From an optimization exercise on the open Yosys and OpenROAD flow, aimed at small area; shortcuts taken in it are not production practice.
In this exercise RTL edits were held to simulation tests only and were not proved equivalent to the original.
The series may have gaps, and a smaller design here may also do less where the tests do not look.
Power is estimated from default activity; no workload was simulated.

**design/flow/run.sh**
```bash
#!/bin/bash
# synth_recipe.tcl (not shown) runs the flow's synth.tcl, then flattens the netlist and writes it again
# the make line also repeats each setting of config.mk as NAME=value (left out here)
make -C /OpenROAD-flow-scripts/flow DESIGN_CONFIG=/design/flow/config.mk WORK_HOME=/design/flow/orfs CLKGATE_MAP_FILE= SYNTH_SCRIPT=/design/flow/synth_recipe.tcl finish
```
**design/flow/config.mk**
```make
export PLATFORM = sky130hd
export DESIGN_NAME = SystolicCore
export DESIGN_NICKNAME = SystolicCore
export VERILOG_FILES = /design/flow/design.v
export SDC_FILE = /design/flow/constraint.sdc
export NUM_CORES = 4
export LEC_CHECK = 0
export CAP_MARGIN = 20
export CORE_MARGIN = 2
export CORE_UTILIZATION = 45
export PLACE_DENSITY = 0.6
export SLEW_MARGIN = 20
```
**design/flow/constraint.sdc**
```tcl
create_clock -name core_clock -period 12.0 [get_ports {clk}]
set_input_delay 2.4000 -clock core_clock [delete_from_list [all_inputs] [get_ports {clk}]]
set_output_delay 2.4000 -clock core_clock [all_outputs]
set_load 0.01 [all_outputs]
```
**design/flow/design.v**
```verilog
`timescale 1ns / 1ps
module PEv3(
    clk,
    rst, 
    in_en,
    data_horz,
    data_obli,
    data_vert,
    active,
    A,
    B,
    C,
    D,
    E,
    H,
    horz_out,
    obli_out,
    bypass_en,
    opsum
    );
    parameter iWIDTH = 16;
    parameter oWIDTH = 16;
    localparam M_WIDTH = oWIDTH;
    localparam A_WIDTH = oWIDTH;
    input clk, rst, active, in_en, A, B, C, D, E, H;
    input [iWIDTH-1:0] data_horz, data_obli;
    input [A_WIDTH-1:0] data_vert;
    output logic [A_WIDTH-1:0] opsum;
    output logic [iWIDTH-1:0] horz_out, obli_out;
    output logic bypass_en;
    logic [iWIDTH-1:0] data_a_reg;
    always@(posedge clk) begin
        if (rst == 0) begin
            data_a_reg <= 0;
        end
        else if (A_mux && in_en) begin
            data_a_reg <= data_horz;
        end
        else begin
            data_a_reg <= 0;
        end
    end
    logic [iWIDTH-1:0] data_b_reg;
    always@(posedge clk) begin
        if (rst == 0) begin
            data_b_reg <= 0;
        end
        else if (B_mux && in_en) begin
            data_b_reg <= (H_mux)? data_vert[iWIDTH-1:0]: data_obli;
        end 
        else begin
            data_b_reg <= 0;
        end
    end
    reg [M_WIDTH-1:0] m_reg;
    always@(posedge clk) begin
        if (rst == 0) begin
            m_reg <= 0;
        end
        else begin
            m_reg <= data_a_reg * data_b_reg;
        end
    end
    logic [A_WIDTH-1:0] a_wire;
    always@(m_reg or psum_mux) begin
        a_wire <= m_reg + psum_mux;
    end
    reg [A_WIDTH-1:0] psum_reg;
    always@(posedge clk) begin
        if (rst == 0) begin
            psum_reg <= 0;
        end
        else begin
            psum_reg <= a_wire;
        end
    end
    logic [A_WIDTH-1:0] psum_mux;
    always@(psum_reg or C_mux) begin
        if (C_mux == 1) begin
            psum_mux <= psum_reg;
        end
        else begin
            psum_mux <= 0;
        end
    end
    logic [A_WIDTH-1:0] opsum_mux;
    always@(a_wire or data_vert_mux or D_mux) begin
        if (D_mux == 1) begin
            opsum_mux <= a_wire;
        end
        else begin
            opsum_mux <= data_vert_mux;
        end
    end
    always@(posedge clk) begin
        if (rst == 0) begin
            opsum <= 0;
        end
        else begin
         opsum <= opsum_mux;
        end
    end
    logic [A_WIDTH-1:0] data_vert_mux;
    always@(data_vert or E_mux) begin
        if (E_mux == 1) begin
            data_vert_mux <= data_vert;
        end
        else begin
            data_vert_mux <= 0;
        end
    end
    wire A_mux;
    assign A_mux = (active)? A:0;
    wire B_mux;
    assign B_mux = (active)? B:0;
    wire C_mux;
    assign C_mux = (active)? C:0;
    wire D_mux;
    assign D_mux = (active)? D:0;
    wire E_mux;
    assign E_mux = E;
    wire H_mux;
    assign H_mux = (active)? H:0;
    assign horz_out = data_a_reg;
    assign obli_out = data_b_reg;
    always@(posedge clk) begin
        bypass_en <= in_en;
    end
endmodule
`timescale 1ns / 1ps
module ACv2(
    clk,
    rst,
    ipsum,
    bn_param_in_en,
    bn_param_in,
    config_bits,
    in_en,
    F,
    data_out,
    data_out_en,
    bn_param_out,
    bn_param_out_en
    );
    parameter IN_WIDTH = 32;  
    parameter ACC_WIDTH = 35;  
    parameter BN_SCALE_WIDTH = 16;
    parameter BN_SHIFT_WIDTH = 16;
    localparam BN_PARAM_WIDTH = BN_SCALE_WIDTH + BN_SHIFT_WIDTH;  
    input logic clk, rst, in_en, F, bn_param_in_en;
    input [2:0] config_bits;
    input logic [IN_WIDTH-1:0] ipsum;
    input [BN_PARAM_WIDTH-1:0] bn_param_in;
    output [ACC_WIDTH-1:0] data_out;
    output logic [BN_PARAM_WIDTH-1:0] bn_param_out;
    output logic bn_param_out_en, data_out_en;
    logic [IN_WIDTH-1:0] ipsum_reg;
    always@(posedge clk) begin
        if (~rst) begin
            ipsum_reg <= 0;
        end
        else if (in_en) begin
            ipsum_reg <= ipsum;
        end
        else begin
            ipsum_reg <= 0;
        end
    end
    logic [ACC_WIDTH-1:0] add_node;
    logic [ACC_WIDTH-1:0] psum_reg;
    always@(posedge clk) begin
        if (~rst) begin
            psum_reg <= 0;
        end
        else begin
            psum_reg <= add_node;
        end
    end
    logic in_en_dly;
    always@(posedge clk) begin
        in_en_dly <= in_en;
    end
    logic [ACC_WIDTH-1:0] psum_mux;
    assign psum_mux = (config_bits[2] & in_en_dly)? psum_reg:0;
    assign add_node = ipsum_reg + psum_mux;
    logic [BN_PARAM_WIDTH-1:0] bn_param_reg;
    always@(posedge clk) begin
        if (~rst) begin
            bn_param_reg <= 0;
        end
        else if (bn_param_in_en) begin
            bn_param_reg <= bn_param_in;
        end
    end
    logic [BN_SCALE_WIDTH-1:0] bn_scale;
    assign bn_scale = bn_param_reg[BN_PARAM_WIDTH-1:BN_PARAM_WIDTH-BN_SCALE_WIDTH];
    logic [BN_SHIFT_WIDTH-1:0] bn_shift;
    assign bn_shift = bn_param_reg[BN_SCALE_WIDTH-1:0];
    logic [BN_SCALE_WIDTH+ACC_WIDTH-1:0] bn_scale_node;
    assign bn_scale_node = add_node * bn_scale;
    logic [BN_SCALE_WIDTH+ACC_WIDTH:0] be_shift_node;
    assign be_shift_node = bn_scale_node + bn_shift;
    logic [BN_SCALE_WIDTH+ACC_WIDTH:0] bn_mux;
    assign bn_mux = (config_bits[0])? be_shift_node: add_node;
    logic [BN_SCALE_WIDTH+ACC_WIDTH:0] relu_node;
    assign relu_node = ($signed(bn_mux) > $signed(0))? bn_mux: 0;
    logic [BN_SCALE_WIDTH+ACC_WIDTH:0] relu_mux;
    assign relu_mux = (config_bits[1])? relu_node: bn_mux;
    assign data_out = relu_mux;
    assign data_out_en = F;
    always@(posedge clk) begin
        bn_param_out_en <= bn_param_in_en;
    end
    always@(posedge clk) begin
        bn_param_out <= bn_param_in;
    end
endmodule
`timescale 1ns / 1ps
module SystolicBank_v2(
	clk,
	rst,
	in_en,
	conv_mm,
	isac,
	isrelu,
	isbn,
	active_1,
	active_2,
	active_3,
	data_in_horz_1,
	data_in_horz_2,
	data_in_horz_3,
	data_in_obli_1,
	data_in_obli_2,
	data_in_obli_3,
	data_in_obli_4,
	data_in_obli_5,
	data_in_obli_6,
	bn_param_in,
	bn_param_in_en,
	A_1,
	A_2,
	A_3,
	A_4,
	B_1,
	B_2,
	B_3,
	B_4,
	C_1,
	C_2,
	C_3,
	C_4,
	D_1,
	D_2,
	D_3,
	D_4,
	E_1,
	E_2,
	E_3,
	E_4,
	F_1,
	F_2,
	F_3,
	F_4,
	G_1,
	G_2,
	G_3,
	G_4,
	H_1,
	H_2,
	H_3,
	H_4,
	dout_en_1,
	dout_en_2,
	dout_en_3,
	dout_en_4,
	dout_1,
	dout_2,
	dout_3,
	dout_4
);
	parameter nCols = 4;
	parameter nRows = 3;
	parameter iWidth = 8;
	parameter oWidth = 8;
	localparam MODE_CONV = 0; localparam MODE_MM = 1;
	input clk, rst, in_en, conv_mm, isac, isrelu, isbn;
	input active_1;
	input active_2;
	input active_3;
	input [7:0] data_in_horz_1;
	input [7:0] data_in_horz_2;
	input [7:0] data_in_horz_3;
	input [7:0] data_in_obli_1;
	input [7:0] data_in_obli_2;
	input [7:0] data_in_obli_3;
	input [7:0] data_in_obli_4;
	input [7:0] data_in_obli_5;
	input [7:0] data_in_obli_6;
	input [15:0] bn_param_in;
	input bn_param_in_en;
	input A_1;
	input A_2;
	input A_3;
	input A_4;
	input B_1;
	input B_2;
	input B_3;
	input B_4;
	input C_1;
	input C_2;
	input C_3;
	input C_4;
	input D_1;
	input D_2;
	input D_3;
	input D_4;
	input E_1;
	input E_2;
	input E_3;
	input E_4;
	input F_1;
	input F_2;
	input F_3;
	input F_4;
	input G_1;
	input G_2;
	input G_3;
	input G_4;
	input H_1;
	input H_2;
	input H_3;
	input H_4;
	output [7:0] dout_1;
	output [7:0] dout_2;
	output [7:0] dout_3;
	output [7:0] dout_4;
	output dout_en_1;
	output dout_en_2;
	output dout_en_3;
	output dout_en_4;
	logic bypass_en_1_0;
	logic bypass_en_1_1;
	logic bypass_en_1_2;
	logic bypass_en_1_3;
	logic bypass_en_1_4;
	logic bypass_en_2_0;
	logic bypass_en_2_1;
	logic bypass_en_2_2;
	logic bypass_en_2_3;
	logic bypass_en_2_4;
	logic bypass_en_3_0;
	logic bypass_en_3_1;
	logic bypass_en_3_2;
	logic bypass_en_3_3;
	logic bypass_en_3_4;
	logic [7:0] data_in_vert_1_1;
	logic [7:0] data_in_vert_1_2;
	logic [7:0] data_in_vert_1_3;
	logic [7:0] data_in_vert_1_4;
	logic [7:0] data_in_vert_2_1;
	logic [7:0] data_in_vert_2_2;
	logic [7:0] data_in_vert_2_3;
	logic [7:0] data_in_vert_2_4;
	logic [7:0] data_in_vert_3_1;
	logic [7:0] data_in_vert_3_2;
	logic [7:0] data_in_vert_3_3;
	logic [7:0] data_in_vert_3_4;
	logic [7:0] data_in_vert_4_1;
	logic [7:0] data_in_vert_4_2;
	logic [7:0] data_in_vert_4_3;
	logic [7:0] data_in_vert_4_4;
	logic [7:0] data_in_horz_1_0;
	logic [7:0] data_in_horz_1_1;
	logic [7:0] data_in_horz_1_2;
	logic [7:0] data_in_horz_1_3;
	logic [7:0] data_in_horz_1_4;
	logic [7:0] data_in_horz_2_0;
	logic [7:0] data_in_horz_2_1;
	logic [7:0] data_in_horz_2_2;
	logic [7:0] data_in_horz_2_3;
	logic [7:0] data_in_horz_2_4;
	logic [7:0] data_in_horz_3_0;
	logic [7:0] data_in_horz_3_1;
	logic [7:0] data_in_horz_3_2;
	logic [7:0] data_in_horz_3_3;
	logic [7:0] data_in_horz_3_4;
	logic [7:0] data_in_horz_4_0;
	logic [7:0] data_in_horz_4_1;
	logic [7:0] data_in_horz_4_2;
	logic [7:0] data_in_horz_4_3;
	logic [7:0] data_in_horz_4_4;
	logic [7:0] data_in_obli_1_0;
	logic [7:0] data_in_obli_1_1;
	logic [7:0] data_in_obli_1_2;
	logic [7:0] data_in_obli_1_3;
	logic [7:0] data_in_obli_1_4;
	logic [7:0] data_in_obli_2_0;
	logic [7:0] data_in_obli_2_1;
	logic [7:0] data_in_obli_2_2;
	logic [7:0] data_in_obli_2_3;
	logic [7:0] data_in_obli_2_4;
	logic [7:0] data_in_obli_3_0;
	logic [7:0] data_in_obli_3_1;
	logic [7:0] data_in_obli_3_2;
	logic [7:0] data_in_obli_3_3;
	logic [7:0] data_in_obli_3_4;
	logic [7:0] data_in_obli_4_0;
	logic [7:0] data_in_obli_4_1;
	logic [7:0] data_in_obli_4_2;
	logic [7:0] data_in_obli_4_3;
	logic [7:0] data_in_obli_4_4;
	logic [15:0] bn_param_out_1;
	logic [15:0] bn_param_out_2;
	logic [15:0] bn_param_out_3;
	logic [15:0] bn_param_out_4;
	logic bn_param_out_en_1;
	logic bn_param_out_en_2;
	logic bn_param_out_en_3;
	logic bn_param_out_en_4;
	assign data_in_vert_4_1 = (conv_mm == MODE_CONV)? 0: data_in_obli_3;
	assign data_in_vert_4_2 = (conv_mm == MODE_CONV)? 0: data_in_obli_4;
	assign data_in_vert_4_3 = (conv_mm == MODE_CONV)? 0: data_in_obli_5;
	assign data_in_vert_4_4 = (conv_mm == MODE_CONV)? 0: data_in_obli_6;
	assign bypass_en_1_0 = in_en;
	assign bypass_en_2_0 = in_en;
	assign bypass_en_3_0 = in_en;
	assign data_in_horz_1_0 = data_in_horz_1;
	assign data_in_horz_2_0 = data_in_horz_2;
	assign data_in_horz_3_0 = data_in_horz_3;
	assign data_in_obli_2_0 = (conv_mm == MODE_CONV)? data_in_obli_1: 0;
	assign data_in_obli_3_0 = (conv_mm == MODE_CONV)? data_in_obli_2: 0;
	assign data_in_obli_4_0 = (conv_mm == MODE_CONV)? data_in_obli_3: 0;
	assign data_in_obli_4_1 = (conv_mm == MODE_CONV)? data_in_obli_4: 0;
	assign data_in_obli_4_2 = (conv_mm == MODE_CONV)? data_in_obli_5: 0;
	assign data_in_obli_4_3 = (conv_mm == MODE_CONV)? data_in_obli_6: 0;
	PEv3 # (.iWIDTH(iWidth), .oWIDTH(oWidth)) p_1_1(.clk(clk), .rst(rst), .in_en(bypass_en_1_0), .data_vert(data_in_vert_2_1), .active(active_1), .data_horz(data_in_horz_1_0), .data_obli(data_in_obli_2_0), .A(A_1), .B(B_1), .C(C_1), .D(D_1), .E(E_1), .H(H_1), .horz_out(data_in_horz_1_1), .obli_out(data_in_obli_1_1), .bypass_en(bypass_en_1_1), .opsum(data_in_vert_1_1));
	PEv3 # (.iWIDTH(iWidth), .oWIDTH(oWidth)) p_1_2(.clk(clk), .rst(rst), .in_en(bypass_en_1_1), .data_vert(data_in_vert_2_2), .active(active_1), .data_horz(data_in_horz_1_1), .data_obli(data_in_obli_2_1), .A(A_2), .B(B_2), .C(C_2), .D(D_2), .E(E_2), .H(H_2), .horz_out(data_in_horz_1_2), .obli_out(data_in_obli_1_2), .bypass_en(bypass_en_1_2), .opsum(data_in_vert_1_2));
	PEv3 # (.iWIDTH(iWidth), .oWIDTH(oWidth)) p_1_3(.clk(clk), .rst(rst), .in_en(bypass_en_1_2), .data_vert(data_in_vert_2_3), .active(active_1), .data_horz(data_in_horz_1_2), .data_obli(data_in_obli_2_2), .A(A_3), .B(B_3), .C(C_3), .D(D_3), .E(E_3), .H(H_3), .horz_out(data_in_horz_1_3), .obli_out(data_in_obli_1_3), .bypass_en(bypass_en_1_3), .opsum(data_in_vert_1_3));
	PEv3 # (.iWIDTH(iWidth), .oWIDTH(oWidth)) p_1_4(.clk(clk), .rst(rst), .in_en(bypass_en_1_3), .data_vert(data_in_vert_2_4), .active(active_1), .data_horz(data_in_horz_1_3), .data_obli(data_in_obli_2_3), .A(A_4), .B(B_4), .C(C_4), .D(D_4), .E(E_4), .H(H_4), .horz_out(data_in_horz_1_4), .obli_out(data_in_obli_1_4), .bypass_en(bypass_en_1_4), .opsum(data_in_vert_1_4));
	PEv3 # (.iWIDTH(iWidth), .oWIDTH(oWidth)) p_2_1(.clk(clk), .rst(rst), .in_en(bypass_en_2_0), .data_vert(data_in_vert_3_1), .active(active_2), .data_horz(data_in_horz_2_0), .data_obli(data_in_obli_3_0), .A(A_1), .B(B_1), .C(C_1), .D(D_1), .E(E_1), .H(H_1), .horz_out(data_in_horz_2_1), .obli_out(data_in_obli_2_1), .bypass_en(bypass_en_2_1), .opsum(data_in_vert_2_1));
	PEv3 # (.iWIDTH(iWidth), .oWIDTH(oWidth)) p_2_2(.clk(clk), .rst(rst), .in_en(bypass_en_2_1), .data_vert(data_in_vert_3_2), .active(active_2), .data_horz(data_in_horz_2_1), .data_obli(data_in_obli_3_1), .A(A_2), .B(B_2), .C(C_2), .D(D_2), .E(E_2), .H(H_2), .horz_out(data_in_horz_2_2), .obli_out(data_in_obli_2_2), .bypass_en(bypass_en_2_2), .opsum(data_in_vert_2_2));
	PEv3 # (.iWIDTH(iWidth), .oWIDTH(oWidth)) p_2_3(.clk(clk), .rst(rst), .in_en(bypass_en_2_2), .data_vert(data_in_vert_3_3), .active(active_2), .data_horz(data_in_horz_2_2), .data_obli(data_in_obli_3_2), .A(A_3), .B(B_3), .C(C_3), .D(D_3), .E(E_3), .H(H_3), .horz_out(data_in_horz_2_3), .obli_out(data_in_obli_2_3), .bypass_en(bypass_en_2_3), .opsum(data_in_vert_2_3));
	PEv3 # (.iWIDTH(iWidth), .oWIDTH(oWidth)) p_2_4(.clk(clk), .rst(rst), .in_en(bypass_en_2_3), .data_vert(data_in_vert_3_4), .active(active_2), .data_horz(data_in_horz_2_3), .data_obli(data_in_obli_3_3), .A(A_4), .B(B_4), .C(C_4), .D(D_4), .E(E_4), .H(H_4), .horz_out(data_in_horz_2_4), .obli_out(data_in_obli_2_4), .bypass_en(bypass_en_2_4), .opsum(data_in_vert_2_4));
	PEv3 # (.iWIDTH(iWidth), .oWIDTH(oWidth)) p_3_1(.clk(clk), .rst(rst), .in_en(bypass_en_3_0), .data_vert(data_in_vert_4_1), .active(active_3), .data_horz(data_in_horz_3_0), .data_obli(data_in_obli_4_0), .A(A_1), .B(B_1), .C(C_1), .D(D_1), .E(E_1), .H(H_1), .horz_out(data_in_horz_3_1), .obli_out(data_in_obli_3_1), .bypass_en(bypass_en_3_1), .opsum(data_in_vert_3_1));
	PEv3 # (.iWIDTH(iWidth), .oWIDTH(oWidth)) p_3_2(.clk(clk), .rst(rst), .in_en(bypass_en_3_1), .data_vert(data_in_vert_4_2), .active(active_3), .data_horz(data_in_horz_3_1), .data_obli(data_in_obli_4_1), .A(A_2), .B(B_2), .C(C_2), .D(D_2), .E(E_2), .H(H_2), .horz_out(data_in_horz_3_2), .obli_out(data_in_obli_3_2), .bypass_en(bypass_en_3_2), .opsum(data_in_vert_3_2));
	PEv3 # (.iWIDTH(iWidth), .oWIDTH(oWidth)) p_3_3(.clk(clk), .rst(rst), .in_en(bypass_en_3_2), .data_vert(data_in_vert_4_3), .active(active_3), .data_horz(data_in_horz_3_2), .data_obli(data_in_obli_4_2), .A(A_3), .B(B_3), .C(C_3), .D(D_3), .E(E_3), .H(H_3), .horz_out(data_in_horz_3_3), .obli_out(data_in_obli_3_3), .bypass_en(bypass_en_3_3), .opsum(data_in_vert_3_3));
	PEv3 # (.iWIDTH(iWidth), .oWIDTH(oWidth)) p_3_4(.clk(clk), .rst(rst), .in_en(bypass_en_3_3), .data_vert(data_in_vert_4_4), .active(active_3), .data_horz(data_in_horz_3_3), .data_obli(data_in_obli_4_3), .A(A_4), .B(B_4), .C(C_4), .D(D_4), .E(E_4), .H(H_4), .horz_out(data_in_horz_3_4), .obli_out(data_in_obli_3_4), .bypass_en(bypass_en_3_4), .opsum(data_in_vert_3_4));
	ACv2 # (.IN_WIDTH(oWidth), .ACC_WIDTH(oWidth), .BN_SCALE_WIDTH(oWidth), .BN_SHIFT_WIDTH(oWidth)) ac_1(.clk(clk), .rst(rst), .config_bits({isac, isrelu, isbn}), .in_en(G_1), .ipsum(data_in_vert_1_1), .F(F_1), .bn_param_in_en(bn_param_in_en), .bn_param_in(bn_param_in), .bn_param_out(bn_param_out_1), .bn_param_out_en(bn_param_out_en_1), .data_out_en(dout_en_1), .data_out(dout_1));
	ACv2 # (.IN_WIDTH(oWidth), .ACC_WIDTH(oWidth), .BN_SCALE_WIDTH(oWidth), .BN_SHIFT_WIDTH(oWidth)) ac_2(.clk(clk), .rst(rst), .config_bits({isac, isrelu, isbn}), .in_en(G_2), .ipsum(data_in_vert_1_2), .F(F_2), .bn_param_in_en(bn_param_out_en_1), .bn_param_in(bn_param_out_1), .bn_param_out(bn_param_out_2), .bn_param_out_en(bn_param_out_en_2), .data_out_en(dout_en_2), .data_out(dout_2));
	ACv2 # (.IN_WIDTH(oWidth), .ACC_WIDTH(oWidth), .BN_SCALE_WIDTH(oWidth), .BN_SHIFT_WIDTH(oWidth)) ac_3(.clk(clk), .rst(rst), .config_bits({isac, isrelu, isbn}), .in_en(G_3), .ipsum(data_in_vert_1_3), .F(F_3), .bn_param_in_en(bn_param_out_en_2), .bn_param_in(bn_param_out_2), .bn_param_out(bn_param_out_3), .bn_param_out_en(bn_param_out_en_3), .data_out_en(dout_en_3), .data_out(dout_3));
	ACv2 # (.IN_WIDTH(oWidth), .ACC_WIDTH(oWidth), .BN_SCALE_WIDTH(oWidth), .BN_SHIFT_WIDTH(oWidth)) ac_4(.clk(clk), .rst(rst), .config_bits({isac, isrelu, isbn}), .in_en(G_4), .ipsum(data_in_vert_1_4), .F(F_4), .bn_param_in_en(bn_param_out_en_3), .bn_param_in(bn_param_out_3), .bn_param_out(bn_param_out_4), .bn_param_out_en(bn_param_out_en_4), .data_out_en(dout_en_4), .data_out(dout_4));
endmodule
`timescale 1ns / 1ps
module DFSMv2(
    clk,
    rst,
    start,
    config_bits,
    in_en,
    start_out,
    in_en_bypass,
    A, B, C, D, E, F, G, H
    );
    parameter MAX_nPERIOD = 8;
    parameter MAX_nLMAC = 3*512*8;
    parameter MAX_nSHFT = 192;
    localparam CONF_REG_LEN = $clog2(MAX_nPERIOD) + $clog2(MAX_nLMAC) + $clog2(MAX_nSHFT);
    localparam MAC_CNT_WIDTH = (MAX_nLMAC > MAX_nSHFT)? MAX_nLMAC:MAX_nSHFT;
    input clk, rst, start, in_en;
    input [CONF_REG_LEN:0] config_bits;
    output logic start_out, in_en_bypass, A, B, C, D, E, F, G, H;
    localparam S0 = 0; localparam S1 = 1; localparam S2 = 2; localparam S0p = 3;
    localparam mdCONV = 0; localparam mdMM = 1;
    logic mode;
    assign mode = config_bits[CONF_REG_LEN];
    logic [$clog2(MAX_nPERIOD)-1:0] config_nPeriod;
    assign config_nPeriod = config_bits[CONF_REG_LEN-1:CONF_REG_LEN-$clog2(MAX_nPERIOD)];
    logic [$clog2(MAX_nLMAC)-1:0] config_nLMAC;
    assign config_nLMAC = config_bits[CONF_REG_LEN-$clog2(MAX_nPERIOD)-1:CONF_REG_LEN-$clog2(MAX_nPERIOD)-$clog2(MAX_nLMAC)];
    logic [$clog2(MAX_nSHFT)-1:0] config_nSHFT;
    assign config_nSHFT = config_bits[CONF_REG_LEN-$clog2(MAX_nPERIOD)-$clog2(MAX_nLMAC)-1:0];
    reg [1:0] state;
    always@(posedge clk) begin
        if (rst == 0) begin
            state <= S0;
        end
        else begin
            case (state)
                S0: begin
                        if (start) begin
                            state <= S0p;
                        end
                    end
                S0p: begin
                        if (in_en) begin
                            state <= S1;
                        end
                     end
                S1: begin
                        if (!(mac_count < config_nLMAC-1)) begin
                            state <= S2;
                        end 
                        else begin
                            if (~in_en) begin
                                state <= S0p;
                            end
                        end
                    end
                S2: begin
                        if (!(mac_count < config_nSHFT-1)) begin
                            if (period_count < config_nPeriod-1) begin
                                state <= (in_en)? S1:S0p;
                            end
                            else begin
                                state <= S0;
                            end
                        end
                    end
            endcase
        end
    end
    reg [$clog2(MAC_CNT_WIDTH)-1:0] mac_count;
    always@(posedge clk) begin
        if (~rst) begin
            mac_count <= 0;
        end
        else begin
            if (state == S1) begin
                if (mac_count < config_nLMAC-1) begin
                    mac_count <= mac_count + 1;
                end
                else begin
                    mac_count <= 0;
                end
            end
            else if (state == S2) begin
                if (mac_count < config_nSHFT-1) begin
                    mac_count <= mac_count + 1;
                end
                else begin
                    mac_count <= 0;
                end
            end
            else if (state == S0p) begin
                mac_count <= mac_count;
            end
            else begin
                mac_count <= 0;
            end
        end
    end
    reg [$clog2(MAX_nPERIOD)-1:0] period_count;
    always@(posedge clk) begin
        if (rst == 0) begin
            period_count <= 0;
        end
        else if (state == S0) begin
            period_count <= 0;
        end
        else if (state == S2 && (!(mac_count == MAX_nSHFT-1))) begin
            if (period_count < config_nPeriod-1) begin
                period_count <= period_count + 1;
            end
            else begin
                period_count <= 0;
            end
        end
    end
    always@(state) begin
        if (state == S1) begin
            A = 1;
        end
        else begin
            A = 0;
        end
    end
    always@(state) begin
        if (state == S1 || state == S0p) begin
            B = 1;
        end
        else begin
            B = 0;
        end
    end
    always@(posedge clk) begin
        if (state == S1 || state == S0p) begin
            C <= 1;
        end
        else begin
            C <= 0;
        end
    end
    always@(posedge clk) begin
        if (state == S1) begin
            D <= 1;
        end
        else begin
            D <= 0;
        end
    end
    always@(posedge clk) begin
        if (state == S2) begin
            E <= 1;
        end
        else begin
            E <= 0;
        end
    end
    reg [MAX_nSHFT-1:0] F_dly;
    always@(posedge clk) begin
        if (rst == 0) begin
            F_dly <= 0;
        end
        else if (state == S2 && mac_count == 0) begin
            F_dly <= {F_dly[MAX_nSHFT-2:0], 1'b1};
        end
        else begin
            F_dly <= {F_dly[MAX_nSHFT-2:0], 1'b0};
        end
    end
    always@(posedge clk) begin
        if (rst == 0) begin
            F <= 0;
        end
        else begin
            F <= F_dly[config_nSHFT-1];
        end
    end
    always@(posedge clk) begin
        G <= (state == S2)? 1:0;
    end
    always@(posedge clk) begin
        H <= (mode == mdMM && state == S1)? 1: 0;
    end
    always@(posedge clk) begin
        in_en_bypass <= in_en;
    end
    always@(posedge clk) begin
        start_out <= start;
    end
endmodule
`timescale 1ns / 1ps
module DFSMv3(
    clk,
    rst,
    start,
    config_bits,
    all_data_rdy,
    in_en,
    start_out,
    in_en_bypass,
    data_preread,
    A, B, C, D, E, F, G, H
    );
    parameter MAX_nPERIOD = 8;
    parameter MAX_nLMAC = 3*512*8;
    parameter MAX_nSHFT = 192;
    localparam CONF_REG_LEN = $clog2(MAX_nPERIOD) + $clog2(MAX_nLMAC) + $clog2(MAX_nSHFT);
    localparam MAC_CNT_WIDTH = (MAX_nLMAC > MAX_nSHFT)? MAX_nLMAC:MAX_nSHFT;
    input clk, rst, start, all_data_rdy, in_en;
    input [CONF_REG_LEN:0] config_bits;
    output logic start_out, in_en_bypass, data_preread, A, B, C, D, E, F, G, H;
    localparam S0 = 0; localparam S1 = 1; localparam S2 = 2; localparam S0p = 3;
    localparam mdCONV = 0; localparam mdMM = 1;
    logic mode;
    assign mode = config_bits[CONF_REG_LEN];
    logic [$clog2(MAX_nPERIOD)-1:0] config_nPeriod;
    assign config_nPeriod = config_bits[CONF_REG_LEN-1:CONF_REG_LEN-$clog2(MAX_nPERIOD)];
    logic [$clog2(MAX_nLMAC)-1:0] config_nLMAC;
    assign config_nLMAC = config_bits[CONF_REG_LEN-$clog2(MAX_nPERIOD)-1:CONF_REG_LEN-$clog2(MAX_nPERIOD)-$clog2(MAX_nLMAC)];
    logic [$clog2(MAX_nSHFT)-1:0] config_nSHFT;
    assign config_nSHFT = config_bits[CONF_REG_LEN-$clog2(MAX_nPERIOD)-$clog2(MAX_nLMAC)-1:0];
    reg [1:0] state;
    always@(posedge clk) begin
        if (rst == 0) begin
            state <= S0;
        end
        else begin
            case (state)
                S0: begin
                        if (start) begin
                            state <= S0p;
                        end
                    end
                S0p: begin
                        if (all_data_rdy) begin
                            state <= S1;
                        end
                     end
                S1: begin
                        if (!(mac_count < config_nLMAC-1)) begin
                            state <= S2;
                        end 
                        else begin
                            if (~all_data_rdy) begin
                                state <= S0p;
                            end
                        end
                    end
                S2: begin
                        if (!(mac_count < config_nSHFT-1)) begin
                            if (period_count < config_nPeriod-1) begin
                                state <= (all_data_rdy)? S1:S0p;
                            end
                            else begin
                                state <= S0;
                            end
                        end
                    end
            endcase
        end
    end
    reg [$clog2(MAC_CNT_WIDTH)-1:0] mac_count;
    always@(posedge clk) begin
        if (~rst) begin
            mac_count <= 0;
        end
        else begin
            if (state == S1) begin
                if (mac_count < config_nLMAC-1) begin
                    mac_count <= mac_count + 1;
                end
                else begin
                    mac_count <= 0;
                end
            end
            else if (state == S2) begin
                if (mac_count < config_nSHFT-1) begin
                    mac_count <= mac_count + 1;
                end
                else begin
                    mac_count <= 0;
                end
            end
            else if (state == S0p) begin
                mac_count <= mac_count;
            end
            else begin
                mac_count <= 0;
            end
        end
    end
    reg [$clog2(MAX_nPERIOD)-1:0] period_count;
    always@(posedge clk) begin
        if (rst == 0) begin
            period_count <= 0;
        end
        else if (state == S0) begin
            period_count <= 0;
        end
        else if (state == S2 && (!(mac_count == MAX_nSHFT-1))) begin
            if (period_count < config_nPeriod-1) begin
                period_count <= period_count + 1;
            end
            else begin
                period_count <= 0;
            end
        end
    end
    logic A_dly;
    always@(posedge clk) begin
        if (state == S1) begin
            A_dly <= 1;
        end
        else begin
            A_dly <= 0;
        end
    end
    always@(posedge clk) begin
        A <= A_dly;
    end
    logic B_dly;
    always@(posedge clk) begin
        if (state == S1 || state == S0p) begin
            B_dly <= 1;
        end
        else begin
            B_dly <= 0;
        end
    end
    always@(posedge clk) begin
        B <= B_dly;
    end
    logic [1:0] C_dly;
    always@(posedge clk) begin
        if (state == S1 || state == S0p) begin
            C_dly <= {C_dly[0], 1'b1};
        end
        else begin
            C_dly <= {C_dly[0], 1'b0};
        end
    end
    always@(posedge clk) begin
        C <= C_dly[1];
    end
    logic [2:0] D_dly;
    always@(posedge clk) begin
        if (state == S1) begin
            D_dly <= {D_dly[1:0], 1'b1};
        end
        else begin
            D_dly <= {D_dly[1:0], 1'b0};
        end
    end
    always@(posedge clk) begin
        D <= D_dly[2];
    end
    logic [1:0] E_dly;
    always@(posedge clk) begin
        E_dly <= (state == S2)? {E_dly[0], 1'b1} : {E_dly[0], 1'b0}; 
    end
    always@(posedge clk) begin
        E <= E_dly[1];
    end
    reg [MAX_nSHFT+1:0] F_dly;
    always@(posedge clk) begin
        if (rst == 0) begin
            F_dly <= 0;
        end
        else if (state == S2 && mac_count == 0) begin
            F_dly <= {F_dly[MAX_nSHFT:0], 1'b1};
        end
        else begin
            F_dly <= {F_dly[MAX_nSHFT:0], 1'b0};
        end
    end
    always@(posedge clk) begin
        if (rst == 0) begin
            F <= 0;
        end
        else begin
            F <= F_dly[config_nSHFT+1];
        end
    end
    logic [1:0] G_dly;
    always@(posedge clk) begin
        G_dly <= (state == S2)? {G_dly[0], 1'b1}:{G_dly[0], 1'b0};
    end
    always@(posedge clk) begin
        G <= G_dly[1];
    end
    logic [1:0] H_dly;
    always@(posedge clk) begin
        H_dly <= (mode == mdMM && state == S1)? {H_dly[0], 1'b1}: {H_dly[0], 1'b0};
    end
    always@(posedge clk) begin
        H <= H_dly[1];
    end
    always@(posedge clk) begin
        in_en_bypass <= in_en;
    end
    always@(posedge clk) begin
        start_out <= start;
    end
    assign data_preread = (state == S1)? 1: 0;
endmodule
module SystolicCore(
	input clk,
	input rst,
	input start,
	input mode_conv_mm,
	input isac,
	input isrelu,
	input isbn,
	input [22:0] dfsm_config,
	input all_data_rdy,
	input pe_config_1_1,
	input pe_config_1_2,
	input pe_config_1_3,
	input pe_config_2_1,
	input pe_config_2_2,
	input pe_config_2_3,
	input [7:0] data_horz_1_1,
	input [7:0] data_horz_1_2,
	input [7:0] data_horz_1_3,
	input [7:0] data_horz_2_1,
	input [7:0] data_horz_2_2,
	input [7:0] data_horz_2_3,
	input [7:0] data_obli_1,
	input [7:0] data_obli_2,
	input [7:0] data_obli_3,
	input [7:0] data_obli_4,
	input [7:0] data_obli_5,
	input [7:0] data_obli_6,
	input [15:0] data_bn_1,
	input [15:0] data_bn_2,
	input data_bn_en,
	output data_preread,
	output [7:0] dout_1_1,
	output [7:0] dout_1_2,
	output [7:0] dout_1_3,
	output [7:0] dout_1_4,
	output [7:0] dout_2_1,
	output [7:0] dout_2_2,
	output [7:0] dout_2_3,
	output [7:0] dout_2_4,
	output dout_en_1_1,
	output dout_en_1_2,
	output dout_en_1_3,
	output dout_en_1_4,
	output dout_en_2_1,
	output dout_en_2_2,
	output dout_en_2_3,
	output dout_en_2_4
);
	parameter nCols = 4;
	parameter nRows = 3;
	parameter iWidth = 8;
	parameter oWidth = 8;
	parameter DFSM_MAX_nPERIOD = 512;
	parameter DFSM_MAX_nLMAC = 3072;
	parameter DFSM_MAX_nSHFT = 3;
	logic A_1, A_2, A_3, A_4;
	logic B_1, B_2, B_3, B_4;
	logic C_1, C_2, C_3, C_4;
	logic D_1, D_2, D_3, D_4;
	logic E_1, E_2, E_3, E_4;
	logic F_1, F_2, F_3, F_4;
	logic G_1, G_2, G_3, G_4;
	logic H_1, H_2, H_3, H_4;
	logic dfsm_data_en_1, dfsm_data_en_2, dfsm_data_en_3, dfsm_data_en_4;
	logic start_bypass_1, start_bypass_2, start_bypass_3, start_bypass_4;
	logic array_data_en;
	always@(posedge clk) begin
		if (~rst) begin
			array_data_en <= 0;
		end
		else begin
			array_data_en <= data_preread;
		end
	end
	SystolicBank_v2 # (.iWidth(iWidth), .oWidth(oWidth), .nRows(nRows), .nCols(nCols)) bank_1(.clk(clk), .rst(rst), .in_en(array_data_en), .conv_mm(mode_conv_mm), .isac(isac), .isrelu(isrelu), .isbn(isbn), .bn_param_in_en(data_bn_en), .bn_param_in(data_bn_1), .active_1(pe_config_1_1), .active_2(pe_config_1_2), .active_3(pe_config_1_3), .data_in_horz_1(data_horz_1_1), .data_in_horz_2(data_horz_1_2), .data_in_horz_3(data_horz_1_3), .data_in_obli_1(data_obli_1), .data_in_obli_2(data_obli_2), .data_in_obli_3(data_obli_3), .data_in_obli_4(data_obli_4), .data_in_obli_5(data_obli_5), .data_in_obli_6(data_obli_6), .A_1(A_1), .A_2(A_2), .A_3(A_3), .A_4(A_4), .B_1(B_1), .B_2(B_2), .B_3(B_3), .B_4(B_4), .C_1(C_1), .C_2(C_2), .C_3(C_3), .C_4(C_4), .D_1(D_1), .D_2(D_2), .D_3(D_3), .D_4(D_4), .E_1(E_1), .E_2(E_2), .E_3(E_3), .E_4(E_4), .F_1(F_1), .F_2(F_2), .F_3(F_3), .F_4(F_4), .G_1(G_1), .G_2(G_2), .G_3(G_3), .G_4(G_4), .H_1(H_1), .H_2(H_2), .H_3(H_3), .H_4(H_4), .dout_en_1(dout_en_1_1), .dout_en_2(dout_en_1_2), .dout_en_3(dout_en_1_3), .dout_en_4(dout_en_1_4), .dout_1(dout_1_1), .dout_2(dout_1_2), .dout_3(dout_1_3), .dout_4(dout_1_4));
	SystolicBank_v2 # (.iWidth(iWidth), .oWidth(oWidth), .nRows(nRows), .nCols(nCols)) bank_2(.clk(clk), .rst(rst), .in_en(array_data_en), .conv_mm(mode_conv_mm), .isac(isac), .isrelu(isrelu), .isbn(isbn), .bn_param_in_en(data_bn_en), .bn_param_in(data_bn_2), .active_1(pe_config_2_1), .active_2(pe_config_2_2), .active_3(pe_config_2_3), .data_in_horz_1(data_horz_2_1), .data_in_horz_2(data_horz_2_2), .data_in_horz_3(data_horz_2_3), .data_in_obli_1(data_obli_1), .data_in_obli_2(data_obli_2), .data_in_obli_3(data_obli_3), .data_in_obli_4(data_obli_4), .data_in_obli_5(data_obli_5), .data_in_obli_6(data_obli_6), .A_1(A_1), .A_2(A_2), .A_3(A_3), .A_4(A_4), .B_1(B_1), .B_2(B_2), .B_3(B_3), .B_4(B_4), .C_1(C_1), .C_2(C_2), .C_3(C_3), .C_4(C_4), .D_1(D_1), .D_2(D_2), .D_3(D_3), .D_4(D_4), .E_1(E_1), .E_2(E_2), .E_3(E_3), .E_4(E_4), .F_1(F_1), .F_2(F_2), .F_3(F_3), .F_4(F_4), .G_1(G_1), .G_2(G_2), .G_3(G_3), .G_4(G_4), .H_1(H_1), .H_2(H_2), .H_3(H_3), .H_4(H_4), .dout_en_1(dout_en_2_1), .dout_en_2(dout_en_2_2), .dout_en_3(dout_en_2_3), .dout_en_4(dout_en_2_4), .dout_1(dout_2_1), .dout_2(dout_2_2), .dout_3(dout_2_3), .dout_4(dout_2_4));
	DFSMv3 # (.MAX_nPERIOD(DFSM_MAX_nPERIOD), .MAX_nLMAC(DFSM_MAX_nLMAC), .MAX_nSHFT(DFSM_MAX_nSHFT)) fsm_1(.clk(clk), .rst(rst), .config_bits({mode_conv_mm, dfsm_config}), .all_data_rdy(all_data_rdy), .in_en(array_data_en), .start(start), .data_preread(data_preread), .in_en_bypass(dfsm_data_en_1), .start_out(start_bypass_1), .A(A_1), .B(B_1), .C(C_1), .D(D_1), .E(E_1), .F(F_1), .G(G_1), .H(H_1));
	DFSMv2 # (.MAX_nPERIOD(DFSM_MAX_nPERIOD), .MAX_nLMAC(DFSM_MAX_nLMAC), .MAX_nSHFT(DFSM_MAX_nSHFT)) fsm_2(.clk(clk), .rst(rst), .config_bits({mode_conv_mm, dfsm_config}), .in_en(dfsm_data_en_1), .start(start_bypass_1), .in_en_bypass(dfsm_data_en_2), .start_out(start_bypass_2), .A(A_2), .B(B_2), .C(C_2), .D(D_2), .E(E_2), .F(F_2), .G(G_2), .H(H_2));
	DFSMv2 # (.MAX_nPERIOD(DFSM_MAX_nPERIOD), .MAX_nLMAC(DFSM_MAX_nLMAC), .MAX_nSHFT(DFSM_MAX_nSHFT)) fsm_3(.clk(clk), .rst(rst), .config_bits({mode_conv_mm, dfsm_config}), .in_en(dfsm_data_en_2), .start(start_bypass_2), .in_en_bypass(dfsm_data_en_3), .start_out(start_bypass_3), .A(A_3), .B(B_3), .C(C_3), .D(D_3), .E(E_3), .F(F_3), .G(G_3), .H(H_3));
	DFSMv2 # (.MAX_nPERIOD(DFSM_MAX_nPERIOD), .MAX_nLMAC(DFSM_MAX_nLMAC), .MAX_nSHFT(DFSM_MAX_nSHFT)) fsm_4(.clk(clk), .rst(rst), .config_bits({mode_conv_mm, dfsm_config}), .in_en(dfsm_data_en_3), .start(start_bypass_3), .in_en_bypass(dfsm_data_en_4), .start_out(start_bypass_4), .A(A_4), .B(B_4), .C(C_4), .D(D_4), .E(E_4), .F(F_4), .G(G_4), .H(H_4));
endmodule
```
Figure 1. PDN straps and rails (run 1).
Pins as bars on the die edge. Tap cells in grey.
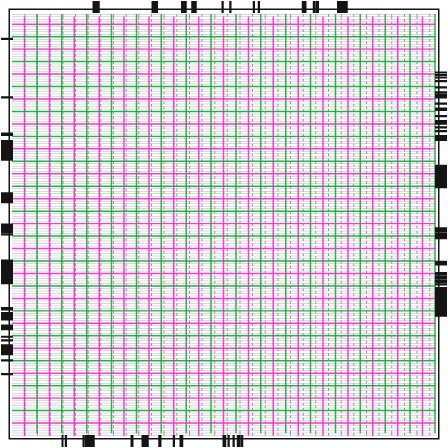
[VDD] green
[VSS] magenta
met1 rails: 170
met4 straps: 34
signal pins: 239
met5 straps: 33

Figure 2. Placed cells, one colour a class (run 1).
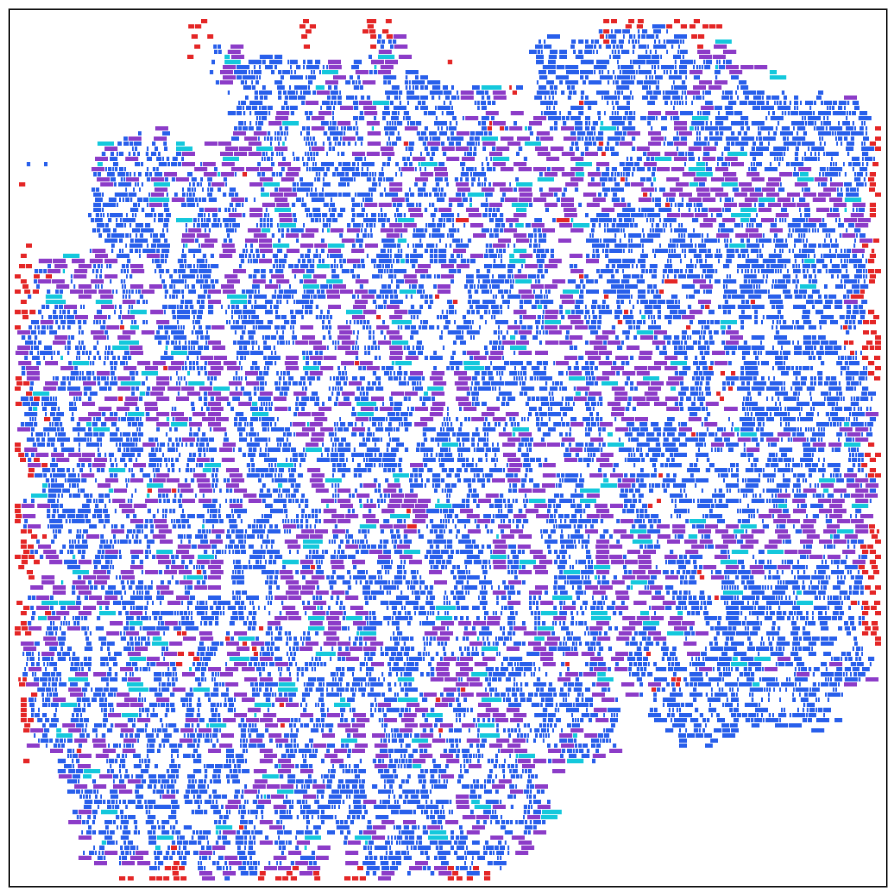
[clock drivers and dummy loads] cyan | cells: 310 | share of their area: 5.7%
[combinational and other logic] blue | cells: 8810 | share of their area: 63%
[remaining buffers and delay cells] red | cells: 316 | share of their area: 2.9%
[sequential cells] purple | cells: 1461 | share of their area: 28%

Figure 3. Wiring by layer (run 1).
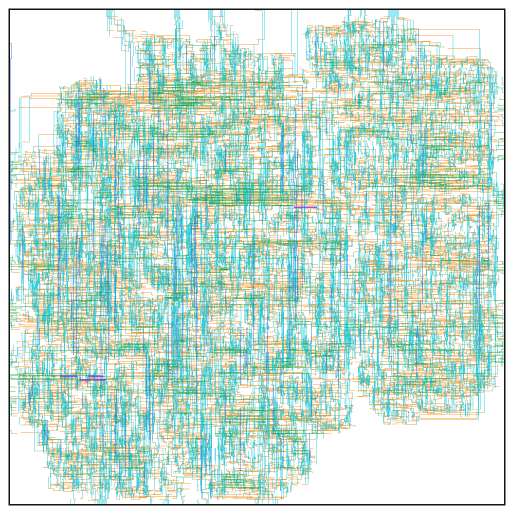
[metal 4] blue | wire length: 6700 microns
[metal 2] cyan | wire length: 120 mm
[metal 1] orange | wire length: 118 mm
[metal 5] purple | wire length: 67.2 microns
[metal 3] green | wire length: 14500 microns

==> impl_metrics.env, run 1 <==
export IMPL_drt_initial_drc_count=4248
export IMPL_final_cell_mix="dfxtp_1 (1458), and2_1 (1355), inv_1 (1231), ha_1 (1087), nand2_1 (997)"
export IMPL_status="timing/DRC/antenna clean"
export IMPL_largest_class="multi-input combinational cells"
export IMPL_hp_class="reg -> reg"
export IMPL_powerDensity_nw_per_um2=112
export IMPL_ctsHoldBuffers=0
export IMPL_area_growth_pct=11.9
export IMPL_swShare_pct=28.4
export IMPL_rsz0062_at_grt="false"
export IMPL_io_pins=239
export IMPL_setup_slack_ns=0.263
export IMPL_utilization_pct=50.8
export IMPL_drt_total_wl_microns=260000
export IMPL_p_total_uw=12100
export IMPL_drt_met1_wl_microns=118000
export IMPL_cp_required_ns=9.60
export IMPL_use_met2_pct=39.6
export IMPL_place_ws_ns=0.294
export IMPL_p_seq_share_pct=43.4
export IMPL_grt_met3_usage_pct=3.71
export IMPL_clk_pin_slew_ns=0.06
export IMPL_buf_share_pct=2.78
export IMPL_antenna_found_initial=10
export IMPL_dp_hpwl_microns=201000
export IMPL_cp_arrival_ns=9.34
export IMPL_dr_wl_met2_microns=120000
export IMPL_drtAntennaViolNets=0
export IMPL_seqCellArea_sq_um=29300
export IMPL_die_w_microns=467
export IMPL_synth_compound_area_share_pct=6.68
export IMPL_post_cts_resized=0
export IMPL_post_dp_cell_area_sq_um=102000
export IMPL_multi_input_comb_cells=7577
export IMPL_power_switching_uw=3440
export IMPL_p_leak_uw=0.0524
export IMPL_r2r_start="bank_2.p_3_1.data_b_reg[2]"
export IMPL_p_comb_uw=1380
export IMPL_final_area_sq_um=108000
export IMPL_syn_area_per_cell_sq_um=9.12
export IMPL_port_buffers=238
export IMPL_critPathKind="in -> out"
export IMPL_wl_per_cell_microns=18.9
export IMPL_setup_tns_final_ns=0
export IMPL_synth_edf_count=0
export IMPL_top_layer="met5"
export IMPL_critPathMaxStageDelay_ns=0.58
export IMPL_hold_violations=0
export IMPL_r2r_slack_ns=8.17
export IMPL_synth_largest_area_cell="dfxtp_1"
export IMPL_synth_cells=10579
export IMPL_drive_gt1_share_pct=3.85
export IMPL_grt_pass1_wl_microns=413000
export IMPL_synthTopCellsByCount="dfxtp_1 (1461), and2_1 (1353), inv_1 (1233), ha_1 (1087), nand2_1 (997)"
## Run 2: files that changed since run 1, shown whole
==> design/flow/design.v <==
module PEv3(
    input clk,
    input rst,
    input in_en,
    input [7:0] data_horz,
    input [7:0] data_obli,
    input [7:0] data_vert,
    input active,
    input A, B, C, D, E, H,
    output logic [7:0] horz_out,
    output logic [7:0] obli_out,
    output logic bypass_en,
    output logic [7:0] opsum
    );
    parameter iWIDTH = 8;
    parameter oWIDTH = 8;
    logic [7:0] data_a_reg, data_b_reg, m_reg, psum_reg;
    logic [7:0] m_wire, a_wire, psum_mux;
    always @(posedge clk) begin
        data_a_reg <= (rst & active & A & in_en) ? data_horz : 8'd0;
        data_b_reg <= (rst & active & B & in_en) ? (H ? data_vert : data_obli) : 8'd0;
    end
    mul8lo u_mul(.a(data_a_reg), .b(data_b_reg), .p(m_wire));
    assign psum_mux = (active & C) ? psum_reg : 8'd0;
    assign a_wire = m_reg + psum_mux;
    always @(posedge clk) begin
        m_reg <= m_wire;
        psum_reg <= a_wire;
        opsum <= (active & D) ? a_wire : (E ? data_vert : 8'd0);
        bypass_en <= in_en;
    end
    assign horz_out = data_a_reg;
    assign obli_out = data_b_reg;
endmodule
module mul8lo(input [7:0] a, input [7:0] b, output [7:0] p);
  wire w1, w2, w3, w4, w5, w6, w7, w8, w9, w10, w11, w12, w13, w14, w15, w16, w17, w18, w19, w20, w21, w22, w23, w24, w25, w26, w27, w28, w29, w30, w31, w32, w33, w34, w35, w36, w37, w38, w39, w40, w41, w42;
  assign p[0] = (a[0] & b[0]);
  assign w1 = (a[0] & b[1]) ^ (a[1] & b[0]);
  assign w2 = (a[0] & b[1]) & (a[1] & b[0]);
  assign p[1] = w1;
  assign w3 = (a[0] & b[2]) ^ (a[1] & b[1]) ^ (a[2] & b[0]);
  assign w4 = ((a[0] & b[2]) & (a[1] & b[1])) | ((a[0] & b[2]) & (a[2] & b[0])) | ((a[1] & b[1]) & (a[2] & b[0]));
  assign w5 = w2 ^ w3;
  assign w6 = w2 & w3;
  assign p[2] = w5;
  assign w7 = (a[0] & b[3]) ^ (a[1] & b[2]) ^ (a[2] & b[1]);
  assign w8 = ((a[0] & b[3]) & (a[1] & b[2])) | ((a[0] & b[3]) & (a[2] & b[1])) | ((a[1] & b[2]) & (a[2] & b[1]));
  assign w9 = (a[3] & b[0]) ^ w4 ^ w6;
  assign w10 = ((a[3] & b[0]) & w4) | ((a[3] & b[0]) & w6) | (w4 & w6);
  assign w11 = w7 ^ w9;
  assign w12 = w7 & w9;
  assign p[3] = w11;
  assign w13 = (a[0] & b[4]) ^ (a[1] & b[3]) ^ (a[2] & b[2]);
  assign w14 = ((a[0] & b[4]) & (a[1] & b[3])) | ((a[0] & b[4]) & (a[2] & b[2])) | ((a[1] & b[3]) & (a[2] & b[2]));
  assign w15 = (a[3] & b[1]) ^ (a[4] & b[0]) ^ w8;
  assign w16 = ((a[3] & b[1]) & (a[4] & b[0])) | ((a[3] & b[1]) & w8) | ((a[4] & b[0]) & w8);
  assign w17 = w10 ^ w12 ^ w13;
  assign w18 = (w10 & w12) | (w10 & w13) | (w12 & w13);
  assign w19 = w15 ^ w17;
  assign w20 = w15 & w17;
  assign p[4] = w19;
  assign w21 = (a[0] & b[5]) ^ (a[1] & b[4]) ^ (a[2] & b[3]);
  assign w22 = ((a[0] & b[5]) & (a[1] & b[4])) | ((a[0] & b[5]) & (a[2] & b[3])) | ((a[1] & b[4]) & (a[2] & b[3]));
  assign w23 = (a[3] & b[2]) ^ (a[4] & b[1]) ^ (a[5] & b[0]);
  assign w24 = ((a[3] & b[2]) & (a[4] & b[1])) | ((a[3] & b[2]) & (a[5] & b[0])) | ((a[4] & b[1]) & (a[5] & b[0]));
  assign w25 = w14 ^ w16 ^ w18;
  assign w26 = (w14 & w16) | (w14 & w18) | (w16 & w18);
  assign w27 = w20 ^ w21 ^ w23;
  assign w28 = (w20 & w21) | (w20 & w23) | (w21 & w23);
  assign w29 = w25 ^ w27;
  assign w30 = w25 & w27;
  assign p[5] = w29;
  assign w31 = (a[0] & b[6]) ^ (a[1] & b[5]) ^ (a[2] & b[4]);
  assign w32 = ((a[0] & b[6]) & (a[1] & b[5])) | ((a[0] & b[6]) & (a[2] & b[4])) | ((a[1] & b[5]) & (a[2] & b[4]));
  assign w33 = (a[3] & b[3]) ^ (a[4] & b[2]) ^ (a[5] & b[1]);
  assign w34 = ((a[3] & b[3]) & (a[4] & b[2])) | ((a[3] & b[3]) & (a[5] & b[1])) | ((a[4] & b[2]) & (a[5] & b[1]));
  assign w35 = (a[6] & b[0]) ^ w22 ^ w24;
  assign w36 = ((a[6] & b[0]) & w22) | ((a[6] & b[0]) & w24) | (w22 & w24);
  assign w37 = w26 ^ w28 ^ w30;
  assign w38 = (w26 & w28) | (w26 & w30) | (w28 & w30);
  assign w39 = w31 ^ w33 ^ w35;
  assign w40 = (w31 & w33) | (w31 & w35) | (w33 & w35);
  assign w41 = w37 ^ w39;
  assign w42 = w37 & w39;
  assign p[6] = w41;
  assign p[7] = (a[0] & b[7]) ^ (a[1] & b[6]) ^ (a[2] & b[5]) ^ (a[3] & b[4]) ^ (a[4] & b[3]) ^ (a[5] & b[2]) ^ (a[6] & b[1]) ^ (a[7] & b[0]) ^ w32 ^ w34 ^ w36 ^ w38 ^ w40 ^ w42;
endmodule
module ACv2(
    input clk,
    input rst,
    input [7:0] ipsum,
    input bn_param_in_en,
    input [15:0] bn_param_in,
    input [2:0] config_bits,
    input in_en,
    input F,
    output [7:0] data_out,
    output logic data_out_en,
    output logic [15:0] bn_param_out,
    output logic bn_param_out_en
    );
    parameter IN_WIDTH = 8;
    parameter ACC_WIDTH = 8;
    parameter BN_SCALE_WIDTH = 8;
    parameter BN_SHIFT_WIDTH = 8;
    logic [7:0] ipsum_reg, psum_reg, add_node, bn_node;
    logic [15:0] bn_param_reg;
    logic in_en_dly;
    always @(posedge clk) begin
        ipsum_reg <= (rst & in_en) ? ipsum : 8'd0;
        psum_reg <= add_node;
        in_en_dly <= in_en;
        if (~rst)
            bn_param_reg <= 16'd0;
        else if (bn_param_in_en)
            bn_param_reg <= bn_param_in;
        bn_param_out_en <= bn_param_in_en;
        bn_param_out <= bn_param_in;
    end
    assign add_node = ipsum_reg + ((config_bits[2] & in_en_dly) ? psum_reg : 8'd0);
    muladd8lo u_bn(.a(add_node), .b(bn_param_reg[15:8]), .c(bn_param_reg[7:0]), .p(bn_node));
    assign data_out = config_bits[0] ? bn_node : add_node;
    assign data_out_en = F;
endmodule
module muladd8lo(input [7:0] a, input [7:0] b, input [7:0] c, output [7:0] p);
  wire w1, w2, w3, w4, w5, w6, w7, w8, w9, w10, w11, w12, w13, w14, w15, w16, w17, w18, w19, w20, w21, w22, w23, w24, w25, w26, w27, w28, w29, w30, w31, w32, w33, w34, w35, w36, w37, w38, w39, w40, w41, w42, w43, w44, w45, w46, w47, w48, w49, w50, w51, w52, w53, w54, w55, w56;
  assign w1 = (a[0] & b[0]) ^ c[0];
  assign w2 = (a[0] & b[0]) & c[0];
  assign p[0] = w1;
  assign w3 = (a[0] & b[1]) ^ (a[1] & b[0]) ^ c[1];
  assign w4 = ((a[0] & b[1]) & (a[1] & b[0])) | ((a[0] & b[1]) & c[1]) | ((a[1] & b[0]) & c[1]);
  assign w5 = w2 ^ w3;
  assign w6 = w2 & w3;
  assign p[1] = w5;
  assign w7 = (a[0] & b[2]) ^ (a[1] & b[1]) ^ (a[2] & b[0]);
  assign w8 = ((a[0] & b[2]) & (a[1] & b[1])) | ((a[0] & b[2]) & (a[2] & b[0])) | ((a[1] & b[1]) & (a[2] & b[0]));
  assign w9 = c[2] ^ w4 ^ w6;
  assign w10 = (c[2] & w4) | (c[2] & w6) | (w4 & w6);
  assign w11 = w7 ^ w9;
  assign w12 = w7 & w9;
  assign p[2] = w11;
  assign w13 = (a[0] & b[3]) ^ (a[1] & b[2]) ^ (a[2] & b[1]);
  assign w14 = ((a[0] & b[3]) & (a[1] & b[2])) | ((a[0] & b[3]) & (a[2] & b[1])) | ((a[1] & b[2]) & (a[2] & b[1]));
  assign w15 = (a[3] & b[0]) ^ c[3] ^ w8;
  assign w16 = ((a[3] & b[0]) & c[3]) | ((a[3] & b[0]) & w8) | (c[3] & w8);
  assign w17 = w10 ^ w12 ^ w13;
  assign w18 = (w10 & w12) | (w10 & w13) | (w12 & w13);
  assign w19 = w15 ^ w17;
  assign w20 = w15 & w17;
  assign p[3] = w19;
  assign w21 = (a[0] & b[4]) ^ (a[1] & b[3]) ^ (a[2] & b[2]);
  assign w22 = ((a[0] & b[4]) & (a[1] & b[3])) | ((a[0] & b[4]) & (a[2] & b[2])) | ((a[1] & b[3]) & (a[2] & b[2]));
  assign w23 = (a[3] & b[1]) ^ (a[4] & b[0]) ^ c[4];
  assign w24 = ((a[3] & b[1]) & (a[4] & b[0])) | ((a[3] & b[1]) & c[4]) | ((a[4] & b[0]) & c[4]);
  assign w25 = w14 ^ w16 ^ w18;
  assign w26 = (w14 & w16) | (w14 & w18) | (w16 & w18);
  assign w27 = w20 ^ w21 ^ w23;
  assign w28 = (w20 & w21) | (w20 & w23) | (w21 & w23);
  assign w29 = w25 ^ w27;
  assign w30 = w25 & w27;
  assign p[4] = w29;
  assign w31 = (a[0] & b[5]) ^ (a[1] & b[4]) ^ (a[2] & b[3]);
  assign w32 = ((a[0] & b[5]) & (a[1] & b[4])) | ((a[0] & b[5]) & (a[2] & b[3])) | ((a[1] & b[4]) & (a[2] & b[3]));
  assign w33 = (a[3] & b[2]) ^ (a[4] & b[1]) ^ (a[5] & b[0]);
  assign w34 = ((a[3] & b[2]) & (a[4] & b[1])) | ((a[3] & b[2]) & (a[5] & b[0])) | ((a[4] & b[1]) & (a[5] & b[0]));
  assign w35 = c[5] ^ w22 ^ w24;
  assign w36 = (c[5] & w22) | (c[5] & w24) | (w22 & w24);
  assign w37 = w26 ^ w28 ^ w30;
  assign w38 = (w26 & w28) | (w26 & w30) | (w28 & w30);
  assign w39 = w31 ^ w33 ^ w35;
  assign w40 = (w31 & w33) | (w31 & w35) | (w33 & w35);
  assign w41 = w37 ^ w39;
  assign w42 = w37 & w39;
  assign p[5] = w41;
  assign w43 = (a[0] & b[6]) ^ (a[1] & b[5]) ^ (a[2] & b[4]);
  assign w44 = ((a[0] & b[6]) & (a[1] & b[5])) | ((a[0] & b[6]) & (a[2] & b[4])) | ((a[1] & b[5]) & (a[2] & b[4]));
  assign w45 = (a[3] & b[3]) ^ (a[4] & b[2]) ^ (a[5] & b[1]);
  assign w46 = ((a[3] & b[3]) & (a[4] & b[2])) | ((a[3] & b[3]) & (a[5] & b[1])) | ((a[4] & b[2]) & (a[5] & b[1]));
  assign w47 = (a[6] & b[0]) ^ c[6] ^ w32;
  assign w48 = ((a[6] & b[0]) & c[6]) | ((a[6] & b[0]) & w32) | (c[6] & w32);
  assign w49 = w34 ^ w36 ^ w38;
  assign w50 = (w34 & w36) | (w34 & w38) | (w36 & w38);
  assign w51 = w40 ^ w42 ^ w43;
  assign w52 = (w40 & w42) | (w40 & w43) | (w42 & w43);
  assign w53 = w45 ^ w47 ^ w49;
  assign w54 = (w45 & w47) | (w45 & w49) | (w47 & w49);
  assign w55 = w51 ^ w53;
  assign w56 = w51 & w53;
  assign p[6] = w55;
  assign p[7] = (a[0] & b[7]) ^ (a[1] & b[6]) ^ (a[2] & b[5]) ^ (a[3] & b[4]) ^ (a[4] & b[3]) ^ (a[5] & b[2]) ^ (a[6] & b[1]) ^ (a[7] & b[0]) ^ c[7] ^ w44 ^ w46 ^ w48 ^ w50 ^ w52 ^ w54 ^ w56;
endmodule
`timescale 1ns / 1ps
module SystolicBank_v2(
	clk,
	rst,
	in_en,
	conv_mm,
	isac,
	isrelu,
	isbn,
	active_1,
	active_2,
	active_3,
	data_in_horz_1,
	data_in_horz_2,
	data_in_horz_3,
	data_in_obli_1,
	data_in_obli_2,
	data_in_obli_3,
	data_in_obli_4,
	data_in_obli_5,
	data_in_obli_6,
	bn_param_in,
	bn_param_in_en,
	A_1,
	A_2,
	A_3,
	A_4,
	B_1,
	B_2,
	B_3,
	B_4,
	C_1,
	C_2,
	C_3,
	C_4,
	D_1,
	D_2,
	D_3,
	D_4,
	E_1,
	E_2,
	E_3,
	E_4,
	F_1,
	F_2,
	F_3,
	F_4,
	G_1,
	G_2,
	G_3,
	G_4,
	H_1,
	H_2,
	H_3,
	H_4,
	dout_en_1,
	dout_en_2,
	dout_en_3,
	dout_en_4,
	dout_1,
	dout_2,
	dout_3,
	dout_4
);
	parameter nCols = 4;
	parameter nRows = 3;
	parameter iWidth = 8;
	parameter oWidth = 8;
	localparam MODE_CONV = 0; localparam MODE_MM = 1;
	input clk, rst, in_en, conv_mm, isac, isrelu, isbn;
	input active_1;
	input active_2;
	input active_3;
	input [7:0] data_in_horz_1;
	input [7:0] data_in_horz_2;
	input [7:0] data_in_horz_3;
	input [7:0] data_in_obli_1;
	input [7:0] data_in_obli_2;
	input [7:0] data_in_obli_3;
	input [7:0] data_in_obli_4;
	input [7:0] data_in_obli_5;
	input [7:0] data_in_obli_6;
	input [15:0] bn_param_in;
	input bn_param_in_en;
	input A_1;
	input A_2;
	input A_3;
	input A_4;
	input B_1;
	input B_2;
	input B_3;
	input B_4;
	input C_1;
	input C_2;
	input C_3;
	input C_4;
	input D_1;
	input D_2;
	input D_3;
	input D_4;
	input E_1;
	input E_2;
	input E_3;
	input E_4;
	input F_1;
	input F_2;
	input F_3;
	input F_4;
	input G_1;
	input G_2;
	input G_3;
	input G_4;
	input H_1;
	input H_2;
	input H_3;
	input H_4;
	output [7:0] dout_1;
	output [7:0] dout_2;
	output [7:0] dout_3;
	output [7:0] dout_4;
	output dout_en_1;
	output dout_en_2;
	output dout_en_3;
	output dout_en_4;
	logic bypass_en_1_0;
	logic bypass_en_1_1;
	logic bypass_en_1_2;
	logic bypass_en_1_3;
	logic bypass_en_1_4;
	logic bypass_en_2_0;
	logic bypass_en_2_1;
	logic bypass_en_2_2;
	logic bypass_en_2_3;
	logic bypass_en_2_4;
	logic bypass_en_3_0;
	logic bypass_en_3_1;
	logic bypass_en_3_2;
	logic bypass_en_3_3;
	logic bypass_en_3_4;
	logic [7:0] data_in_vert_1_1;
	logic [7:0] data_in_vert_1_2;
	logic [7:0] data_in_vert_1_3;
	logic [7:0] data_in_vert_1_4;
	logic [7:0] data_in_vert_2_1;
	logic [7:0] data_in_vert_2_2;
	logic [7:0] data_in_vert_2_3;
	logic [7:0] data_in_vert_2_4;
	logic [7:0] data_in_vert_3_1;
	logic [7:0] data_in_vert_3_2;
	logic [7:0] data_in_vert_3_3;
	logic [7:0] data_in_vert_3_4;
	logic [7:0] data_in_vert_4_1;
	logic [7:0] data_in_vert_4_2;
	logic [7:0] data_in_vert_4_3;
	logic [7:0] data_in_vert_4_4;
	logic [7:0] data_in_horz_1_0;
	logic [7:0] data_in_horz_1_1;
	logic [7:0] data_in_horz_1_2;
	logic [7:0] data_in_horz_1_3;
	logic [7:0] data_in_horz_1_4;
	logic [7:0] data_in_horz_2_0;
	logic [7:0] data_in_horz_2_1;
	logic [7:0] data_in_horz_2_2;
	logic [7:0] data_in_horz_2_3;
	logic [7:0] data_in_horz_2_4;
	logic [7:0] data_in_horz_3_0;
	logic [7:0] data_in_horz_3_1;
	logic [7:0] data_in_horz_3_2;
	logic [7:0] data_in_horz_3_3;
	logic [7:0] data_in_horz_3_4;
	logic [7:0] data_in_horz_4_0;
	logic [7:0] data_in_horz_4_1;
	logic [7:0] data_in_horz_4_2;
	logic [7:0] data_in_horz_4_3;
	logic [7:0] data_in_horz_4_4;
	logic [7:0] data_in_obli_1_0;
	logic [7:0] data_in_obli_1_1;
	logic [7:0] data_in_obli_1_2;
	logic [7:0] data_in_obli_1_3;
	logic [7:0] data_in_obli_1_4;
	logic [7:0] data_in_obli_2_0;
	logic [7:0] data_in_obli_2_1;
	logic [7:0] data_in_obli_2_2;
	logic [7:0] data_in_obli_2_3;
	logic [7:0] data_in_obli_2_4;
	logic [7:0] data_in_obli_3_0;
	logic [7:0] data_in_obli_3_1;
	logic [7:0] data_in_obli_3_2;
	logic [7:0] data_in_obli_3_3;
	logic [7:0] data_in_obli_3_4;
	logic [7:0] data_in_obli_4_0;
	logic [7:0] data_in_obli_4_1;
	logic [7:0] data_in_obli_4_2;
	logic [7:0] data_in_obli_4_3;
	logic [7:0] data_in_obli_4_4;
	logic [15:0] bn_param_out_1;
	logic [15:0] bn_param_out_2;
	logic [15:0] bn_param_out_3;
	logic [15:0] bn_param_out_4;
	logic bn_param_out_en_1;
	logic bn_param_out_en_2;
	logic bn_param_out_en_3;
	logic bn_param_out_en_4;
	assign data_in_vert_4_1 = (conv_mm == MODE_CONV)? 0: data_in_obli_3;
	assign data_in_vert_4_2 = (conv_mm == MODE_CONV)? 0: data_in_obli_4;
	assign data_in_vert_4_3 = (conv_mm == MODE_CONV)? 0: data_in_obli_5;
	assign data_in_vert_4_4 = (conv_mm == MODE_CONV)? 0: data_in_obli_6;
	assign bypass_en_1_0 = in_en;
	assign bypass_en_2_0 = in_en;
	assign bypass_en_3_0 = in_en;
	assign data_in_horz_1_0 = data_in_horz_1;
	assign data_in_horz_2_0 = data_in_horz_2;
	assign data_in_horz_3_0 = data_in_horz_3;
	assign data_in_obli_2_0 = (conv_mm == MODE_CONV)? data_in_obli_1: 0;
	assign data_in_obli_3_0 = (conv_mm == MODE_CONV)? data_in_obli_2: 0;
	assign data_in_obli_4_0 = (conv_mm == MODE_CONV)? data_in_obli_3: 0;
	assign data_in_obli_4_1 = (conv_mm == MODE_CONV)? data_in_obli_4: 0;
	assign data_in_obli_4_2 = (conv_mm == MODE_CONV)? data_in_obli_5: 0;
	assign data_in_obli_4_3 = (conv_mm == MODE_CONV)? data_in_obli_6: 0;
	PEv3 # (.iWIDTH(iWidth), .oWIDTH(oWidth)) p_1_1(.clk(clk), .rst(rst), .in_en(bypass_en_1_0), .data_vert(data_in_vert_2_1), .active(active_1), .data_horz(data_in_horz_1_0), .data_obli(data_in_obli_2_0), .A(A_1), .B(B_1), .C(C_1), .D(D_1), .E(E_1), .H(H_1), .horz_out(data_in_horz_1_1), .obli_out(data_in_obli_1_1), .bypass_en(bypass_en_1_1), .opsum(data_in_vert_1_1));
	PEv3 # (.iWIDTH(iWidth), .oWIDTH(oWidth)) p_1_2(.clk(clk), .rst(rst), .in_en(bypass_en_1_1), .data_vert(data_in_vert_2_2), .active(active_1), .data_horz(data_in_horz_1_1), .data_obli(data_in_obli_2_1), .A(A_2), .B(B_2), .C(C_2), .D(D_2), .E(E_2), .H(H_2), .horz_out(data_in_horz_1_2), .obli_out(data_in_obli_1_2), .bypass_en(bypass_en_1_2), .opsum(data_in_vert_1_2));
	PEv3 # (.iWIDTH(iWidth), .oWIDTH(oWidth)) p_1_3(.clk(clk), .rst(rst), .in_en(bypass_en_1_2), .data_vert(data_in_vert_2_3), .active(active_1), .data_horz(data_in_horz_1_2), .data_obli(data_in_obli_2_2), .A(A_3), .B(B_3), .C(C_3), .D(D_3), .E(E_3), .H(H_3), .horz_out(data_in_horz_1_3), .obli_out(data_in_obli_1_3), .bypass_en(bypass_en_1_3), .opsum(data_in_vert_1_3));
	PEv3 # (.iWIDTH(iWidth), .oWIDTH(oWidth)) p_1_4(.clk(clk), .rst(rst), .in_en(bypass_en_1_3), .data_vert(data_in_vert_2_4), .active(active_1), .data_horz(data_in_horz_1_3), .data_obli(data_in_obli_2_3), .A(A_4), .B(B_4), .C(C_4), .D(D_4), .E(E_4), .H(H_4), .horz_out(data_in_horz_1_4), .obli_out(data_in_obli_1_4), .bypass_en(bypass_en_1_4), .opsum(data_in_vert_1_4));
	PEv3 # (.iWIDTH(iWidth), .oWIDTH(oWidth)) p_2_1(.clk(clk), .rst(rst), .in_en(bypass_en_2_0), .data_vert(data_in_vert_3_1), .active(active_2), .data_horz(data_in_horz_2_0), .data_obli(data_in_obli_3_0), .A(A_1), .B(B_1), .C(C_1), .D(D_1), .E(E_1), .H(H_1), .horz_out(data_in_horz_2_1), .obli_out(data_in_obli_2_1), .bypass_en(bypass_en_2_1), .opsum(data_in_vert_2_1));
	PEv3 # (.iWIDTH(iWidth), .oWIDTH(oWidth)) p_2_2(.clk(clk), .rst(rst), .in_en(bypass_en_2_1), .data_vert(data_in_vert_3_2), .active(active_2), .data_horz(data_in_horz_2_1), .data_obli(data_in_obli_3_1), .A(A_2), .B(B_2), .C(C_2), .D(D_2), .E(E_2), .H(H_2), .horz_out(data_in_horz_2_2), .obli_out(data_in_obli_2_2), .bypass_en(bypass_en_2_2), .opsum(data_in_vert_2_2));
	PEv3 # (.iWIDTH(iWidth), .oWIDTH(oWidth)) p_2_3(.clk(clk), .rst(rst), .in_en(bypass_en_2_2), .data_vert(data_in_vert_3_3), .active(active_2), .data_horz(data_in_horz_2_2), .data_obli(data_in_obli_3_2), .A(A_3), .B(B_3), .C(C_3), .D(D_3), .E(E_3), .H(H_3), .horz_out(data_in_horz_2_3), .obli_out(data_in_obli_2_3), .bypass_en(bypass_en_2_3), .opsum(data_in_vert_2_3));
	PEv3 # (.iWIDTH(iWidth), .oWIDTH(oWidth)) p_2_4(.clk(clk), .rst(rst), .in_en(bypass_en_2_3), .data_vert(data_in_vert_3_4), .active(active_2), .data_horz(data_in_horz_2_3), .data_obli(data_in_obli_3_3), .A(A_4), .B(B_4), .C(C_4), .D(D_4), .E(E_4), .H(H_4), .horz_out(data_in_horz_2_4), .obli_out(data_in_obli_2_4), .bypass_en(bypass_en_2_4), .opsum(data_in_vert_2_4));
	PEv3 # (.iWIDTH(iWidth), .oWIDTH(oWidth)) p_3_1(.clk(clk), .rst(rst), .in_en(bypass_en_3_0), .data_vert(data_in_vert_4_1), .active(active_3), .data_horz(data_in_horz_3_0), .data_obli(data_in_obli_4_0), .A(A_1), .B(B_1), .C(C_1), .D(D_1), .E(E_1), .H(H_1), .horz_out(data_in_horz_3_1), .obli_out(data_in_obli_3_1), .bypass_en(bypass_en_3_1), .opsum(data_in_vert_3_1));
	PEv3 # (.iWIDTH(iWidth), .oWIDTH(oWidth)) p_3_2(.clk(clk), .rst(rst), .in_en(bypass_en_3_1), .data_vert(data_in_vert_4_2), .active(active_3), .data_horz(data_in_horz_3_1), .data_obli(data_in_obli_4_1), .A(A_2), .B(B_2), .C(C_2), .D(D_2), .E(E_2), .H(H_2), .horz_out(data_in_horz_3_2), .obli_out(data_in_obli_3_2), .bypass_en(bypass_en_3_2), .opsum(data_in_vert_3_2));
	PEv3 # (.iWIDTH(iWidth), .oWIDTH(oWidth)) p_3_3(.clk(clk), .rst(rst), .in_en(bypass_en_3_2), .data_vert(data_in_vert_4_3), .active(active_3), .data_horz(data_in_horz_3_2), .data_obli(data_in_obli_4_2), .A(A_3), .B(B_3), .C(C_3), .D(D_3), .E(E_3), .H(H_3), .horz_out(data_in_horz_3_3), .obli_out(data_in_obli_3_3), .bypass_en(bypass_en_3_3), .opsum(data_in_vert_3_3));
	PEv3 # (.iWIDTH(iWidth), .oWIDTH(oWidth)) p_3_4(.clk(clk), .rst(rst), .in_en(bypass_en_3_3), .data_vert(data_in_vert_4_4), .active(active_3), .data_horz(data_in_horz_3_3), .data_obli(data_in_obli_4_3), .A(A_4), .B(B_4), .C(C_4), .D(D_4), .E(E_4), .H(H_4), .horz_out(data_in_horz_3_4), .obli_out(data_in_obli_3_4), .bypass_en(bypass_en_3_4), .opsum(data_in_vert_3_4));
	ACv2 # (.IN_WIDTH(oWidth), .ACC_WIDTH(oWidth), .BN_SCALE_WIDTH(oWidth), .BN_SHIFT_WIDTH(oWidth)) ac_1(.clk(clk), .rst(rst), .config_bits({isac, isrelu, isbn}), .in_en(G_1), .ipsum(data_in_vert_1_1), .F(F_1), .bn_param_in_en(bn_param_in_en), .bn_param_in(bn_param_in), .bn_param_out(bn_param_out_1), .bn_param_out_en(bn_param_out_en_1), .data_out_en(dout_en_1), .data_out(dout_1));
	ACv2 # (.IN_WIDTH(oWidth), .ACC_WIDTH(oWidth), .BN_SCALE_WIDTH(oWidth), .BN_SHIFT_WIDTH(oWidth)) ac_2(.clk(clk), .rst(rst), .config_bits({isac, isrelu, isbn}), .in_en(G_2), .ipsum(data_in_vert_1_2), .F(F_2), .bn_param_in_en(bn_param_out_en_1), .bn_param_in(bn_param_out_1), .bn_param_out(bn_param_out_2), .bn_param_out_en(bn_param_out_en_2), .data_out_en(dout_en_2), .data_out(dout_2));
	ACv2 # (.IN_WIDTH(oWidth), .ACC_WIDTH(oWidth), .BN_SCALE_WIDTH(oWidth), .BN_SHIFT_WIDTH(oWidth)) ac_3(.clk(clk), .rst(rst), .config_bits({isac, isrelu, isbn}), .in_en(G_3), .ipsum(data_in_vert_1_3), .F(F_3), .bn_param_in_en(bn_param_out_en_2), .bn_param_in(bn_param_out_2), .bn_param_out(bn_param_out_3), .bn_param_out_en(bn_param_out_en_3), .data_out_en(dout_en_3), .data_out(dout_3));
	ACv2 # (.IN_WIDTH(oWidth), .ACC_WIDTH(oWidth), .BN_SCALE_WIDTH(oWidth), .BN_SHIFT_WIDTH(oWidth)) ac_4(.clk(clk), .rst(rst), .config_bits({isac, isrelu, isbn}), .in_en(G_4), .ipsum(data_in_vert_1_4), .F(F_4), .bn_param_in_en(bn_param_out_en_3), .bn_param_in(bn_param_out_3), .bn_param_out(bn_param_out_4), .bn_param_out_en(bn_param_out_en_4), .data_out_en(dout_en_4), .data_out(dout_4));
endmodule
module DFSMv2(
    input clk,
    input rst,
    input start,
    input [23:0] config_bits,
    input in_en,
    output logic start_out,
    output logic in_en_bypass,
    output logic A, B, C, D, E, F, G, H
    );
    parameter MAX_nPERIOD = 512;
    parameter MAX_nLMAC = 3072;
    parameter MAX_nSHFT = 3;
    localparam S0 = 2'd0, S1 = 2'd1, S2 = 2'd2, S0p = 2'd3;
    wire mode = config_bits[23];
    wire [8:0] config_nPeriod = config_bits[22:14];
    wire [11:0] config_nLMAC = config_bits[13:2];
    wire [1:0] config_nSHFT = config_bits[1:0];
    logic [1:0] state;
    logic [11:0] mac_count;
    logic [8:0] period_count;
    logic [2:0] F_dly;
    wire mac_more = mac_count < config_nLMAC - 12'd1;
    wire shft_more = mac_count[1:0] < config_nSHFT - 2'd1;
    wire per_more = period_count < config_nPeriod - 9'd1;
    always @(posedge clk) begin
        if (~rst) begin
            state <= S0;
            mac_count <= 12'd0;
            period_count <= 9'd0;
            F_dly <= 3'd0;
            F <= 1'b0;
        end
        else begin
            case (state)
                S0: begin
                    if (start) state <= S0p;
                    mac_count <= 12'd0;
                    period_count <= 9'd0;
                end
                S0p: begin
                    if (in_en) state <= S1;
                end
                S1: begin
                    if (!mac_more) state <= S2;
                    else if (~in_en) state <= S0p;
                    mac_count <= mac_more ? mac_count + 12'd1 : 12'd0;
                end
                S2: begin
                    if (!shft_more) state <= per_more ? (in_en ? S1 : S0p) : S0;
                    mac_count <= shft_more ? {10'd0, mac_count[1:0] + 2'd1} : 12'd0;
                    if (!mac_count[1]) period_count <= per_more ? period_count + 9'd1 : 9'd0;
                end
            endcase
            F_dly <= {F_dly[1:0], state == S2 && mac_count[1:0] == 2'd0};
            F <= F_dly[config_nSHFT - 2'd1];
        end
    end
    assign A = state == S1;
    assign B = state == S1 || state == S0p;
    always @(posedge clk) begin
        C <= state == S1 || state == S0p;
        D <= state == S1;
        E <= state == S2;
        H <= mode && state == S1;
        in_en_bypass <= in_en;
        start_out <= start;
    end
    assign G = E;
endmodule
module DFSMv3(
    input clk,
    input rst,
    input start,
    input [23:0] config_bits,
    input all_data_rdy,
    input in_en,
    output logic start_out,
    output logic in_en_bypass,
    output logic data_preread,
    output logic A, B, C, D, E, F, G, H
    );
    parameter MAX_nPERIOD = 512;
    parameter MAX_nLMAC = 3072;
    parameter MAX_nSHFT = 3;
    localparam S0 = 2'd0, S1 = 2'd1, S2 = 2'd2, S0p = 2'd3;
    wire mode = config_bits[23];
    wire [8:0] config_nPeriod = config_bits[22:14];
    wire [11:0] config_nLMAC = config_bits[13:2];
    wire [1:0] config_nSHFT = config_bits[1:0];
    logic [1:0] state;
    logic [11:0] mac_count;
    logic [8:0] period_count;
    logic [4:0] F_dly;
    wire mac_more = mac_count < config_nLMAC - 12'd1;
    wire shft_more = mac_count[1:0] < config_nSHFT - 2'd1;
    wire per_more = period_count < config_nPeriod - 9'd1;
    always @(posedge clk) begin
        if (~rst) begin
            state <= S0;
            mac_count <= 12'd0;
            period_count <= 9'd0;
            F_dly <= 5'd0;
            F <= 1'b0;
        end
        else begin
            case (state)
                S0: begin
                    if (start) state <= S0p;
                    mac_count <= 12'd0;
                    period_count <= 9'd0;
                end
                S0p: begin
                    if (all_data_rdy) state <= S1;
                end
                S1: begin
                    if (!mac_more) state <= S2;
                    else if (~all_data_rdy) state <= S0p;
                    mac_count <= mac_more ? mac_count + 12'd1 : 12'd0;
                end
                S2: begin
                    if (!shft_more) state <= per_more ? (all_data_rdy ? S1 : S0p) : S0;
                    mac_count <= shft_more ? {10'd0, mac_count[1:0] + 2'd1} : 12'd0;
                    if (!mac_count[1]) period_count <= per_more ? period_count + 9'd1 : 9'd0;
                end
            endcase
            F_dly <= {F_dly[3:0], state == S2 && mac_count[1:0] == 2'd0};
            F <= F_dly[{1'b0, config_nSHFT} + 3'd1];
        end
    end
    logic A_dly, B_dly, D_dly1, E_dly1, E_dly2, H_dly1, H_dly2;
    always @(posedge clk) begin
        A_dly <= state == S1;
        A <= A_dly;
        D_dly1 <= A;
        D <= D_dly1;
        B_dly <= state == S1 || state == S0p;
        B <= B_dly;
        C <= B;
        E_dly1 <= state == S2;
        E_dly2 <= E_dly1;
        E <= E_dly2;
        H_dly1 <= mode && state == S1;
        H_dly2 <= H_dly1;
        H <= H_dly2;
        in_en_bypass <= in_en;
        start_out <= start;
    end
    assign G = E;
    assign data_preread = state == S1;
endmodule
module SystolicCore(
	input clk,
	input rst,
	input start,
	input mode_conv_mm,
	input isac,
	input isrelu,
	input isbn,
	input [22:0] dfsm_config,
	input all_data_rdy,
	input pe_config_1_1,
	input pe_config_1_2,
	input pe_config_1_3,
	input pe_config_2_1,
	input pe_config_2_2,
	input pe_config_2_3,
	input [7:0] data_horz_1_1,
	input [7:0] data_horz_1_2,
	input [7:0] data_horz_1_3,
	input [7:0] data_horz_2_1,
	input [7:0] data_horz_2_2,
	input [7:0] data_horz_2_3,
	input [7:0] data_obli_1,
	input [7:0] data_obli_2,
	input [7:0] data_obli_3,
	input [7:0] data_obli_4,
	input [7:0] data_obli_5,
	input [7:0] data_obli_6,
	input [15:0] data_bn_1,
	input [15:0] data_bn_2,
	input data_bn_en,
	output data_preread,
	output [7:0] dout_1_1,
	output [7:0] dout_1_2,
	output [7:0] dout_1_3,
	output [7:0] dout_1_4,
	output [7:0] dout_2_1,
	output [7:0] dout_2_2,
	output [7:0] dout_2_3,
	output [7:0] dout_2_4,
	output dout_en_1_1,
	output dout_en_1_2,
	output dout_en_1_3,
	output dout_en_1_4,
	output dout_en_2_1,
	output dout_en_2_2,
	output dout_en_2_3,
	output dout_en_2_4
);
	parameter nCols = 4;
	parameter nRows = 3;
	parameter iWidth = 8;
	parameter oWidth = 8;
	parameter DFSM_MAX_nPERIOD = 512;
	parameter DFSM_MAX_nLMAC = 3072;
	parameter DFSM_MAX_nSHFT = 3;
	logic A_1, A_2, A_3, A_4;
	logic B_1, B_2, B_3, B_4;
	logic C_1, C_2, C_3, C_4;
	logic D_1, D_2, D_3, D_4;
	logic E_1, E_2, E_3, E_4;
	logic F_1, F_2, F_3, F_4;
	logic G_1, G_2, G_3, G_4;
	logic H_1, H_2, H_3, H_4;
	logic dfsm_data_en_1, dfsm_data_en_2, dfsm_data_en_3, dfsm_data_en_4;
	logic start_bypass_1, start_bypass_2, start_bypass_3, start_bypass_4;
	logic array_data_en;
	always@(posedge clk) begin
		array_data_en <= data_preread;
	end
	SystolicBank_v2 # (.iWidth(iWidth), .oWidth(oWidth), .nRows(nRows), .nCols(nCols)) bank_1(.clk(clk), .rst(rst), .in_en(array_data_en), .conv_mm(mode_conv_mm), .isac(isac), .isrelu(isrelu), .isbn(isbn), .bn_param_in_en(data_bn_en), .bn_param_in(data_bn_1), .active_1(pe_config_1_1), .active_2(pe_config_1_2), .active_3(pe_config_1_3), .data_in_horz_1(data_horz_1_1), .data_in_horz_2(data_horz_1_2), .data_in_horz_3(data_horz_1_3), .data_in_obli_1(data_obli_1), .data_in_obli_2(data_obli_2), .data_in_obli_3(data_obli_3), .data_in_obli_4(data_obli_4), .data_in_obli_5(data_obli_5), .data_in_obli_6(data_obli_6), .A_1(A_1), .A_2(A_2), .A_3(A_3), .A_4(A_4), .B_1(B_1), .B_2(B_2), .B_3(B_3), .B_4(B_4), .C_1(C_1), .C_2(C_2), .C_3(C_3), .C_4(C_4), .D_1(D_1), .D_2(D_2), .D_3(D_3), .D_4(D_4), .E_1(E_1), .E_2(E_2), .E_3(E_3), .E_4(E_4), .F_1(F_1), .F_2(F_2), .F_3(F_3), .F_4(F_4), .G_1(G_1), .G_2(G_2), .G_3(G_3), .G_4(G_4), .H_1(H_1), .H_2(H_2), .H_3(H_3), .H_4(H_4), .dout_en_1(dout_en_1_1), .dout_en_2(dout_en_1_2), .dout_en_3(dout_en_1_3), .dout_en_4(dout_en_1_4), .dout_1(dout_1_1), .dout_2(dout_1_2), .dout_3(dout_1_3), .dout_4(dout_1_4));
	SystolicBank_v2 # (.iWidth(iWidth), .oWidth(oWidth), .nRows(nRows), .nCols(nCols)) bank_2(.clk(clk), .rst(rst), .in_en(array_data_en), .conv_mm(mode_conv_mm), .isac(isac), .isrelu(isrelu), .isbn(isbn), .bn_param_in_en(data_bn_en), .bn_param_in(data_bn_2), .active_1(pe_config_2_1), .active_2(pe_config_2_2), .active_3(pe_config_2_3), .data_in_horz_1(data_horz_2_1), .data_in_horz_2(data_horz_2_2), .data_in_horz_3(data_horz_2_3), .data_in_obli_1(data_obli_1), .data_in_obli_2(data_obli_2), .data_in_obli_3(data_obli_3), .data_in_obli_4(data_obli_4), .data_in_obli_5(data_obli_5), .data_in_obli_6(data_obli_6), .A_1(A_1), .A_2(A_2), .A_3(A_3), .A_4(A_4), .B_1(B_1), .B_2(B_2), .B_3(B_3), .B_4(B_4), .C_1(C_1), .C_2(C_2), .C_3(C_3), .C_4(C_4), .D_1(D_1), .D_2(D_2), .D_3(D_3), .D_4(D_4), .E_1(E_1), .E_2(E_2), .E_3(E_3), .E_4(E_4), .F_1(F_1), .F_2(F_2), .F_3(F_3), .F_4(F_4), .G_1(G_1), .G_2(G_2), .G_3(G_3), .G_4(G_4), .H_1(H_1), .H_2(H_2), .H_3(H_3), .H_4(H_4), .dout_en_1(dout_en_2_1), .dout_en_2(dout_en_2_2), .dout_en_3(dout_en_2_3), .dout_en_4(dout_en_2_4), .dout_1(dout_2_1), .dout_2(dout_2_2), .dout_3(dout_2_3), .dout_4(dout_2_4));
	DFSMv3 # (.MAX_nPERIOD(DFSM_MAX_nPERIOD), .MAX_nLMAC(DFSM_MAX_nLMAC), .MAX_nSHFT(DFSM_MAX_nSHFT)) fsm_1(.clk(clk), .rst(rst), .config_bits({mode_conv_mm, dfsm_config}), .all_data_rdy(all_data_rdy), .in_en(array_data_en), .start(start), .data_preread(data_preread), .in_en_bypass(dfsm_data_en_1), .start_out(start_bypass_1), .A(A_1), .B(B_1), .C(C_1), .D(D_1), .E(E_1), .F(F_1), .G(G_1), .H(H_1));
	DFSMv2 # (.MAX_nPERIOD(DFSM_MAX_nPERIOD), .MAX_nLMAC(DFSM_MAX_nLMAC), .MAX_nSHFT(DFSM_MAX_nSHFT)) fsm_2(.clk(clk), .rst(rst), .config_bits({mode_conv_mm, dfsm_config}), .in_en(dfsm_data_en_1), .start(start_bypass_1), .in_en_bypass(dfsm_data_en_2), .start_out(start_bypass_2), .A(A_2), .B(B_2), .C(C_2), .D(D_2), .E(E_2), .F(F_2), .G(G_2), .H(H_2));
	DFSMv2 # (.MAX_nPERIOD(DFSM_MAX_nPERIOD), .MAX_nLMAC(DFSM_MAX_nLMAC), .MAX_nSHFT(DFSM_MAX_nSHFT)) fsm_3(.clk(clk), .rst(rst), .config_bits({mode_conv_mm, dfsm_config}), .in_en(dfsm_data_en_2), .start(start_bypass_2), .in_en_bypass(dfsm_data_en_3), .start_out(start_bypass_3), .A(A_3), .B(B_3), .C(C_3), .D(D_3), .E(E_3), .F(F_3), .G(G_3), .H(H_3));
	DFSMv2 # (.MAX_nPERIOD(DFSM_MAX_nPERIOD), .MAX_nLMAC(DFSM_MAX_nLMAC), .MAX_nSHFT(DFSM_MAX_nSHFT)) fsm_4(.clk(clk), .rst(rst), .config_bits({mode_conv_mm, dfsm_config}), .in_en(dfsm_data_en_3), .start(start_bypass_3), .in_en_bypass(dfsm_data_en_4), .start_out(start_bypass_4), .A(A_4), .B(B_4), .C(C_4), .D(D_4), .E(E_4), .F(F_4), .G(G_4), .H(H_4));
endmodule
Figure 4. Wiring by layer (run 2).
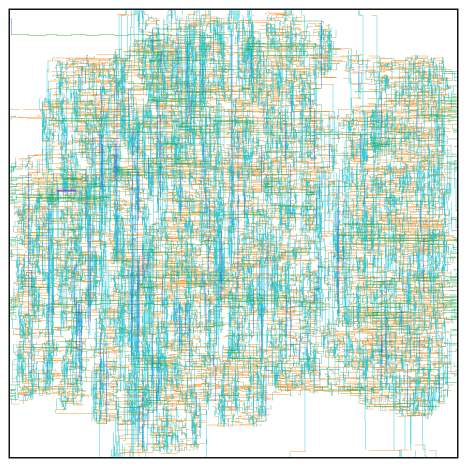
[metal 3] green | wire length: 8760 microns
[metal 5] purple | wire length: 16.6 microns
[metal 4] blue | wire length: 5470 microns
[metal 2] cyan | wire length: 98.1 mm
[metal 1] orange | wire length: 93.4 mm

Figure 5. Placement view (run 2).
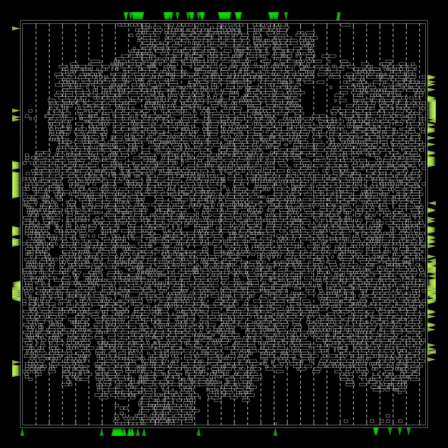
FF+latch count: 1457
fraction of area in registers: 32.0%
Cell Rows: 154
n_taps: 2340
fillers: 16023

==> run 2 against run 1 <==
Now fails the layout checks on negative setup slack. Design area decreased by 16%. Critical path depth increased by 8. Setup slack got worse by 0.31 ns. Critical path type unchanged. Largest cell class unchanged. Largest power group unchanged. Highest routed layer unchanged.
==> impl_metrics.env, run 2 <==
export IMPL_area_growth_pct=14.2
export IMPL_synth_cells=8100
export IMPL_drt_initial_drc_count=3007
export IMPL_synth_compound_area_share_pct=5.58
export IMPL_r2r_slack_ns=6.91
export IMPL_io_pins=239
export IMPL_use_met2_pct=38.6
export IMPL_powerDensity_nw_per_um2=130
export IMPL_dr_wl_met2_microns=98100
export IMPL_cp_arrival_ns=9.65
export IMPL_status="complete, but fails checks"
export IMPL_drt_total_wl_microns=206000
export IMPL_critPathKind="in -> out"
export IMPL_setup_slack_ns=-0.0460
export IMPL_drt_met1_wl_microns=93400
export IMPL_die_w_microns=425
export IMPL_port_buffers=237
export IMPL_largest_class="multi-input combinational cells"
export IMPL_synthTopCellsByCount="dfxtp_1 (1457), and2_1 (955), inv_1 (799), nand2_1 (740), fa_1 (555)"
export IMPL_synth_largest_area_cell="dfxtp_1"
export IMPL_cp_required_ns=9.60
export IMPL_hold_violations=0
export IMPL_setup_violations=1
export IMPL_p_comb_uw=1350
export IMPL_dp_hpwl_microns=158000
export IMPL_so_faults="negative setup slack"
export IMPL_grt_pass1_wl_microns=325000
export IMPL_wl_per_cell_microns=19.0
Figure 6. Clock wires, drivers and flops (run 2).
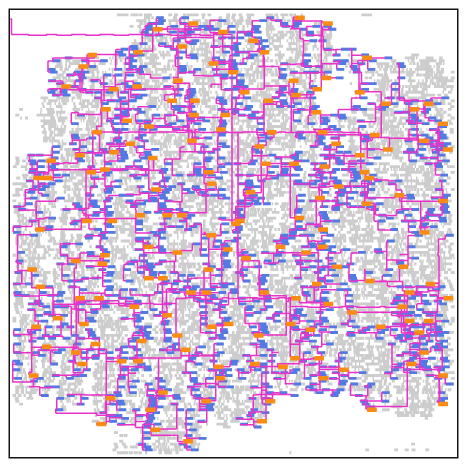
[clock drivers] orange | count: 161
[flip-flops] blue | count: 1457
[clock wires] magenta | length: 18900 microns
flops lie: spread over the die

Figure 7. The whole layout, all layers (run 2).
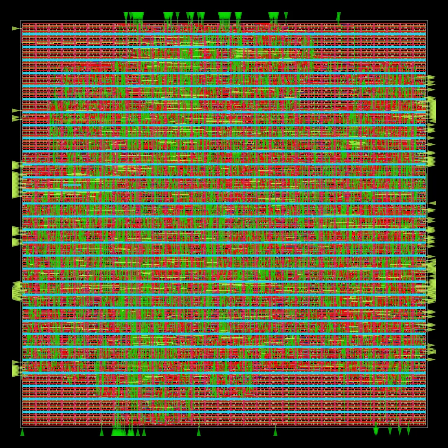
Layout Utilization: 51.7%
Die Footprint: 181000 sq um
post-route cell area: 91100 sq um

--- run 3 (diff from run 2) ---
--- a/design/flow/design.v
+++ b/design/flow/design.v
@@ -23,5 +23,5 @@
     mul8lo u_mul(.a(data_a_reg), .b(data_b_reg), .p(m_wire));
     assign psum_mux = (active & C) ? psum_reg : 8'd0;
-    assign a_wire = m_reg + psum_mux;
+    add8 u_add(.a(m_reg), .b(psum_mux), .s(a_wire));
     always @(posedge clk) begin
         m_reg <= m_wire;
@@ -86,4 +86,14 @@
   assign p[7] = (a[0] & b[7]) ^ (a[1] & b[6]) ^ (a[2] & b[5]) ^ (a[3] & b[4]) ^ (a[4] & b[3]) ^ (a[5] & b[2]) ^ (a[6] & b[1]) ^ (a[7] & b[0]) ^ w32 ^ w34 ^ w36 ^ w38 ^ w40 ^ w42;
 endmodule
+module add8(input [7:0] a, input [7:0] b, output [7:0] s);
+  wire [7:0] c;
+  assign s[0] = a[0] ^ b[0];
+  assign c[0] = a[0] & b[0];
+  genvar i;
+  generate for (i = 1; i < 8; i = i + 1) begin : g_bit
+    assign s[i] = a[i] ^ b[i] ^ c[i-1];
+    assign c[i] = (a[i] & b[i]) | (a[i] & c[i-1]) | (b[i] & c[i-1]);
+  end endgenerate
+endmodule
 module ACv2(
     input clk,
@@ -118,5 +128,6 @@
         bn_param_out <= bn_param_in;
     end
-    assign add_node = ipsum_reg + ((config_bits[2] & in_en_dly) ? psum_reg : 8'd0);
+    wire [7:0] acc_sum = ipsum_reg + psum_reg;
+    assign add_node = (config_bits[2] & in_en_dly) ? acc_sum : ipsum_reg;
     muladd8lo u_bn(.a(add_node), .b(bn_param_reg[15:8]), .c(bn_param_reg[7:0]), .p(bn_node));
     assign data_out = config_bits[0] ? bn_node : add_node;
@@ -448,7 +459,9 @@
     logic [8:0] period_count;
     logic [2:0] F_dly;
-    wire mac_more = mac_count < config_nLMAC - 12'd1;
+    wire [11:0] mac_inc = mac_count + 12'd1;
+    wire [8:0] period_inc = period_count + 9'd1;
+    wire mac_more = mac_inc < config_nLMAC;
     wire shft_more = mac_count[1:0] < config_nSHFT - 2'd1;
-    wire per_more = period_count < config_nPeriod - 9'd1;
+    wire per_more = period_inc < config_nPeriod;
     always @(posedge clk) begin
         if (~rst) begin
@@ -472,10 +485,10 @@
                     if (!mac_more) state <= S2;
                     else if (~in_en) state <= S0p;
-                    mac_count <= mac_more ? mac_count + 12'd1 : 12'd0;
+                    mac_count <= mac_more ? mac_inc : 12'd0;
                 end
                 S2: begin
                     if (!shft_more) state <= per_more ? (in_en ? S1 : S0p) : S0;
                     mac_count <= shft_more ? {10'd0, mac_count[1:0] + 2'd1} : 12'd0;
-                    if (!mac_count[1]) period_count <= per_more ? period_count + 9'd1 : 9'd0;
+                    if (!mac_count[1]) period_count <= per_more ? period_inc : 9'd0;
                 end
             endcase
@@ -520,7 +533,9 @@
     logic [8:0] period_count;
     logic [4:0] F_dly;
-    wire mac_more = mac_count < config_nLMAC - 12'd1;
+    wire [11:0] mac_inc = mac_count + 12'd1;
+    wire [8:0] period_inc = period_count + 9'd1;
+    wire mac_more = mac_inc < config_nLMAC;
     wire shft_more = mac_count[1:0] < config_nSHFT - 2'd1;
-    wire per_more = period_count < config_nPeriod - 9'd1;
+    wire per_more = period_inc < config_nPeriod;
     always @(posedge clk) begin
         if (~rst) begin
@@ -544,10 +559,10 @@
                     if (!mac_more) state <= S2;
                     else if (~all_data_rdy) state <= S0p;
-                    mac_count <= mac_more ? mac_count + 12'd1 : 12'd0;
+                    mac_count <= mac_more ? mac_inc : 12'd0;
                 end
                 S2: begin
                     if (!shft_more) state <= per_more ? (all_data_rdy ? S1 : S0p) : S0;
                     mac_count <= shft_more ? {10'd0, mac_count[1:0] + 2'd1} : 12'd0;
-                    if (!mac_count[1]) period_count <= per_more ? period_count + 9'd1 : 9'd0;
+                    if (!mac_count[1]) period_count <= per_more ? period_inc : 9'd0;
                 end
             endcase
--- a/design/flow/config.mk
+++ b/design/flow/config.mk
@@ -9,4 +9,6 @@
 export CORE_MARGIN = 2
 export CORE_UTILIZATION = 45
+export CTS_BUF_LIST = sky130_fd_sc_hd__clkbuf_8
 export PLACE_DENSITY = 0.6
+export SETUP_SLACK_MARGIN = 0.3
 export SLEW_MARGIN = 20
==> run 3 against run 2 <==
Clock power is 5.1% lower. Area after synthesis decreased by 2.2%. Sequential share of layout area rose by 0.79 points. Now clean on timing, DRC and antenna.
==> impl_metrics.env, run 3 <==
export IMPL_drt_total_wl_microns=202000
export IMPL_top_layer="met5"
export IMPL_swShare_pct=27.6
export IMPL_synth_compound_area_share_pct=4.21
export IMPL_area_growth_pct=13.9
export IMPL_p_leak_uw=0.0407
export IMPL_drt_initial_drc_count=3164
export IMPL_largest_class="multi-input combinational cells"
export IMPL_antenna_found_initial=16
export IMPL_cp_arrival_ns=9.18
export IMPL_critPathKind="in -> out"
export IMPL_drive_gt1_share_pct=8.30
export IMPL_cp_required_ns=9.60
export IMPL_setup_violations=0
export IMPL_final_area_sq_um=88900
export IMPL_status="timing/DRC/antenna clean"
export IMPL_ctsHoldBuffers=0
export IMPL_post_dp_cell_area_sq_um=82900
export IMPL_synth_largest_area_cell="dfxtp_1"
export IMPL_setup_slack_ns=0.421
export IMPL_utilization_pct=51.7
export IMPL_flops_and_latches=1457
export IMPL_final_cell_mix="dfxtp_1 (1448), nand2_1 (971), and2_1 (940), inv_1 (702), fa_1 (672)"
export IMPL_syn_area_per_cell_sq_um=10.1
export IMPL_drt_met1_wl_microns=92800
export IMPL_synth_cells=7739
export IMPL_use_met2_pct=37.3
export IMPL_powerDensity_nw_per_um2=129
export IMPL_post_cts_resized=49
export IMPL_wl_per_cell_microns=19.0
export IMPL_dp_hpwl_microns=156000
export IMPL_setup_tns_final_ns=0
export IMPL_seqCellArea_sq_um=29200
export IMPL_io_pins=239
export IMPL_seq_cell_share_pct=32.8
export IMPL_r2r_slack_ns=6.90
export IMPL_port_buffers=237
export IMPL_grt_pass1_wl_microns=317000
export IMPL_buf_share_pct=3.45
export IMPL_p_total_uw=11500
export IMPL_die_area_sq_um=177000
export IMPL_hold_violations=0
export IMPL_synth_edf_count=0
export IMPL_grt_met3_usage_pct=3.40
export IMPL_die_w_microns=420
export IMPL_p_comb_uw=1260
export IMPL_power_switching_uw=3170
export IMPL_p_seq_share_pct=45.5
export IMPL_place_ws_ns=-0.768
export IMPL_hp_class="reg -> reg"
export IMPL_num_fill_cells=15770
export IMPL_dr_wl_met2_microns=93600
export IMPL_rsz0062_at_grt="true"
export IMPL_r2r_start="bank_2.p_2_2.data_a_reg[0]"
export IMPL_synthTopCellsByCount="dfxtp_1 (1457), nand2_1 (983), and2_1 (940), fa_1 (680), inv_1 (648)"
Figure 8. Placement view (run 3).
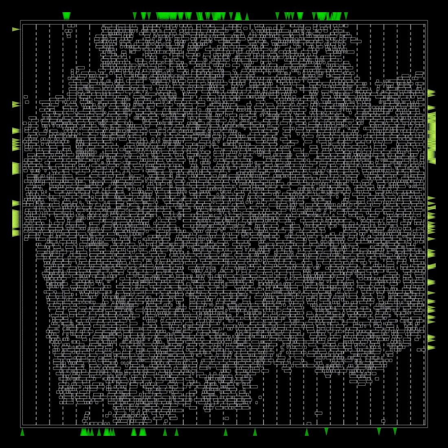
Core Footprint: 172000 sq um
n_taps: 2310
Final Non-Filler Cells: 10598

Figure 9. Placed cells, one colour a class (run 3).
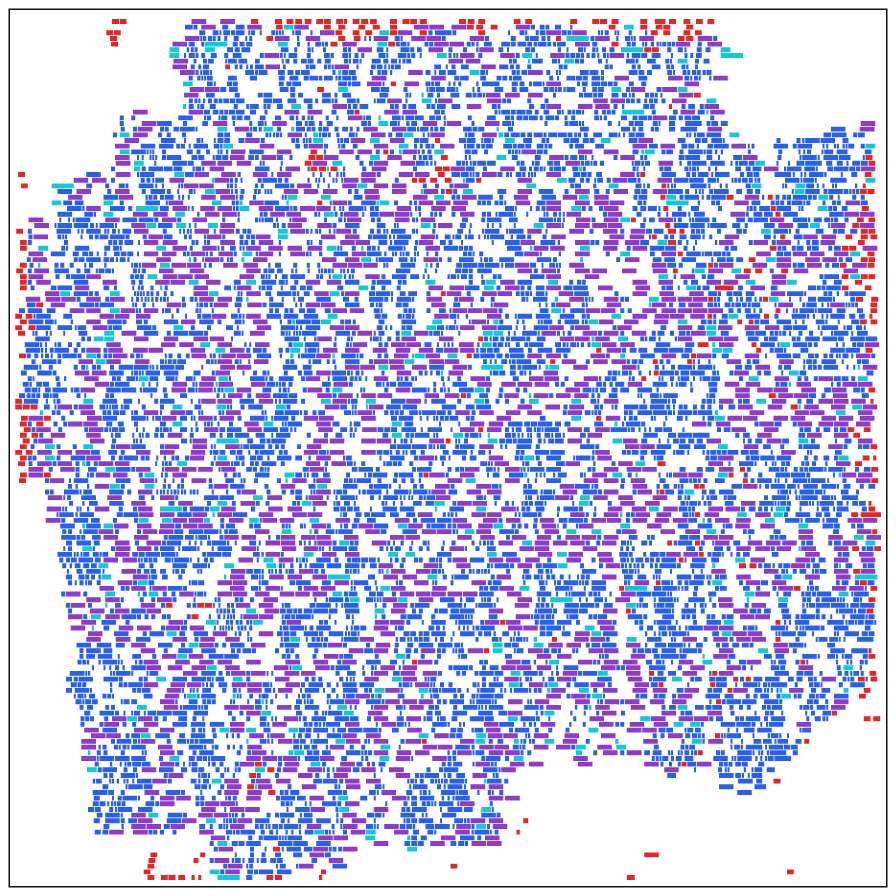
[clock drivers and dummy loads] cyan | cells: 453 | share of their area: 6.5%
[remaining buffers and delay cells] red | cells: 329 | share of their area: 3.6%
[sequential cells] purple | cells: 1457 | share of their area: 34%
[combinational and other logic] blue | cells: 6037 | share of their area: 56%

Figure 10. Clock wires, drivers and flops (run 3).
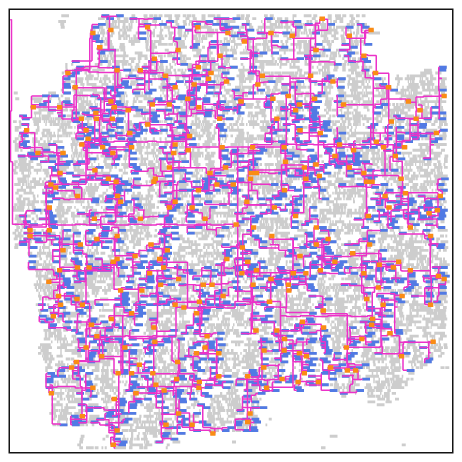
[clock wires] magenta | length: 20.6 mm
[flip-flops] blue | count: 1457
[clock drivers] orange | count: 275
flops lie: spread over the die
routed clock nets: 276

Figure 11. The whole layout, all layers (run 3).
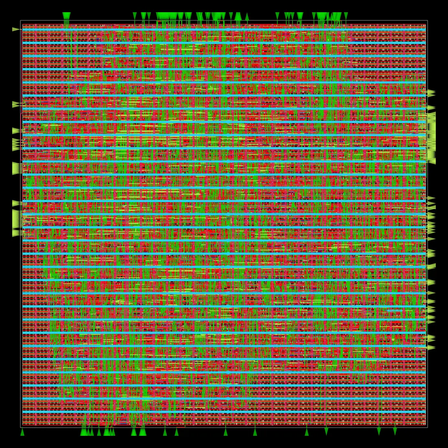
Cell Rows: 152
DIE HEIGHT: 420 microns

Figure 12. PDN straps and rails (run 3).
Pins as bars on the die edge. Tap cells in grey.
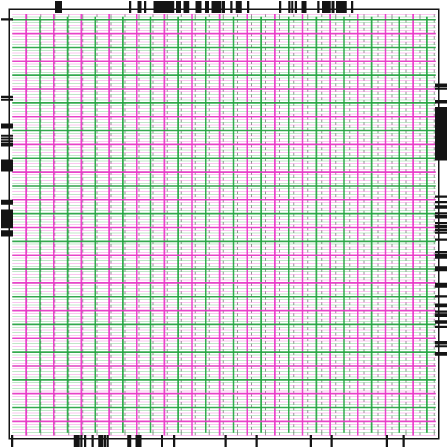

--- run 4 (diff from run 3) ---
--- a/design/flow/design.v
+++ b/design/flow/design.v
@@ -23,5 +23,5 @@
     mul8lo u_mul(.a(data_a_reg), .b(data_b_reg), .p(m_wire));
     assign psum_mux = (active & C) ? psum_reg : 8'd0;
-    add8 u_add(.a(m_reg), .b(psum_mux), .s(a_wire));
+    assign a_wire = m_reg + psum_mux;
     always @(posedge clk) begin
         m_reg <= m_wire;
@@ -86,14 +86,4 @@
   assign p[7] = (a[0] & b[7]) ^ (a[1] & b[6]) ^ (a[2] & b[5]) ^ (a[3] & b[4]) ^ (a[4] & b[3]) ^ (a[5] & b[2]) ^ (a[6] & b[1]) ^ (a[7] & b[0]) ^ w32 ^ w34 ^ w36 ^ w38 ^ w40 ^ w42;
 endmodule
-module add8(input [7:0] a, input [7:0] b, output [7:0] s);
-  wire [7:0] c;
-  assign s[0] = a[0] ^ b[0];
-  assign c[0] = a[0] & b[0];
-  genvar i;
-  generate for (i = 1; i < 8; i = i + 1) begin : g_bit
-    assign s[i] = a[i] ^ b[i] ^ c[i-1];
-    assign c[i] = (a[i] & b[i]) | (a[i] & c[i-1]) | (b[i] & c[i-1]);
-  end endgenerate
-endmodule
 module ACv2(
     input clk,
@@ -135,69 +125,101 @@
 endmodule
 module muladd8lo(input [7:0] a, input [7:0] b, input [7:0] c, output [7:0] p);
-  wire w1, w2, w3, w4, w5, w6, w7, w8, w9, w10, w11, w12, w13, w14, w15, w16, w17, w18, w19, w20, w21, w22, w23, w24, w25, w26, w27, w28, w29, w30, w31, w32, w33, w34, w35, w36, w37, w38, w39, w40, w41, w42, w43, w44, w45, w46, w47, w48, w49, w50, w51, w52, w53, w54, w55, w56;
-  assign w1 = (a[0] & b[0]) ^ c[0];
-  assign w2 = (a[0] & b[0]) & c[0];
-  assign p[0] = w1;
-  assign w3 = (a[0] & b[1]) ^ (a[1] & b[0]) ^ c[1];
-  assign w4 = ((a[0] & b[1]) & (a[1] & b[0])) | ((a[0] & b[1]) & c[1]) | ((a[1] & b[0]) & c[1]);
-  assign w5 = w2 ^ w3;
-  assign w6 = w2 & w3;
-  assign p[1] = w5;
-  assign w7 = (a[0] & b[2]) ^ (a[1] & b[1]) ^ (a[2] & b[0]);
-  assign w8 = ((a[0] & b[2]) & (a[1] & b[1])) | ((a[0] & b[2]) & (a[2] & b[0])) | ((a[1] & b[1]) & (a[2] & b[0]));
-  assign w9 = c[2] ^ w4 ^ w6;
-  assign w10 = (c[2] & w4) | (c[2] & w6) | (w4 & w6);
-  assign w11 = w7 ^ w9;
-  assign w12 = w7 & w9;
-  assign p[2] = w11;
-  assign w13 = (a[0] & b[3]) ^ (a[1] & b[2]) ^ (a[2] & b[1]);
-  assign w14 = ((a[0] & b[3]) & (a[1] & b[2])) | ((a[0] & b[3]) & (a[2] & b[1])) | ((a[1] & b[2]) & (a[2] & b[1]));
-  assign w15 = (a[3] & b[0]) ^ c[3] ^ w8;
-  assign w16 = ((a[3] & b[0]) & c[3]) | ((a[3] & b[0]) & w8) | (c[3] & w8);
-  assign w17 = w10 ^ w12 ^ w13;
-  assign w18 = (w10 & w12) | (w10 & w13) | (w12 & w13);
-  assign w19 = w15 ^ w17;
-  assign w20 = w15 & w17;
-  assign p[3] = w19;
-  assign w21 = (a[0] & b[4]) ^ (a[1] & b[3]) ^ (a[2] & b[2]);
-  assign w22 = ((a[0] & b[4]) & (a[1] & b[3])) | ((a[0] & b[4]) & (a[2] & b[2])) | ((a[1] & b[3]) & (a[2] & b[2]));
-  assign w23 = (a[3] & b[1]) ^ (a[4] & b[0]) ^ c[4];
-  assign w24 = ((a[3] & b[1]) & (a[4] & b[0])) | ((a[3] & b[1]) & c[4]) | ((a[4] & b[0]) & c[4]);
-  assign w25 = w14 ^ w16 ^ w18;
-  assign w26 = (w14 & w16) | (w14 & w18) | (w16 & w18);
-  assign w27 = w20 ^ w21 ^ w23;
-  assign w28 = (w20 & w21) | (w20 & w23) | (w21 & w23);
-  assign w29 = w25 ^ w27;
-  assign w30 = w25 & w27;
-  assign p[4] = w29;
-  assign w31 = (a[0] & b[5]) ^ (a[1] & b[4]) ^ (a[2] & b[3]);
-  assign w32 = ((a[0] & b[5]) & (a[1] & b[4])) | ((a[0] & b[5]) & (a[2] & b[3])) | ((a[1] & b[4]) & (a[2] & b[3]));
-  assign w33 = (a[3] & b[2]) ^ (a[4] & b[1]) ^ (a[5] & b[0]);
-  assign w34 = ((a[3] & b[2]) & (a[4] & b[1])) | ((a[3] & b[2]) & (a[5] & b[0])) | ((a[4] & b[1]) & (a[5] & b[0]));
-  assign w35 = c[5] ^ w22 ^ w24;
-  assign w36 = (c[5] & w22) | (c[5] & w24) | (w22 & w24);
-  assign w37 = w26 ^ w28 ^ w30;
-  assign w38 = (w26 & w28) | (w26 & w30) | (w28 & w30);
-  assign w39 = w31 ^ w33 ^ w35;
-  assign w40 = (w31 & w33) | (w31 & w35) | (w33 & w35);
-  assign w41 = w37 ^ w39;
-  assign w42 = w37 & w39;
-  assign p[5] = w41;
-  assign w43 = (a[0] & b[6]) ^ (a[1] & b[5]) ^ (a[2] & b[4]);
-  assign w44 = ((a[0] & b[6]) & (a[1] & b[5])) | ((a[0] & b[6]) & (a[2] & b[4])) | ((a[1] & b[5]) & (a[2] & b[4]));
-  assign w45 = (a[3] & b[3]) ^ (a[4] & b[2]) ^ (a[5] & b[1]);
-  assign w46 = ((a[3] & b[3]) & (a[4] & b[2])) | ((a[3] & b[3]) & (a[5] & b[1])) | ((a[4] & b[2]) & (a[5] & b[1]));
-  assign w47 = (a[6] & b[0]) ^ c[6] ^ w32;
-  assign w48 = ((a[6] & b[0]) & c[6]) | ((a[6] & b[0]) & w32) | (c[6] & w32);
-  assign w49 = w34 ^ w36 ^ w38;
-  assign w50 = (w34 & w36) | (w34 & w38) | (w36 & w38);
-  assign w51 = w40 ^ w42 ^ w43;
-  assign w52 = (w40 & w42) | (w40 & w43) | (w42 & w43);
-  assign w53 = w45 ^ w47 ^ w49;
-  assign w54 = (w45 & w47) | (w45 & w49) | (w47 & w49);
-  assign w55 = w51 ^ w53;
-  assign w56 = w51 & w53;
-  assign p[6] = w55;
-  assign p[7] = (a[0] & b[7]) ^ (a[1] & b[6]) ^ (a[2] & b[5]) ^ (a[3] & b[4]) ^ (a[4] & b[3]) ^ (a[5] & b[2]) ^ (a[6] & b[1]) ^ (a[7] & b[0]) ^ c[7] ^ w44 ^ w46 ^ w48 ^ w50 ^ w52 ^ w54 ^ w56;
+  wire w1, w2, w3, w4, w5, w6, w7, w8, w9, w10, w11, w12, w13, w14, w15, w16, w17, w18, w19, w20, w21, w22, w23, w24, w25, w26, w27, w28, w29, w30, w31, w32, w33, w34, w35, w36, w37, w38, w39, w40, w41, w42, w43, w44, w45, w46, w47, w48, w49, w50, w51, w52, w53, w54, w55, w56, w57, w58, w59, w60, w61, w62, w63, w64, w65, w66, w67, w68, w69, w70, w71, w72, w73, w74, w75, w76, w77, w78, w79, w80, w81, w82, w83, w84, w85, w86, w87, w88;
+  assign w1 = (a[0] & b[5]) ^ (a[1] & b[4]);
+  assign w2 = (a[0] & b[5]) & (a[1] & b[4]);
+  assign w3 = (a[0] & b[6]) ^ (a[1] & b[5]) ^ (a[2] & b[4]);
+  assign w4 = ((a[0] & b[6]) & (a[1] & b[5])) | ((a[0] & b[6]) & (a[2] & b[4])) | ((a[1] & b[5]) & (a[2] & b[4]));
+  assign w5 = (a[3] & b[3]) ^ (a[4] & b[2]);
+  assign w6 = (a[3] & b[3]) & (a[4] & b[2]);
+  assign w7 = (a[0] & b[3]) ^ (a[1] & b[2]);
+  assign w8 = (a[0] & b[3]) & (a[1] & b[2]);
+  assign w9 = (a[0] & b[4]) ^ (a[1] & b[3]) ^ (a[2] & b[2]);
+  assign w10 = ((a[0] & b[4]) & (a[1] & b[3])) | ((a[0] & b[4]) & (a[2] & b[2])) | ((a[1] & b[3]) & (a[2] & b[2]));
+  assign w11 = (a[3] & b[1]) ^ (a[4] & b[0]);
+  assign w12 = (a[3] & b[1]) & (a[4] & b[0]);
+  assign w13 = w1 ^ (a[2] & b[3]) ^ (a[3] & b[2]);
+  assign w14 = (w1 & (a[2] & b[3])) | (w1 & (a[3] & b[2])) | ((a[2] & b[3]) & (a[3] & b[2]));
+  assign w15 = (a[4] & b[1]) ^ (a[5] & b[0]) ^ c[5];
+  assign w16 = ((a[4] & b[1]) & (a[5] & b[0])) | ((a[4] & b[1]) & c[5]) | ((a[5] & b[0]) & c[5]);
+  assign w17 = w3 ^ w5 ^ (a[5] & b[1]);
+  assign w18 = (w3 & w5) | (w3 & (a[5] & b[1])) | (w5 & (a[5] & b[1]));
+  assign w19 = (a[6] & b[0]) ^ c[6] ^ w2;
+  assign w20 = ((a[6] & b[0]) & c[6]) | ((a[6] & b[0]) & w2) | (c[6] & w2);
+  assign w21 = (a[0] & b[2]) ^ (a[1] & b[1]);
+  assign w22 = (a[0] & b[2]) & (a[1] & b[1]);
+  assign w23 = w7 ^ (a[2] & b[1]) ^ (a[3] & b[0]);
+  assign w24 = (w7 & (a[2] & b[1])) | (w7 & (a[3] & b[0])) | ((a[2] & b[1]) & (a[3] & b[0]));
+  assign w25 = w9 ^ w11 ^ c[4];
+  assign w26 = (w9 & w11) | (w9 & c[4]) | (w11 & c[4]);
+  assign w27 = w13 ^ w15 ^ w10;
+  assign w28 = (w13 & w15) | (w13 & w10) | (w15 & w10);
+  assign w29 = w17 ^ w19 ^ w14;
+  assign w30 = (w17 & w19) | (w17 & w14) | (w19 & w14);
+  assign w31 = (a[0] & b[1]) ^ (a[1] & b[0]);
+  assign w32 = (a[0] & b[1]) & (a[1] & b[0]);
+  assign w33 = w21 ^ (a[2] & b[0]) ^ c[2];
+  assign w34 = (w21 & (a[2] & b[0])) | (w21 & c[2]) | ((a[2] & b[0]) & c[2]);
+  assign w35 = w23 ^ c[3] ^ w22;
+  assign w36 = (w23 & c[3]) | (w23 & w22) | (c[3] & w22);
+  assign w37 = w25 ^ w8 ^ w24;
+  assign w38 = (w25 & w8) | (w25 & w24) | (w8 & w24);
+  assign w39 = w27 ^ w12 ^ w26;
+  assign w40 = (w27 & w12) | (w27 & w26) | (w12 & w26);
+  assign w41 = w29 ^ w16 ^ w28;
+  assign w42 = (w29 & w16) | (w29 & w28) | (w16 & w28);
+  assign w43 = (a[0] & b[0]) & c[0];
+  assign w44 = (a[0] & b[0]) ^ c[0];
+  assign w45 = w31 & c[1];
+  assign w46 = w31 ^ c[1];
+  assign w47 = w33 & w32;
+  assign w48 = w33 ^ w32;
+  assign w49 = w35 & w34;
+  assign w50 = w35 ^ w34;
+  assign w51 = w37 & w36;
+  assign w52 = w37 ^ w36;
+  assign w53 = w39 & w38;
+  assign w54 = w39 ^ w38;
+  assign w55 = w41 & w40;
+  assign w56 = w41 ^ w40;
+  assign w57 = w45 | (w46 & w43);
+  assign w58 = w46 & w44;
+  assign w59 = w49 | (w50 & w47);
+  assign w60 = w50 & w48;
+  assign w61 = w53 | (w54 & w51);
+  assign w62 = w54 & w52;
+  assign w63 = w47 | (w48 & w57);
+  assign w64 = w48 & w58;
+  assign w65 = w59 | (w60 & w57);
+  assign w66 = w60 & w58;
+  assign w67 = w55 | (w56 & w61);
+  assign w68 = w56 & w62;
+  assign w69 = w51 | (w52 & w65);
+  assign w70 = w52 & w66;
+  assign w71 = w61 | (w62 & w65);
+  assign w72 = w62 & w66;
+  assign w73 = w67 | (w68 & w65);
+  assign w74 = w68 & w66;
+  assign p[0] = w44;
+  assign p[1] = w46 ^ w43;
+  assign p[2] = w48 ^ w57;
+  assign p[3] = w50 ^ w63;
+  assign p[4] = w52 ^ w65;
+  assign p[5] = w54 ^ w69;
+  assign p[6] = w56 ^ w71;
+  assign w75 = (a[0] & b[7]) ^ (a[1] & b[6]);
+  assign w76 = (a[2] & b[5]) ^ (a[3] & b[4]);
+  assign w77 = (a[4] & b[3]) ^ (a[5] & b[2]);
+  assign w78 = (a[6] & b[1]) ^ (a[7] & b[0]);
+  assign w79 = c[7] ^ w4;
+  assign w80 = w6 ^ w18;
+  assign w81 = w20 ^ w30;
+  assign w82 = w75 ^ w76;
+  assign w83 = w77 ^ w78;
+  assign w84 = w79 ^ w80;
+  assign w85 = w81 ^ w42;
+  assign w86 = w82 ^ w83;
+  assign w87 = w84 ^ w85;
+  assign w88 = w86 ^ w87;
+  assign p[7] = w88 ^ w73;
 endmodule
 `timescale 1ns / 1ps
--- a/design/flow/config.mk
+++ b/design/flow/config.mk
@@ -9,5 +9,4 @@
 export CORE_MARGIN = 2
 export CORE_UTILIZATION = 45
-export CTS_BUF_LIST = sky130_fd_sc_hd__clkbuf_8
 export PLACE_DENSITY = 0.6
 export SETUP_SLACK_MARGIN = 0.3
Figure 13. PDN straps and rails (run 4).
Pins as bars on the die edge. Tap cells in grey.
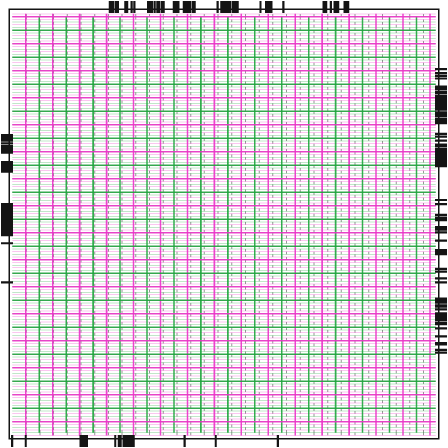
Die Span X: 431 microns
Core Footprint: 181000 sq um

Figure 14. Wiring by layer (run 4).
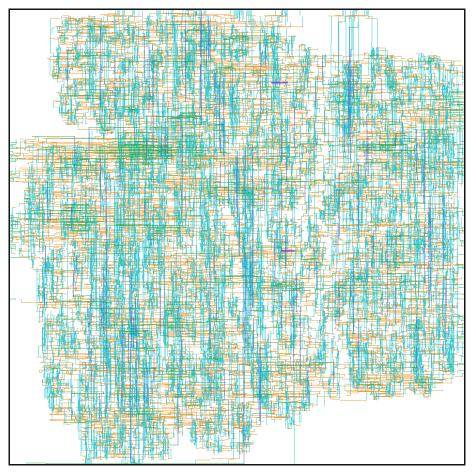
[metal 3] green | wire length: 9790 microns
[metal 4] blue | wire length: 6220 microns
[metal 2] cyan | wire length: 100 mm
[metal 5] purple | wire length: 24.8 microns
[metal 1] orange | wire length: 98.8 mm

Figure 15. Clock wires, drivers and flops (run 4).
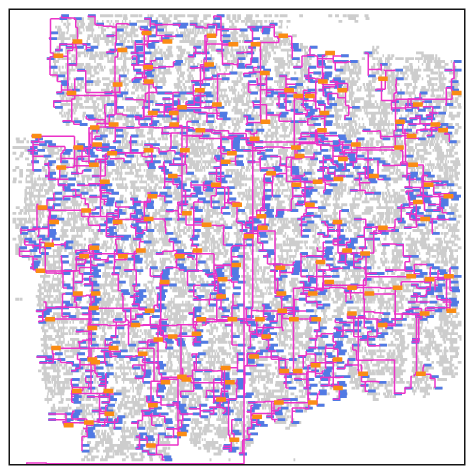
[clock drivers] orange | count: 161
[flip-flops] blue | count: 1457
[clock wires] magenta | length: 18700 microns
routed clock nets: 162

Figure 16. Placed cells, one colour a class (run 4).
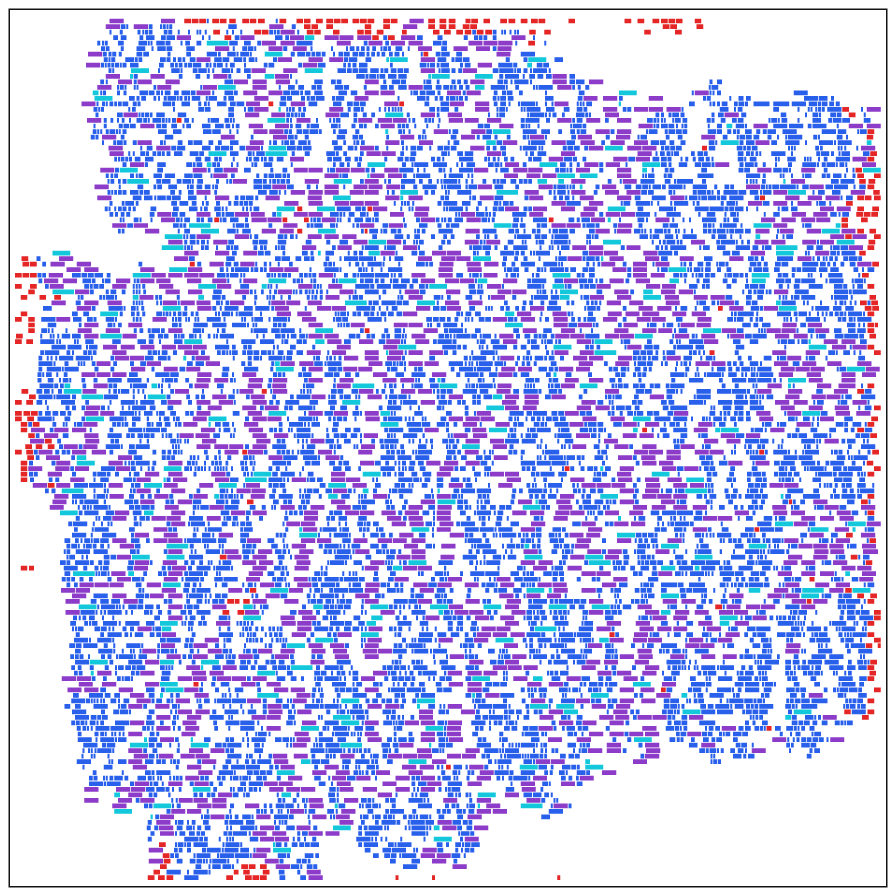
[remaining buffers and delay cells] red | cells: 271 | share of their area: 2.9%
[combinational and other logic] blue | cells: 6874 | share of their area: 58%
[clock drivers and dummy loads] cyan | cells: 295 | share of their area: 6.5%
[sequential cells] purple | cells: 1457 | share of their area: 33%

==> run 4 against run 3 <==
Design area is 4.0% higher. Synthesized cell count is 11% higher. Critical endpoint is now dout_2_2[7]. Clock skew is 0.0046 ns lower. Setup slack better by 0.072 ns. Non-clock buffer count is 58 lower. Power is 6.0% higher. First-iteration DRC count is 13% higher. Count of clock-buffer cells in the layout is 132 lower. Die area is 5.2% higher. Still clean on timing, DRC and antenna. Wire length is 6.8% higher.
==> impl_metrics.env, run 4 <==
export IMPL_powerDensity_nw_per_um2=131
export IMPL_place_ws_ns=0.516
export IMPL_p_leak_uw=0.0414
export IMPL_seqCellArea_sq_um=29200
export IMPL_buf_share_pct=2.80
export IMPL_post_dp_cell_area_sq_um=86600
export IMPL_p_seq_share_pct=43.4
export IMPL_critPathMaxStageDelay_ns=0.63
export IMPL_synth_cells=8589
export IMPL_multi_input_comb_cells=6040
export IMPL_ctsHoldBuffers=0
export IMPL_synth_edf_count=0
export IMPL_area_growth_pct=12.6
export IMPL_status="timing/DRC/antenna clean"
export IMPL_drt_total_wl_microns=215000
export IMPL_syn_area_per_cell_sq_um=9.56
export IMPL_clk_pin_slew_ns=0.06
export IMPL_antenna_found_initial=14
export IMPL_synth_compound_area_share_pct=7.37
export IMPL_final_cell_mix="dfxtp_1 (1450), nand2_1 (898), and2_1 (846), inv_1 (833), ha_1 (576)"
export IMPL_die_area_sq_um=186000
export IMPL_synth_largest_area_cell="dfxtp_1"
export IMPL_synthTopCellsByCount="dfxtp_1 (1457), nand2_1 (898), and2_1 (846), inv_1 (834), ha_1 (576)"
export IMPL_hp_class="reg -> reg"
export IMPL_rows=156
export IMPL_port_buffers=237
export IMPL_final_area_sq_um=92400
export IMPL_critPathKind="in -> out"
export IMPL_drive_gt1_share_pct=5.50
export IMPL_rsz0062_at_grt="true"
export IMPL_r2r_start="bank_2.p_3_1.data_b_reg[1]"
export IMPL_dp_hpwl_microns=167000
export IMPL_fin_cells=11276
export IMPL_flops_and_latches=1457
export IMPL_drt_initial_drc_count=3570
export IMPL_hold_violations=0
export IMPL_largest_class="multi-input combinational cells"
export IMPL_p_total_uw=12100
export IMPL_utilization_pct=51.1
Figure 17. The whole layout, all layers (run 4).
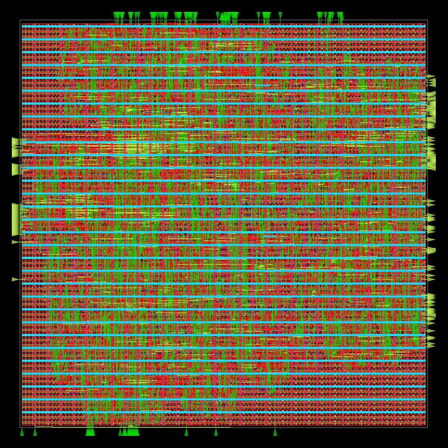

--- run 5 (diff from run 4) ---
--- a/design/flow/design.v
+++ b/design/flow/design.v
@@ -23,5 +23,5 @@
     mul8lo u_mul(.a(data_a_reg), .b(data_b_reg), .p(m_wire));
     assign psum_mux = (active & C) ? psum_reg : 8'd0;
-    assign a_wire = m_reg + psum_mux;
+    add8 u_add(.a(m_reg), .b(psum_mux), .s(a_wire));
     always @(posedge clk) begin
         m_reg <= m_wire;
@@ -86,4 +86,14 @@
   assign p[7] = (a[0] & b[7]) ^ (a[1] & b[6]) ^ (a[2] & b[5]) ^ (a[3] & b[4]) ^ (a[4] & b[3]) ^ (a[5] & b[2]) ^ (a[6] & b[1]) ^ (a[7] & b[0]) ^ w32 ^ w34 ^ w36 ^ w38 ^ w40 ^ w42;
 endmodule
+module add8(input [7:0] a, input [7:0] b, output [7:0] s);
+  wire [7:0] c;
+  assign s[0] = a[0] ^ b[0];
+  assign c[0] = a[0] & b[0];
+  genvar i;
+  generate for (i = 1; i < 8; i = i + 1) begin : g_bit
+    assign s[i] = a[i] ^ b[i] ^ c[i-1];
+    assign c[i] = (a[i] & b[i]) | (a[i] & c[i-1]) | (b[i] & c[i-1]);
+  end endgenerate
+endmodule
 module ACv2(
     input clk,
Figure 18. The whole layout, all layers (run 5).
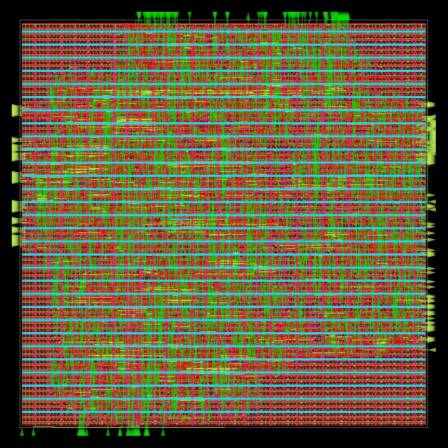
Final Non-Filler Cells: 10649
DIE HEIGHT: 423 microns
Die Footprint: 179000 sq um
Die Span X: 423 microns
Layout Utilization: 51.3%

Figure 19. Placed cells, one colour a class (run 5).
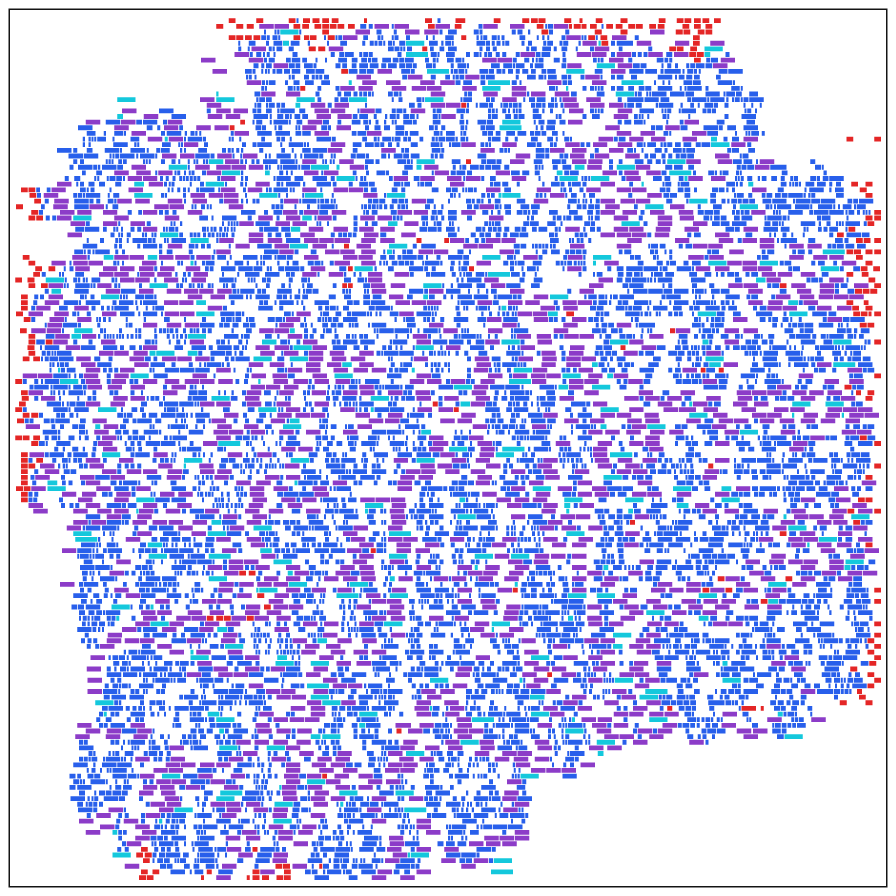
post-route cell area: 89200 sq um
Cell Rows: 153
Core Footprint: 174000 sq um

==> run 5 against run 4 <==
Still clean. Sequential share of layout area increased by 1.1 points. Die area decreased by 3.9%. Final cell count decreased by 5.6%. Worst hold slack got worse by 0.0018 ns. Via count decreased by 8.1%. Utilization increased by 0.18 points. Non-clock buffer count increased by 3. Global-route usage decreased by 0.53 points. Clock skew decreased by 0.0019 ns. Critical endpoint is now dout_1_4[7].
==> impl_metrics.env, run 5 <==
export IMPL_p_leak_uw=0.0400
export IMPL_buf_share_pct=2.95
export IMPL_powerDensity_nw_per_um2=131
export IMPL_drtAntennaViolNets=0
export IMPL_overflow=0
export IMPL_multi_input_area_sq_um=45900
export IMPL_ctsHoldBuffers=0
export IMPL_hold_violations=0
export IMPL_cp_required_ns=9.60
export IMPL_swShare_pct=27.1
export IMPL_status="timing/DRC/antenna clean"
export IMPL_synth_cells=7979
export IMPL_setup_violations=0
export IMPL_drive_gt1_share_pct=5.10
export IMPL_dp_cells=10348
export IMPL_top_layer="met5"
export IMPL_post_dp_cell_area_sq_um=83500
export IMPL_flops_and_latches=1457
export IMPL_critPathKind="in -> out"
export IMPL_crit_path_end="dout_1_4[7]"
export IMPL_final_cell_mix="dfxtp_1 (1449), nand2_1 (1057), and2_1 (833), inv_1 (773), fa_1 (656)"
export IMPL_r2r_start="bank_1.p_2_1.data_a_reg[0]"
export IMPL_setup_slack_ns=1.12
export IMPL_synthTopCellsByCount="dfxtp_1 (1457), nand2_1 (1057), and2_1 (833), inv_1 (774), fa_1 (656)"
export IMPL_seqCellArea_sq_um=29200
export IMPL_async_flop_share_pct=0
export IMPL_place_ws_ns=1.10
export IMPL_synth_edf_count=0
export IMPL_post_cts_resized=0
export IMPL_critPathMaxStageDelay_ns=0.56
export IMPL_dr_wl_met2_microns=92900
export IMPL_largest_class="multi-input combinational cells"
export IMPL_p_seq_share_pct=44.4
export IMPL_p_comb_uw=1260
export IMPL_cp_max_fo=46
export IMPL_r2r_slack_ns=6.59
export IMPL_hp_class="reg -> reg"
export IMPL_power_switching_uw=3180
export IMPL_io_pins=239
export IMPL_area_growth_pct=13.1
export IMPL_grt_met3_usage_pct=3.23
export IMPL_p_total_uw=11700
export IMPL_clk_pin_slew_ns=0.06
export IMPL_rsz0062_at_grt="false"
export IMPL_drt_met1_wl_microns=93000
export IMPL_antenna_found_initial=16
export IMPL_drt_total_wl_microns=201000
export IMPL_dp_hpwl_microns=156000
export IMPL_wl_per_cell_microns=18.8
export IMPL_multi_input_comb_cells=5518
export IMPL_synth_largest_area_cell="dfxtp_1"
export IMPL_setup_tns_final_ns=0
export IMPL_port_buffers=237
export IMPL_drt_initial_drc_count=3189
export IMPL_synth_compound_area_share_pct=4.56
export IMPL_grt_pass1_wl_microns=317000
Figure 20. PDN straps and rails (run 5).
Pins as bars on the die edge. Tap cells in grey.
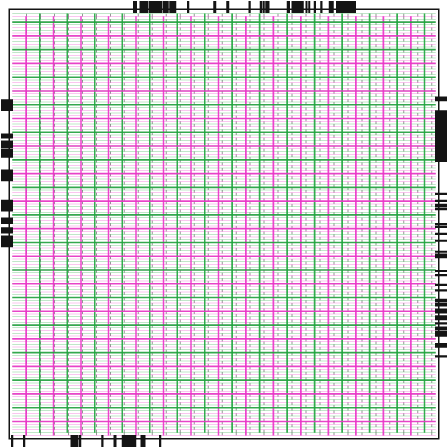
[VSS] magenta
[VDD] green
met1 rails: 154
rows: 153

Figure 21. Placement view (run 5).
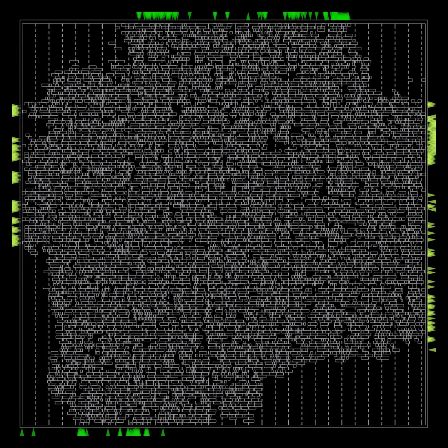
fillers: 15792
fraction of area in registers: 32.7%
n_taps: 2325

Figure 22. Wiring by layer (run 5).
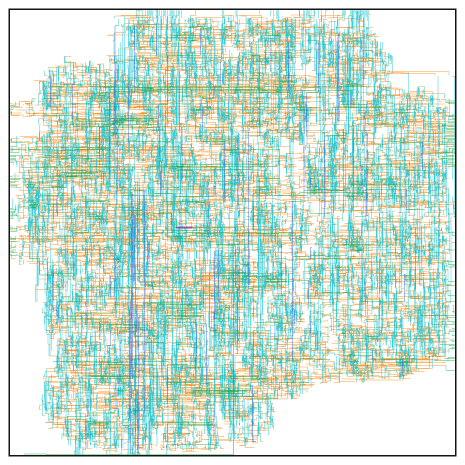

--- run 6 (diff from run 5) ---
--- a/design/flow/config.mk
+++ b/design/flow/config.mk
@@ -9,4 +9,5 @@
 export CORE_MARGIN = 2
 export CORE_UTILIZATION = 45
+export CTS_BUF_LIST = sky130_fd_sc_hd__clkbuf_8
 export PLACE_DENSITY = 0.6
 export SETUP_SLACK_MARGIN = 0.3
Figure 23. Wiring by layer (run 6).
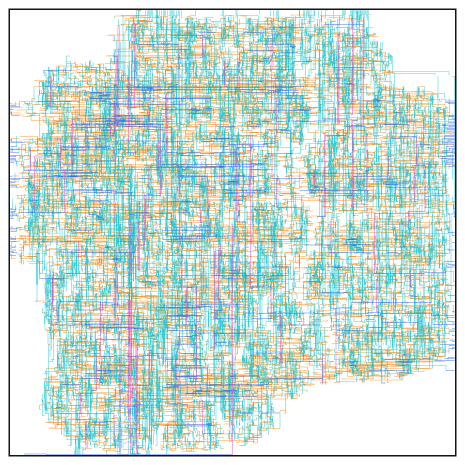
[metal 4] magenta | wire length: 5600 microns
[metal 1] orange | wire length: 92.4 mm
[metal 3] blue | wire length: 10400 microns
[metal 2] cyan | wire length: 93.3 mm

Figure 24. Placement view (run 6).
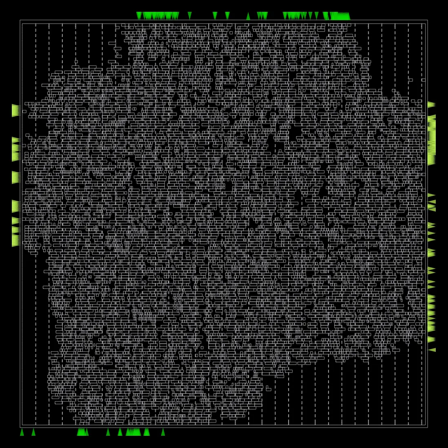
fraction of area in registers: 32.9%
Final Non-Filler Cells: 10788
Layout Utilization: 51.0%

Figure 25. Placed cells, one colour a class (run 6).
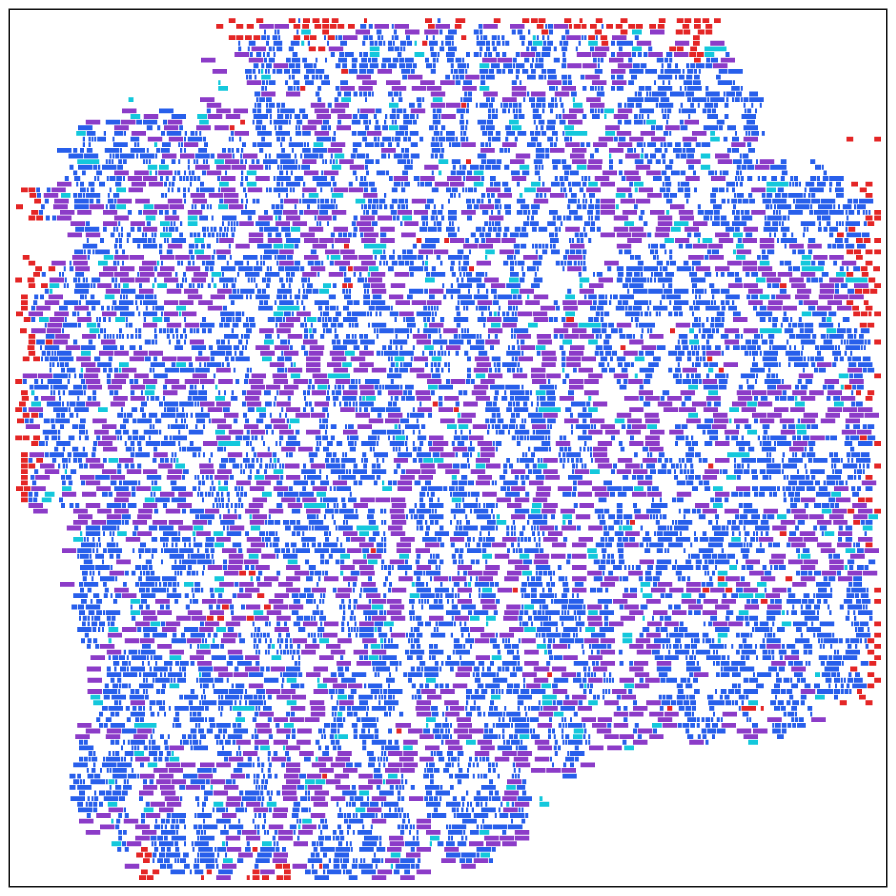
[combinational and other logic] blue | cells: 6292 | share of their area: 57%
[sequential cells] purple | cells: 1457 | share of their area: 34%
[clock drivers and dummy loads] cyan | cells: 433 | share of their area: 6.2%
[remaining buffers and delay cells] red | cells: 274 | share of their area: 3.1%

Figure 26. The whole layout, all layers (run 6).
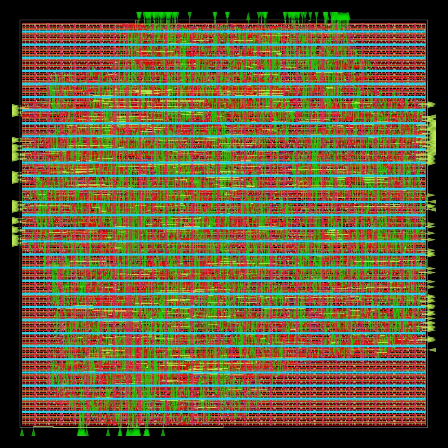
post-route cell area: 88800 sq um
Top Ports: 239
Routed WL: 202000 microns

==> run 6 against run 5 <==
Setup slack improved by 0.015 ns. Non-clock buffer count unchanged. Global-route usage increased by 0.10 points. Worst hold slack improved by 0.00074 ns. First-iteration DRC count decreased by 3.3%. Via count increased by 0.91%. Largest cell class unchanged. Synthesized cell count unchanged. Highest routed layer is now met4. Die area unchanged.
==> impl_metrics.env, run 6 <==
export IMPL_status="timing/DRC/antenna clean"
export IMPL_multi_input_comb_cells=5518
export IMPL_drt_met1_wl_microns=92400
export IMPL_flops_and_latches=1457
export IMPL_r2r_start="bank_1.p_2_1.data_a_reg[0]"
export IMPL_dp_cells=10348
export IMPL_cp_max_fo=46
export IMPL_cp_required_ns=9.60
export IMPL_swShare_pct=28.2
export IMPL_drt_initial_drc_count=3083
export IMPL_largest_class="multi-input combinational cells"
export IMPL_setup_violations=0
export IMPL_overflow=0
export IMPL_async_flop_share_pct=0
export IMPL_grt_met3_usage_pct=3.49
export IMPL_hold_violations=0
export IMPL_cp_arrival_ns=8.46
export IMPL_antenna_found_initial=17
export IMPL_p_leak_uw=0.0401
export IMPL_hp_class="reg -> reg"
export IMPL_synth_largest_area_cell="dfxtp_1"
export IMPL_powerDensity_nw_per_um2=126
export IMPL_rsz0062_at_grt="false"
export IMPL_final_cell_mix="dfxtp_1 (1449), nand2_1 (1057), and2_1 (833), inv_1 (826), fa_1 (656)"
export IMPL_synthTopCellsByCount="dfxtp_1 (1457), nand2_1 (1057), and2_1 (833), inv_1 (774), fa_1 (656)"
export IMPL_post_cts_resized=0
export IMPL_setup_tns_final_ns=0
export IMPL_r2r_slack_ns=6.58
export IMPL_use_met2_pct=37.0
export IMPL_crit_path_end="dout_1_4[7]"
export IMPL_critPathKind="in -> out"
export IMPL_p_comb_uw=1260
export IMPL_die_area_sq_um=179000
export IMPL_multi_input_area_sq_um=45900
export IMPL_grt_pass1_wl_microns=319000
export IMPL_synth_cells=7979
export IMPL_critPathMaxStageDelay_ns=0.56
--- run 7 (diff from run 6) ---
--- a/design/flow/config.mk
+++ b/design/flow/config.mk
@@ -8,7 +8,7 @@
 export CAP_MARGIN = 20
 export CORE_MARGIN = 2
-export CORE_UTILIZATION = 45
-export CTS_BUF_LIST = sky130_fd_sc_hd__clkbuf_8
-export PLACE_DENSITY = 0.6
+export CORE_UTILIZATION = 60
+export CTS_BUF_LIST = sky130_fd_sc_hd__clkbuf_4
+export PLACE_DENSITY = 0.7
 export SETUP_SLACK_MARGIN = 0.3
 export SLEW_MARGIN = 20
Figure 27. Clock wires, drivers and flops (run 7).
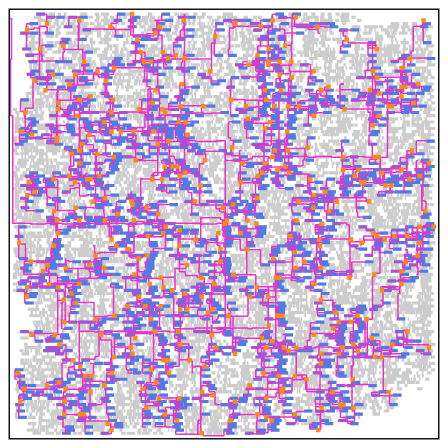
[clock drivers] orange | count: 385
[flip-flops] blue | count: 1457
[clock wires] magenta | length: 19500 microns
flops lie: spread over the die

Figure 28. PDN straps and rails (run 7).
Pins as bars on the die edge. Tap cells in grey.
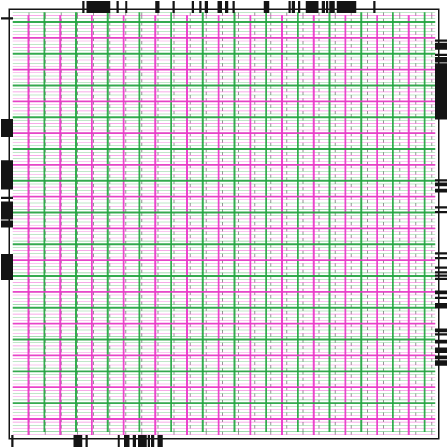
DIE HEIGHT: 367 microns
worst IR drop on VDD: 0.114 mV

==> run 7 against run 6 <==
Sequential power grew 1%. Global-route usage increased by 6.6 points. Critical path depth is 1 lower. Count of clock-buffer cells in the layout rose by 229. Worst hold slack got worse by 0.0076 ns. Power shrank 5.1%. Clock skew is 0.062 ns higher.
==> impl_metrics.env, run 7 <==
export IMPL_drt_initial_drc_count=3499
export IMPL_syn_area_per_cell_sq_um=9.89
export IMPL_num_fill_cells=10785
export IMPL_clk_pin_slew_ns=0.06
export IMPL_power_switching_uw=3070
export IMPL_seqCellArea_sq_um=29200
export IMPL_setup_tns_final_ns=0
export IMPL_p_seq_share_pct=49.4
export IMPL_multi_input_comb_cells=5518
export IMPL_setup_slack_ns=0.879
export IMPL_largest_class="multi-input combinational cells"
export IMPL_async_flop_share_pct=0
export IMPL_post_dp_cell_area_sq_um=82700
export IMPL_synth_largest_area_cell="dfxtp_1"
export IMPL_rsz0062_at_grt="false"
export IMPL_dp_hpwl_microns=148000
export IMPL_swShare_pct=28.8
export IMPL_place_ws_ns=0.879
export IMPL_drt_met1_wl_microns=87000
export IMPL_synth_cells=7979
export IMPL_overflow=0
export IMPL_fin_cells=10420
export IMPL_top_layer="met4"
export IMPL_port_buffers=237
export IMPL_synth_compound_area_share_pct=4.56
export IMPL_drive_gt1_share_pct=8.04
export IMPL_crit_path_end="dout_2_2[7]"
export IMPL_drtAntennaViolNets=0
export IMPL_die_w_microns=367
export IMPL_status="timing/DRC/antenna clean"
export IMPL_grt_pass1_wl_microns=310000
export IMPL_core_area_sq_um=131000
export IMPL_setup_violations=0
export IMPL_die_area_sq_um=134000
export IMPL_area_growth_pct=10.7
export IMPL_critPathKind="in -> out"
export IMPL_num_tap_cells=1755
export IMPL_dr_wl_met2_microns=88400
export IMPL_hp_class="reg -> reg"
export IMPL_cp_max_fo=23
export IMPL_p_comb_uw=1230
export IMPL_dp_cells=9773
export IMPL_powerDensity_nw_per_um2=122
Figure 29. Wiring by layer (run 7).
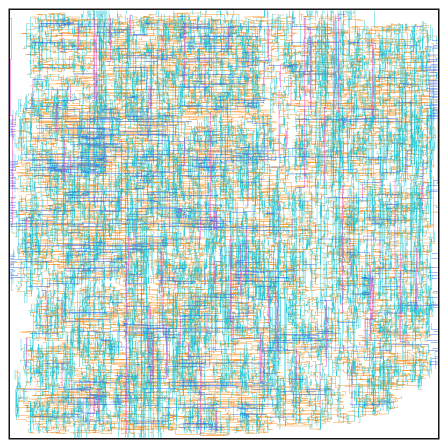
[metal 2] cyan | wire length: 88.4 mm
[metal 4] magenta | wire length: 6960 microns
[metal 1] orange | wire length: 87.0 mm
[metal 3] blue | wire length: 11800 microns

Figure 30. The whole layout, all layers (run 7).
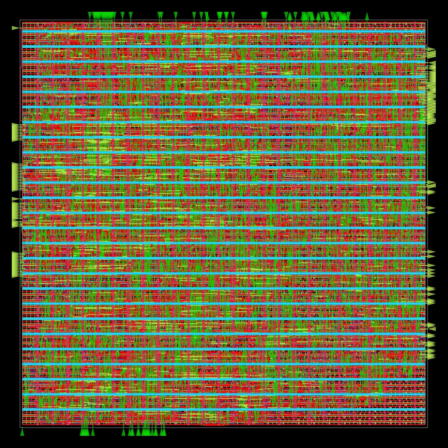
Cell Rows: 133
Layout Utilization: 66.7%
post-route cell area: 87300 sq um

--- run 8 (diff from run 7) ---
==> design/flow/flow/run.sh (new file) <==
#!/bin/bash
# The standard layout, with the port buffers made of the smallest buffer.
set -e
export BUFFER_PORTS_ARGS="-buffer_cell sky130_fd_sc_hd__buf_1"
bash standard.sh > standard_flow.log 2>&1
==> design/flow/standard.sh (new file) <==
#!/bin/bash
# synth_recipe.tcl (not shown) runs the flow's synth.tcl, then flattens the netlist and writes it again
# the make line also repeats each setting of config.mk as NAME=value (left out here)
make -C /OpenROAD-flow-scripts/flow DESIGN_CONFIG=/design/flow/config.mk WORK_HOME=/design/flow/orfs CLKGATE_MAP_FILE= SYNTH_SCRIPT=/design/flow/synth_recipe.tcl "${@:-finish}"
removed: design/flow/run.sh
Figure 31. Placement view (run 8).
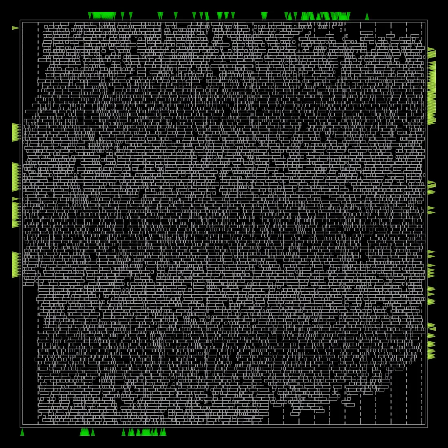
n_taps: 1755
fraction of area in registers: 33.9%
fillers: 10823

Figure 32. Placed cells, one colour a class (run 8).
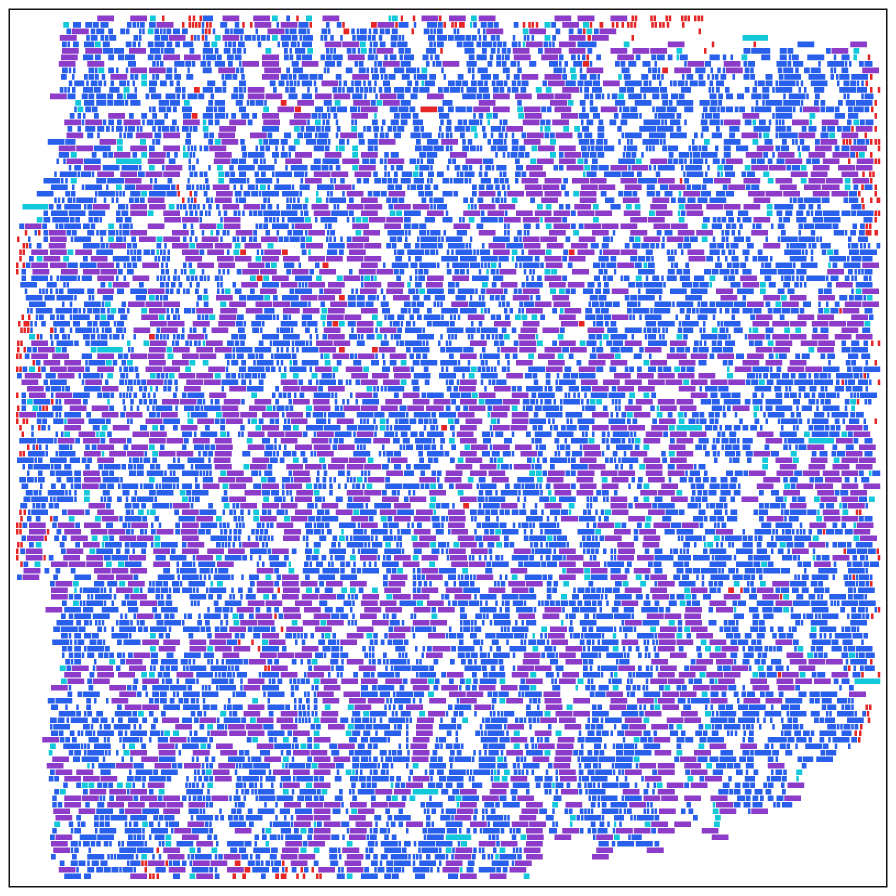
[combinational and other logic] blue | cells: 6292 | share of their area: 58%
[sequential cells] purple | cells: 1457 | share of their area: 35%
[remaining buffers and delay cells] red | cells: 265 | share of their area: 1.3%
[clock drivers and dummy loads] cyan | cells: 646 | share of their area: 5.6%

Figure 33. Wiring by layer (run 8).
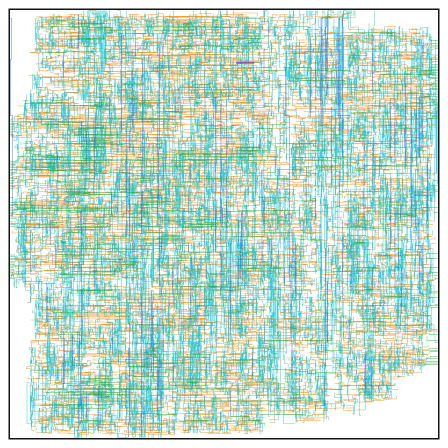
[metal 4] blue | wire length: 6490 microns
[metal 3] green | wire length: 12400 microns
[metal 1] orange | wire length: 86.3 mm
[metal 2] cyan | wire length: 88.6 mm
[metal 5] purple | wire length: 13.8 microns

Figure 34. The whole layout, all layers (run 8).
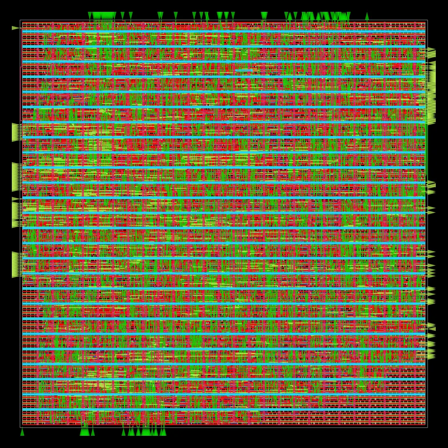
Final Non-Filler Cells: 10433
Die Span X: 367 microns

==> run 8 against run 7 <==
Utilization shrank 1.0 points. Critical path type unchanged. First-iteration DRC count is 9.2% higher. Final cell count grew 0.12%. Setup slack gained 0.17 ns. Via count grew 0.38%. Sequential cell count unchanged. Register-to-register slack better by 0.05 ns.
==> impl_metrics.env, run 8 <==
export IMPL_synth_compound_area_share_pct=4.56
export IMPL_clk_pin_slew_ns=0.07
export IMPL_swShare_pct=28.8
export IMPL_die_area_sq_um=134000
export IMPL_setup_violations=0
export IMPL_post_cts_resized=0
export IMPL_final_cell_mix="dfxtp_1 (1449), nand2_1 (1057), and2_1 (833), inv_1 (773), fa_1 (656)"
export IMPL_ctsHoldBuffers=0
export IMPL_hold_violations=0
export IMPL_use_met2_pct=46.4
export IMPL_cp_required_ns=9.60
export IMPL_crit_path_end="dout_1_2[7]"
export IMPL_setup_slack_ns=1.05
export IMPL_synthTopCellsByCount="dfxtp_1 (1457), nand2_1 (1057), and2_1 (833), inv_1 (774), fa_1 (656)"
export IMPL_cp_max_fo=40
export IMPL_overflow=0
export IMPL_place_ws_ns=1.17
export IMPL_core_area_sq_um=131000
export IMPL_rows=133
export IMPL_largest_class="multi-input combinational cells"
export IMPL_power_switching_uw=3080
export IMPL_drt_met1_wl_microns=86300
export IMPL_multi_input_area_sq_um=45900
export IMPL_synth_cells=7979
export IMPL_syn_area_per_cell_sq_um=9.89
export IMPL_ir_worst_vdd_mv=0.101
export IMPL_p_leak_uw=0.0394
export IMPL_powerDensity_nw_per_um2=124
export IMPL_p_total_uw=10700
export IMPL_r2r_start="bank_2.p_3_4.data_a_reg[0]"
export IMPL_synth_edf_count=0
export IMPL_critPathKind="in -> out"
export IMPL_drive_gt1_share_pct=8.20
export IMPL_multi_input_comb_cells=5518
export IMPL_io_pins=239
export IMPL_async_flop_share_pct=0
export IMPL_buf_share_pct=1.31
export IMPL_utilization_pct=65.7
export IMPL_dp_hpwl_microns=148000
export IMPL_flops_and_latches=1457
export IMPL_rsz0062_at_grt="false"
export IMPL_p_comb_uw=1180
export IMPL_area_growth_pct=9.07
export IMPL_dp_cells=9769
export IMPL_seqCellArea_sq_um=29200
export IMPL_status="timing/DRC/antenna clean"
export IMPL_critPathMaxStageDelay_ns=0.55
export IMPL_top_layer="met5"
export IMPL_final_area_sq_um=86000
export IMPL_wl_per_cell_microns=18.6
export IMPL_setup_tns_final_ns=0
--- run 9 (diff from run 8) ---
--- a/design/flow/config.mk
+++ b/design/flow/config.mk
@@ -6,9 +6,8 @@
 export NUM_CORES = 4
 export LEC_CHECK = 0
-export CAP_MARGIN = 20
+export CAP_MARGIN = 0
 export CORE_MARGIN = 2
 export CORE_UTILIZATION = 60
 export CTS_BUF_LIST = sky130_fd_sc_hd__clkbuf_4
 export PLACE_DENSITY = 0.7
-export SETUP_SLACK_MARGIN = 0.3
-export SLEW_MARGIN = 20
+export SLEW_MARGIN = 0
Figure 35. Placement view (run 9).
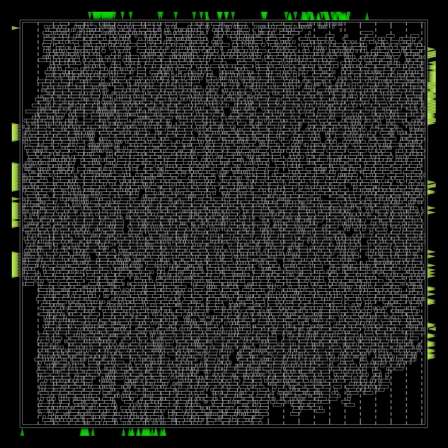
Final Non-Filler Cells: 10430
Core Footprint: 131000 sq um
Layout Utilization: 65.7%
fraction of area in registers: 33.9%

Figure 36. Placed cells, one colour a class (run 9).
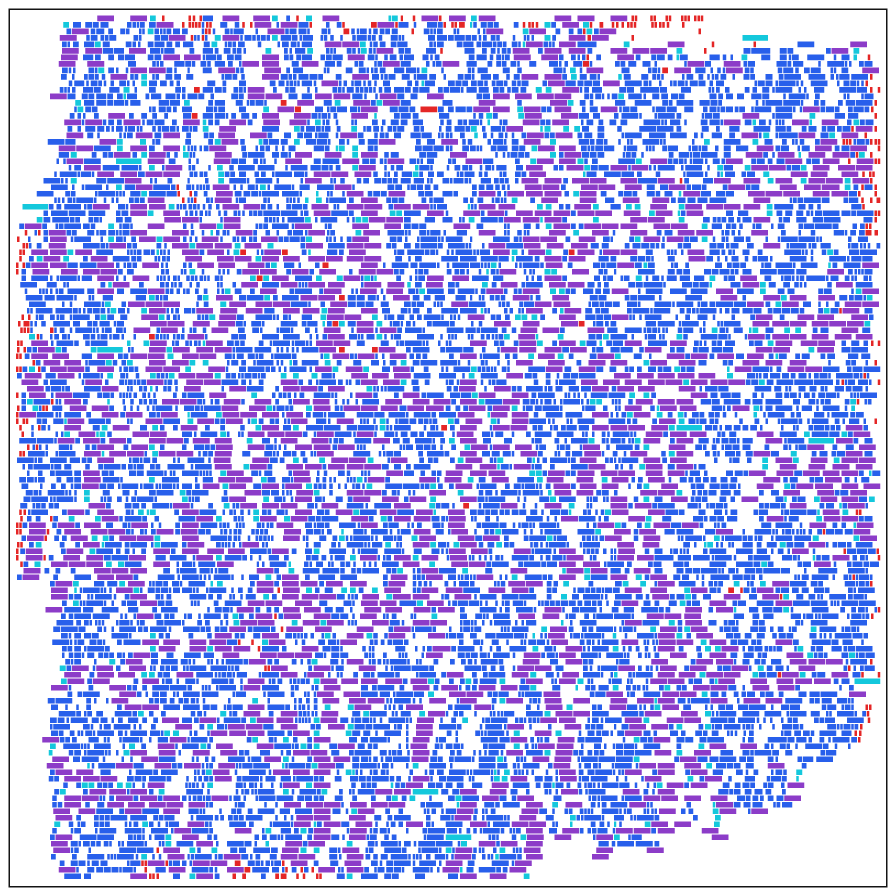
post-route cell area: 86000 sq um

Figure 37. The whole layout, all layers (run 9).
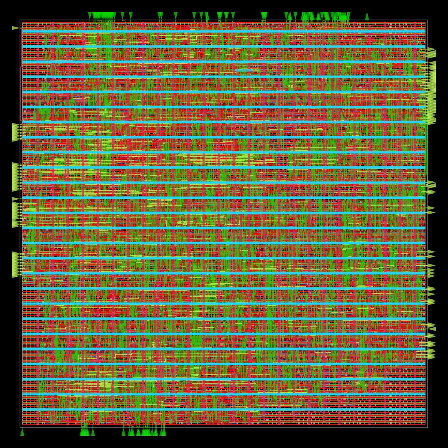
Routed WL: 194000 microns
Die Footprint: 134000 sq um

Figure 38. Wiring by layer (run 9).
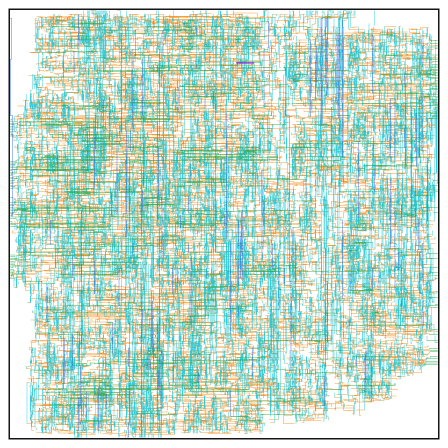
[metal 2] cyan | wire length: 88.9 mm
[metal 3] green | wire length: 12500 microns
[metal 1] orange | wire length: 85.8 mm
[metal 4] blue | wire length: 6400 microns
[metal 5] purple | wire length: 13.8 microns

==> run 9 against run 8 <==
Clock power is essentially flat. Power is essentially flat. Final cell count is essentially flat. Maximum frequency grew 0.23%. Combinational power is essentially flat. Synthesized cell count is the same. Wire length is essentially flat. Register-to-register slack is essentially flat.
==> impl_metrics.env, run 9 <==
export IMPL_synth_largest_area_cell="dfxtp_1"
export IMPL_dp_hpwl_microns=148000
export IMPL_grt_met3_usage_pct=5.56
export IMPL_buf_share_pct=1.31
export IMPL_die_h_microns=367
export IMPL_num_tap_cells=1755
export IMPL_cp_max_fo=40
export IMPL_rsz0062_at_grt="false"
export IMPL_hp_class="reg -> reg"
export IMPL_async_flop_share_pct=0
export IMPL_p_seq_share_pct=49.2
export IMPL_synthTopCellsByCount="dfxtp_1 (1457), nand2_1 (1057), and2_1 (833), inv_1 (774), fa_1 (656)"
export IMPL_top_layer="met5"
export IMPL_drt_initial_drc_count=4004
export IMPL_overflow=0
export IMPL_r2r_start="bank_2.p_3_4.data_a_reg[0]"
export IMPL_multi_input_area_sq_um=45900
export IMPL_r2r_slack_ns=6.76
export IMPL_io_pins=239
export IMPL_setup_tns_final_ns=0
export IMPL_p_total_uw=10700
export IMPL_critPathKind="in -> out"
export IMPL_powerDensity_nw_per_um2=124
export IMPL_final_cell_mix="dfxtp_1 (1449), nand2_1 (1057), and2_1 (833), inv_1 (773), fa_1 (656)"
export IMPL_clk_pin_slew_ns=0.07
export IMPL_seqCellArea_sq_um=29200
export IMPL_use_met2_pct=46.4
export IMPL_dp_cells=9769
export IMPL_num_fill_cells=10821
export IMPL_die_w_microns=367
export IMPL_wl_per_cell_microns=18.6
export IMPL_status="timing/DRC/antenna clean"
export IMPL_place_ws_ns=1.17
export IMPL_post_dp_cell_area_sq_um=81300
export IMPL_dr_wl_met2_microns=88900
export IMPL_ctsHoldBuffers=0
export IMPL_crit_path_end="dout_1_2[7]"
--- run 10 (diff from run 9) ---
--- a/design/flow/config.mk
+++ b/design/flow/config.mk
@@ -10,4 +10,6 @@
 export CORE_UTILIZATION = 60
 export CTS_BUF_LIST = sky130_fd_sc_hd__clkbuf_4
+export CTS_CLUSTER_DIAMETER = 35
+export CTS_CLUSTER_SIZE = 10
 export PLACE_DENSITY = 0.7
 export SLEW_MARGIN = 0
==> run 10 against run 9 <==
Still clean on timing, DRC and antenna. Design area shrank 0.83%. Die area is the same. Area after synthesis is the same. Global-route usage shrank 0.22 points. Synthesized cell count is the same. Wire length shrank 0.80%. Sequential cell count is the same. Worst hold slack gained 0.0092 ns. Critical path depth is the same. Combinational power is essentially flat. Critical endpoint unchanged. Largest power group unchanged. Highest routed layer unchanged.
==> impl_metrics.env, run 10 <==
export IMPL_r2r_start="bank_2.p_3_1.data_b_reg[2]"
export IMPL_cp_required_ns=9.60
export IMPL_critPathKind="in -> out"
export IMPL_die_w_microns=367
export IMPL_setup_tns_final_ns=0
export IMPL_grt_pass1_wl_microns=308000
export IMPL_post_dp_cell_area_sq_um=81300
export IMPL_flops_and_latches=1457
export IMPL_post_cts_resized=0
export IMPL_drive_gt1_share_pct=6.39
export IMPL_powerDensity_nw_per_um2=122
export IMPL_seqCellArea_sq_um=29200
export IMPL_p_total_uw=10400
export IMPL_ir_worst_vdd_mv=0.111
export IMPL_use_met2_pct=46.6
export IMPL_swShare_pct=29.6
export IMPL_multi_input_comb_cells=5518
export IMPL_drt_met1_wl_microns=85400
export IMPL_p_seq_share_pct=50.4
export IMPL_async_flop_share_pct=0
export IMPL_final_cell_mix="dfxtp_1 (1449), nand2_1 (1057), and2_1 (833), inv_1 (773), fa_1 (656)"
export IMPL_ctsHoldBuffers=0
export IMPL_die_h_microns=367
export IMPL_die_area_sq_um=134000
export IMPL_status="timing/DRC/antenna clean"
export IMPL_rsz0062_at_grt="false"
export IMPL_overflow=0
export IMPL_wl_per_cell_microns=18.8
Figure 39. Placed cells, one colour a class (run 10).
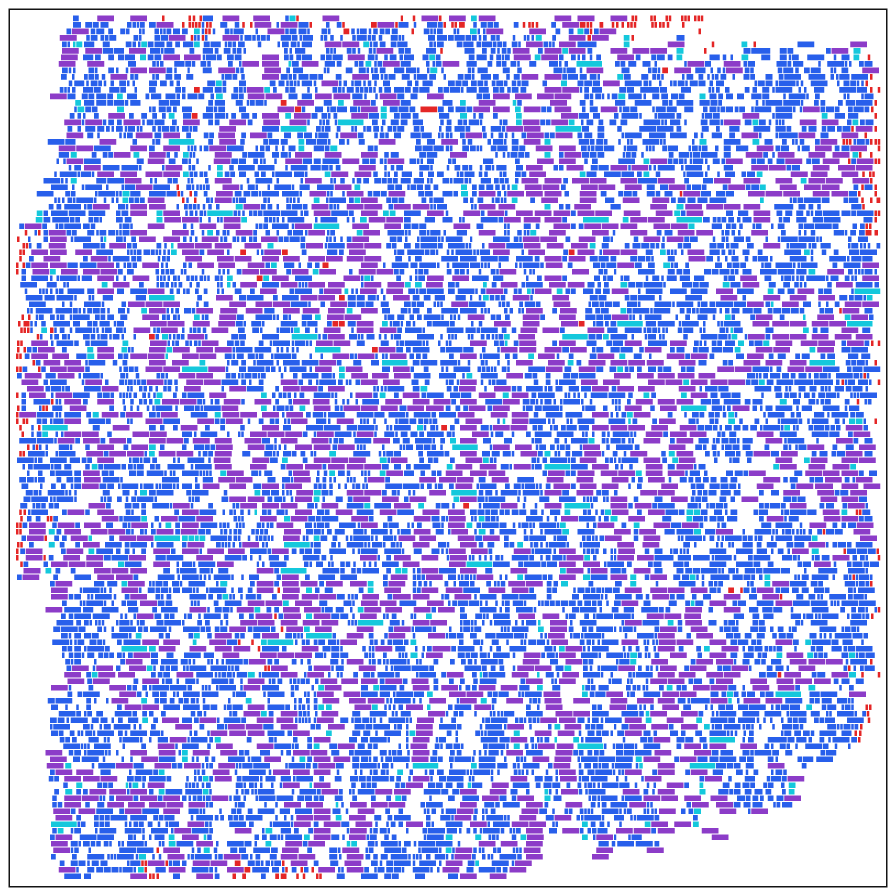
[remaining buffers and delay cells] red | cells: 265 | share of their area: 1.4%
[clock drivers and dummy loads] cyan | cells: 421 | share of their area: 4.8%
[sequential cells] purple | cells: 1457 | share of their area: 35%
[combinational and other logic] blue | cells: 6292 | share of their area: 59%

Figure 40. The whole layout, all layers (run 10).
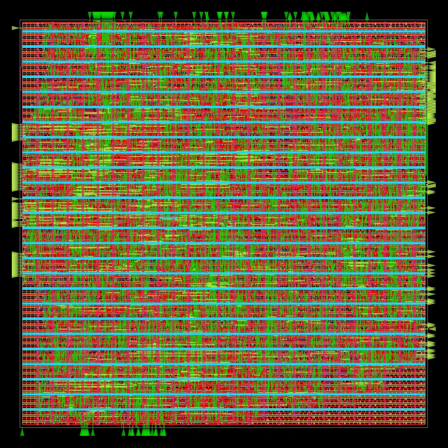
post-route cell area: 85300 sq um
Routed WL: 192000 microns
Final Non-Filler Cells: 10204
Layout Utilization: 65.1%

Figure 41. Clock wires, drivers and flops (run 10).
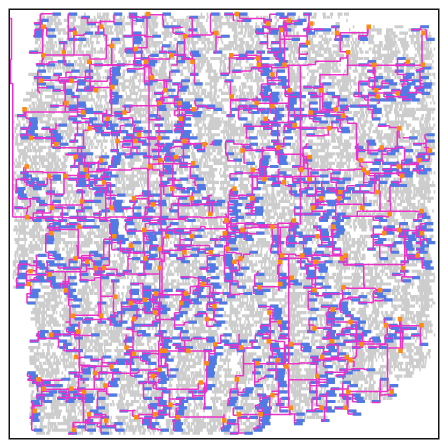
[flip-flops] blue | count: 1457
[clock drivers] orange | count: 237
[clock wires] magenta | length: 17300 microns
routed clock nets: 238

Figure 42. Placement view (run 10).
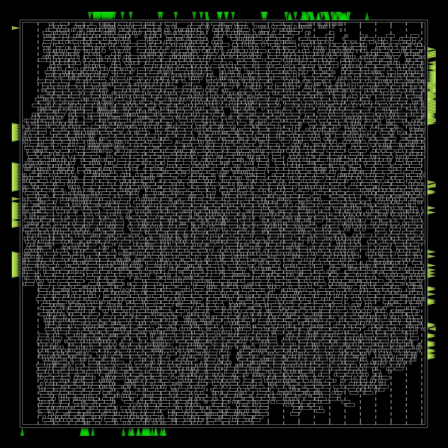
fraction of area in registers: 34.2%
fillers: 10814

--- run 11 (diff from run 10) ---
--- a/design/flow/config.mk
+++ b/design/flow/config.mk
@@ -10,6 +10,6 @@
 export CORE_UTILIZATION = 60
 export CTS_BUF_LIST = sky130_fd_sc_hd__clkbuf_4
-export CTS_CLUSTER_DIAMETER = 35
-export CTS_CLUSTER_SIZE = 10
+export CTS_CLUSTER_DIAMETER = 60
+export CTS_CLUSTER_SIZE = 8
 export PLACE_DENSITY = 0.7
 export SLEW_MARGIN = 0
Figure 43. Placement view (run 11).
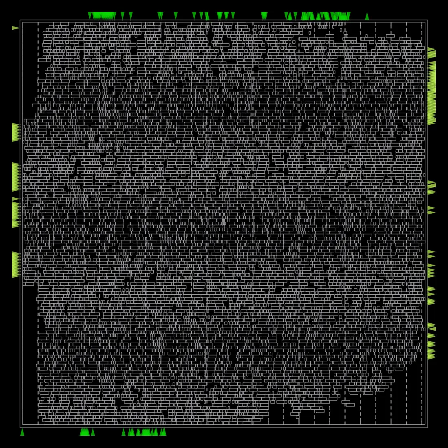
fillers: 11045
fraction of area in registers: 35.0%
Layout Utilization: 63.6%
Final Non-Filler Cells: 10032

Figure 44. The whole layout, all layers (run 11).
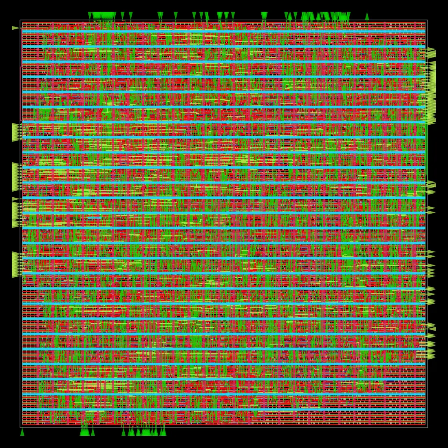
Routed WL: 192000 microns
post-route cell area: 83300 sq um

Figure 45. Clock wires, drivers and flops (run 11).
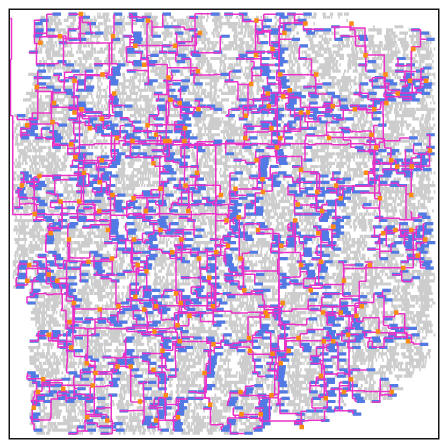
[flip-flops] blue | count: 1457
[clock drivers] orange | count: 207
[clock wires] magenta | length: 17800 microns
routed clock nets: 208
flops lie: spread over the die

Figure 46. Wiring by layer (run 11).
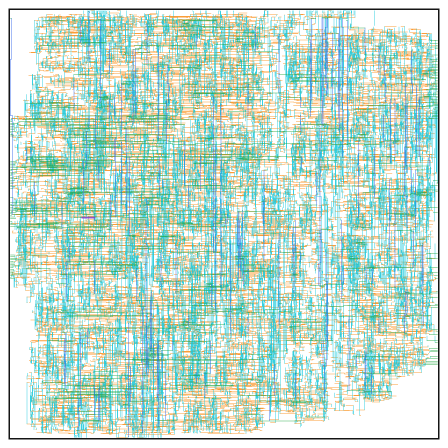
[metal 1] orange | wire length: 85.6 mm
[metal 3] green | wire length: 11800 microns
[metal 4] blue | wire length: 6540 microns
[metal 5] purple | wire length: 10.1 microns
[metal 2] cyan | wire length: 87.6 mm

==> run 11 against run 10 <==
Still clean. Largest cell class unchanged. Power fell by 12%. Combinational power about the same. Highest routed layer unchanged. Via count down 1.1%. Setup slack got worse by 0.035 ns. Count of clock-buffer cells in the layout fell by 43. Die area unchanged. Global-route usage fell by 0.11 points. Worst hold slack worse by 0.0044 ns.
==> impl_metrics.env, run 11 <==
export IMPL_status="timing/DRC/antenna clean"
export IMPL_drt_met1_wl_microns=85600
export IMPL_critPathKind="in -> out"
export IMPL_grt_met3_usage_pct=4.69
export IMPL_die_area_sq_um=134000
export IMPL_drtAntennaViolNets=0
export IMPL_io_pins=239
export IMPL_drive_gt1_share_pct=4.52
export IMPL_crit_path_end="dout_1_2[7]"
export IMPL_dr_wl_met2_microns=87600
export IMPL_cp_max_fo=40
export IMPL_die_h_microns=367
export IMPL_core_area_sq_um=131000
export IMPL_hp_class="reg -> reg"
export IMPL_area_growth_pct=5.65
export IMPL_r2r_start="bank_2.p_2_3.data_a_reg[0]"
export IMPL_wl_per_cell_microns=19.1
export IMPL_port_buffers=237
export IMPL_cp_required_ns=9.60
export IMPL_top_layer="met5"
export IMPL_rsz0062_at_grt="false"
export IMPL_synth_edf_count=0
export IMPL_r2r_slack_ns=6.75
export IMPL_overflow=0
export IMPL_place_ws_ns=1.17
export IMPL_drt_initial_drc_count=3719
export IMPL_buf_share_pct=1.35
export IMPL_grt_pass1_wl_microns=307000
export IMPL_ctsHoldBuffers=0
export IMPL_setup_tns_final_ns=0
export IMPL_p_seq_share_pct=57.5
export IMPL_synth_largest_area_cell="dfxtp_1"
export IMPL_ir_worst_vdd_mv=0.0839
export IMPL_rows=133
export IMPL_die_w_microns=367
export IMPL_syn_area_per_cell_sq_um=9.89
export IMPL_final_cell_mix="dfxtp_1 (1449), nand2_1 (1057), and2_1 (833), inv_1 (773), fa_1 (656)"
--- run 12 (diff from run 11) ---
--- a/design/flow/config.mk
+++ b/design/flow/config.mk
@@ -10,6 +10,6 @@
 export CORE_UTILIZATION = 60
 export CTS_BUF_LIST = sky130_fd_sc_hd__clkbuf_4
-export CTS_CLUSTER_DIAMETER = 60
-export CTS_CLUSTER_SIZE = 8
+export CTS_CLUSTER_DIAMETER = 80
+export CTS_CLUSTER_SIZE = 9
 export PLACE_DENSITY = 0.7
 export SLEW_MARGIN = 0
Figure 47. Placed cells, one colour a class (run 12).
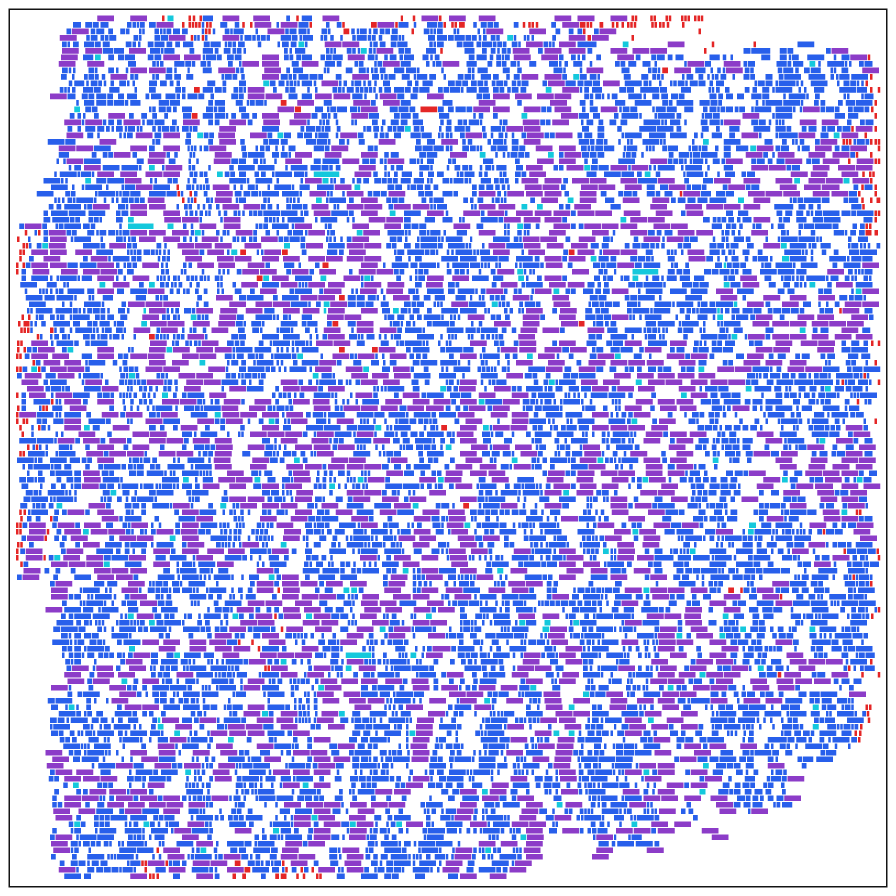
[sequential cells] purple | cells: 1457 | share of their area: 36%
[remaining buffers and delay cells] red | cells: 265 | share of their area: 1.4%
[clock drivers and dummy loads] cyan | cells: 198 | share of their area: 1.9%
[combinational and other logic] blue | cells: 6292 | share of their area: 60%

Figure 48. Placement view (run 12).
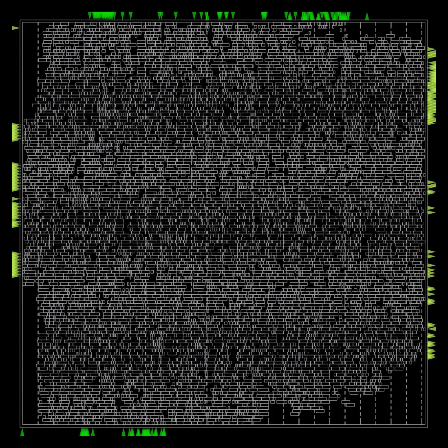
Final Non-Filler Cells: 9984
Layout Utilization: 63.3%

==> run 12 against run 11 <==
Still clean. Sequential share of layout area is 0.19 points higher. Count of clock-buffer cells in the layout is 33 lower. Sequential cell count stayed put. Non-clock buffer count stayed put. Die area stayed put. Sequential power hardly changed. Global-route usage hardly changed. Design area is 0.54% lower. Setup slack worse by 0.037 ns. Power is 3.2% lower. Wire length is 0.12% higher. Clock skew is 0.0096 ns higher. Highest routed layer is now met4.
==> impl_metrics.env, run 12 <==
export IMPL_final_cell_mix="dfxtp_1 (1449), nand2_1 (1057), and2_1 (833), inv_1 (773), fa_1 (656)"
export IMPL_rows=133
export IMPL_status="timing/DRC/antenna clean"
export IMPL_multi_input_area_sq_um=45900
export IMPL_p_seq_share_pct=59.4
export IMPL_synthTopCellsByCount="dfxtp_1 (1457), nand2_1 (1057), and2_1 (833), inv_1 (774), fa_1 (656)"
export IMPL_synth_cells=7979
export IMPL_p_total_uw=8840
export IMPL_num_fill_cells=11021
export IMPL_port_buffers=237
export IMPL_setup_slack_ns=1.07
export IMPL_rsz0062_at_grt="false"
export IMPL_synth_largest_area_cell="dfxtp_1"
export IMPL_drt_initial_drc_count=3862
export IMPL_io_pins=239
export IMPL_crit_path_end="dout_1_2[7]"
export IMPL_overflow=0
export IMPL_die_w_microns=367
export IMPL_synth_edf_count=0
export IMPL_num_tap_cells=1755
export IMPL_largest_class="multi-input combinational cells"
export IMPL_cp_arrival_ns=8.53
export IMPL_drt_met1_wl_microns=86000
export IMPL_hold_violations=0
export IMPL_synth_compound_area_share_pct=4.56
export IMPL_place_ws_ns=1.17
export IMPL_async_flop_share_pct=0
export IMPL_p_comb_uw=1180
export IMPL_post_cts_resized=0
export IMPL_top_layer="met4"
export IMPL_clk_pin_slew_ns=0.11
export IMPL_drive_gt1_share_pct=4.07
export IMPL_critPathKind="in -> out"
export IMPL_cp_max_fo=40
export IMPL_post_dp_cell_area_sq_um=81300
export IMPL_grt_met3_usage_pct=4.27
export IMPL_antenna_found_initial=15
export IMPL_hp_class="reg -> reg"
export IMPL_drtAntennaViolNets=0
export IMPL_swShare_pct=30.4
export IMPL_setup_tns_final_ns=0
export IMPL_power_switching_uw=2680
export IMPL_ir_worst_vdd_mv=0.0926
export IMPL_dp_hpwl_microns=148000
export IMPL_flops_and_latches=1457
export IMPL_multi_input_comb_cells=5518
export IMPL_r2r_slack_ns=6.74
export IMPL_dr_wl_met2_microns=87900
export IMPL_seqCellArea_sq_um=29200
export IMPL_dp_cells=9769
export IMPL_p_leak_uw=0.0375
export IMPL_powerDensity_nw_per_um2=107
export IMPL_ctsHoldBuffers=0
Figure 49. Wiring by layer (run 12).
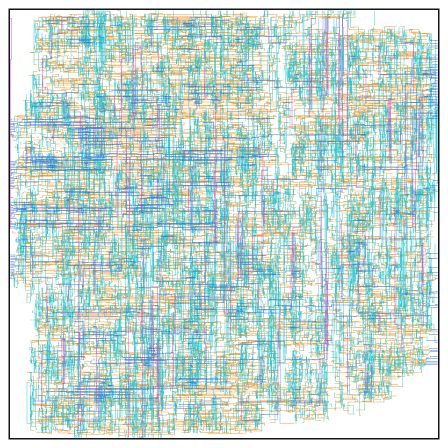
[metal 3] blue | wire length: 11500 microns
[metal 2] cyan | wire length: 87.9 mm
[metal 1] orange | wire length: 86.0 mm
[metal 4] magenta | wire length: 6280 microns

Figure 50. The whole layout, all layers (run 12).
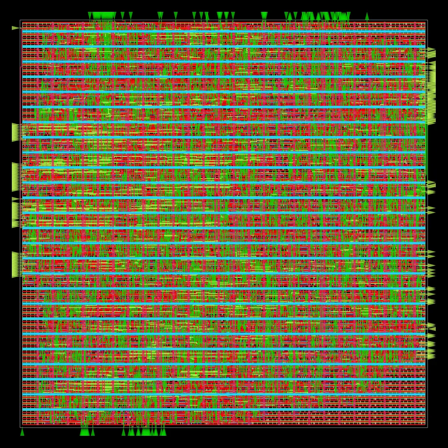
Routed WL: 192000 microns
post-route cell area: 82900 sq um

--- run 13 (diff from run 12) ---
--- a/design/flow/config.mk
+++ b/design/flow/config.mk
@@ -9,5 +9,5 @@
 export CORE_MARGIN = 2
 export CORE_UTILIZATION = 60
-export CTS_BUF_LIST = sky130_fd_sc_hd__clkbuf_4
+export CTS_BUF_LIST = sky130_fd_sc_hd__clkbuf_4 sky130_fd_sc_hd__clkbuf_8
 export CTS_CLUSTER_DIAMETER = 80
 export CTS_CLUSTER_SIZE = 9
==> run 13 against run 12 <==
Register-to-register slack improved by 0.03 ns. Wire length rose by 0.22%. Area after synthesis did not move. Via count barely moved. Combinational power barely moved. Sequential cell count did not move. Count of clock-buffer cells in the layout rose by 1. Critical endpoint unchanged. Maximum frequency rose by 0.11%.
==> impl_metrics.env, run 13 <==
export IMPL_overflow=0
export IMPL_synth_edf_count=0
export IMPL_setup_tns_final_ns=0
export IMPL_multi_input_comb_cells=5518
export IMPL_rsz0062_at_grt="false"
export IMPL_die_area_sq_um=134000
export IMPL_syn_area_per_cell_sq_um=9.89
export IMPL_synth_compound_area_share_pct=4.56
export IMPL_dp_hpwl_microns=148000
export IMPL_post_dp_cell_area_sq_um=81300
export IMPL_status="timing/DRC/antenna clean"
export IMPL_grt_pass1_wl_microns=307000
export IMPL_p_total_uw=9570
export IMPL_largest_class="multi-input combinational cells"
export IMPL_die_w_microns=367
export IMPL_multi_input_area_sq_um=45900
export IMPL_die_h_microns=367
export IMPL_critPathMaxStageDelay_ns=0.55
export IMPL_powerDensity_nw_per_um2=114
export IMPL_cp_required_ns=9.60
export IMPL_setup_violations=0
export IMPL_dr_wl_met2_microns=88000
export IMPL_grt_met3_usage_pct=4.20
export IMPL_critPathKind="in -> out"
export IMPL_cp_arrival_ns=8.52
export IMPL_synth_cells=7979
export IMPL_p_seq_share_pct=55.0
export IMPL_num_tap_cells=1755
export IMPL_async_flop_share_pct=0
export IMPL_cp_max_fo=40
export IMPL_swShare_pct=29.4
Figure 51. Wiring by layer (run 13).
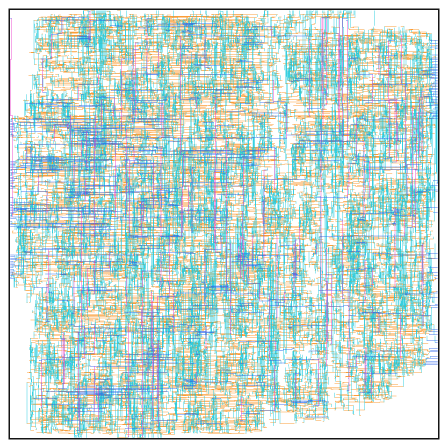
[metal 4] magenta | wire length: 6620 microns
[metal 3] blue | wire length: 11400 microns
[metal 1] orange | wire length: 86.2 mm
[metal 2] cyan | wire length: 88.0 mm

Figure 52. Placement view (run 13).
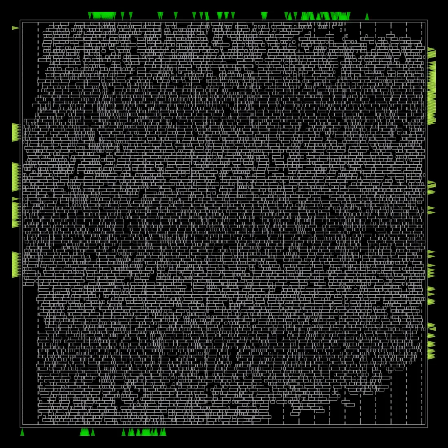
fraction of area in registers: 34.7%
Layout Utilization: 64.1%
Final Non-Filler Cells: 9977
fillers: 10886

Figure 53. Clock wires, drivers and flops (run 13).
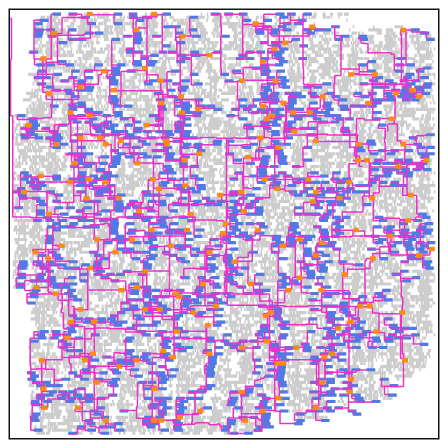
[flip-flops] blue | count: 1457
[clock drivers] orange | count: 180
[clock wires] magenta | length: 18000 microns
routed clock nets: 181
flops lie: spread over the die

Figure 54. The whole layout, all layers (run 13).
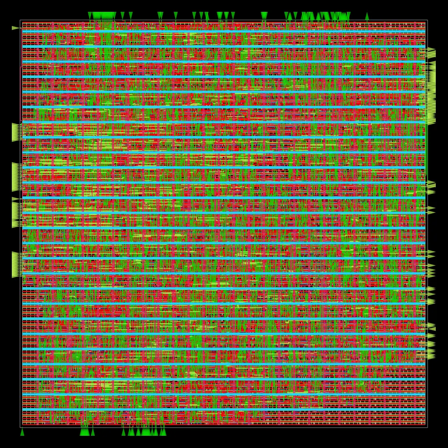
post-route cell area: 84000 sq um
Routed WL: 192000 microns

--- run 14 (diff from run 13) ---
--- a/design/flow/design.v
+++ b/design/flow/design.v
@@ -128,5 +128,6 @@
         bn_param_out <= bn_param_in;
     end
-    wire [7:0] acc_sum = ipsum_reg + psum_reg;
+    wire [7:0] acc_sum;
+    add8 u_acc(.a(ipsum_reg), .b(psum_reg), .s(acc_sum));
     assign add_node = (config_bits[2] & in_en_dly) ? acc_sum : ipsum_reg;
     muladd8lo u_bn(.a(add_node), .b(bn_param_reg[15:8]), .c(bn_param_reg[7:0]), .p(bn_node));
--- a/design/flow/config.mk
+++ b/design/flow/config.mk
@@ -9,7 +9,7 @@
 export CORE_MARGIN = 2
 export CORE_UTILIZATION = 60
-export CTS_BUF_LIST = sky130_fd_sc_hd__clkbuf_4 sky130_fd_sc_hd__clkbuf_8
+export CTS_BUF_LIST = sky130_fd_sc_hd__clkbuf_4
 export CTS_CLUSTER_DIAMETER = 80
-export CTS_CLUSTER_SIZE = 9
+export CTS_CLUSTER_SIZE = 8
 export PLACE_DENSITY = 0.7
 export SLEW_MARGIN = 0
Figure 55. Placed cells, one colour a class (run 14).
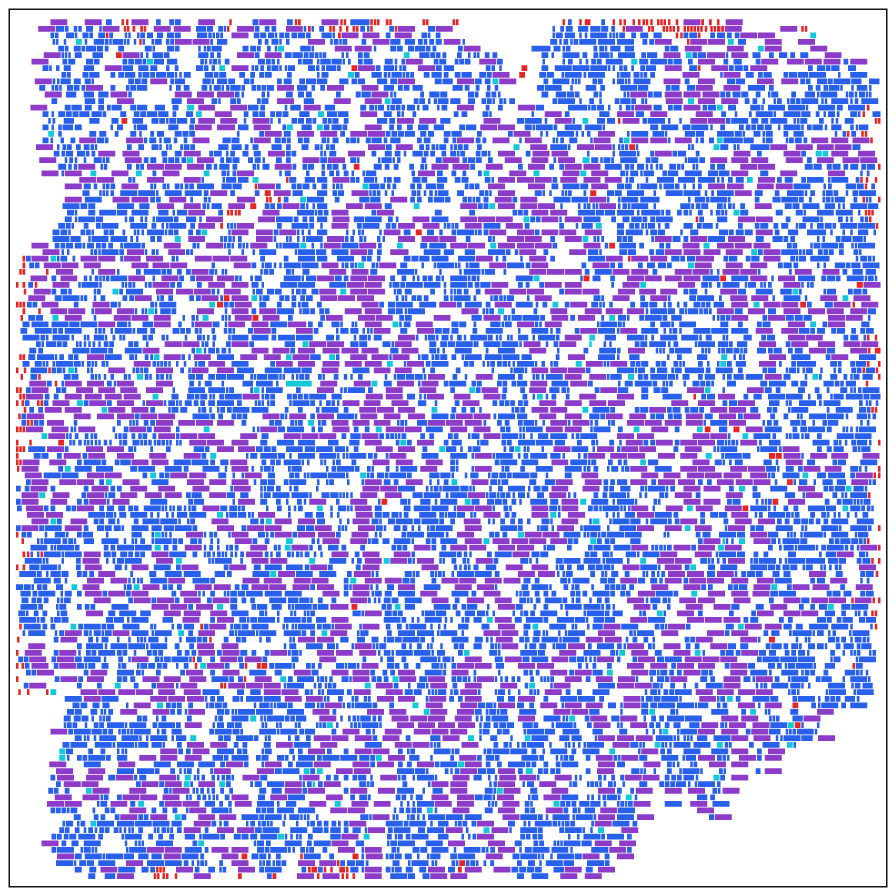
Layout Utilization: 63.7%
fraction of area in registers: 35.9%
Core Footprint: 128000 sq um
post-route cell area: 81300 sq um
Cell Rows: 131

Figure 56. Wiring by layer (run 14).
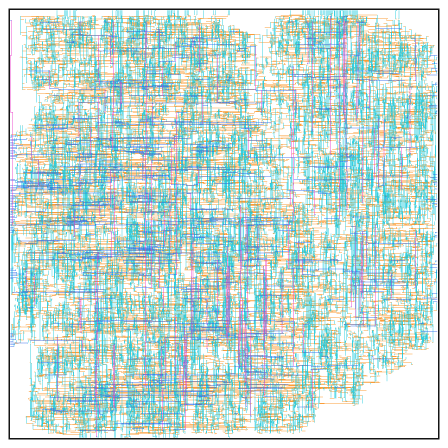
[metal 1] orange | wire length: 82.8 mm
[metal 4] magenta | wire length: 6220 microns
[metal 2] cyan | wire length: 86.0 mm
[metal 3] blue | wire length: 11200 microns

==> run 14 against run 13 <==
Critical path depth grew 1. Wire length shrank 3.1%. Sequential power grew 0.8%. Design area shrank 3.2%. Sequential cell count is the same. Utilization shrank 0.45 points. Maximum frequency grew 1.3%. Setup slack gained 0.14 ns. Count of clock-buffer cells in the layout grew 20. Power shrank 7.7%. Final cell count shrank 3.9%. Global-route usage shrank 0.20 points. Critical endpoint unchanged.
==> impl_metrics.env, run 14 <==
export IMPL_port_buffers=237
export IMPL_grt_met3_usage_pct=4.49
export IMPL_io_pins=239
export IMPL_use_met2_pct=46.0
export IMPL_multi_input_comb_cells=5313
export IMPL_seqCellArea_sq_um=29200
export IMPL_synth_cells=7647
export IMPL_swShare_pct=30.4
export IMPL_p_seq_share_pct=60.0
export IMPL_critPathMaxStageDelay_ns=0.70
export IMPL_setup_violations=0
export IMPL_hp_class="reg -> reg"
export IMPL_dr_wl_met2_microns=86000
export IMPL_cp_max_fo=4
export IMPL_syn_area_per_cell_sq_um=10.1
export IMPL_top_layer="met4"
export IMPL_r2r_slack_ns=6.92
export IMPL_p_comb_uw=1090
export IMPL_buf_share_pct=1.46
export IMPL_place_ws_ns=1.49
export IMPL_async_flop_share_pct=0
export IMPL_rsz0062_at_grt="false"
export IMPL_status="timing/DRC/antenna clean"
export IMPL_drive_gt1_share_pct=4.12
export IMPL_area_growth_pct=5.30
export IMPL_clk_pin_slew_ns=0.09
export IMPL_overflow=0
export IMPL_die_h_microns=363
export IMPL_multi_input_area_sq_um=44700
export IMPL_hold_violations=0
export IMPL_p_total_uw=8830
export IMPL_drt_met1_wl_microns=82800
export IMPL_synth_largest_area_cell="dfxtp_1"
export IMPL_die_area_sq_um=132000
export IMPL_post_dp_cell_area_sq_um=79600
export IMPL_synthTopCellsByCount="dfxtp_1 (1457), and2_1 (969), nand2_1 (945), fa_1 (696), inv_1 (648)"
export IMPL_grt_pass1_wl_microns=294000
export IMPL_synth_edf_count=0
export IMPL_drt_total_wl_microns=186000
export IMPL_final_cell_mix="dfxtp_1 (1447), and2_1 (969), nand2_1 (945), fa_1 (696), inv_1 (648)"
export IMPL_ir_worst_vdd_mv=0.108
export IMPL_drtAntennaViolNets=0
export IMPL_drt_initial_drc_count=3001
export IMPL_power_switching_uw=2690
export IMPL_ctsHoldBuffers=0
export IMPL_synth_compound_area_share_pct=4.15
export IMPL_p_leak_uw=0.0363
export IMPL_powerDensity_nw_per_um2=109
export IMPL_dp_cells=9355
export IMPL_die_w_microns=363
Figure 57. Clock wires, drivers and flops (run 14).
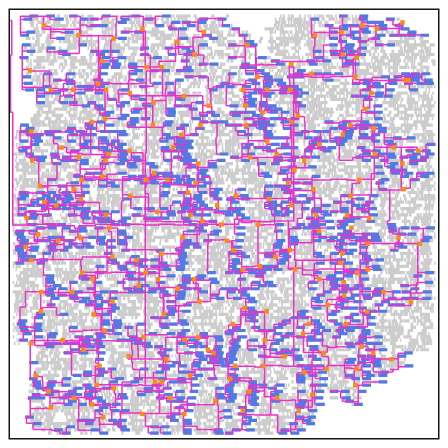
Clock Skew: 0.110 ns
clk pwr: 2440 uW
clock power share: 27.7%
worst-skew pair later-pin latency: 1.27 ns

Figure 58. Placement view (run 14).
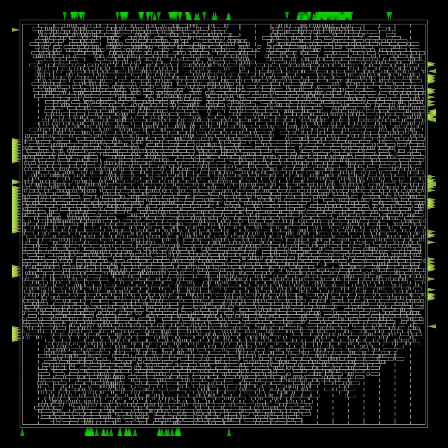
n_taps: 1662
fillers: 10606
Final Non-Filler Cells: 9587

Figure 59. The whole layout, all layers (run 14).
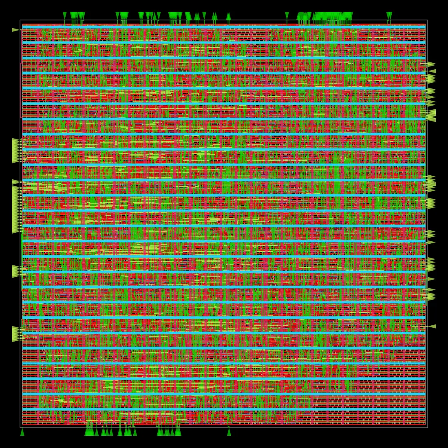

--- run 15 (diff from run 14) ---
--- a/design/flow/config.mk
+++ b/design/flow/config.mk
@@ -10,5 +10,5 @@
 export CORE_UTILIZATION = 60
 export CTS_BUF_LIST = sky130_fd_sc_hd__clkbuf_4
-export CTS_CLUSTER_DIAMETER = 80
+export CTS_CLUSTER_DIAMETER = 60
 export CTS_CLUSTER_SIZE = 8
 export PLACE_DENSITY = 0.7
Figure 60. The whole layout, all layers (run 15).
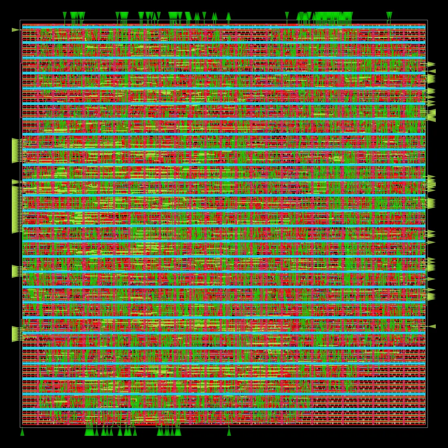
DIE HEIGHT: 363 microns
Layout Utilization: 63.9%
Die Span X: 363 microns
Die Footprint: 132000 sq um

Figure 61. Placement view (run 15).
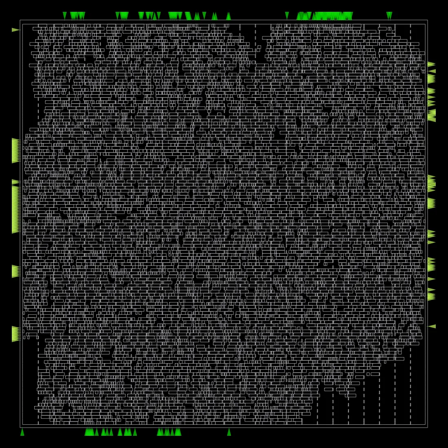
fillers: 10548
fraction of area in registers: 35.8%
Final Non-Filler Cells: 9606

==> run 15 against run 14 <==
Still clean on timing, DRC and antenna. First-iteration DRC count is 14% higher. Sequential cell count unchanged. Combinational power about the same. Sequential power about the same. Synthesized cell count unchanged. Power increased by 1.8%. Final cell count grew 0.20%. Non-clock buffer count unchanged. Maximum frequency barely moved. Sequential share of layout area shrank 0.10 points.
==> impl_metrics.env, run 15 <==
export IMPL_ctsHoldBuffers=0
export IMPL_antenna_found_initial=21
export IMPL_multi_input_comb_cells=5313
export IMPL_grt_met3_usage_pct=4.37
export IMPL_drt_total_wl_microns=186000
export IMPL_setup_tns_final_ns=0
export IMPL_final_cell_mix="dfxtp_1 (1447), and2_1 (969), nand2_1 (945), fa_1 (696), inv_1 (648)"
export IMPL_top_layer="met4"
export IMPL_drt_initial_drc_count=3412
export IMPL_largest_class="multi-input combinational cells"
export IMPL_drtAntennaViolNets=0
export IMPL_status="timing/DRC/antenna clean"
export IMPL_hold_violations=0
export IMPL_swShare_pct=29.9
export IMPL_dr_wl_met2_microns=86100
export IMPL_p_total_uw=8990
export IMPL_crit_path_end="dout_1_2[7]"
export IMPL_synth_largest_area_cell="dfxtp_1"
export IMPL_post_cts_resized=0
export IMPL_cp_max_fo=4
export IMPL_p_seq_share_pct=58.9
export IMPL_multi_input_area_sq_um=44700
export IMPL_num_tap_cells=1662
export IMPL_cp_arrival_ns=8.37
export IMPL_worst_skew_pair_late_latency_ns=1.26
export IMPL_place_ws_ns=1.49
export IMPL_flops_and_latches=1457
export IMPL_clk_pin_slew_ns=0.09
Figure 62. Placed cells, one colour a class (run 15).
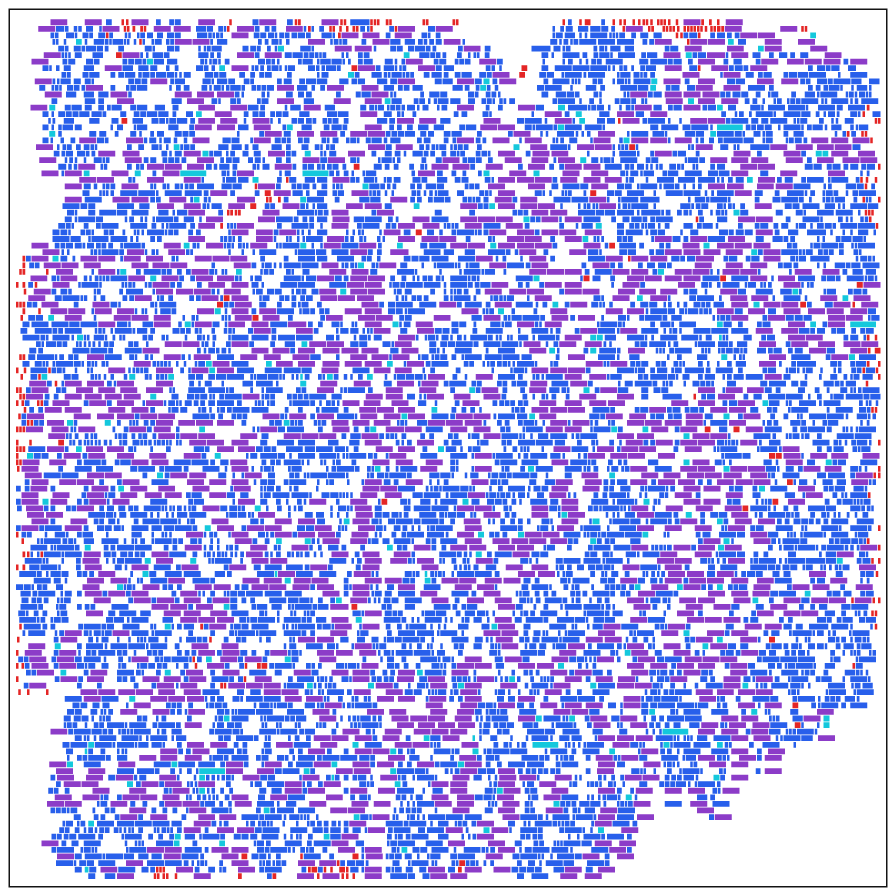
[combinational and other logic] blue | cells: 5961 | share of their area: 59%
[remaining buffers and delay cells] red | cells: 275 | share of their area: 1.5%
[sequential cells] purple | cells: 1457 | share of their area: 37%
[clock drivers and dummy loads] cyan | cells: 232 | share of their area: 2.4%

Figure 63. PDN straps and rails (run 15).
Pins as bars on the die edge. Tap cells in grey.
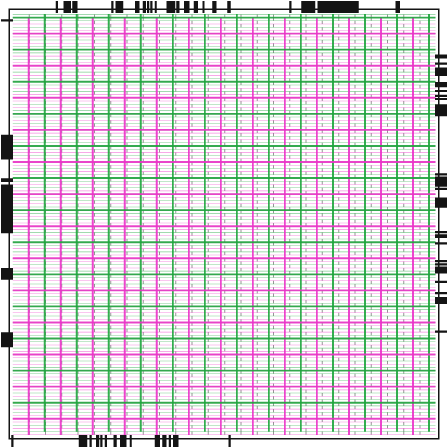
worst IR drop on VDD: 0.106 mV

Figure 64. Clock wires, drivers and flops (run 15).
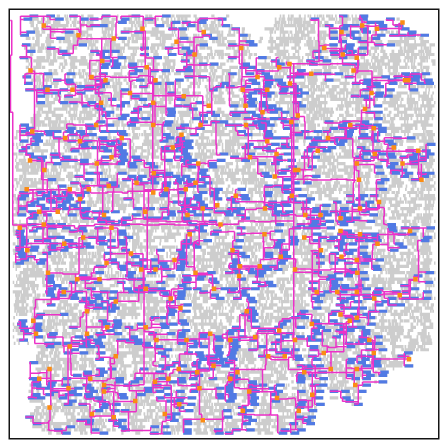

--- run 16 (diff from run 15) ---
--- a/design/flow/config.mk
+++ b/design/flow/config.mk
@@ -11,5 +11,5 @@
 export CTS_BUF_LIST = sky130_fd_sc_hd__clkbuf_4
 export CTS_CLUSTER_DIAMETER = 60
-export CTS_CLUSTER_SIZE = 8
+export CTS_CLUSTER_SIZE = 9
 export PLACE_DENSITY = 0.7
 export SLEW_MARGIN = 0
Figure 65. Clock wires, drivers and flops (run 16).
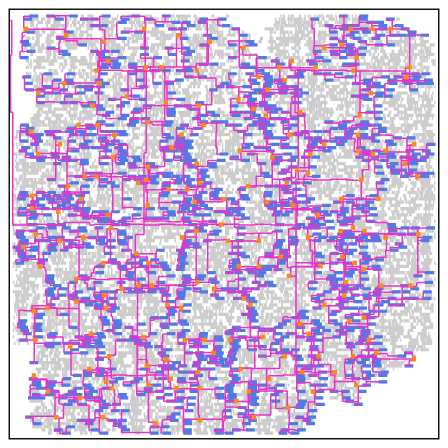
[flip-flops] blue | count: 1457
[clock wires] magenta | length: 17300 microns
[clock drivers] orange | count: 186
flops lie: spread over the die
routed clock nets: 187

Figure 66. Placed cells, one colour a class (run 16).
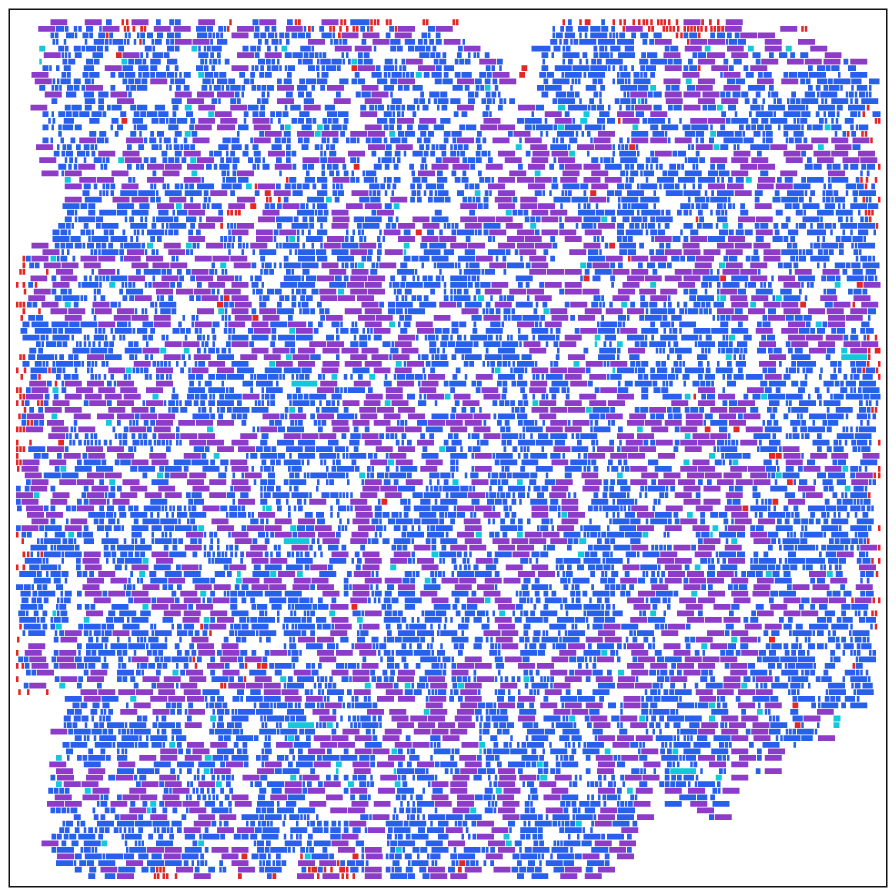
Layout Utilization: 63.8%
fraction of area in registers: 35.8%
post-route cell area: 81400 sq um

==> run 16 against run 15 <==
Clock power fell by 3%. Setup slack improved by 0.012 ns. Wire length barely moved. Sequential share of layout area rose by 0.057 points. Combinational power barely moved. Non-clock buffer count did not move. Synthesized cell count did not move. Design area fell by 0.16%. Area after synthesis did not move. Count of clock-buffer cells in the layout fell by 20. Critical path type unchanged.
==> impl_metrics.env, run 16 <==
export IMPL_drt_met1_wl_microns=83300
export IMPL_dp_cells=9355
export IMPL_use_met2_pct=45.9
export IMPL_post_dp_cell_area_sq_um=79600
export IMPL_crit_path_end="dout_1_2[7]"
export IMPL_ir_worst_vdd_mv=0.104
export IMPL_multi_input_area_sq_um=44700
export IMPL_status="timing/DRC/antenna clean"
export IMPL_post_cts_resized=0
export IMPL_die_h_microns=363
export IMPL_antenna_found_initial=19
export IMPL_setup_slack_ns=1.24
export IMPL_setup_violations=0
export IMPL_dp_hpwl_microns=143000
export IMPL_rows=131
export IMPL_final_cell_mix="dfxtp_1 (1447), and2_1 (969), nand2_1 (945), fa_1 (696), inv_1 (648)"
export IMPL_num_fill_cells=10582
export IMPL_drive_gt1_share_pct=4.09
export IMPL_core_area_sq_um=128000
export IMPL_overflow=0
export IMPL_drtAntennaViolNets=0
export IMPL_area_growth_pct=5.43
export IMPL_grt_met3_usage_pct=4.48
export IMPL_r2r_start="bank_1.p_3_1.data_a_reg[0]"
export IMPL_dr_wl_met2_microns=85900
export IMPL_largest_class="multi-input combinational cells"
export IMPL_r2r_slack_ns=6.90
export IMPL_critPathMaxStageDelay_ns=0.65
export IMPL_hp_class="reg -> reg"
export IMPL_flops_and_latches=1457
export IMPL_synthTopCellsByCount="dfxtp_1 (1457), and2_1 (969), nand2_1 (945), fa_1 (696), inv_1 (648)"
export IMPL_p_comb_uw=1090
export IMPL_die_w_microns=363
export IMPL_synth_largest_area_cell="dfxtp_1"
export IMPL_ctsHoldBuffers=0
export IMPL_buf_share_pct=1.46
export IMPL_seqCellArea_sq_um=29200
export IMPL_top_layer="met4"
export IMPL_place_ws_ns=1.49
export IMPL_power_switching_uw=2700
export IMPL_setup_tns_final_ns=0
export IMPL_port_buffers=237
export IMPL_finalClockSkew_ns=0.0857
export IMPL_cp_arrival_ns=8.36
Figure 67. Wiring by layer (run 16).
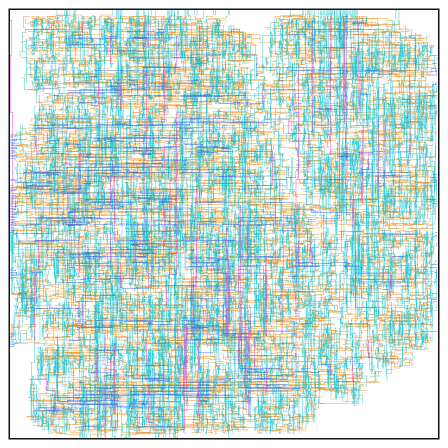
Avg WL per Cell: 19.4 microns
All-Layer GR Usage: 28.8%
Routed WL: 186000 microns
Vias: 51565

Figure 68. The whole layout, all layers (run 16).
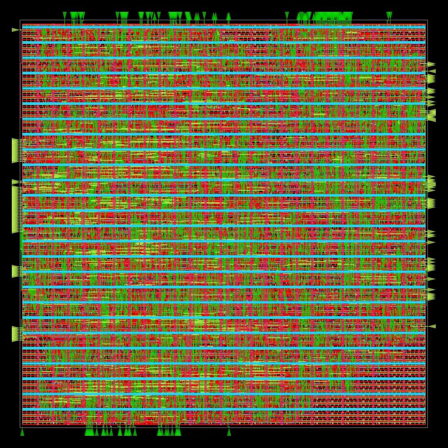
Final Non-Filler Cells: 9593

--- run 17 (diff from run 16) ---
--- a/design/flow/design.v
+++ b/design/flow/design.v
@@ -494,7 +494,8 @@
     wire [11:0] mac_inc = mac_count + 12'd1;
     wire [8:0] period_inc = period_count + 9'd1;
-    wire mac_more = mac_inc < config_nLMAC;
+    wire mac_more, per_more;
+    ult #(12) u_mac_lt(.a(mac_inc), .b(config_nLMAC), .lt(mac_more));
     wire shft_more = mac_count[1:0] < config_nSHFT - 2'd1;
-    wire per_more = period_inc < config_nPeriod;
+    ult #(9) u_per_lt(.a(period_inc), .b(config_nPeriod), .lt(per_more));
     always @(posedge clk) begin
         if (~rst) begin
@@ -542,4 +543,13 @@
     assign G = E;
 endmodule
+module ult #(parameter W = 8) (input [W-1:0] a, input [W-1:0] b, output lt);
+  wire [W-1:0] l;
+  assign l[0] = ~a[0] & b[0];
+  genvar i;
+  generate for (i = 1; i < W; i = i + 1) begin : g_bit
+    assign l[i] = (b[i] & ~a[i]) | ((b[i] | ~a[i]) & l[i-1]);
+  end endgenerate
+  assign lt = l[W-1];
+endmodule
 module DFSMv3(
     input clk,
@@ -568,7 +578,8 @@
     wire [11:0] mac_inc = mac_count + 12'd1;
     wire [8:0] period_inc = period_count + 9'd1;
-    wire mac_more = mac_inc < config_nLMAC;
+    wire mac_more, per_more;
+    ult #(12) u_mac_lt(.a(mac_inc), .b(config_nLMAC), .lt(mac_more));
     wire shft_more = mac_count[1:0] < config_nSHFT - 2'd1;
-    wire per_more = period_inc < config_nPeriod;
+    ult #(9) u_per_lt(.a(period_inc), .b(config_nPeriod), .lt(per_more));
     always @(posedge clk) begin
         if (~rst) begin
--- a/design/flow/config.mk
+++ b/design/flow/config.mk
@@ -10,6 +10,6 @@
 export CORE_UTILIZATION = 60
 export CTS_BUF_LIST = sky130_fd_sc_hd__clkbuf_4
-export CTS_CLUSTER_DIAMETER = 60
-export CTS_CLUSTER_SIZE = 9
+export CTS_CLUSTER_DIAMETER = 80
+export CTS_CLUSTER_SIZE = 8
 export PLACE_DENSITY = 0.7
 export SLEW_MARGIN = 0
Figure 69. Placement view (run 17).
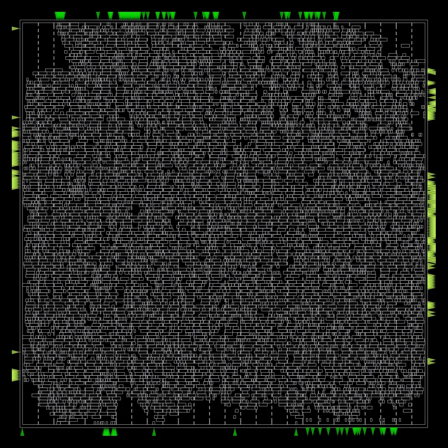
Layout Utilization: 63.4%
Final Non-Filler Cells: 9684
Core Footprint: 127000 sq um
fillers: 10822
fraction of area in registers: 36.2%

Figure 70. PDN straps and rails (run 17).
Pins as bars on the die edge. Tap cells in grey.
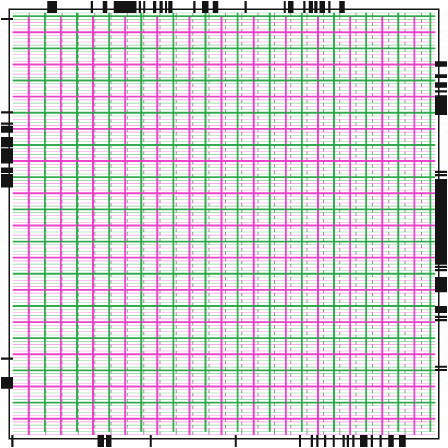
[VDD] green
[VSS] magenta
rows: 131
met1 rails: 132
tap cells: 1662

Figure 71. Placed cells, one colour a class (run 17).
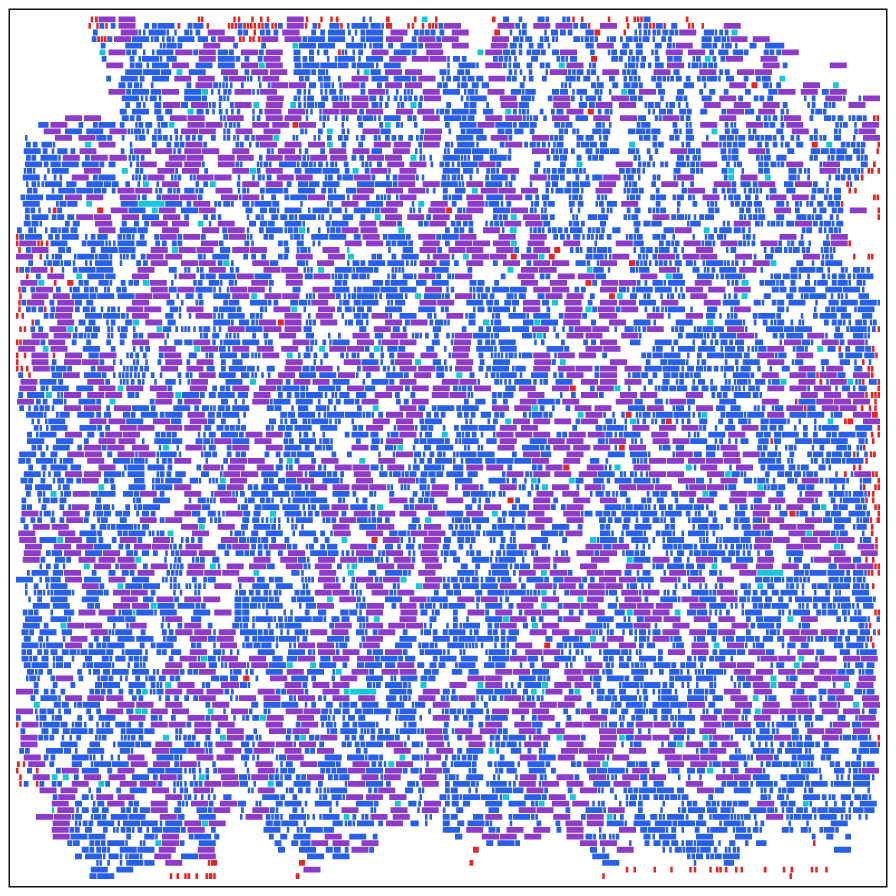
[remaining buffers and delay cells] red | cells: 268 | share of their area: 1.5%
[clock drivers and dummy loads] cyan | cells: 218 | share of their area: 2.1%
[sequential cells] purple | cells: 1457 | share of their area: 37%
[combinational and other logic] blue | cells: 6068 | share of their area: 59%

Figure 72. Wiring by layer (run 17).
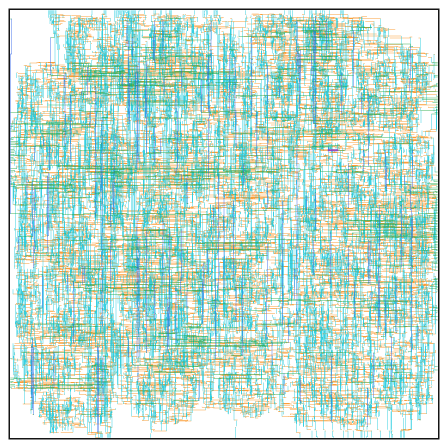
All-Layer GR Usage: 28.4%
Routed WL: 184000 microns

==> run 17 against run 16 <==
Still clean. Clock power shrank 2%. Register-to-register slack barely moved. Synthesized cell count is 1.8% higher. Combinational power barely moved. Highest routed layer is now met5.
==> impl_metrics.env, run 17 <==
export IMPL_die_area_sq_um=131000
export IMPL_status="timing/DRC/antenna clean"
export IMPL_setup_slack_ns=1.36
export IMPL_multi_input_area_sq_um=44100
export IMPL_cp_arrival_ns=8.24
export IMPL_setup_violations=0
export IMPL_p_comb_uw=1120
export IMPL_antenna_found_initial=6
export IMPL_grt_pass1_wl_microns=291000
export IMPL_place_ws_ns=1.53
export IMPL_hold_violations=0
export IMPL_post_dp_cell_area_sq_um=78900
export IMPL_synth_cells=7781
export IMPL_synth_largest_area_cell="dfxtp_1"
export IMPL_overflow=0
export IMPL_syn_area_per_cell_sq_um=9.86
export IMPL_p_leak_uw=0.0355
export IMPL_rsz0062_at_grt="false"
export IMPL_p_seq_share_pct=59.3
export IMPL_drive_gt1_share_pct=4.14
export IMPL_flops_and_latches=1457
export IMPL_dp_hpwl_microns=142000
export IMPL_r2r_slack_ns=6.89
export IMPL_cp_required_ns=9.60
export IMPL_drt_met1_wl_microns=78400
export IMPL_top_layer="met5"
export IMPL_buf_share_pct=1.41
export IMPL_critPathKind="reg -> out"
export IMPL_clk_pin_slew_ns=0.12
export IMPL_dp_cells=9455
export IMPL_synthTopCellsByCount="dfxtp_1 (1457), nand2_1 (1011), and2_1 (1002), fa_1 (696), inv_1 (649)"
export IMPL_hp_class="reg -> reg"
export IMPL_powerDensity_nw_per_um2=109
export IMPL_swShare_pct=30.0
export IMPL_area_growth_pct=5.11
export IMPL_rows=131
export IMPL_port_buffers=237
export IMPL_num_tap_cells=1662
--- run 18 (diff from run 17) ---
--- a/design/flow/config.mk
+++ b/design/flow/config.mk
@@ -10,5 +10,5 @@
 export CORE_UTILIZATION = 60
 export CTS_BUF_LIST = sky130_fd_sc_hd__clkbuf_4
-export CTS_CLUSTER_DIAMETER = 80
+export CTS_CLUSTER_DIAMETER = 60
 export CTS_CLUSTER_SIZE = 8
 export PLACE_DENSITY = 0.7
Figure 73. Wiring by layer (run 18).
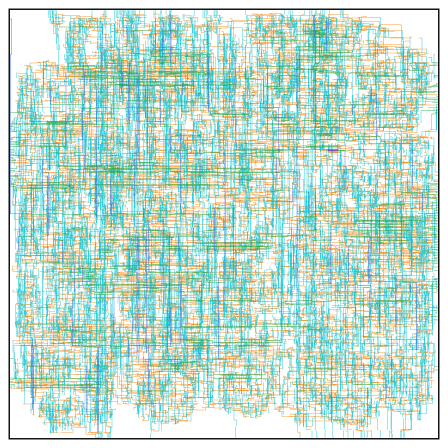
[metal 2] cyan | wire length: 87.8 mm
[metal 3] green | wire length: 11200 microns
[metal 4] blue | wire length: 5500 microns
[metal 5] purple | wire length: 7.40 microns
[metal 1] orange | wire length: 79.2 mm

Figure 74. Placed cells, one colour a class (run 18).
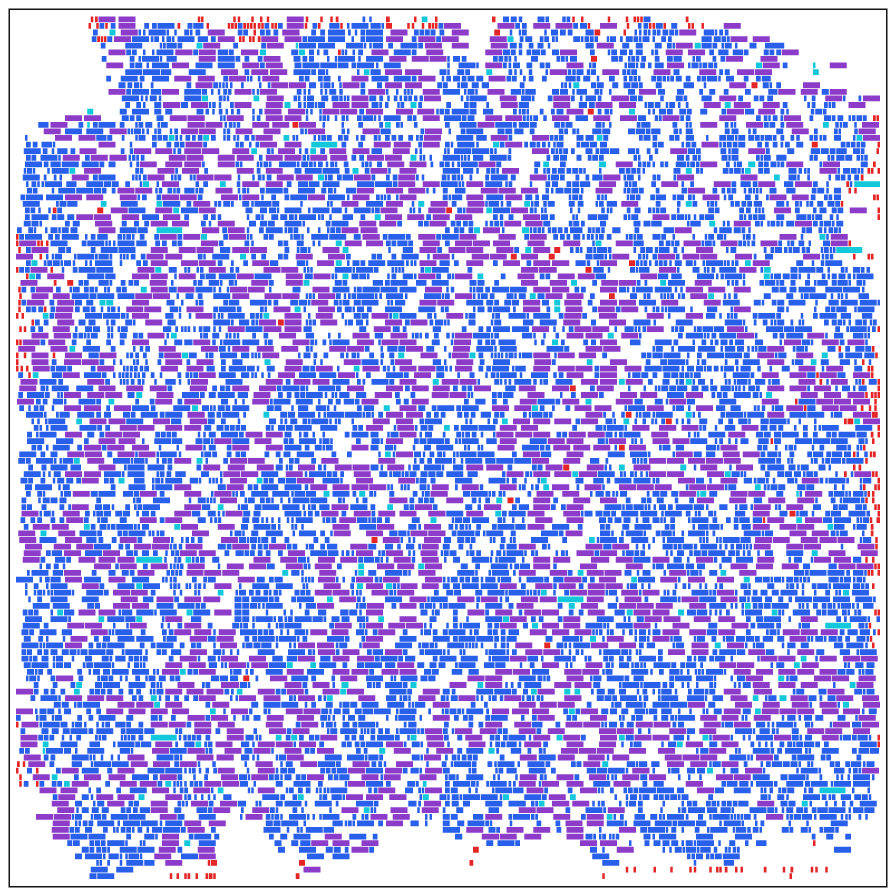
Layout Utilization: 63.6%
fraction of area in registers: 36.1%
post-route cell area: 80900 sq um

Figure 75. The whole layout, all layers (run 18).
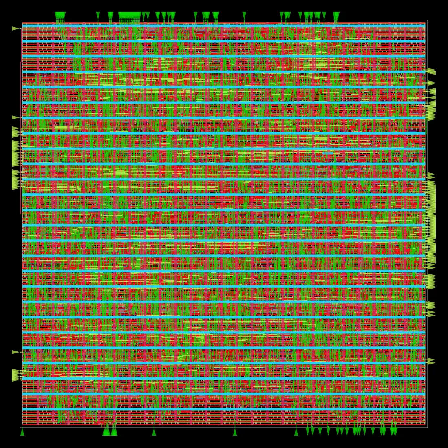
Die Span X: 362 microns
Final Non-Filler Cells: 9702
Routed WL: 184000 microns
DIE HEIGHT: 362 microns
Die Footprint: 131000 sq um

Figure 76. Clock wires, drivers and flops (run 18).
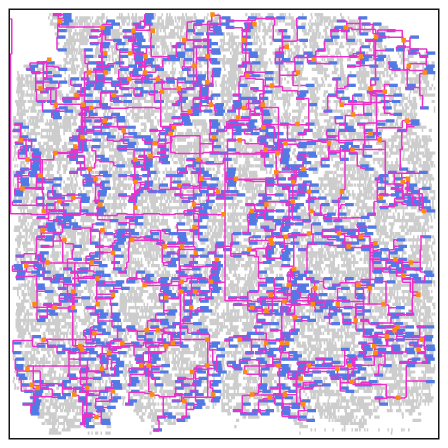
clock power share: 29.7%
worst-skew pair later-pin latency: 1.26 ns

==> run 18 against run 17 <==
Setup slack improved by 0.052 ns. Worst hold slack worse by 0.0033 ns. Largest cell class unchanged. Still clean. Via count about the same. Utilization increased by 0.23 points. Design area grew 0.36%. Critical path type unchanged. Synthesized cell count is the same. Count of clock-buffer cells in the layout is 7 higher. First-iteration DRC count is 1.5% higher. Final cell count is 0.19% higher. Die area did not move. Critical path depth unchanged.
==> impl_metrics.env, run 18 <==
export IMPL_status="timing/DRC/antenna clean"
export IMPL_critPathMaxStageDelay_ns=0.55
export IMPL_synth_largest_area_cell="dfxtp_1"
export IMPL_p_seq_share_pct=57.9
export IMPL_overflow=0
export IMPL_setup_violations=0
export IMPL_synthTopCellsByCount="dfxtp_1 (1457), nand2_1 (1011), and2_1 (1002), fa_1 (696), inv_1 (649)"
export IMPL_dp_hpwl_microns=142000
export IMPL_num_tap_cells=1662
export IMPL_grt_use_total_pct=28.5
export IMPL_rows=131
export IMPL_multi_input_comb_cells=5418
export IMPL_post_cts_resized=0
export IMPL_syn_area_per_cell_sq_um=9.86
export IMPL_p_leak_uw=0.0357
export IMPL_hp_class="reg -> reg"
export IMPL_dr_wl_met2_microns=87800
export IMPL_hold_violations=0
export IMPL_dp_cells=9455
export IMPL_swShare_pct=29.7
export IMPL_p_comb_uw=1120
export IMPL_powerDensity_nw_per_um2=111
export IMPL_setup_tns_final_ns=0
export IMPL_synth_compound_area_share_pct=4.86
export IMPL_r2r_start="bank_2.p_2_3.data_a_reg[0]"
export IMPL_setup_slack_ns=1.41
--- run 19 (diff from run 18) ---
--- a/design/flow/design.v
+++ b/design/flow/design.v
@@ -492,6 +492,8 @@
     logic [8:0] period_count;
     logic [2:0] F_dly;
-    wire [11:0] mac_inc = mac_count + 12'd1;
-    wire [8:0] period_inc = period_count + 9'd1;
+    wire [11:0] mac_inc;
+    inc #(12) u_mac_inc(.a(mac_count), .y(mac_inc));
+    wire [8:0] period_inc;
+    inc #(9) u_per_inc(.a(period_count), .y(period_inc));
     wire mac_more, per_more;
     ult #(12) u_mac_lt(.a(mac_inc), .b(config_nLMAC), .lt(mac_more));
@@ -552,4 +554,14 @@
   assign lt = l[W-1];
 endmodule
+module inc #(parameter W = 8) (input [W-1:0] a, output [W-1:0] y);
+  wire [W-1:0] c;
+  assign y[0] = ~a[0];
+  assign c[0] = a[0];
+  genvar i;
+  generate for (i = 1; i < W; i = i + 1) begin : g_bit
+    assign y[i] = a[i] ^ c[i-1];
+    assign c[i] = a[i] & c[i-1];
+  end endgenerate
+endmodule
 module DFSMv3(
     input clk,
@@ -576,6 +588,8 @@
     logic [8:0] period_count;
     logic [4:0] F_dly;
-    wire [11:0] mac_inc = mac_count + 12'd1;
-    wire [8:0] period_inc = period_count + 9'd1;
+    wire [11:0] mac_inc;
+    inc #(12) u_mac_inc(.a(mac_count), .y(mac_inc));
+    wire [8:0] period_inc;
+    inc #(9) u_per_inc(.a(period_count), .y(period_inc));
     wire mac_more, per_more;
     ult #(12) u_mac_lt(.a(mac_inc), .b(config_nLMAC), .lt(mac_more));
--- a/design/flow/config.mk
+++ b/design/flow/config.mk
@@ -10,5 +10,5 @@
 export CORE_UTILIZATION = 60
 export CTS_BUF_LIST = sky130_fd_sc_hd__clkbuf_4
-export CTS_CLUSTER_DIAMETER = 60
+export CTS_CLUSTER_DIAMETER = 80
 export CTS_CLUSTER_SIZE = 8
 export PLACE_DENSITY = 0.7
Figure 77. Placement view (run 19).
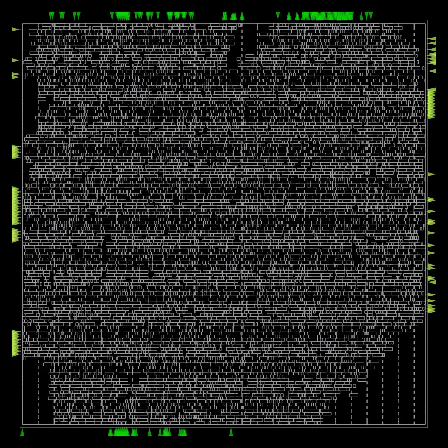
Cell Rows: 130
Core Footprint: 126000 sq um

Figure 78. Clock wires, drivers and flops (run 19).
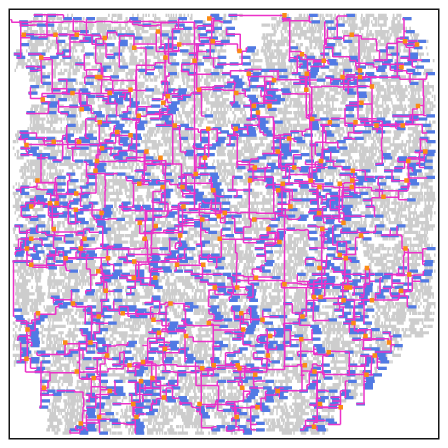
[flip-flops] blue | count: 1457
[clock drivers] orange | count: 200
[clock wires] magenta | length: 17700 microns
routed clock nets: 201
flops lie: spread over the die

==> run 19 against run 18 <==
Die area shrank 1.1%. Setup slack gained 0.038 ns. Utilization barely moved. Sequential power about the same. Critical path type unchanged.
==> impl_metrics.env, run 19 <==
export IMPL_port_buffers=237
export IMPL_dp_hpwl_microns=142000
export IMPL_wl_per_cell_microns=19.6
export IMPL_setup_violations=0
export IMPL_overflow=0
export IMPL_multi_input_area_sq_um=43300
export IMPL_critPathMaxStageDelay_ns=0.54
export IMPL_p_seq_share_pct=59.1
export IMPL_syn_area_per_cell_sq_um=10.1
export IMPL_async_flop_share_pct=0
export IMPL_antenna_found_initial=13
export IMPL_grt_met3_usage_pct=4.57
export IMPL_synth_compound_area_share_pct=4.24
export IMPL_worst_skew_pair_late_latency_ns=1.26
export IMPL_drtAntennaViolNets=0
export IMPL_flops_and_latches=1457
export IMPL_grt_pass1_wl_microns=294000
export IMPL_status="timing/DRC/antenna clean"
export IMPL_finalClockSkew_ns=0.0913
export IMPL_dp_cells=9179
export IMPL_final_cell_mix="dfxtp_1 (1447), and2_1 (1008), nand2_1 (938), fa_1 (696), inv_1 (652)"
export IMPL_p_leak_uw=0.0359
export IMPL_r2r_start="bank_2.p_3_1.data_a_reg[0]"
export IMPL_drt_initial_drc_count=3133
export IMPL_powerDensity_nw_per_um2=110
export IMPL_synth_edf_count=0
export IMPL_p_comb_uw=1090
export IMPL_largest_class="multi-input combinational cells"
export IMPL_multi_input_comb_cells=5154
export IMPL_die_w_microns=359
export IMPL_buf_share_pct=1.37
export IMPL_synth_largest_area_cell="dfxtp_1"
export IMPL_num_tap_cells=1650
export IMPL_swShare_pct=29.9
export IMPL_drt_total_wl_microns=184000
export IMPL_cp_max_fo=4
export IMPL_power_switching_uw=2640
export IMPL_num_fill_cells=10541
export IMPL_setup_tns_final_ns=0
export IMPL_drive_gt1_share_pct=3.94
export IMPL_crit_path_end="dout_2_3[7]"
export IMPL_synthTopCellsByCount="dfxtp_1 (1457), and2_1 (1008), nand2_1 (938), fa_1 (696), inv_1 (653)"
export IMPL_clk_pin_slew_ns=0.08
export IMPL_setup_slack_ns=1.45
Figure 79. Placed cells, one colour a class (run 19).
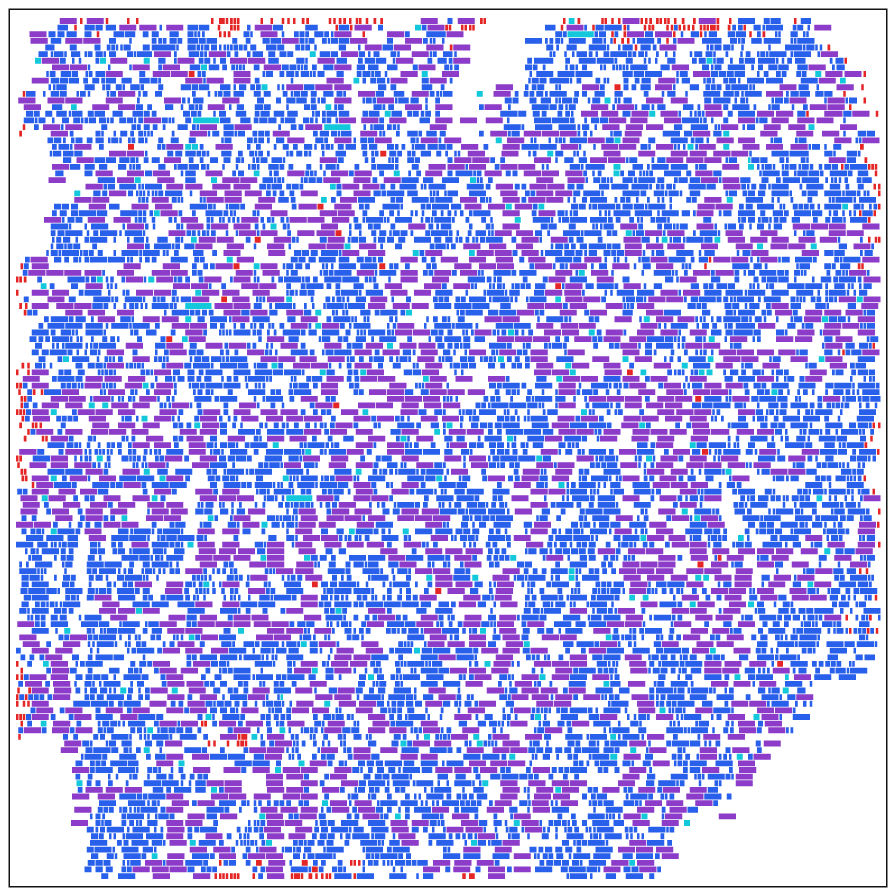
Layout Utilization: 63.6%
post-route cell area: 79900 sq um
fraction of area in registers: 36.5%

Figure 80. PDN straps and rails (run 19).
Pins as bars on the die edge. Tap cells in grey.
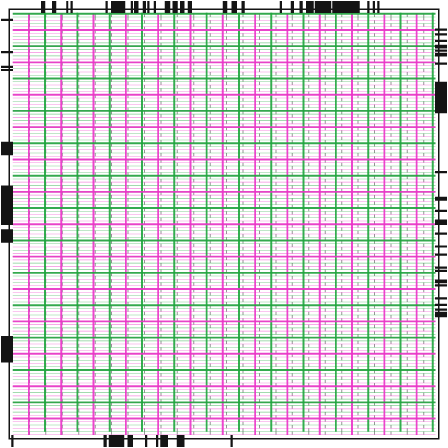
[VSS] magenta
[VDD] green
rows: 130
met5 straps: 26
met4 straps: 26

--- run 20 (diff from run 19) ---
--- a/design/flow/config.mk
+++ b/design/flow/config.mk
@@ -10,5 +10,5 @@
 export CORE_UTILIZATION = 60
 export CTS_BUF_LIST = sky130_fd_sc_hd__clkbuf_4
-export CTS_CLUSTER_DIAMETER = 80
+export CTS_CLUSTER_DIAMETER = 60
 export CTS_CLUSTER_SIZE = 8
 export PLACE_DENSITY = 0.7
Figure 81. Wiring by layer (run 20).
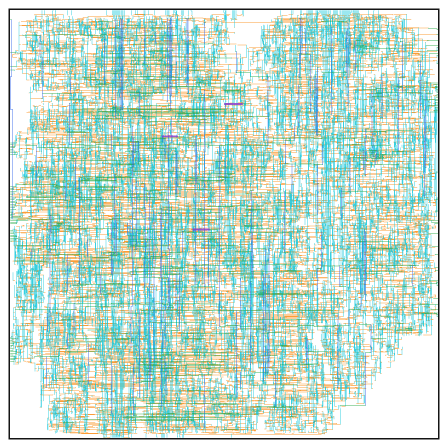
[metal 5] purple | wire length: 38.6 microns
[metal 3] green | wire length: 10300 microns
[metal 4] blue | wire length: 6240 microns
[metal 1] orange | wire length: 82.7 mm
[metal 2] cyan | wire length: 84.6 mm

Figure 82. The whole layout, all layers (run 20).
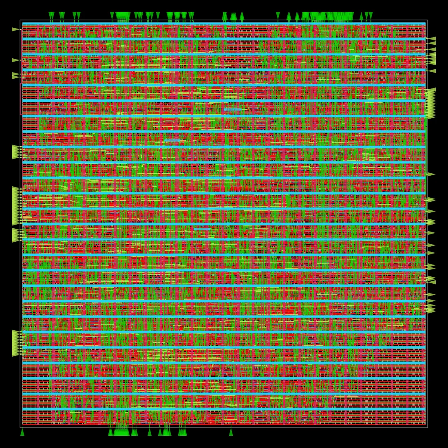
Die Footprint: 129000 sq um
Die Span X: 359 microns
post-route cell area: 80000 sq um

==> run 20 against run 19 <==
Sequential cell count stayed put. Sequential power about the same. Final cell count grew 0.11%. Design area increased by 0.13%. Critical endpoint unchanged. Maximum frequency about the same. Count of clock-buffer cells in the layout up 5. Combinational power is essentially flat. Still clean on timing, DRC and antenna. Clock skew grew 0.016 ns.
==> impl_metrics.env, run 20 <==
export IMPL_synthTopCellsByCount="dfxtp_1 (1457), and2_1 (1008), nand2_1 (938), fa_1 (696), inv_1 (653)"
export IMPL_status="timing/DRC/antenna clean"
export IMPL_largest_class="multi-input combinational cells"
export IMPL_port_buffers=237
export IMPL_cp_arrival_ns=8.15
export IMPL_critPathKind="reg -> out"
export IMPL_critPathMaxStageDelay_ns=0.54
export IMPL_power_clock_uw=2600
export IMPL_rows=130
export IMPL_dp_hpwl_microns=142000
export IMPL_wl_per_cell_microns=19.5
export IMPL_dp_cells=9179
export IMPL_swShare_pct=29.7
export IMPL_flops_and_latches=1457
export IMPL_multi_input_area_sq_um=43300
export IMPL_p_total_uw=8900
export IMPL_powerDensity_nw_per_um2=111
export IMPL_power_switching_uw=2650
export IMPL_seq_cell_share_pct=36.5
export IMPL_drt_total_wl_microns=184000
export IMPL_seqCellArea_sq_um=29200
export IMPL_crit_path_end="dout_2_3[7]"
export IMPL_grt_met3_usage_pct=4.32
export IMPL_core_area_sq_um=126000
export IMPL_buf_share_pct=1.37
export IMPL_hp_class="reg -> reg"
export IMPL_finalClockSkew_ns=0.107
export IMPL_cp_required_ns=9.60
export IMPL_io_pins=239
export IMPL_clkPwrFrac_pct=29.2
Figure 83. Placement view (run 20).
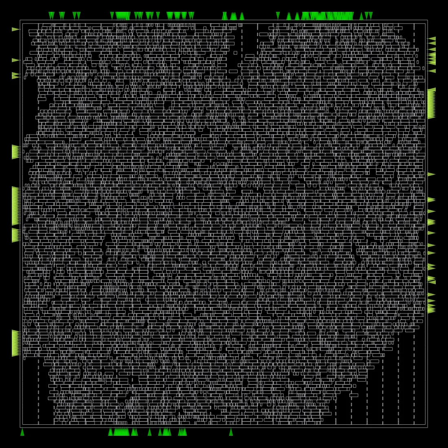
Layout Utilization: 63.7%
fillers: 10516

Figure 84. Clock wires, drivers and flops (run 20).
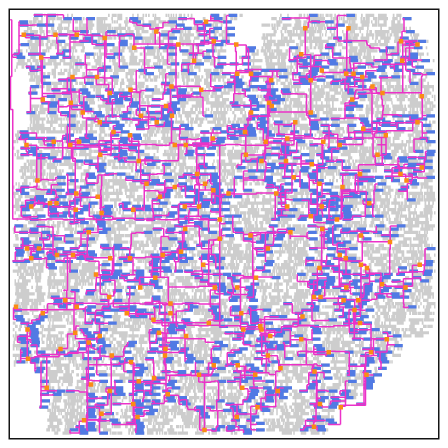
[flip-flops] blue | count: 1457
[clock drivers] orange | count: 203
[clock wires] magenta | length: 17500 microns
routed clock nets: 204

Figure 85. Placed cells, one colour a class (run 20).
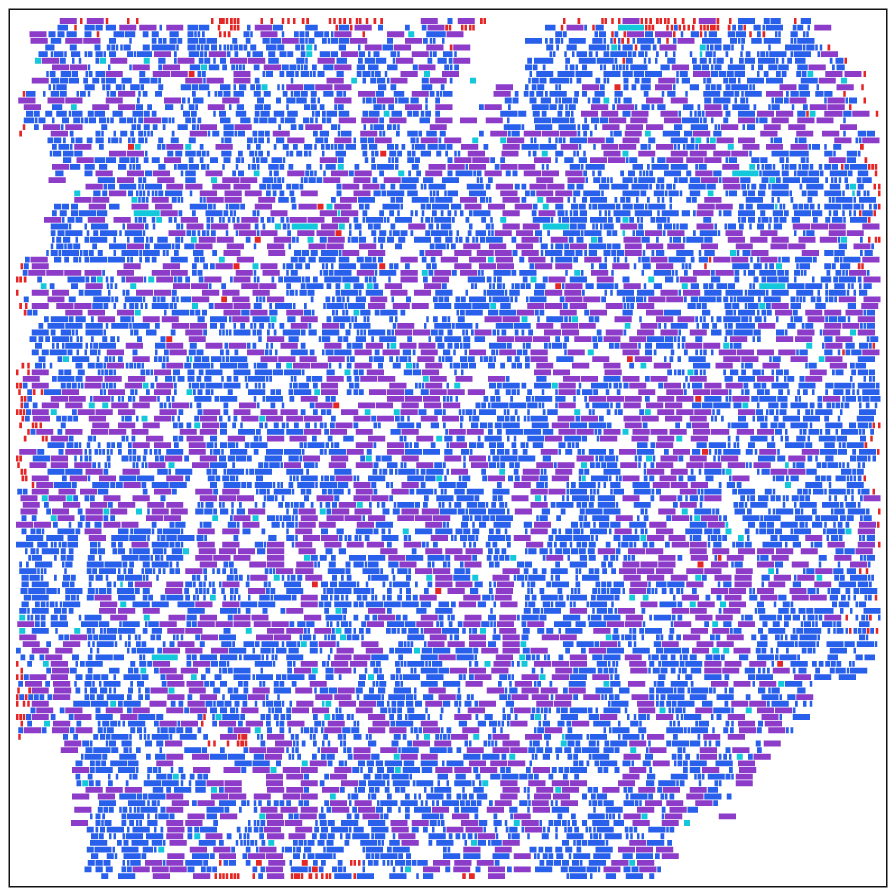

--- run 21 (diff from run 20) ---
--- a/design/flow/config.mk
+++ b/design/flow/config.mk
@@ -8,8 +8,8 @@
 export CAP_MARGIN = 0
 export CORE_MARGIN = 2
-export CORE_UTILIZATION = 60
+export CORE_UTILIZATION = 55
 export CTS_BUF_LIST = sky130_fd_sc_hd__clkbuf_4
-export CTS_CLUSTER_DIAMETER = 60
+export CTS_CLUSTER_DIAMETER = 80
 export CTS_CLUSTER_SIZE = 8
-export PLACE_DENSITY = 0.7
+export PLACE_DENSITY = 0.65
 export SLEW_MARGIN = 0
Figure 86. Placed cells, one colour a class (run 21).
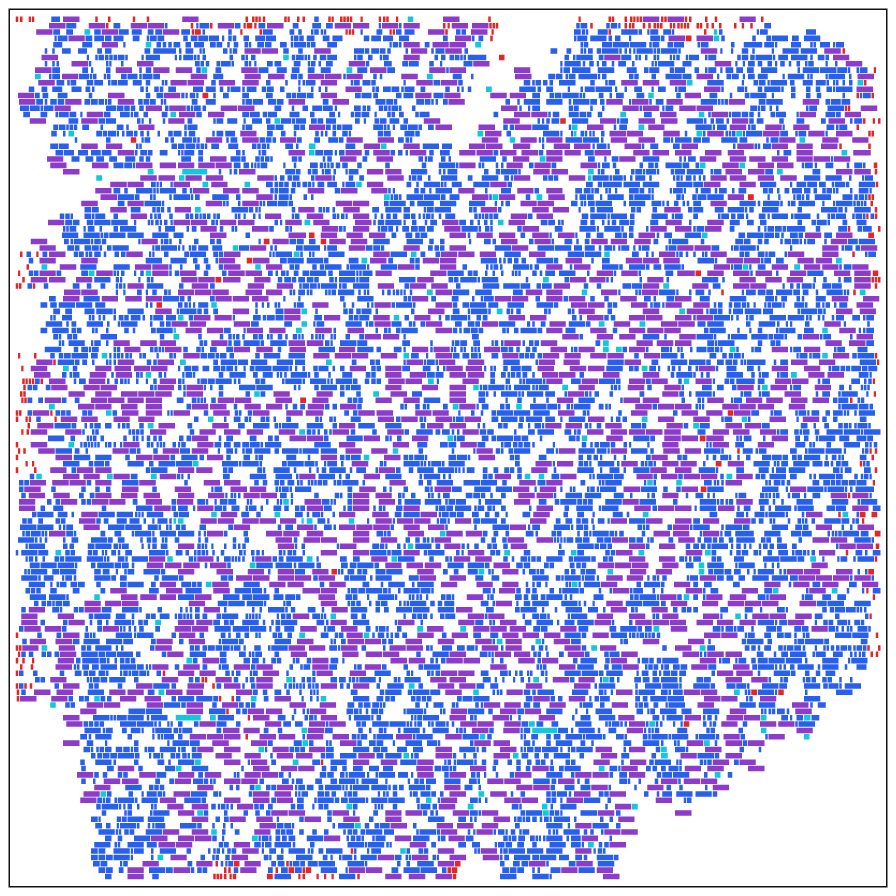
[remaining buffers and delay cells] red | cells: 271 | share of their area: 1.5%
[sequential cells] purple | cells: 1457 | share of their area: 37%
[clock drivers and dummy loads] cyan | cells: 222 | share of their area: 2.2%
[combinational and other logic] blue | cells: 5809 | share of their area: 59%

Figure 87. The whole layout, all layers (run 21).
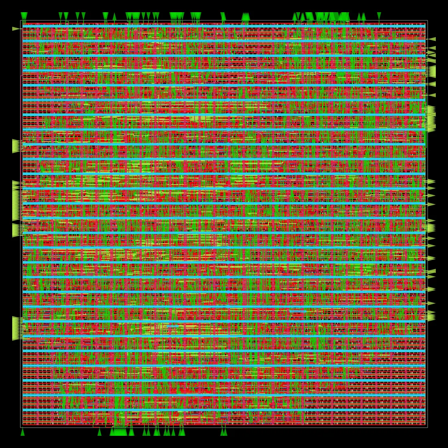
Cell Rows: 136
Routed WL: 186000 microns
Die Span X: 375 microns
post-route cell area: 80100 sq um
DIE HEIGHT: 375 microns

Figure 88. Wiring by layer (run 21).
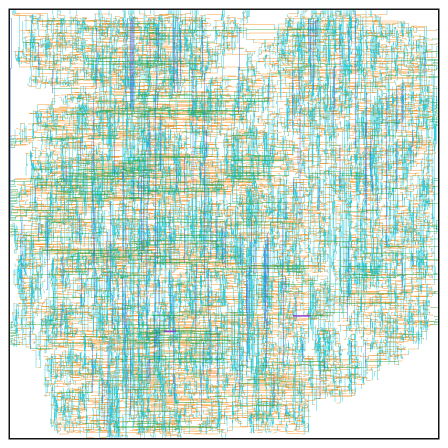
[metal 3] green | wire length: 10900 microns
[metal 5] purple | wire length: 23.0 microns
[metal 2] cyan | wire length: 84.1 mm
[metal 4] blue | wire length: 6620 microns
[metal 1] orange | wire length: 84.8 mm

Figure 89. Clock wires, drivers and flops (run 21).
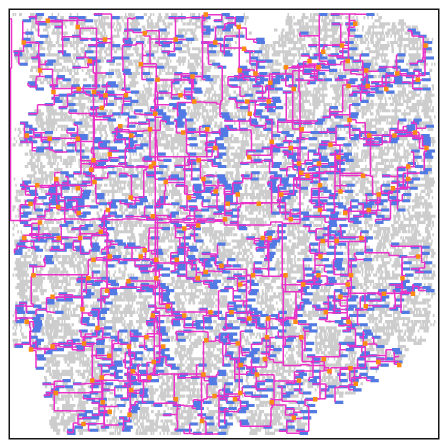
[flip-flops] blue | count: 1457
[clock drivers] orange | count: 201
[clock wires] magenta | length: 17900 microns
routed clock nets: 202
flops lie: spread over the die

==> run 21 against run 20 <==
Still clean. Area after synthesis stayed put. Setup slack worse by 0.14 ns. Utilization is 5.3 points lower. Critical path depth stayed put. Design area is 0.14% higher. Critical path type unchanged. Highest routed layer unchanged.
==> impl_metrics.env, run 21 <==
export IMPL_status="timing/DRC/antenna clean"
export IMPL_p_leak_uw=0.0359
export IMPL_seqCellArea_sq_um=29200
export IMPL_dp_hpwl_microns=144000
export IMPL_die_area_sq_um=141000
export IMPL_buf_share_pct=1.45
export IMPL_utilization_pct=58.4
export IMPL_drt_initial_drc_count=3024
export IMPL_grt_use_total_pct=27.1
export IMPL_p_seq_share_pct=59.5
export IMPL_num_tap_cells=1794
export IMPL_async_flop_share_pct=0
export IMPL_final_cell_mix="dfxtp_1 (1447), and2_1 (1008), nand2_1 (938), fa_1 (696), inv_1 (652)"
export IMPL_area_growth_pct=5.68
export IMPL_num_fill_cells=12139
export IMPL_rsz0062_at_grt="false"
export IMPL_flops_and_latches=1457
export IMPL_vias=50440
export IMPL_ctsHoldBuffers=0
export IMPL_fin_cells=9565
export IMPL_clk_pin_slew_ns=0.10
export IMPL_power_switching_uw=2640
export IMPL_drive_gt1_share_pct=4.11
export IMPL_multi_input_comb_cells=5154
export IMPL_p_comb_uw=1060
export IMPL_wl_per_cell_microns=19.5
export IMPL_post_cts_resized=0
export IMPL_synth_largest_area_cell="dfxtp_1"
export IMPL_seq_cell_share_pct=36.4
export IMPL_powerDensity_nw_per_um2=110
export IMPL_synthTopCellsByCount="dfxtp_1 (1457), and2_1 (1008), nand2_1 (938), fa_1 (696), inv_1 (653)"
export IMPL_multi_input_area_sq_um=43300
export IMPL_worst_skew_pair_late_latency_ns=1.27
export IMPL_antenna_found_initial=12
export IMPL_port_buffers=237
export IMPL_synth_cells=7491
export IMPL_dr_wl_met2_microns=84100
export IMPL_crit_path_end="dout_2_3[7]"
export IMPL_cp_max_fo=4
--- run 22 (diff from run 21) ---
--- a/design/flow/config.mk
+++ b/design/flow/config.mk
@@ -8,8 +8,8 @@
 export CAP_MARGIN = 0
 export CORE_MARGIN = 2
-export CORE_UTILIZATION = 55
+export CORE_UTILIZATION = 65
 export CTS_BUF_LIST = sky130_fd_sc_hd__clkbuf_4
 export CTS_CLUSTER_DIAMETER = 80
 export CTS_CLUSTER_SIZE = 8
-export PLACE_DENSITY = 0.65
+export PLACE_DENSITY = 0.75
 export SLEW_MARGIN = 0
==> run 22 against run 21 <==
Largest power group unchanged. Critical path depth is 5 lower. Critical path type is now in -> out. Wire length is 2.4% lower. Sequential share of layout area is 0.12 points higher. Still clean on timing, DRC and antenna. Non-clock buffer count is 3 lower. Area after synthesis stayed put. Critical endpoint is now dout_1_1[7]. Utilization is 10 points higher. Register-to-register slack worse by 0.07 ns. First-iteration DRC count is 12% higher. Via count is 1.8% higher. Combinational power is 6% higher. Global-route usage is 4.0 points higher. Clock power is 3% higher.
==> impl_metrics.env, run 22 <==
export IMPL_seqCellArea_sq_um=29200
export IMPL_p_total_uw=8880
export IMPL_grt_use_total_pct=31.1
export IMPL_post_dp_cell_area_sq_um=78000
export IMPL_wl_per_cell_microns=19.6
export IMPL_syn_area_per_cell_sq_um=10.1
export IMPL_critPathMaxStageDelay_ns=0.73
export IMPL_hold_violations=0
export IMPL_antenna_found_initial=8
export IMPL_synthTopCellsByCount="dfxtp_1 (1457), and2_1 (1008), nand2_1 (938), fa_1 (696), inv_1 (653)"
export IMPL_status="timing/DRC/antenna clean"
export IMPL_cp_arrival_ns=8.14
export IMPL_vias=51356
export IMPL_dr_wl_met2_microns=84000
export IMPL_top_layer="met5"
export IMPL_grt_pass1_wl_microns=292000
export IMPL_drt_total_wl_microns=182000
export IMPL_drtAntennaViolNets=0
export IMPL_overflow=0
export IMPL_setup_violations=0
export IMPL_rsz0062_at_grt="false"
export IMPL_dp_hpwl_microns=141000
export IMPL_p_comb_uw=1120
export IMPL_worst_skew_pair_late_latency_ns=1.20
export IMPL_use_met2_pct=49.6
export IMPL_finalClockSkew_ns=0.0767
export IMPL_synth_largest_area_cell="dfxtp_1"
export IMPL_cp_required_ns=9.60
export IMPL_setup_tns_final_ns=0
export IMPL_clk_pin_slew_ns=0.08
export IMPL_async_flop_share_pct=0
export IMPL_dp_cells=9058
export IMPL_critPathKind="in -> out"
export IMPL_synth_edf_count=0
export IMPL_synth_cells=7491
Figure 90. The whole layout, all layers (run 22).
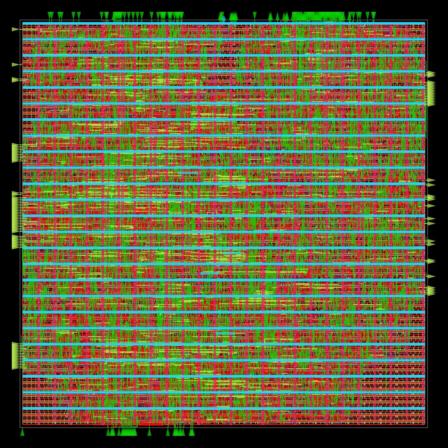
Layout Utilization: 68.9%
Die Footprint: 119000 sq um
Die Span X: 346 microns

Figure 91. Placement view (run 22).
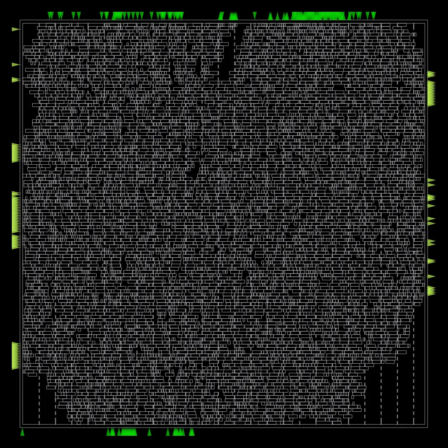
Cell Rows: 125
Core Footprint: 116000 sq um
Final Non-Filler Cells: 9286
n_taps: 1524
fraction of area in registers: 36.5%

Figure 92. Clock wires, drivers and flops (run 22).
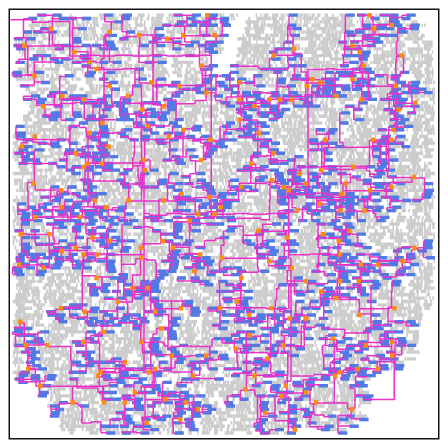
[clock wires] magenta | length: 16800 microns
[flip-flops] blue | count: 1457
[clock drivers] orange | count: 201
routed clock nets: 202
flops lie: spread over the die

Figure 93. Placed cells, one colour a class (run 22).
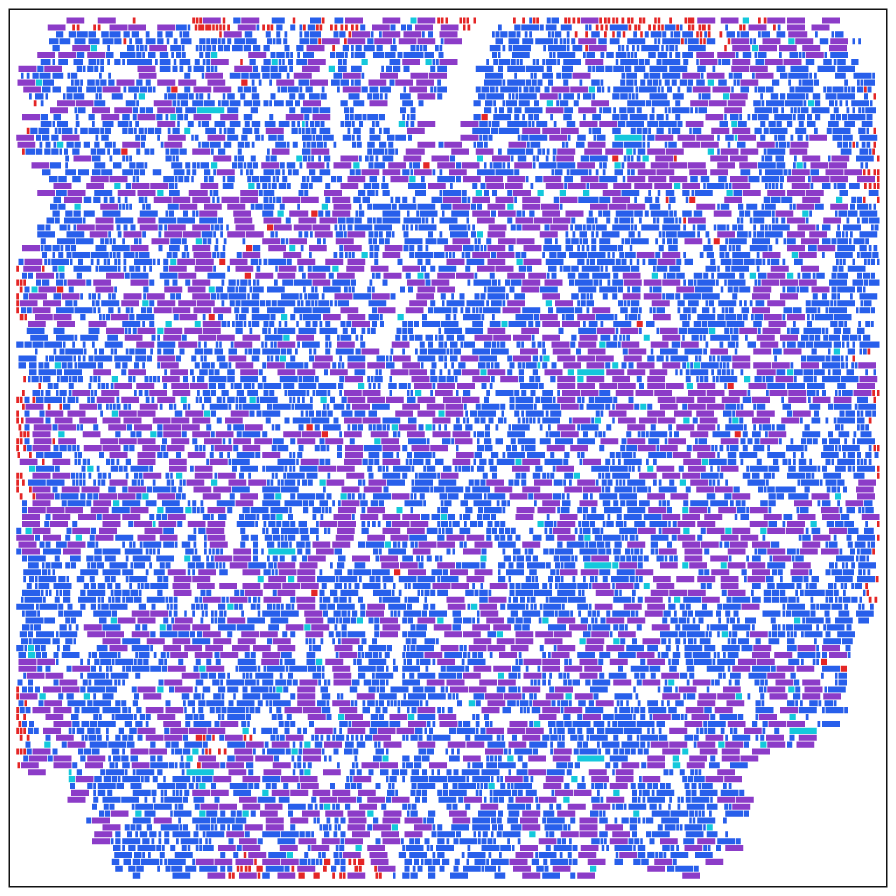
[sequential cells] purple | cells: 1457 | share of their area: 37%
[remaining buffers and delay cells] red | cells: 268 | share of their area: 1.5%
[combinational and other logic] blue | cells: 5809 | share of their area: 59%
[clock drivers and dummy loads] cyan | cells: 221 | share of their area: 2.3%

--- run 23 (diff from run 22) ---
--- a/design/flow/design.v
+++ b/design/flow/design.v
@@ -116,13 +116,12 @@
     logic [7:0] ipsum_reg, psum_reg, add_node, bn_node;
     logic [15:0] bn_param_reg;
-    logic in_en_dly;
+    logic in_en_dly, bn_valid;
     always @(posedge clk) begin
         ipsum_reg <= (rst & in_en) ? ipsum : 8'd0;
         psum_reg <= add_node;
         in_en_dly <= in_en;
-        if (~rst)
-            bn_param_reg <= 16'd0;
-        else if (bn_param_in_en)
+        if (bn_param_in_en)
             bn_param_reg <= bn_param_in;
+        bn_valid <= rst & (bn_valid | bn_param_in_en);
         bn_param_out_en <= bn_param_in_en;
         bn_param_out <= bn_param_in;
@@ -132,5 +131,5 @@
     assign add_node = (config_bits[2] & in_en_dly) ? acc_sum : ipsum_reg;
     muladd8lo u_bn(.a(add_node), .b(bn_param_reg[15:8]), .c(bn_param_reg[7:0]), .p(bn_node));
-    assign data_out = config_bits[0] ? bn_node : add_node;
+    assign data_out = config_bits[0] ? (bn_valid ? bn_node : 8'd0) : add_node;
     assign data_out_en = F;
 endmodule
--- a/design/flow/config.mk
+++ b/design/flow/config.mk
@@ -8,8 +8,8 @@
 export CAP_MARGIN = 0
 export CORE_MARGIN = 2
-export CORE_UTILIZATION = 65
+export CORE_UTILIZATION = 60
 export CTS_BUF_LIST = sky130_fd_sc_hd__clkbuf_4
 export CTS_CLUSTER_DIAMETER = 80
 export CTS_CLUSTER_SIZE = 8
-export PLACE_DENSITY = 0.75
+export PLACE_DENSITY = 0.7
 export SLEW_MARGIN = 0
Figure 94. Wiring by layer (run 23).
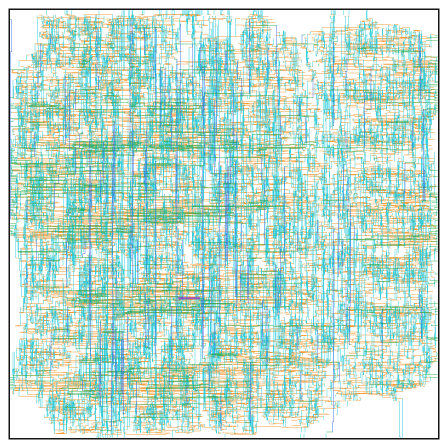
[metal 5] purple | wire length: 16.6 microns
[metal 2] cyan | wire length: 83.9 mm
[metal 4] blue | wire length: 6750 microns
[metal 3] green | wire length: 11700 microns
[metal 1] orange | wire length: 76.6 mm

Figure 95. Placed cells, one colour a class (run 23).
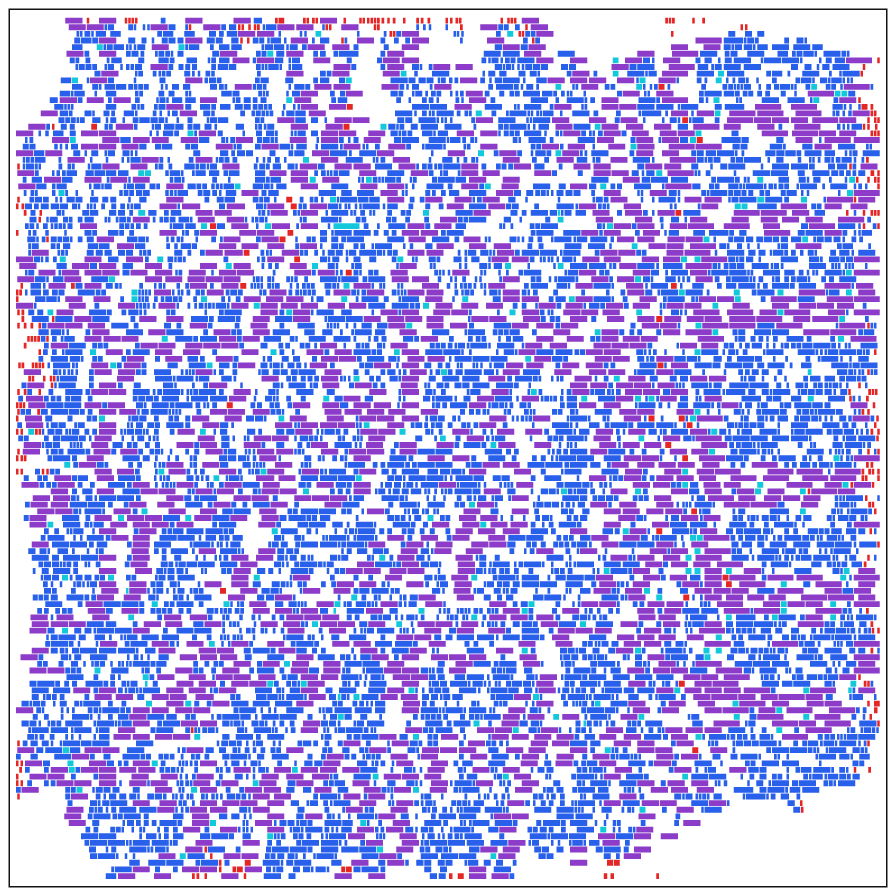
Cell Rows: 130
Core Footprint: 125000 sq um
Layout Utilization: 63.9%

Figure 96. PDN straps and rails (run 23).
Pins as bars on the die edge. Tap cells in grey.
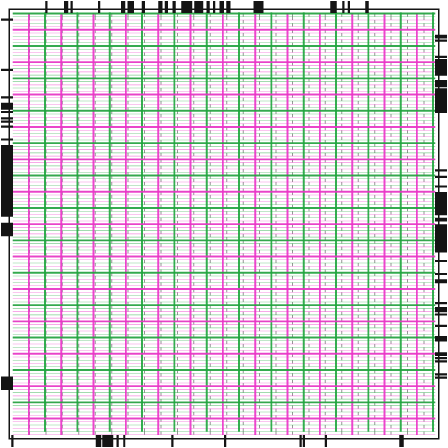
[VSS] magenta
[VDD] green
signal pins: 239
met1 rails: 131
met4 straps: 26
met5 straps: 26

Figure 97. Placement view (run 23).
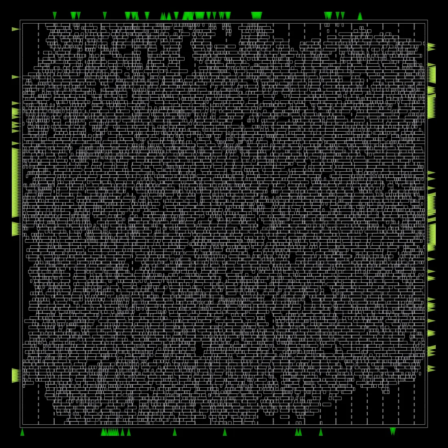
fraction of area in registers: 38.2%
Final Non-Filler Cells: 9267
n_taps: 1650
FF+latch count: 1465

==> run 23 against run 22 <==
Global-route usage shrank 2.7 points. Via count is 2.7% lower. Still clean. Final cell count fell by 0.20%. Sequential power rose by 3%. Largest cell class unchanged.
==> impl_metrics.env, run 23 <==
export IMPL_grt_use_total_pct=28.3
export IMPL_status="timing/DRC/antenna clean"
export IMPL_critPathKind="in -> out"
export IMPL_top_layer="met5"
export IMPL_synthTopCellsByCount="dfxtp_1 (1337), nand2_1 (957), and2_1 (925), fa_1 (696), inv_1 (665)"
export IMPL_vias=49951
export IMPL_critPathMaxStageDelay_ns=0.87
export IMPL_die_w_microns=359
export IMPL_cp_required_ns=9.60
export IMPL_synth_edf_count=128
export IMPL_cp_arrival_ns=8.19
export IMPL_wl_per_cell_microns=19.3
export IMPL_r2r_slack_ns=6.87
export IMPL_setup_slack_ns=1.41
export IMPL_powerDensity_nw_per_um2=111
export IMPL_dr_wl_met2_microns=83900
export IMPL_synth_compound_area_share_pct=4.34
export IMPL_dp_cells=9006
export IMPL_num_fill_cells=10337
export IMPL_finalClockSkew_ns=0.0705
export IMPL_crit_path_end="dout_2_2[7]"
export IMPL_buf_share_pct=1.51
export IMPL_setup_violations=0
export IMPL_multi_input_comb_cells=4943
export IMPL_cp_max_fo=20
export IMPL_p_leak_uw=0.0356
export IMPL_synth_cells=7276
export IMPL_drive_gt1_share_pct=4.40
export IMPL_setup_tns_final_ns=0
export IMPL_dp_hpwl_microns=138000
export IMPL_ctsHoldBuffers=0
export IMPL_io_pins=239
export IMPL_swShare_pct=29.2
export IMPL_p_comb_uw=985
export IMPL_ir_worst_vdd_mv=0.104
export IMPL_drtAntennaViolNets=0

==> notes/layouts.md <==
Pictures saved along the way, in no particular order.

Placed cells, one colour a class.
panel A
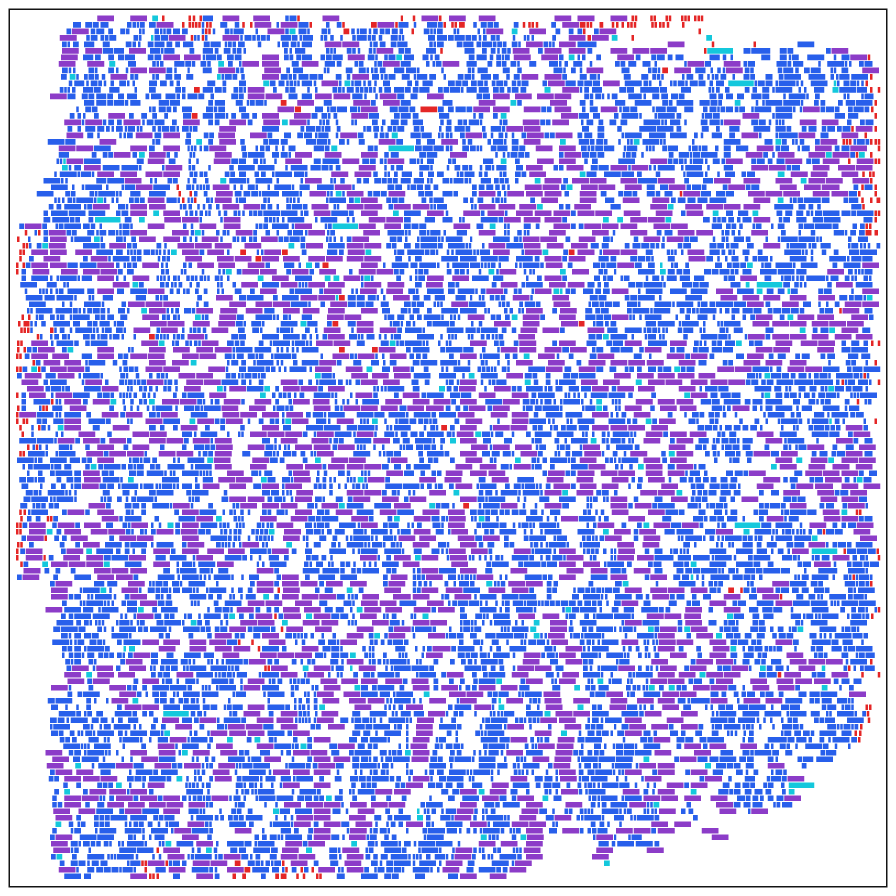
panel B
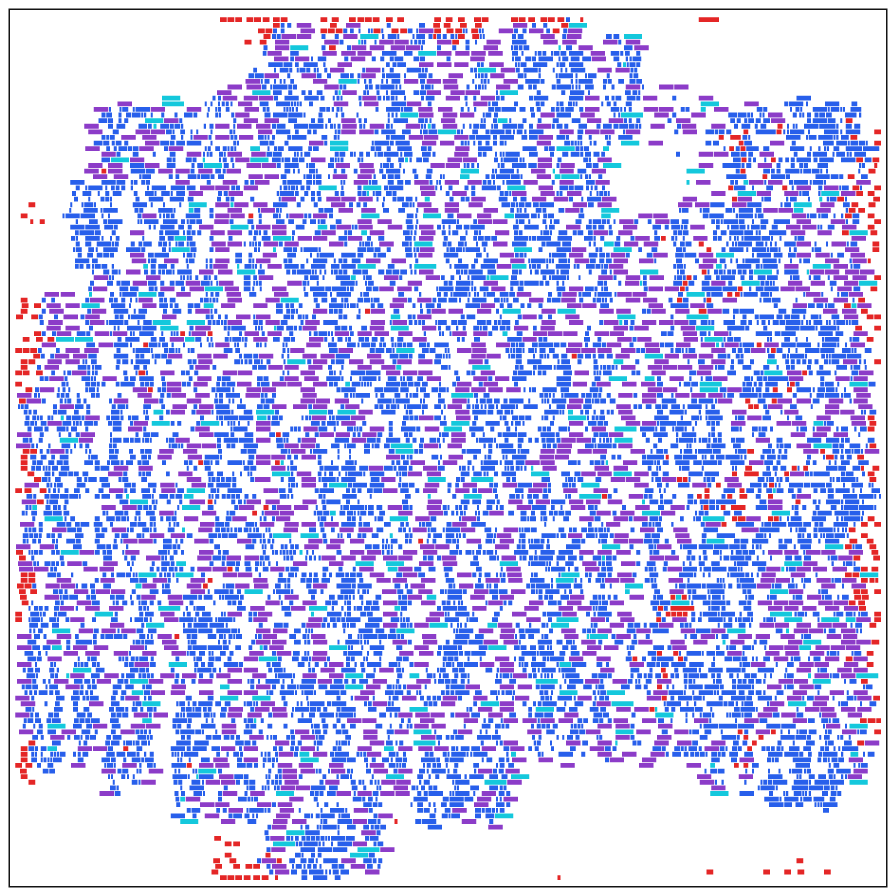
The one with the highest utilization is panel A.
panel A: run 11
panel B: run 2

Key to panel B:
[sequential cells] purple | cells: 1457 | share of their area: 33%
[clock drivers and dummy loads] cyan | cells: 293 | share of their area: 6.5%
[remaining buffers and delay cells] red | cells: 352 | share of their area: 3.7%
[combinational and other logic] blue | cells: 6410 | share of their area: 57%


==> gallery <==
Clock wires, drivers and flops.
(a)
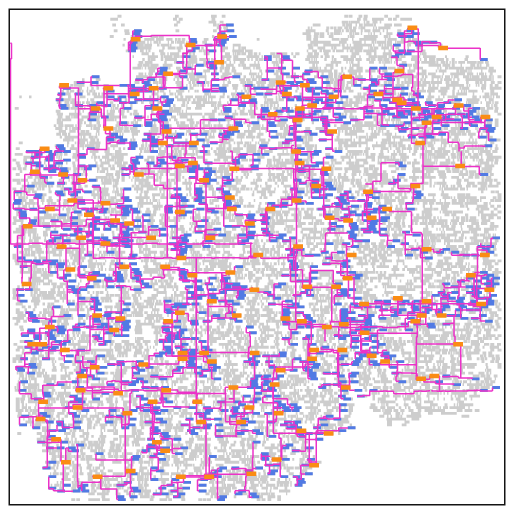
(b)
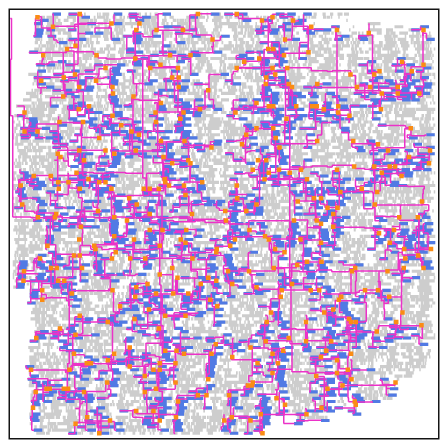
(c)
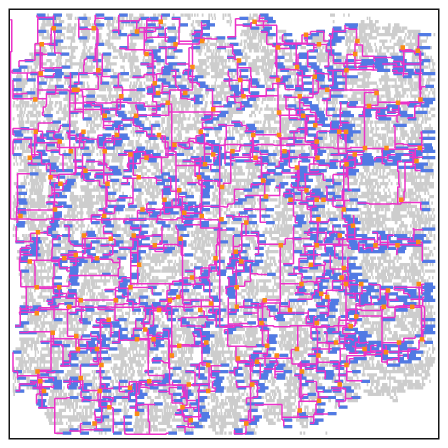
(d)
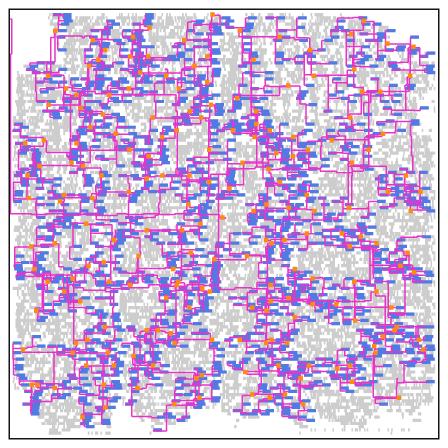
run 8 -> (b)
run 1 -> (a)
run 23 -> (c)
run 17 -> (d)

Key to (d):
[flip-flops] blue | count: 1457
[clock drivers] orange | count: 200
[clock wires] magenta | length: 17500 microns
routed clock nets: 201

[afterwards: timing with drivers on the ports]
How much do the figures lean on ideal ports? The routed layouts below were timed once more, with nothing changed but the port constraints. Step 1: set_driving_cell puts a clkbuf_16 on clk and a buf_2 on each other input, an assumption about the parent block. Step 2 times the ports against the registers' clock, not the clock port: input delays grow and output delays shrink by t, the midpoint of the rising clock arrivals with the driver on. Three values: ideal ports, drivers, drivers and shift; two values: the first two.
run	shift t [ns]	slack for setup (ns)	worst setup path at the end	slew at the worst register clock pin (ns)
run 1	0.911	0.263 / 0.243 / 0.243	input to output	0.07 / 0.07
run 2	0.879	-0.046 / -0.106 / -0.106	input to output	0.07 / 0.07
run 3	1.034	0.421 / 0.390 / 0.390	input to output	0.07 / 0.07
run 4	0.878	0.492 / 0.427 / 0.427	input to output	0.07 / 0.07
run 5	0.873	1.121 / 1.046 / 1.046	input to output	0.07 / 0.07
run 6	1.051	1.135 / 1.062 / 1.062	input to output	0.07 / 0.07
run 7	1.351	0.879 / 0.813 / 0.813	input to output	0.08 / 0.08
run 8	1.371	1.048 / 0.982 / 0.982	input to output	0.08 / 0.08
run 9	1.382	1.073 / 1.007 / 1.007	input to output	0.08 / 0.08
run 10	1.352	1.144 / 1.083 / 1.083	input to output	0.11 / 0.11
run 11	1.250	1.110 / 1.048 / 1.048	input to output	0.12 / 0.12
run 12	1.248	1.073 / 1.011 / 1.011	input to output	0.12 / 0.12
run 13	0.981	1.084 / 1.023 / 1.023	input to output	0.08 / 0.08
run 14	1.291	1.221 / 1.147 / 1.508	input to output	0.11 / 0.11
run 15	1.284	1.232 / 1.157 / 1.520	input to output	0.12 / 0.12
run 16	1.274	1.244 / 1.170 / 1.475	input to output	0.11 / 0.11
run 17	1.304	1.362 / 1.292 / 1.479	input to output	0.12 / 0.12
run 18	1.278	1.414 / 1.345 / 1.535	input to output	0.11 / 0.11
run 19	1.298	1.452 / 1.370 / 1.444	input to output	0.12 / 0.12
run 20	1.246	1.449 / 1.375 / 1.435	input to output	0.11 / 0.11
run 21	1.303	1.309 / 1.238 / 1.447	input to output	0.11 / 0.11
run 22	1.235	1.461 / 1.393 / 1.434	input to output	0.11 / 0.11
run 23	1.253	1.405 / 1.384 / 1.384	input to output	0.11 / 0.11
The setup slack of run 5, which loses most, moves by -0.075 ns with the drivers and by -0.075 ns with both steps.
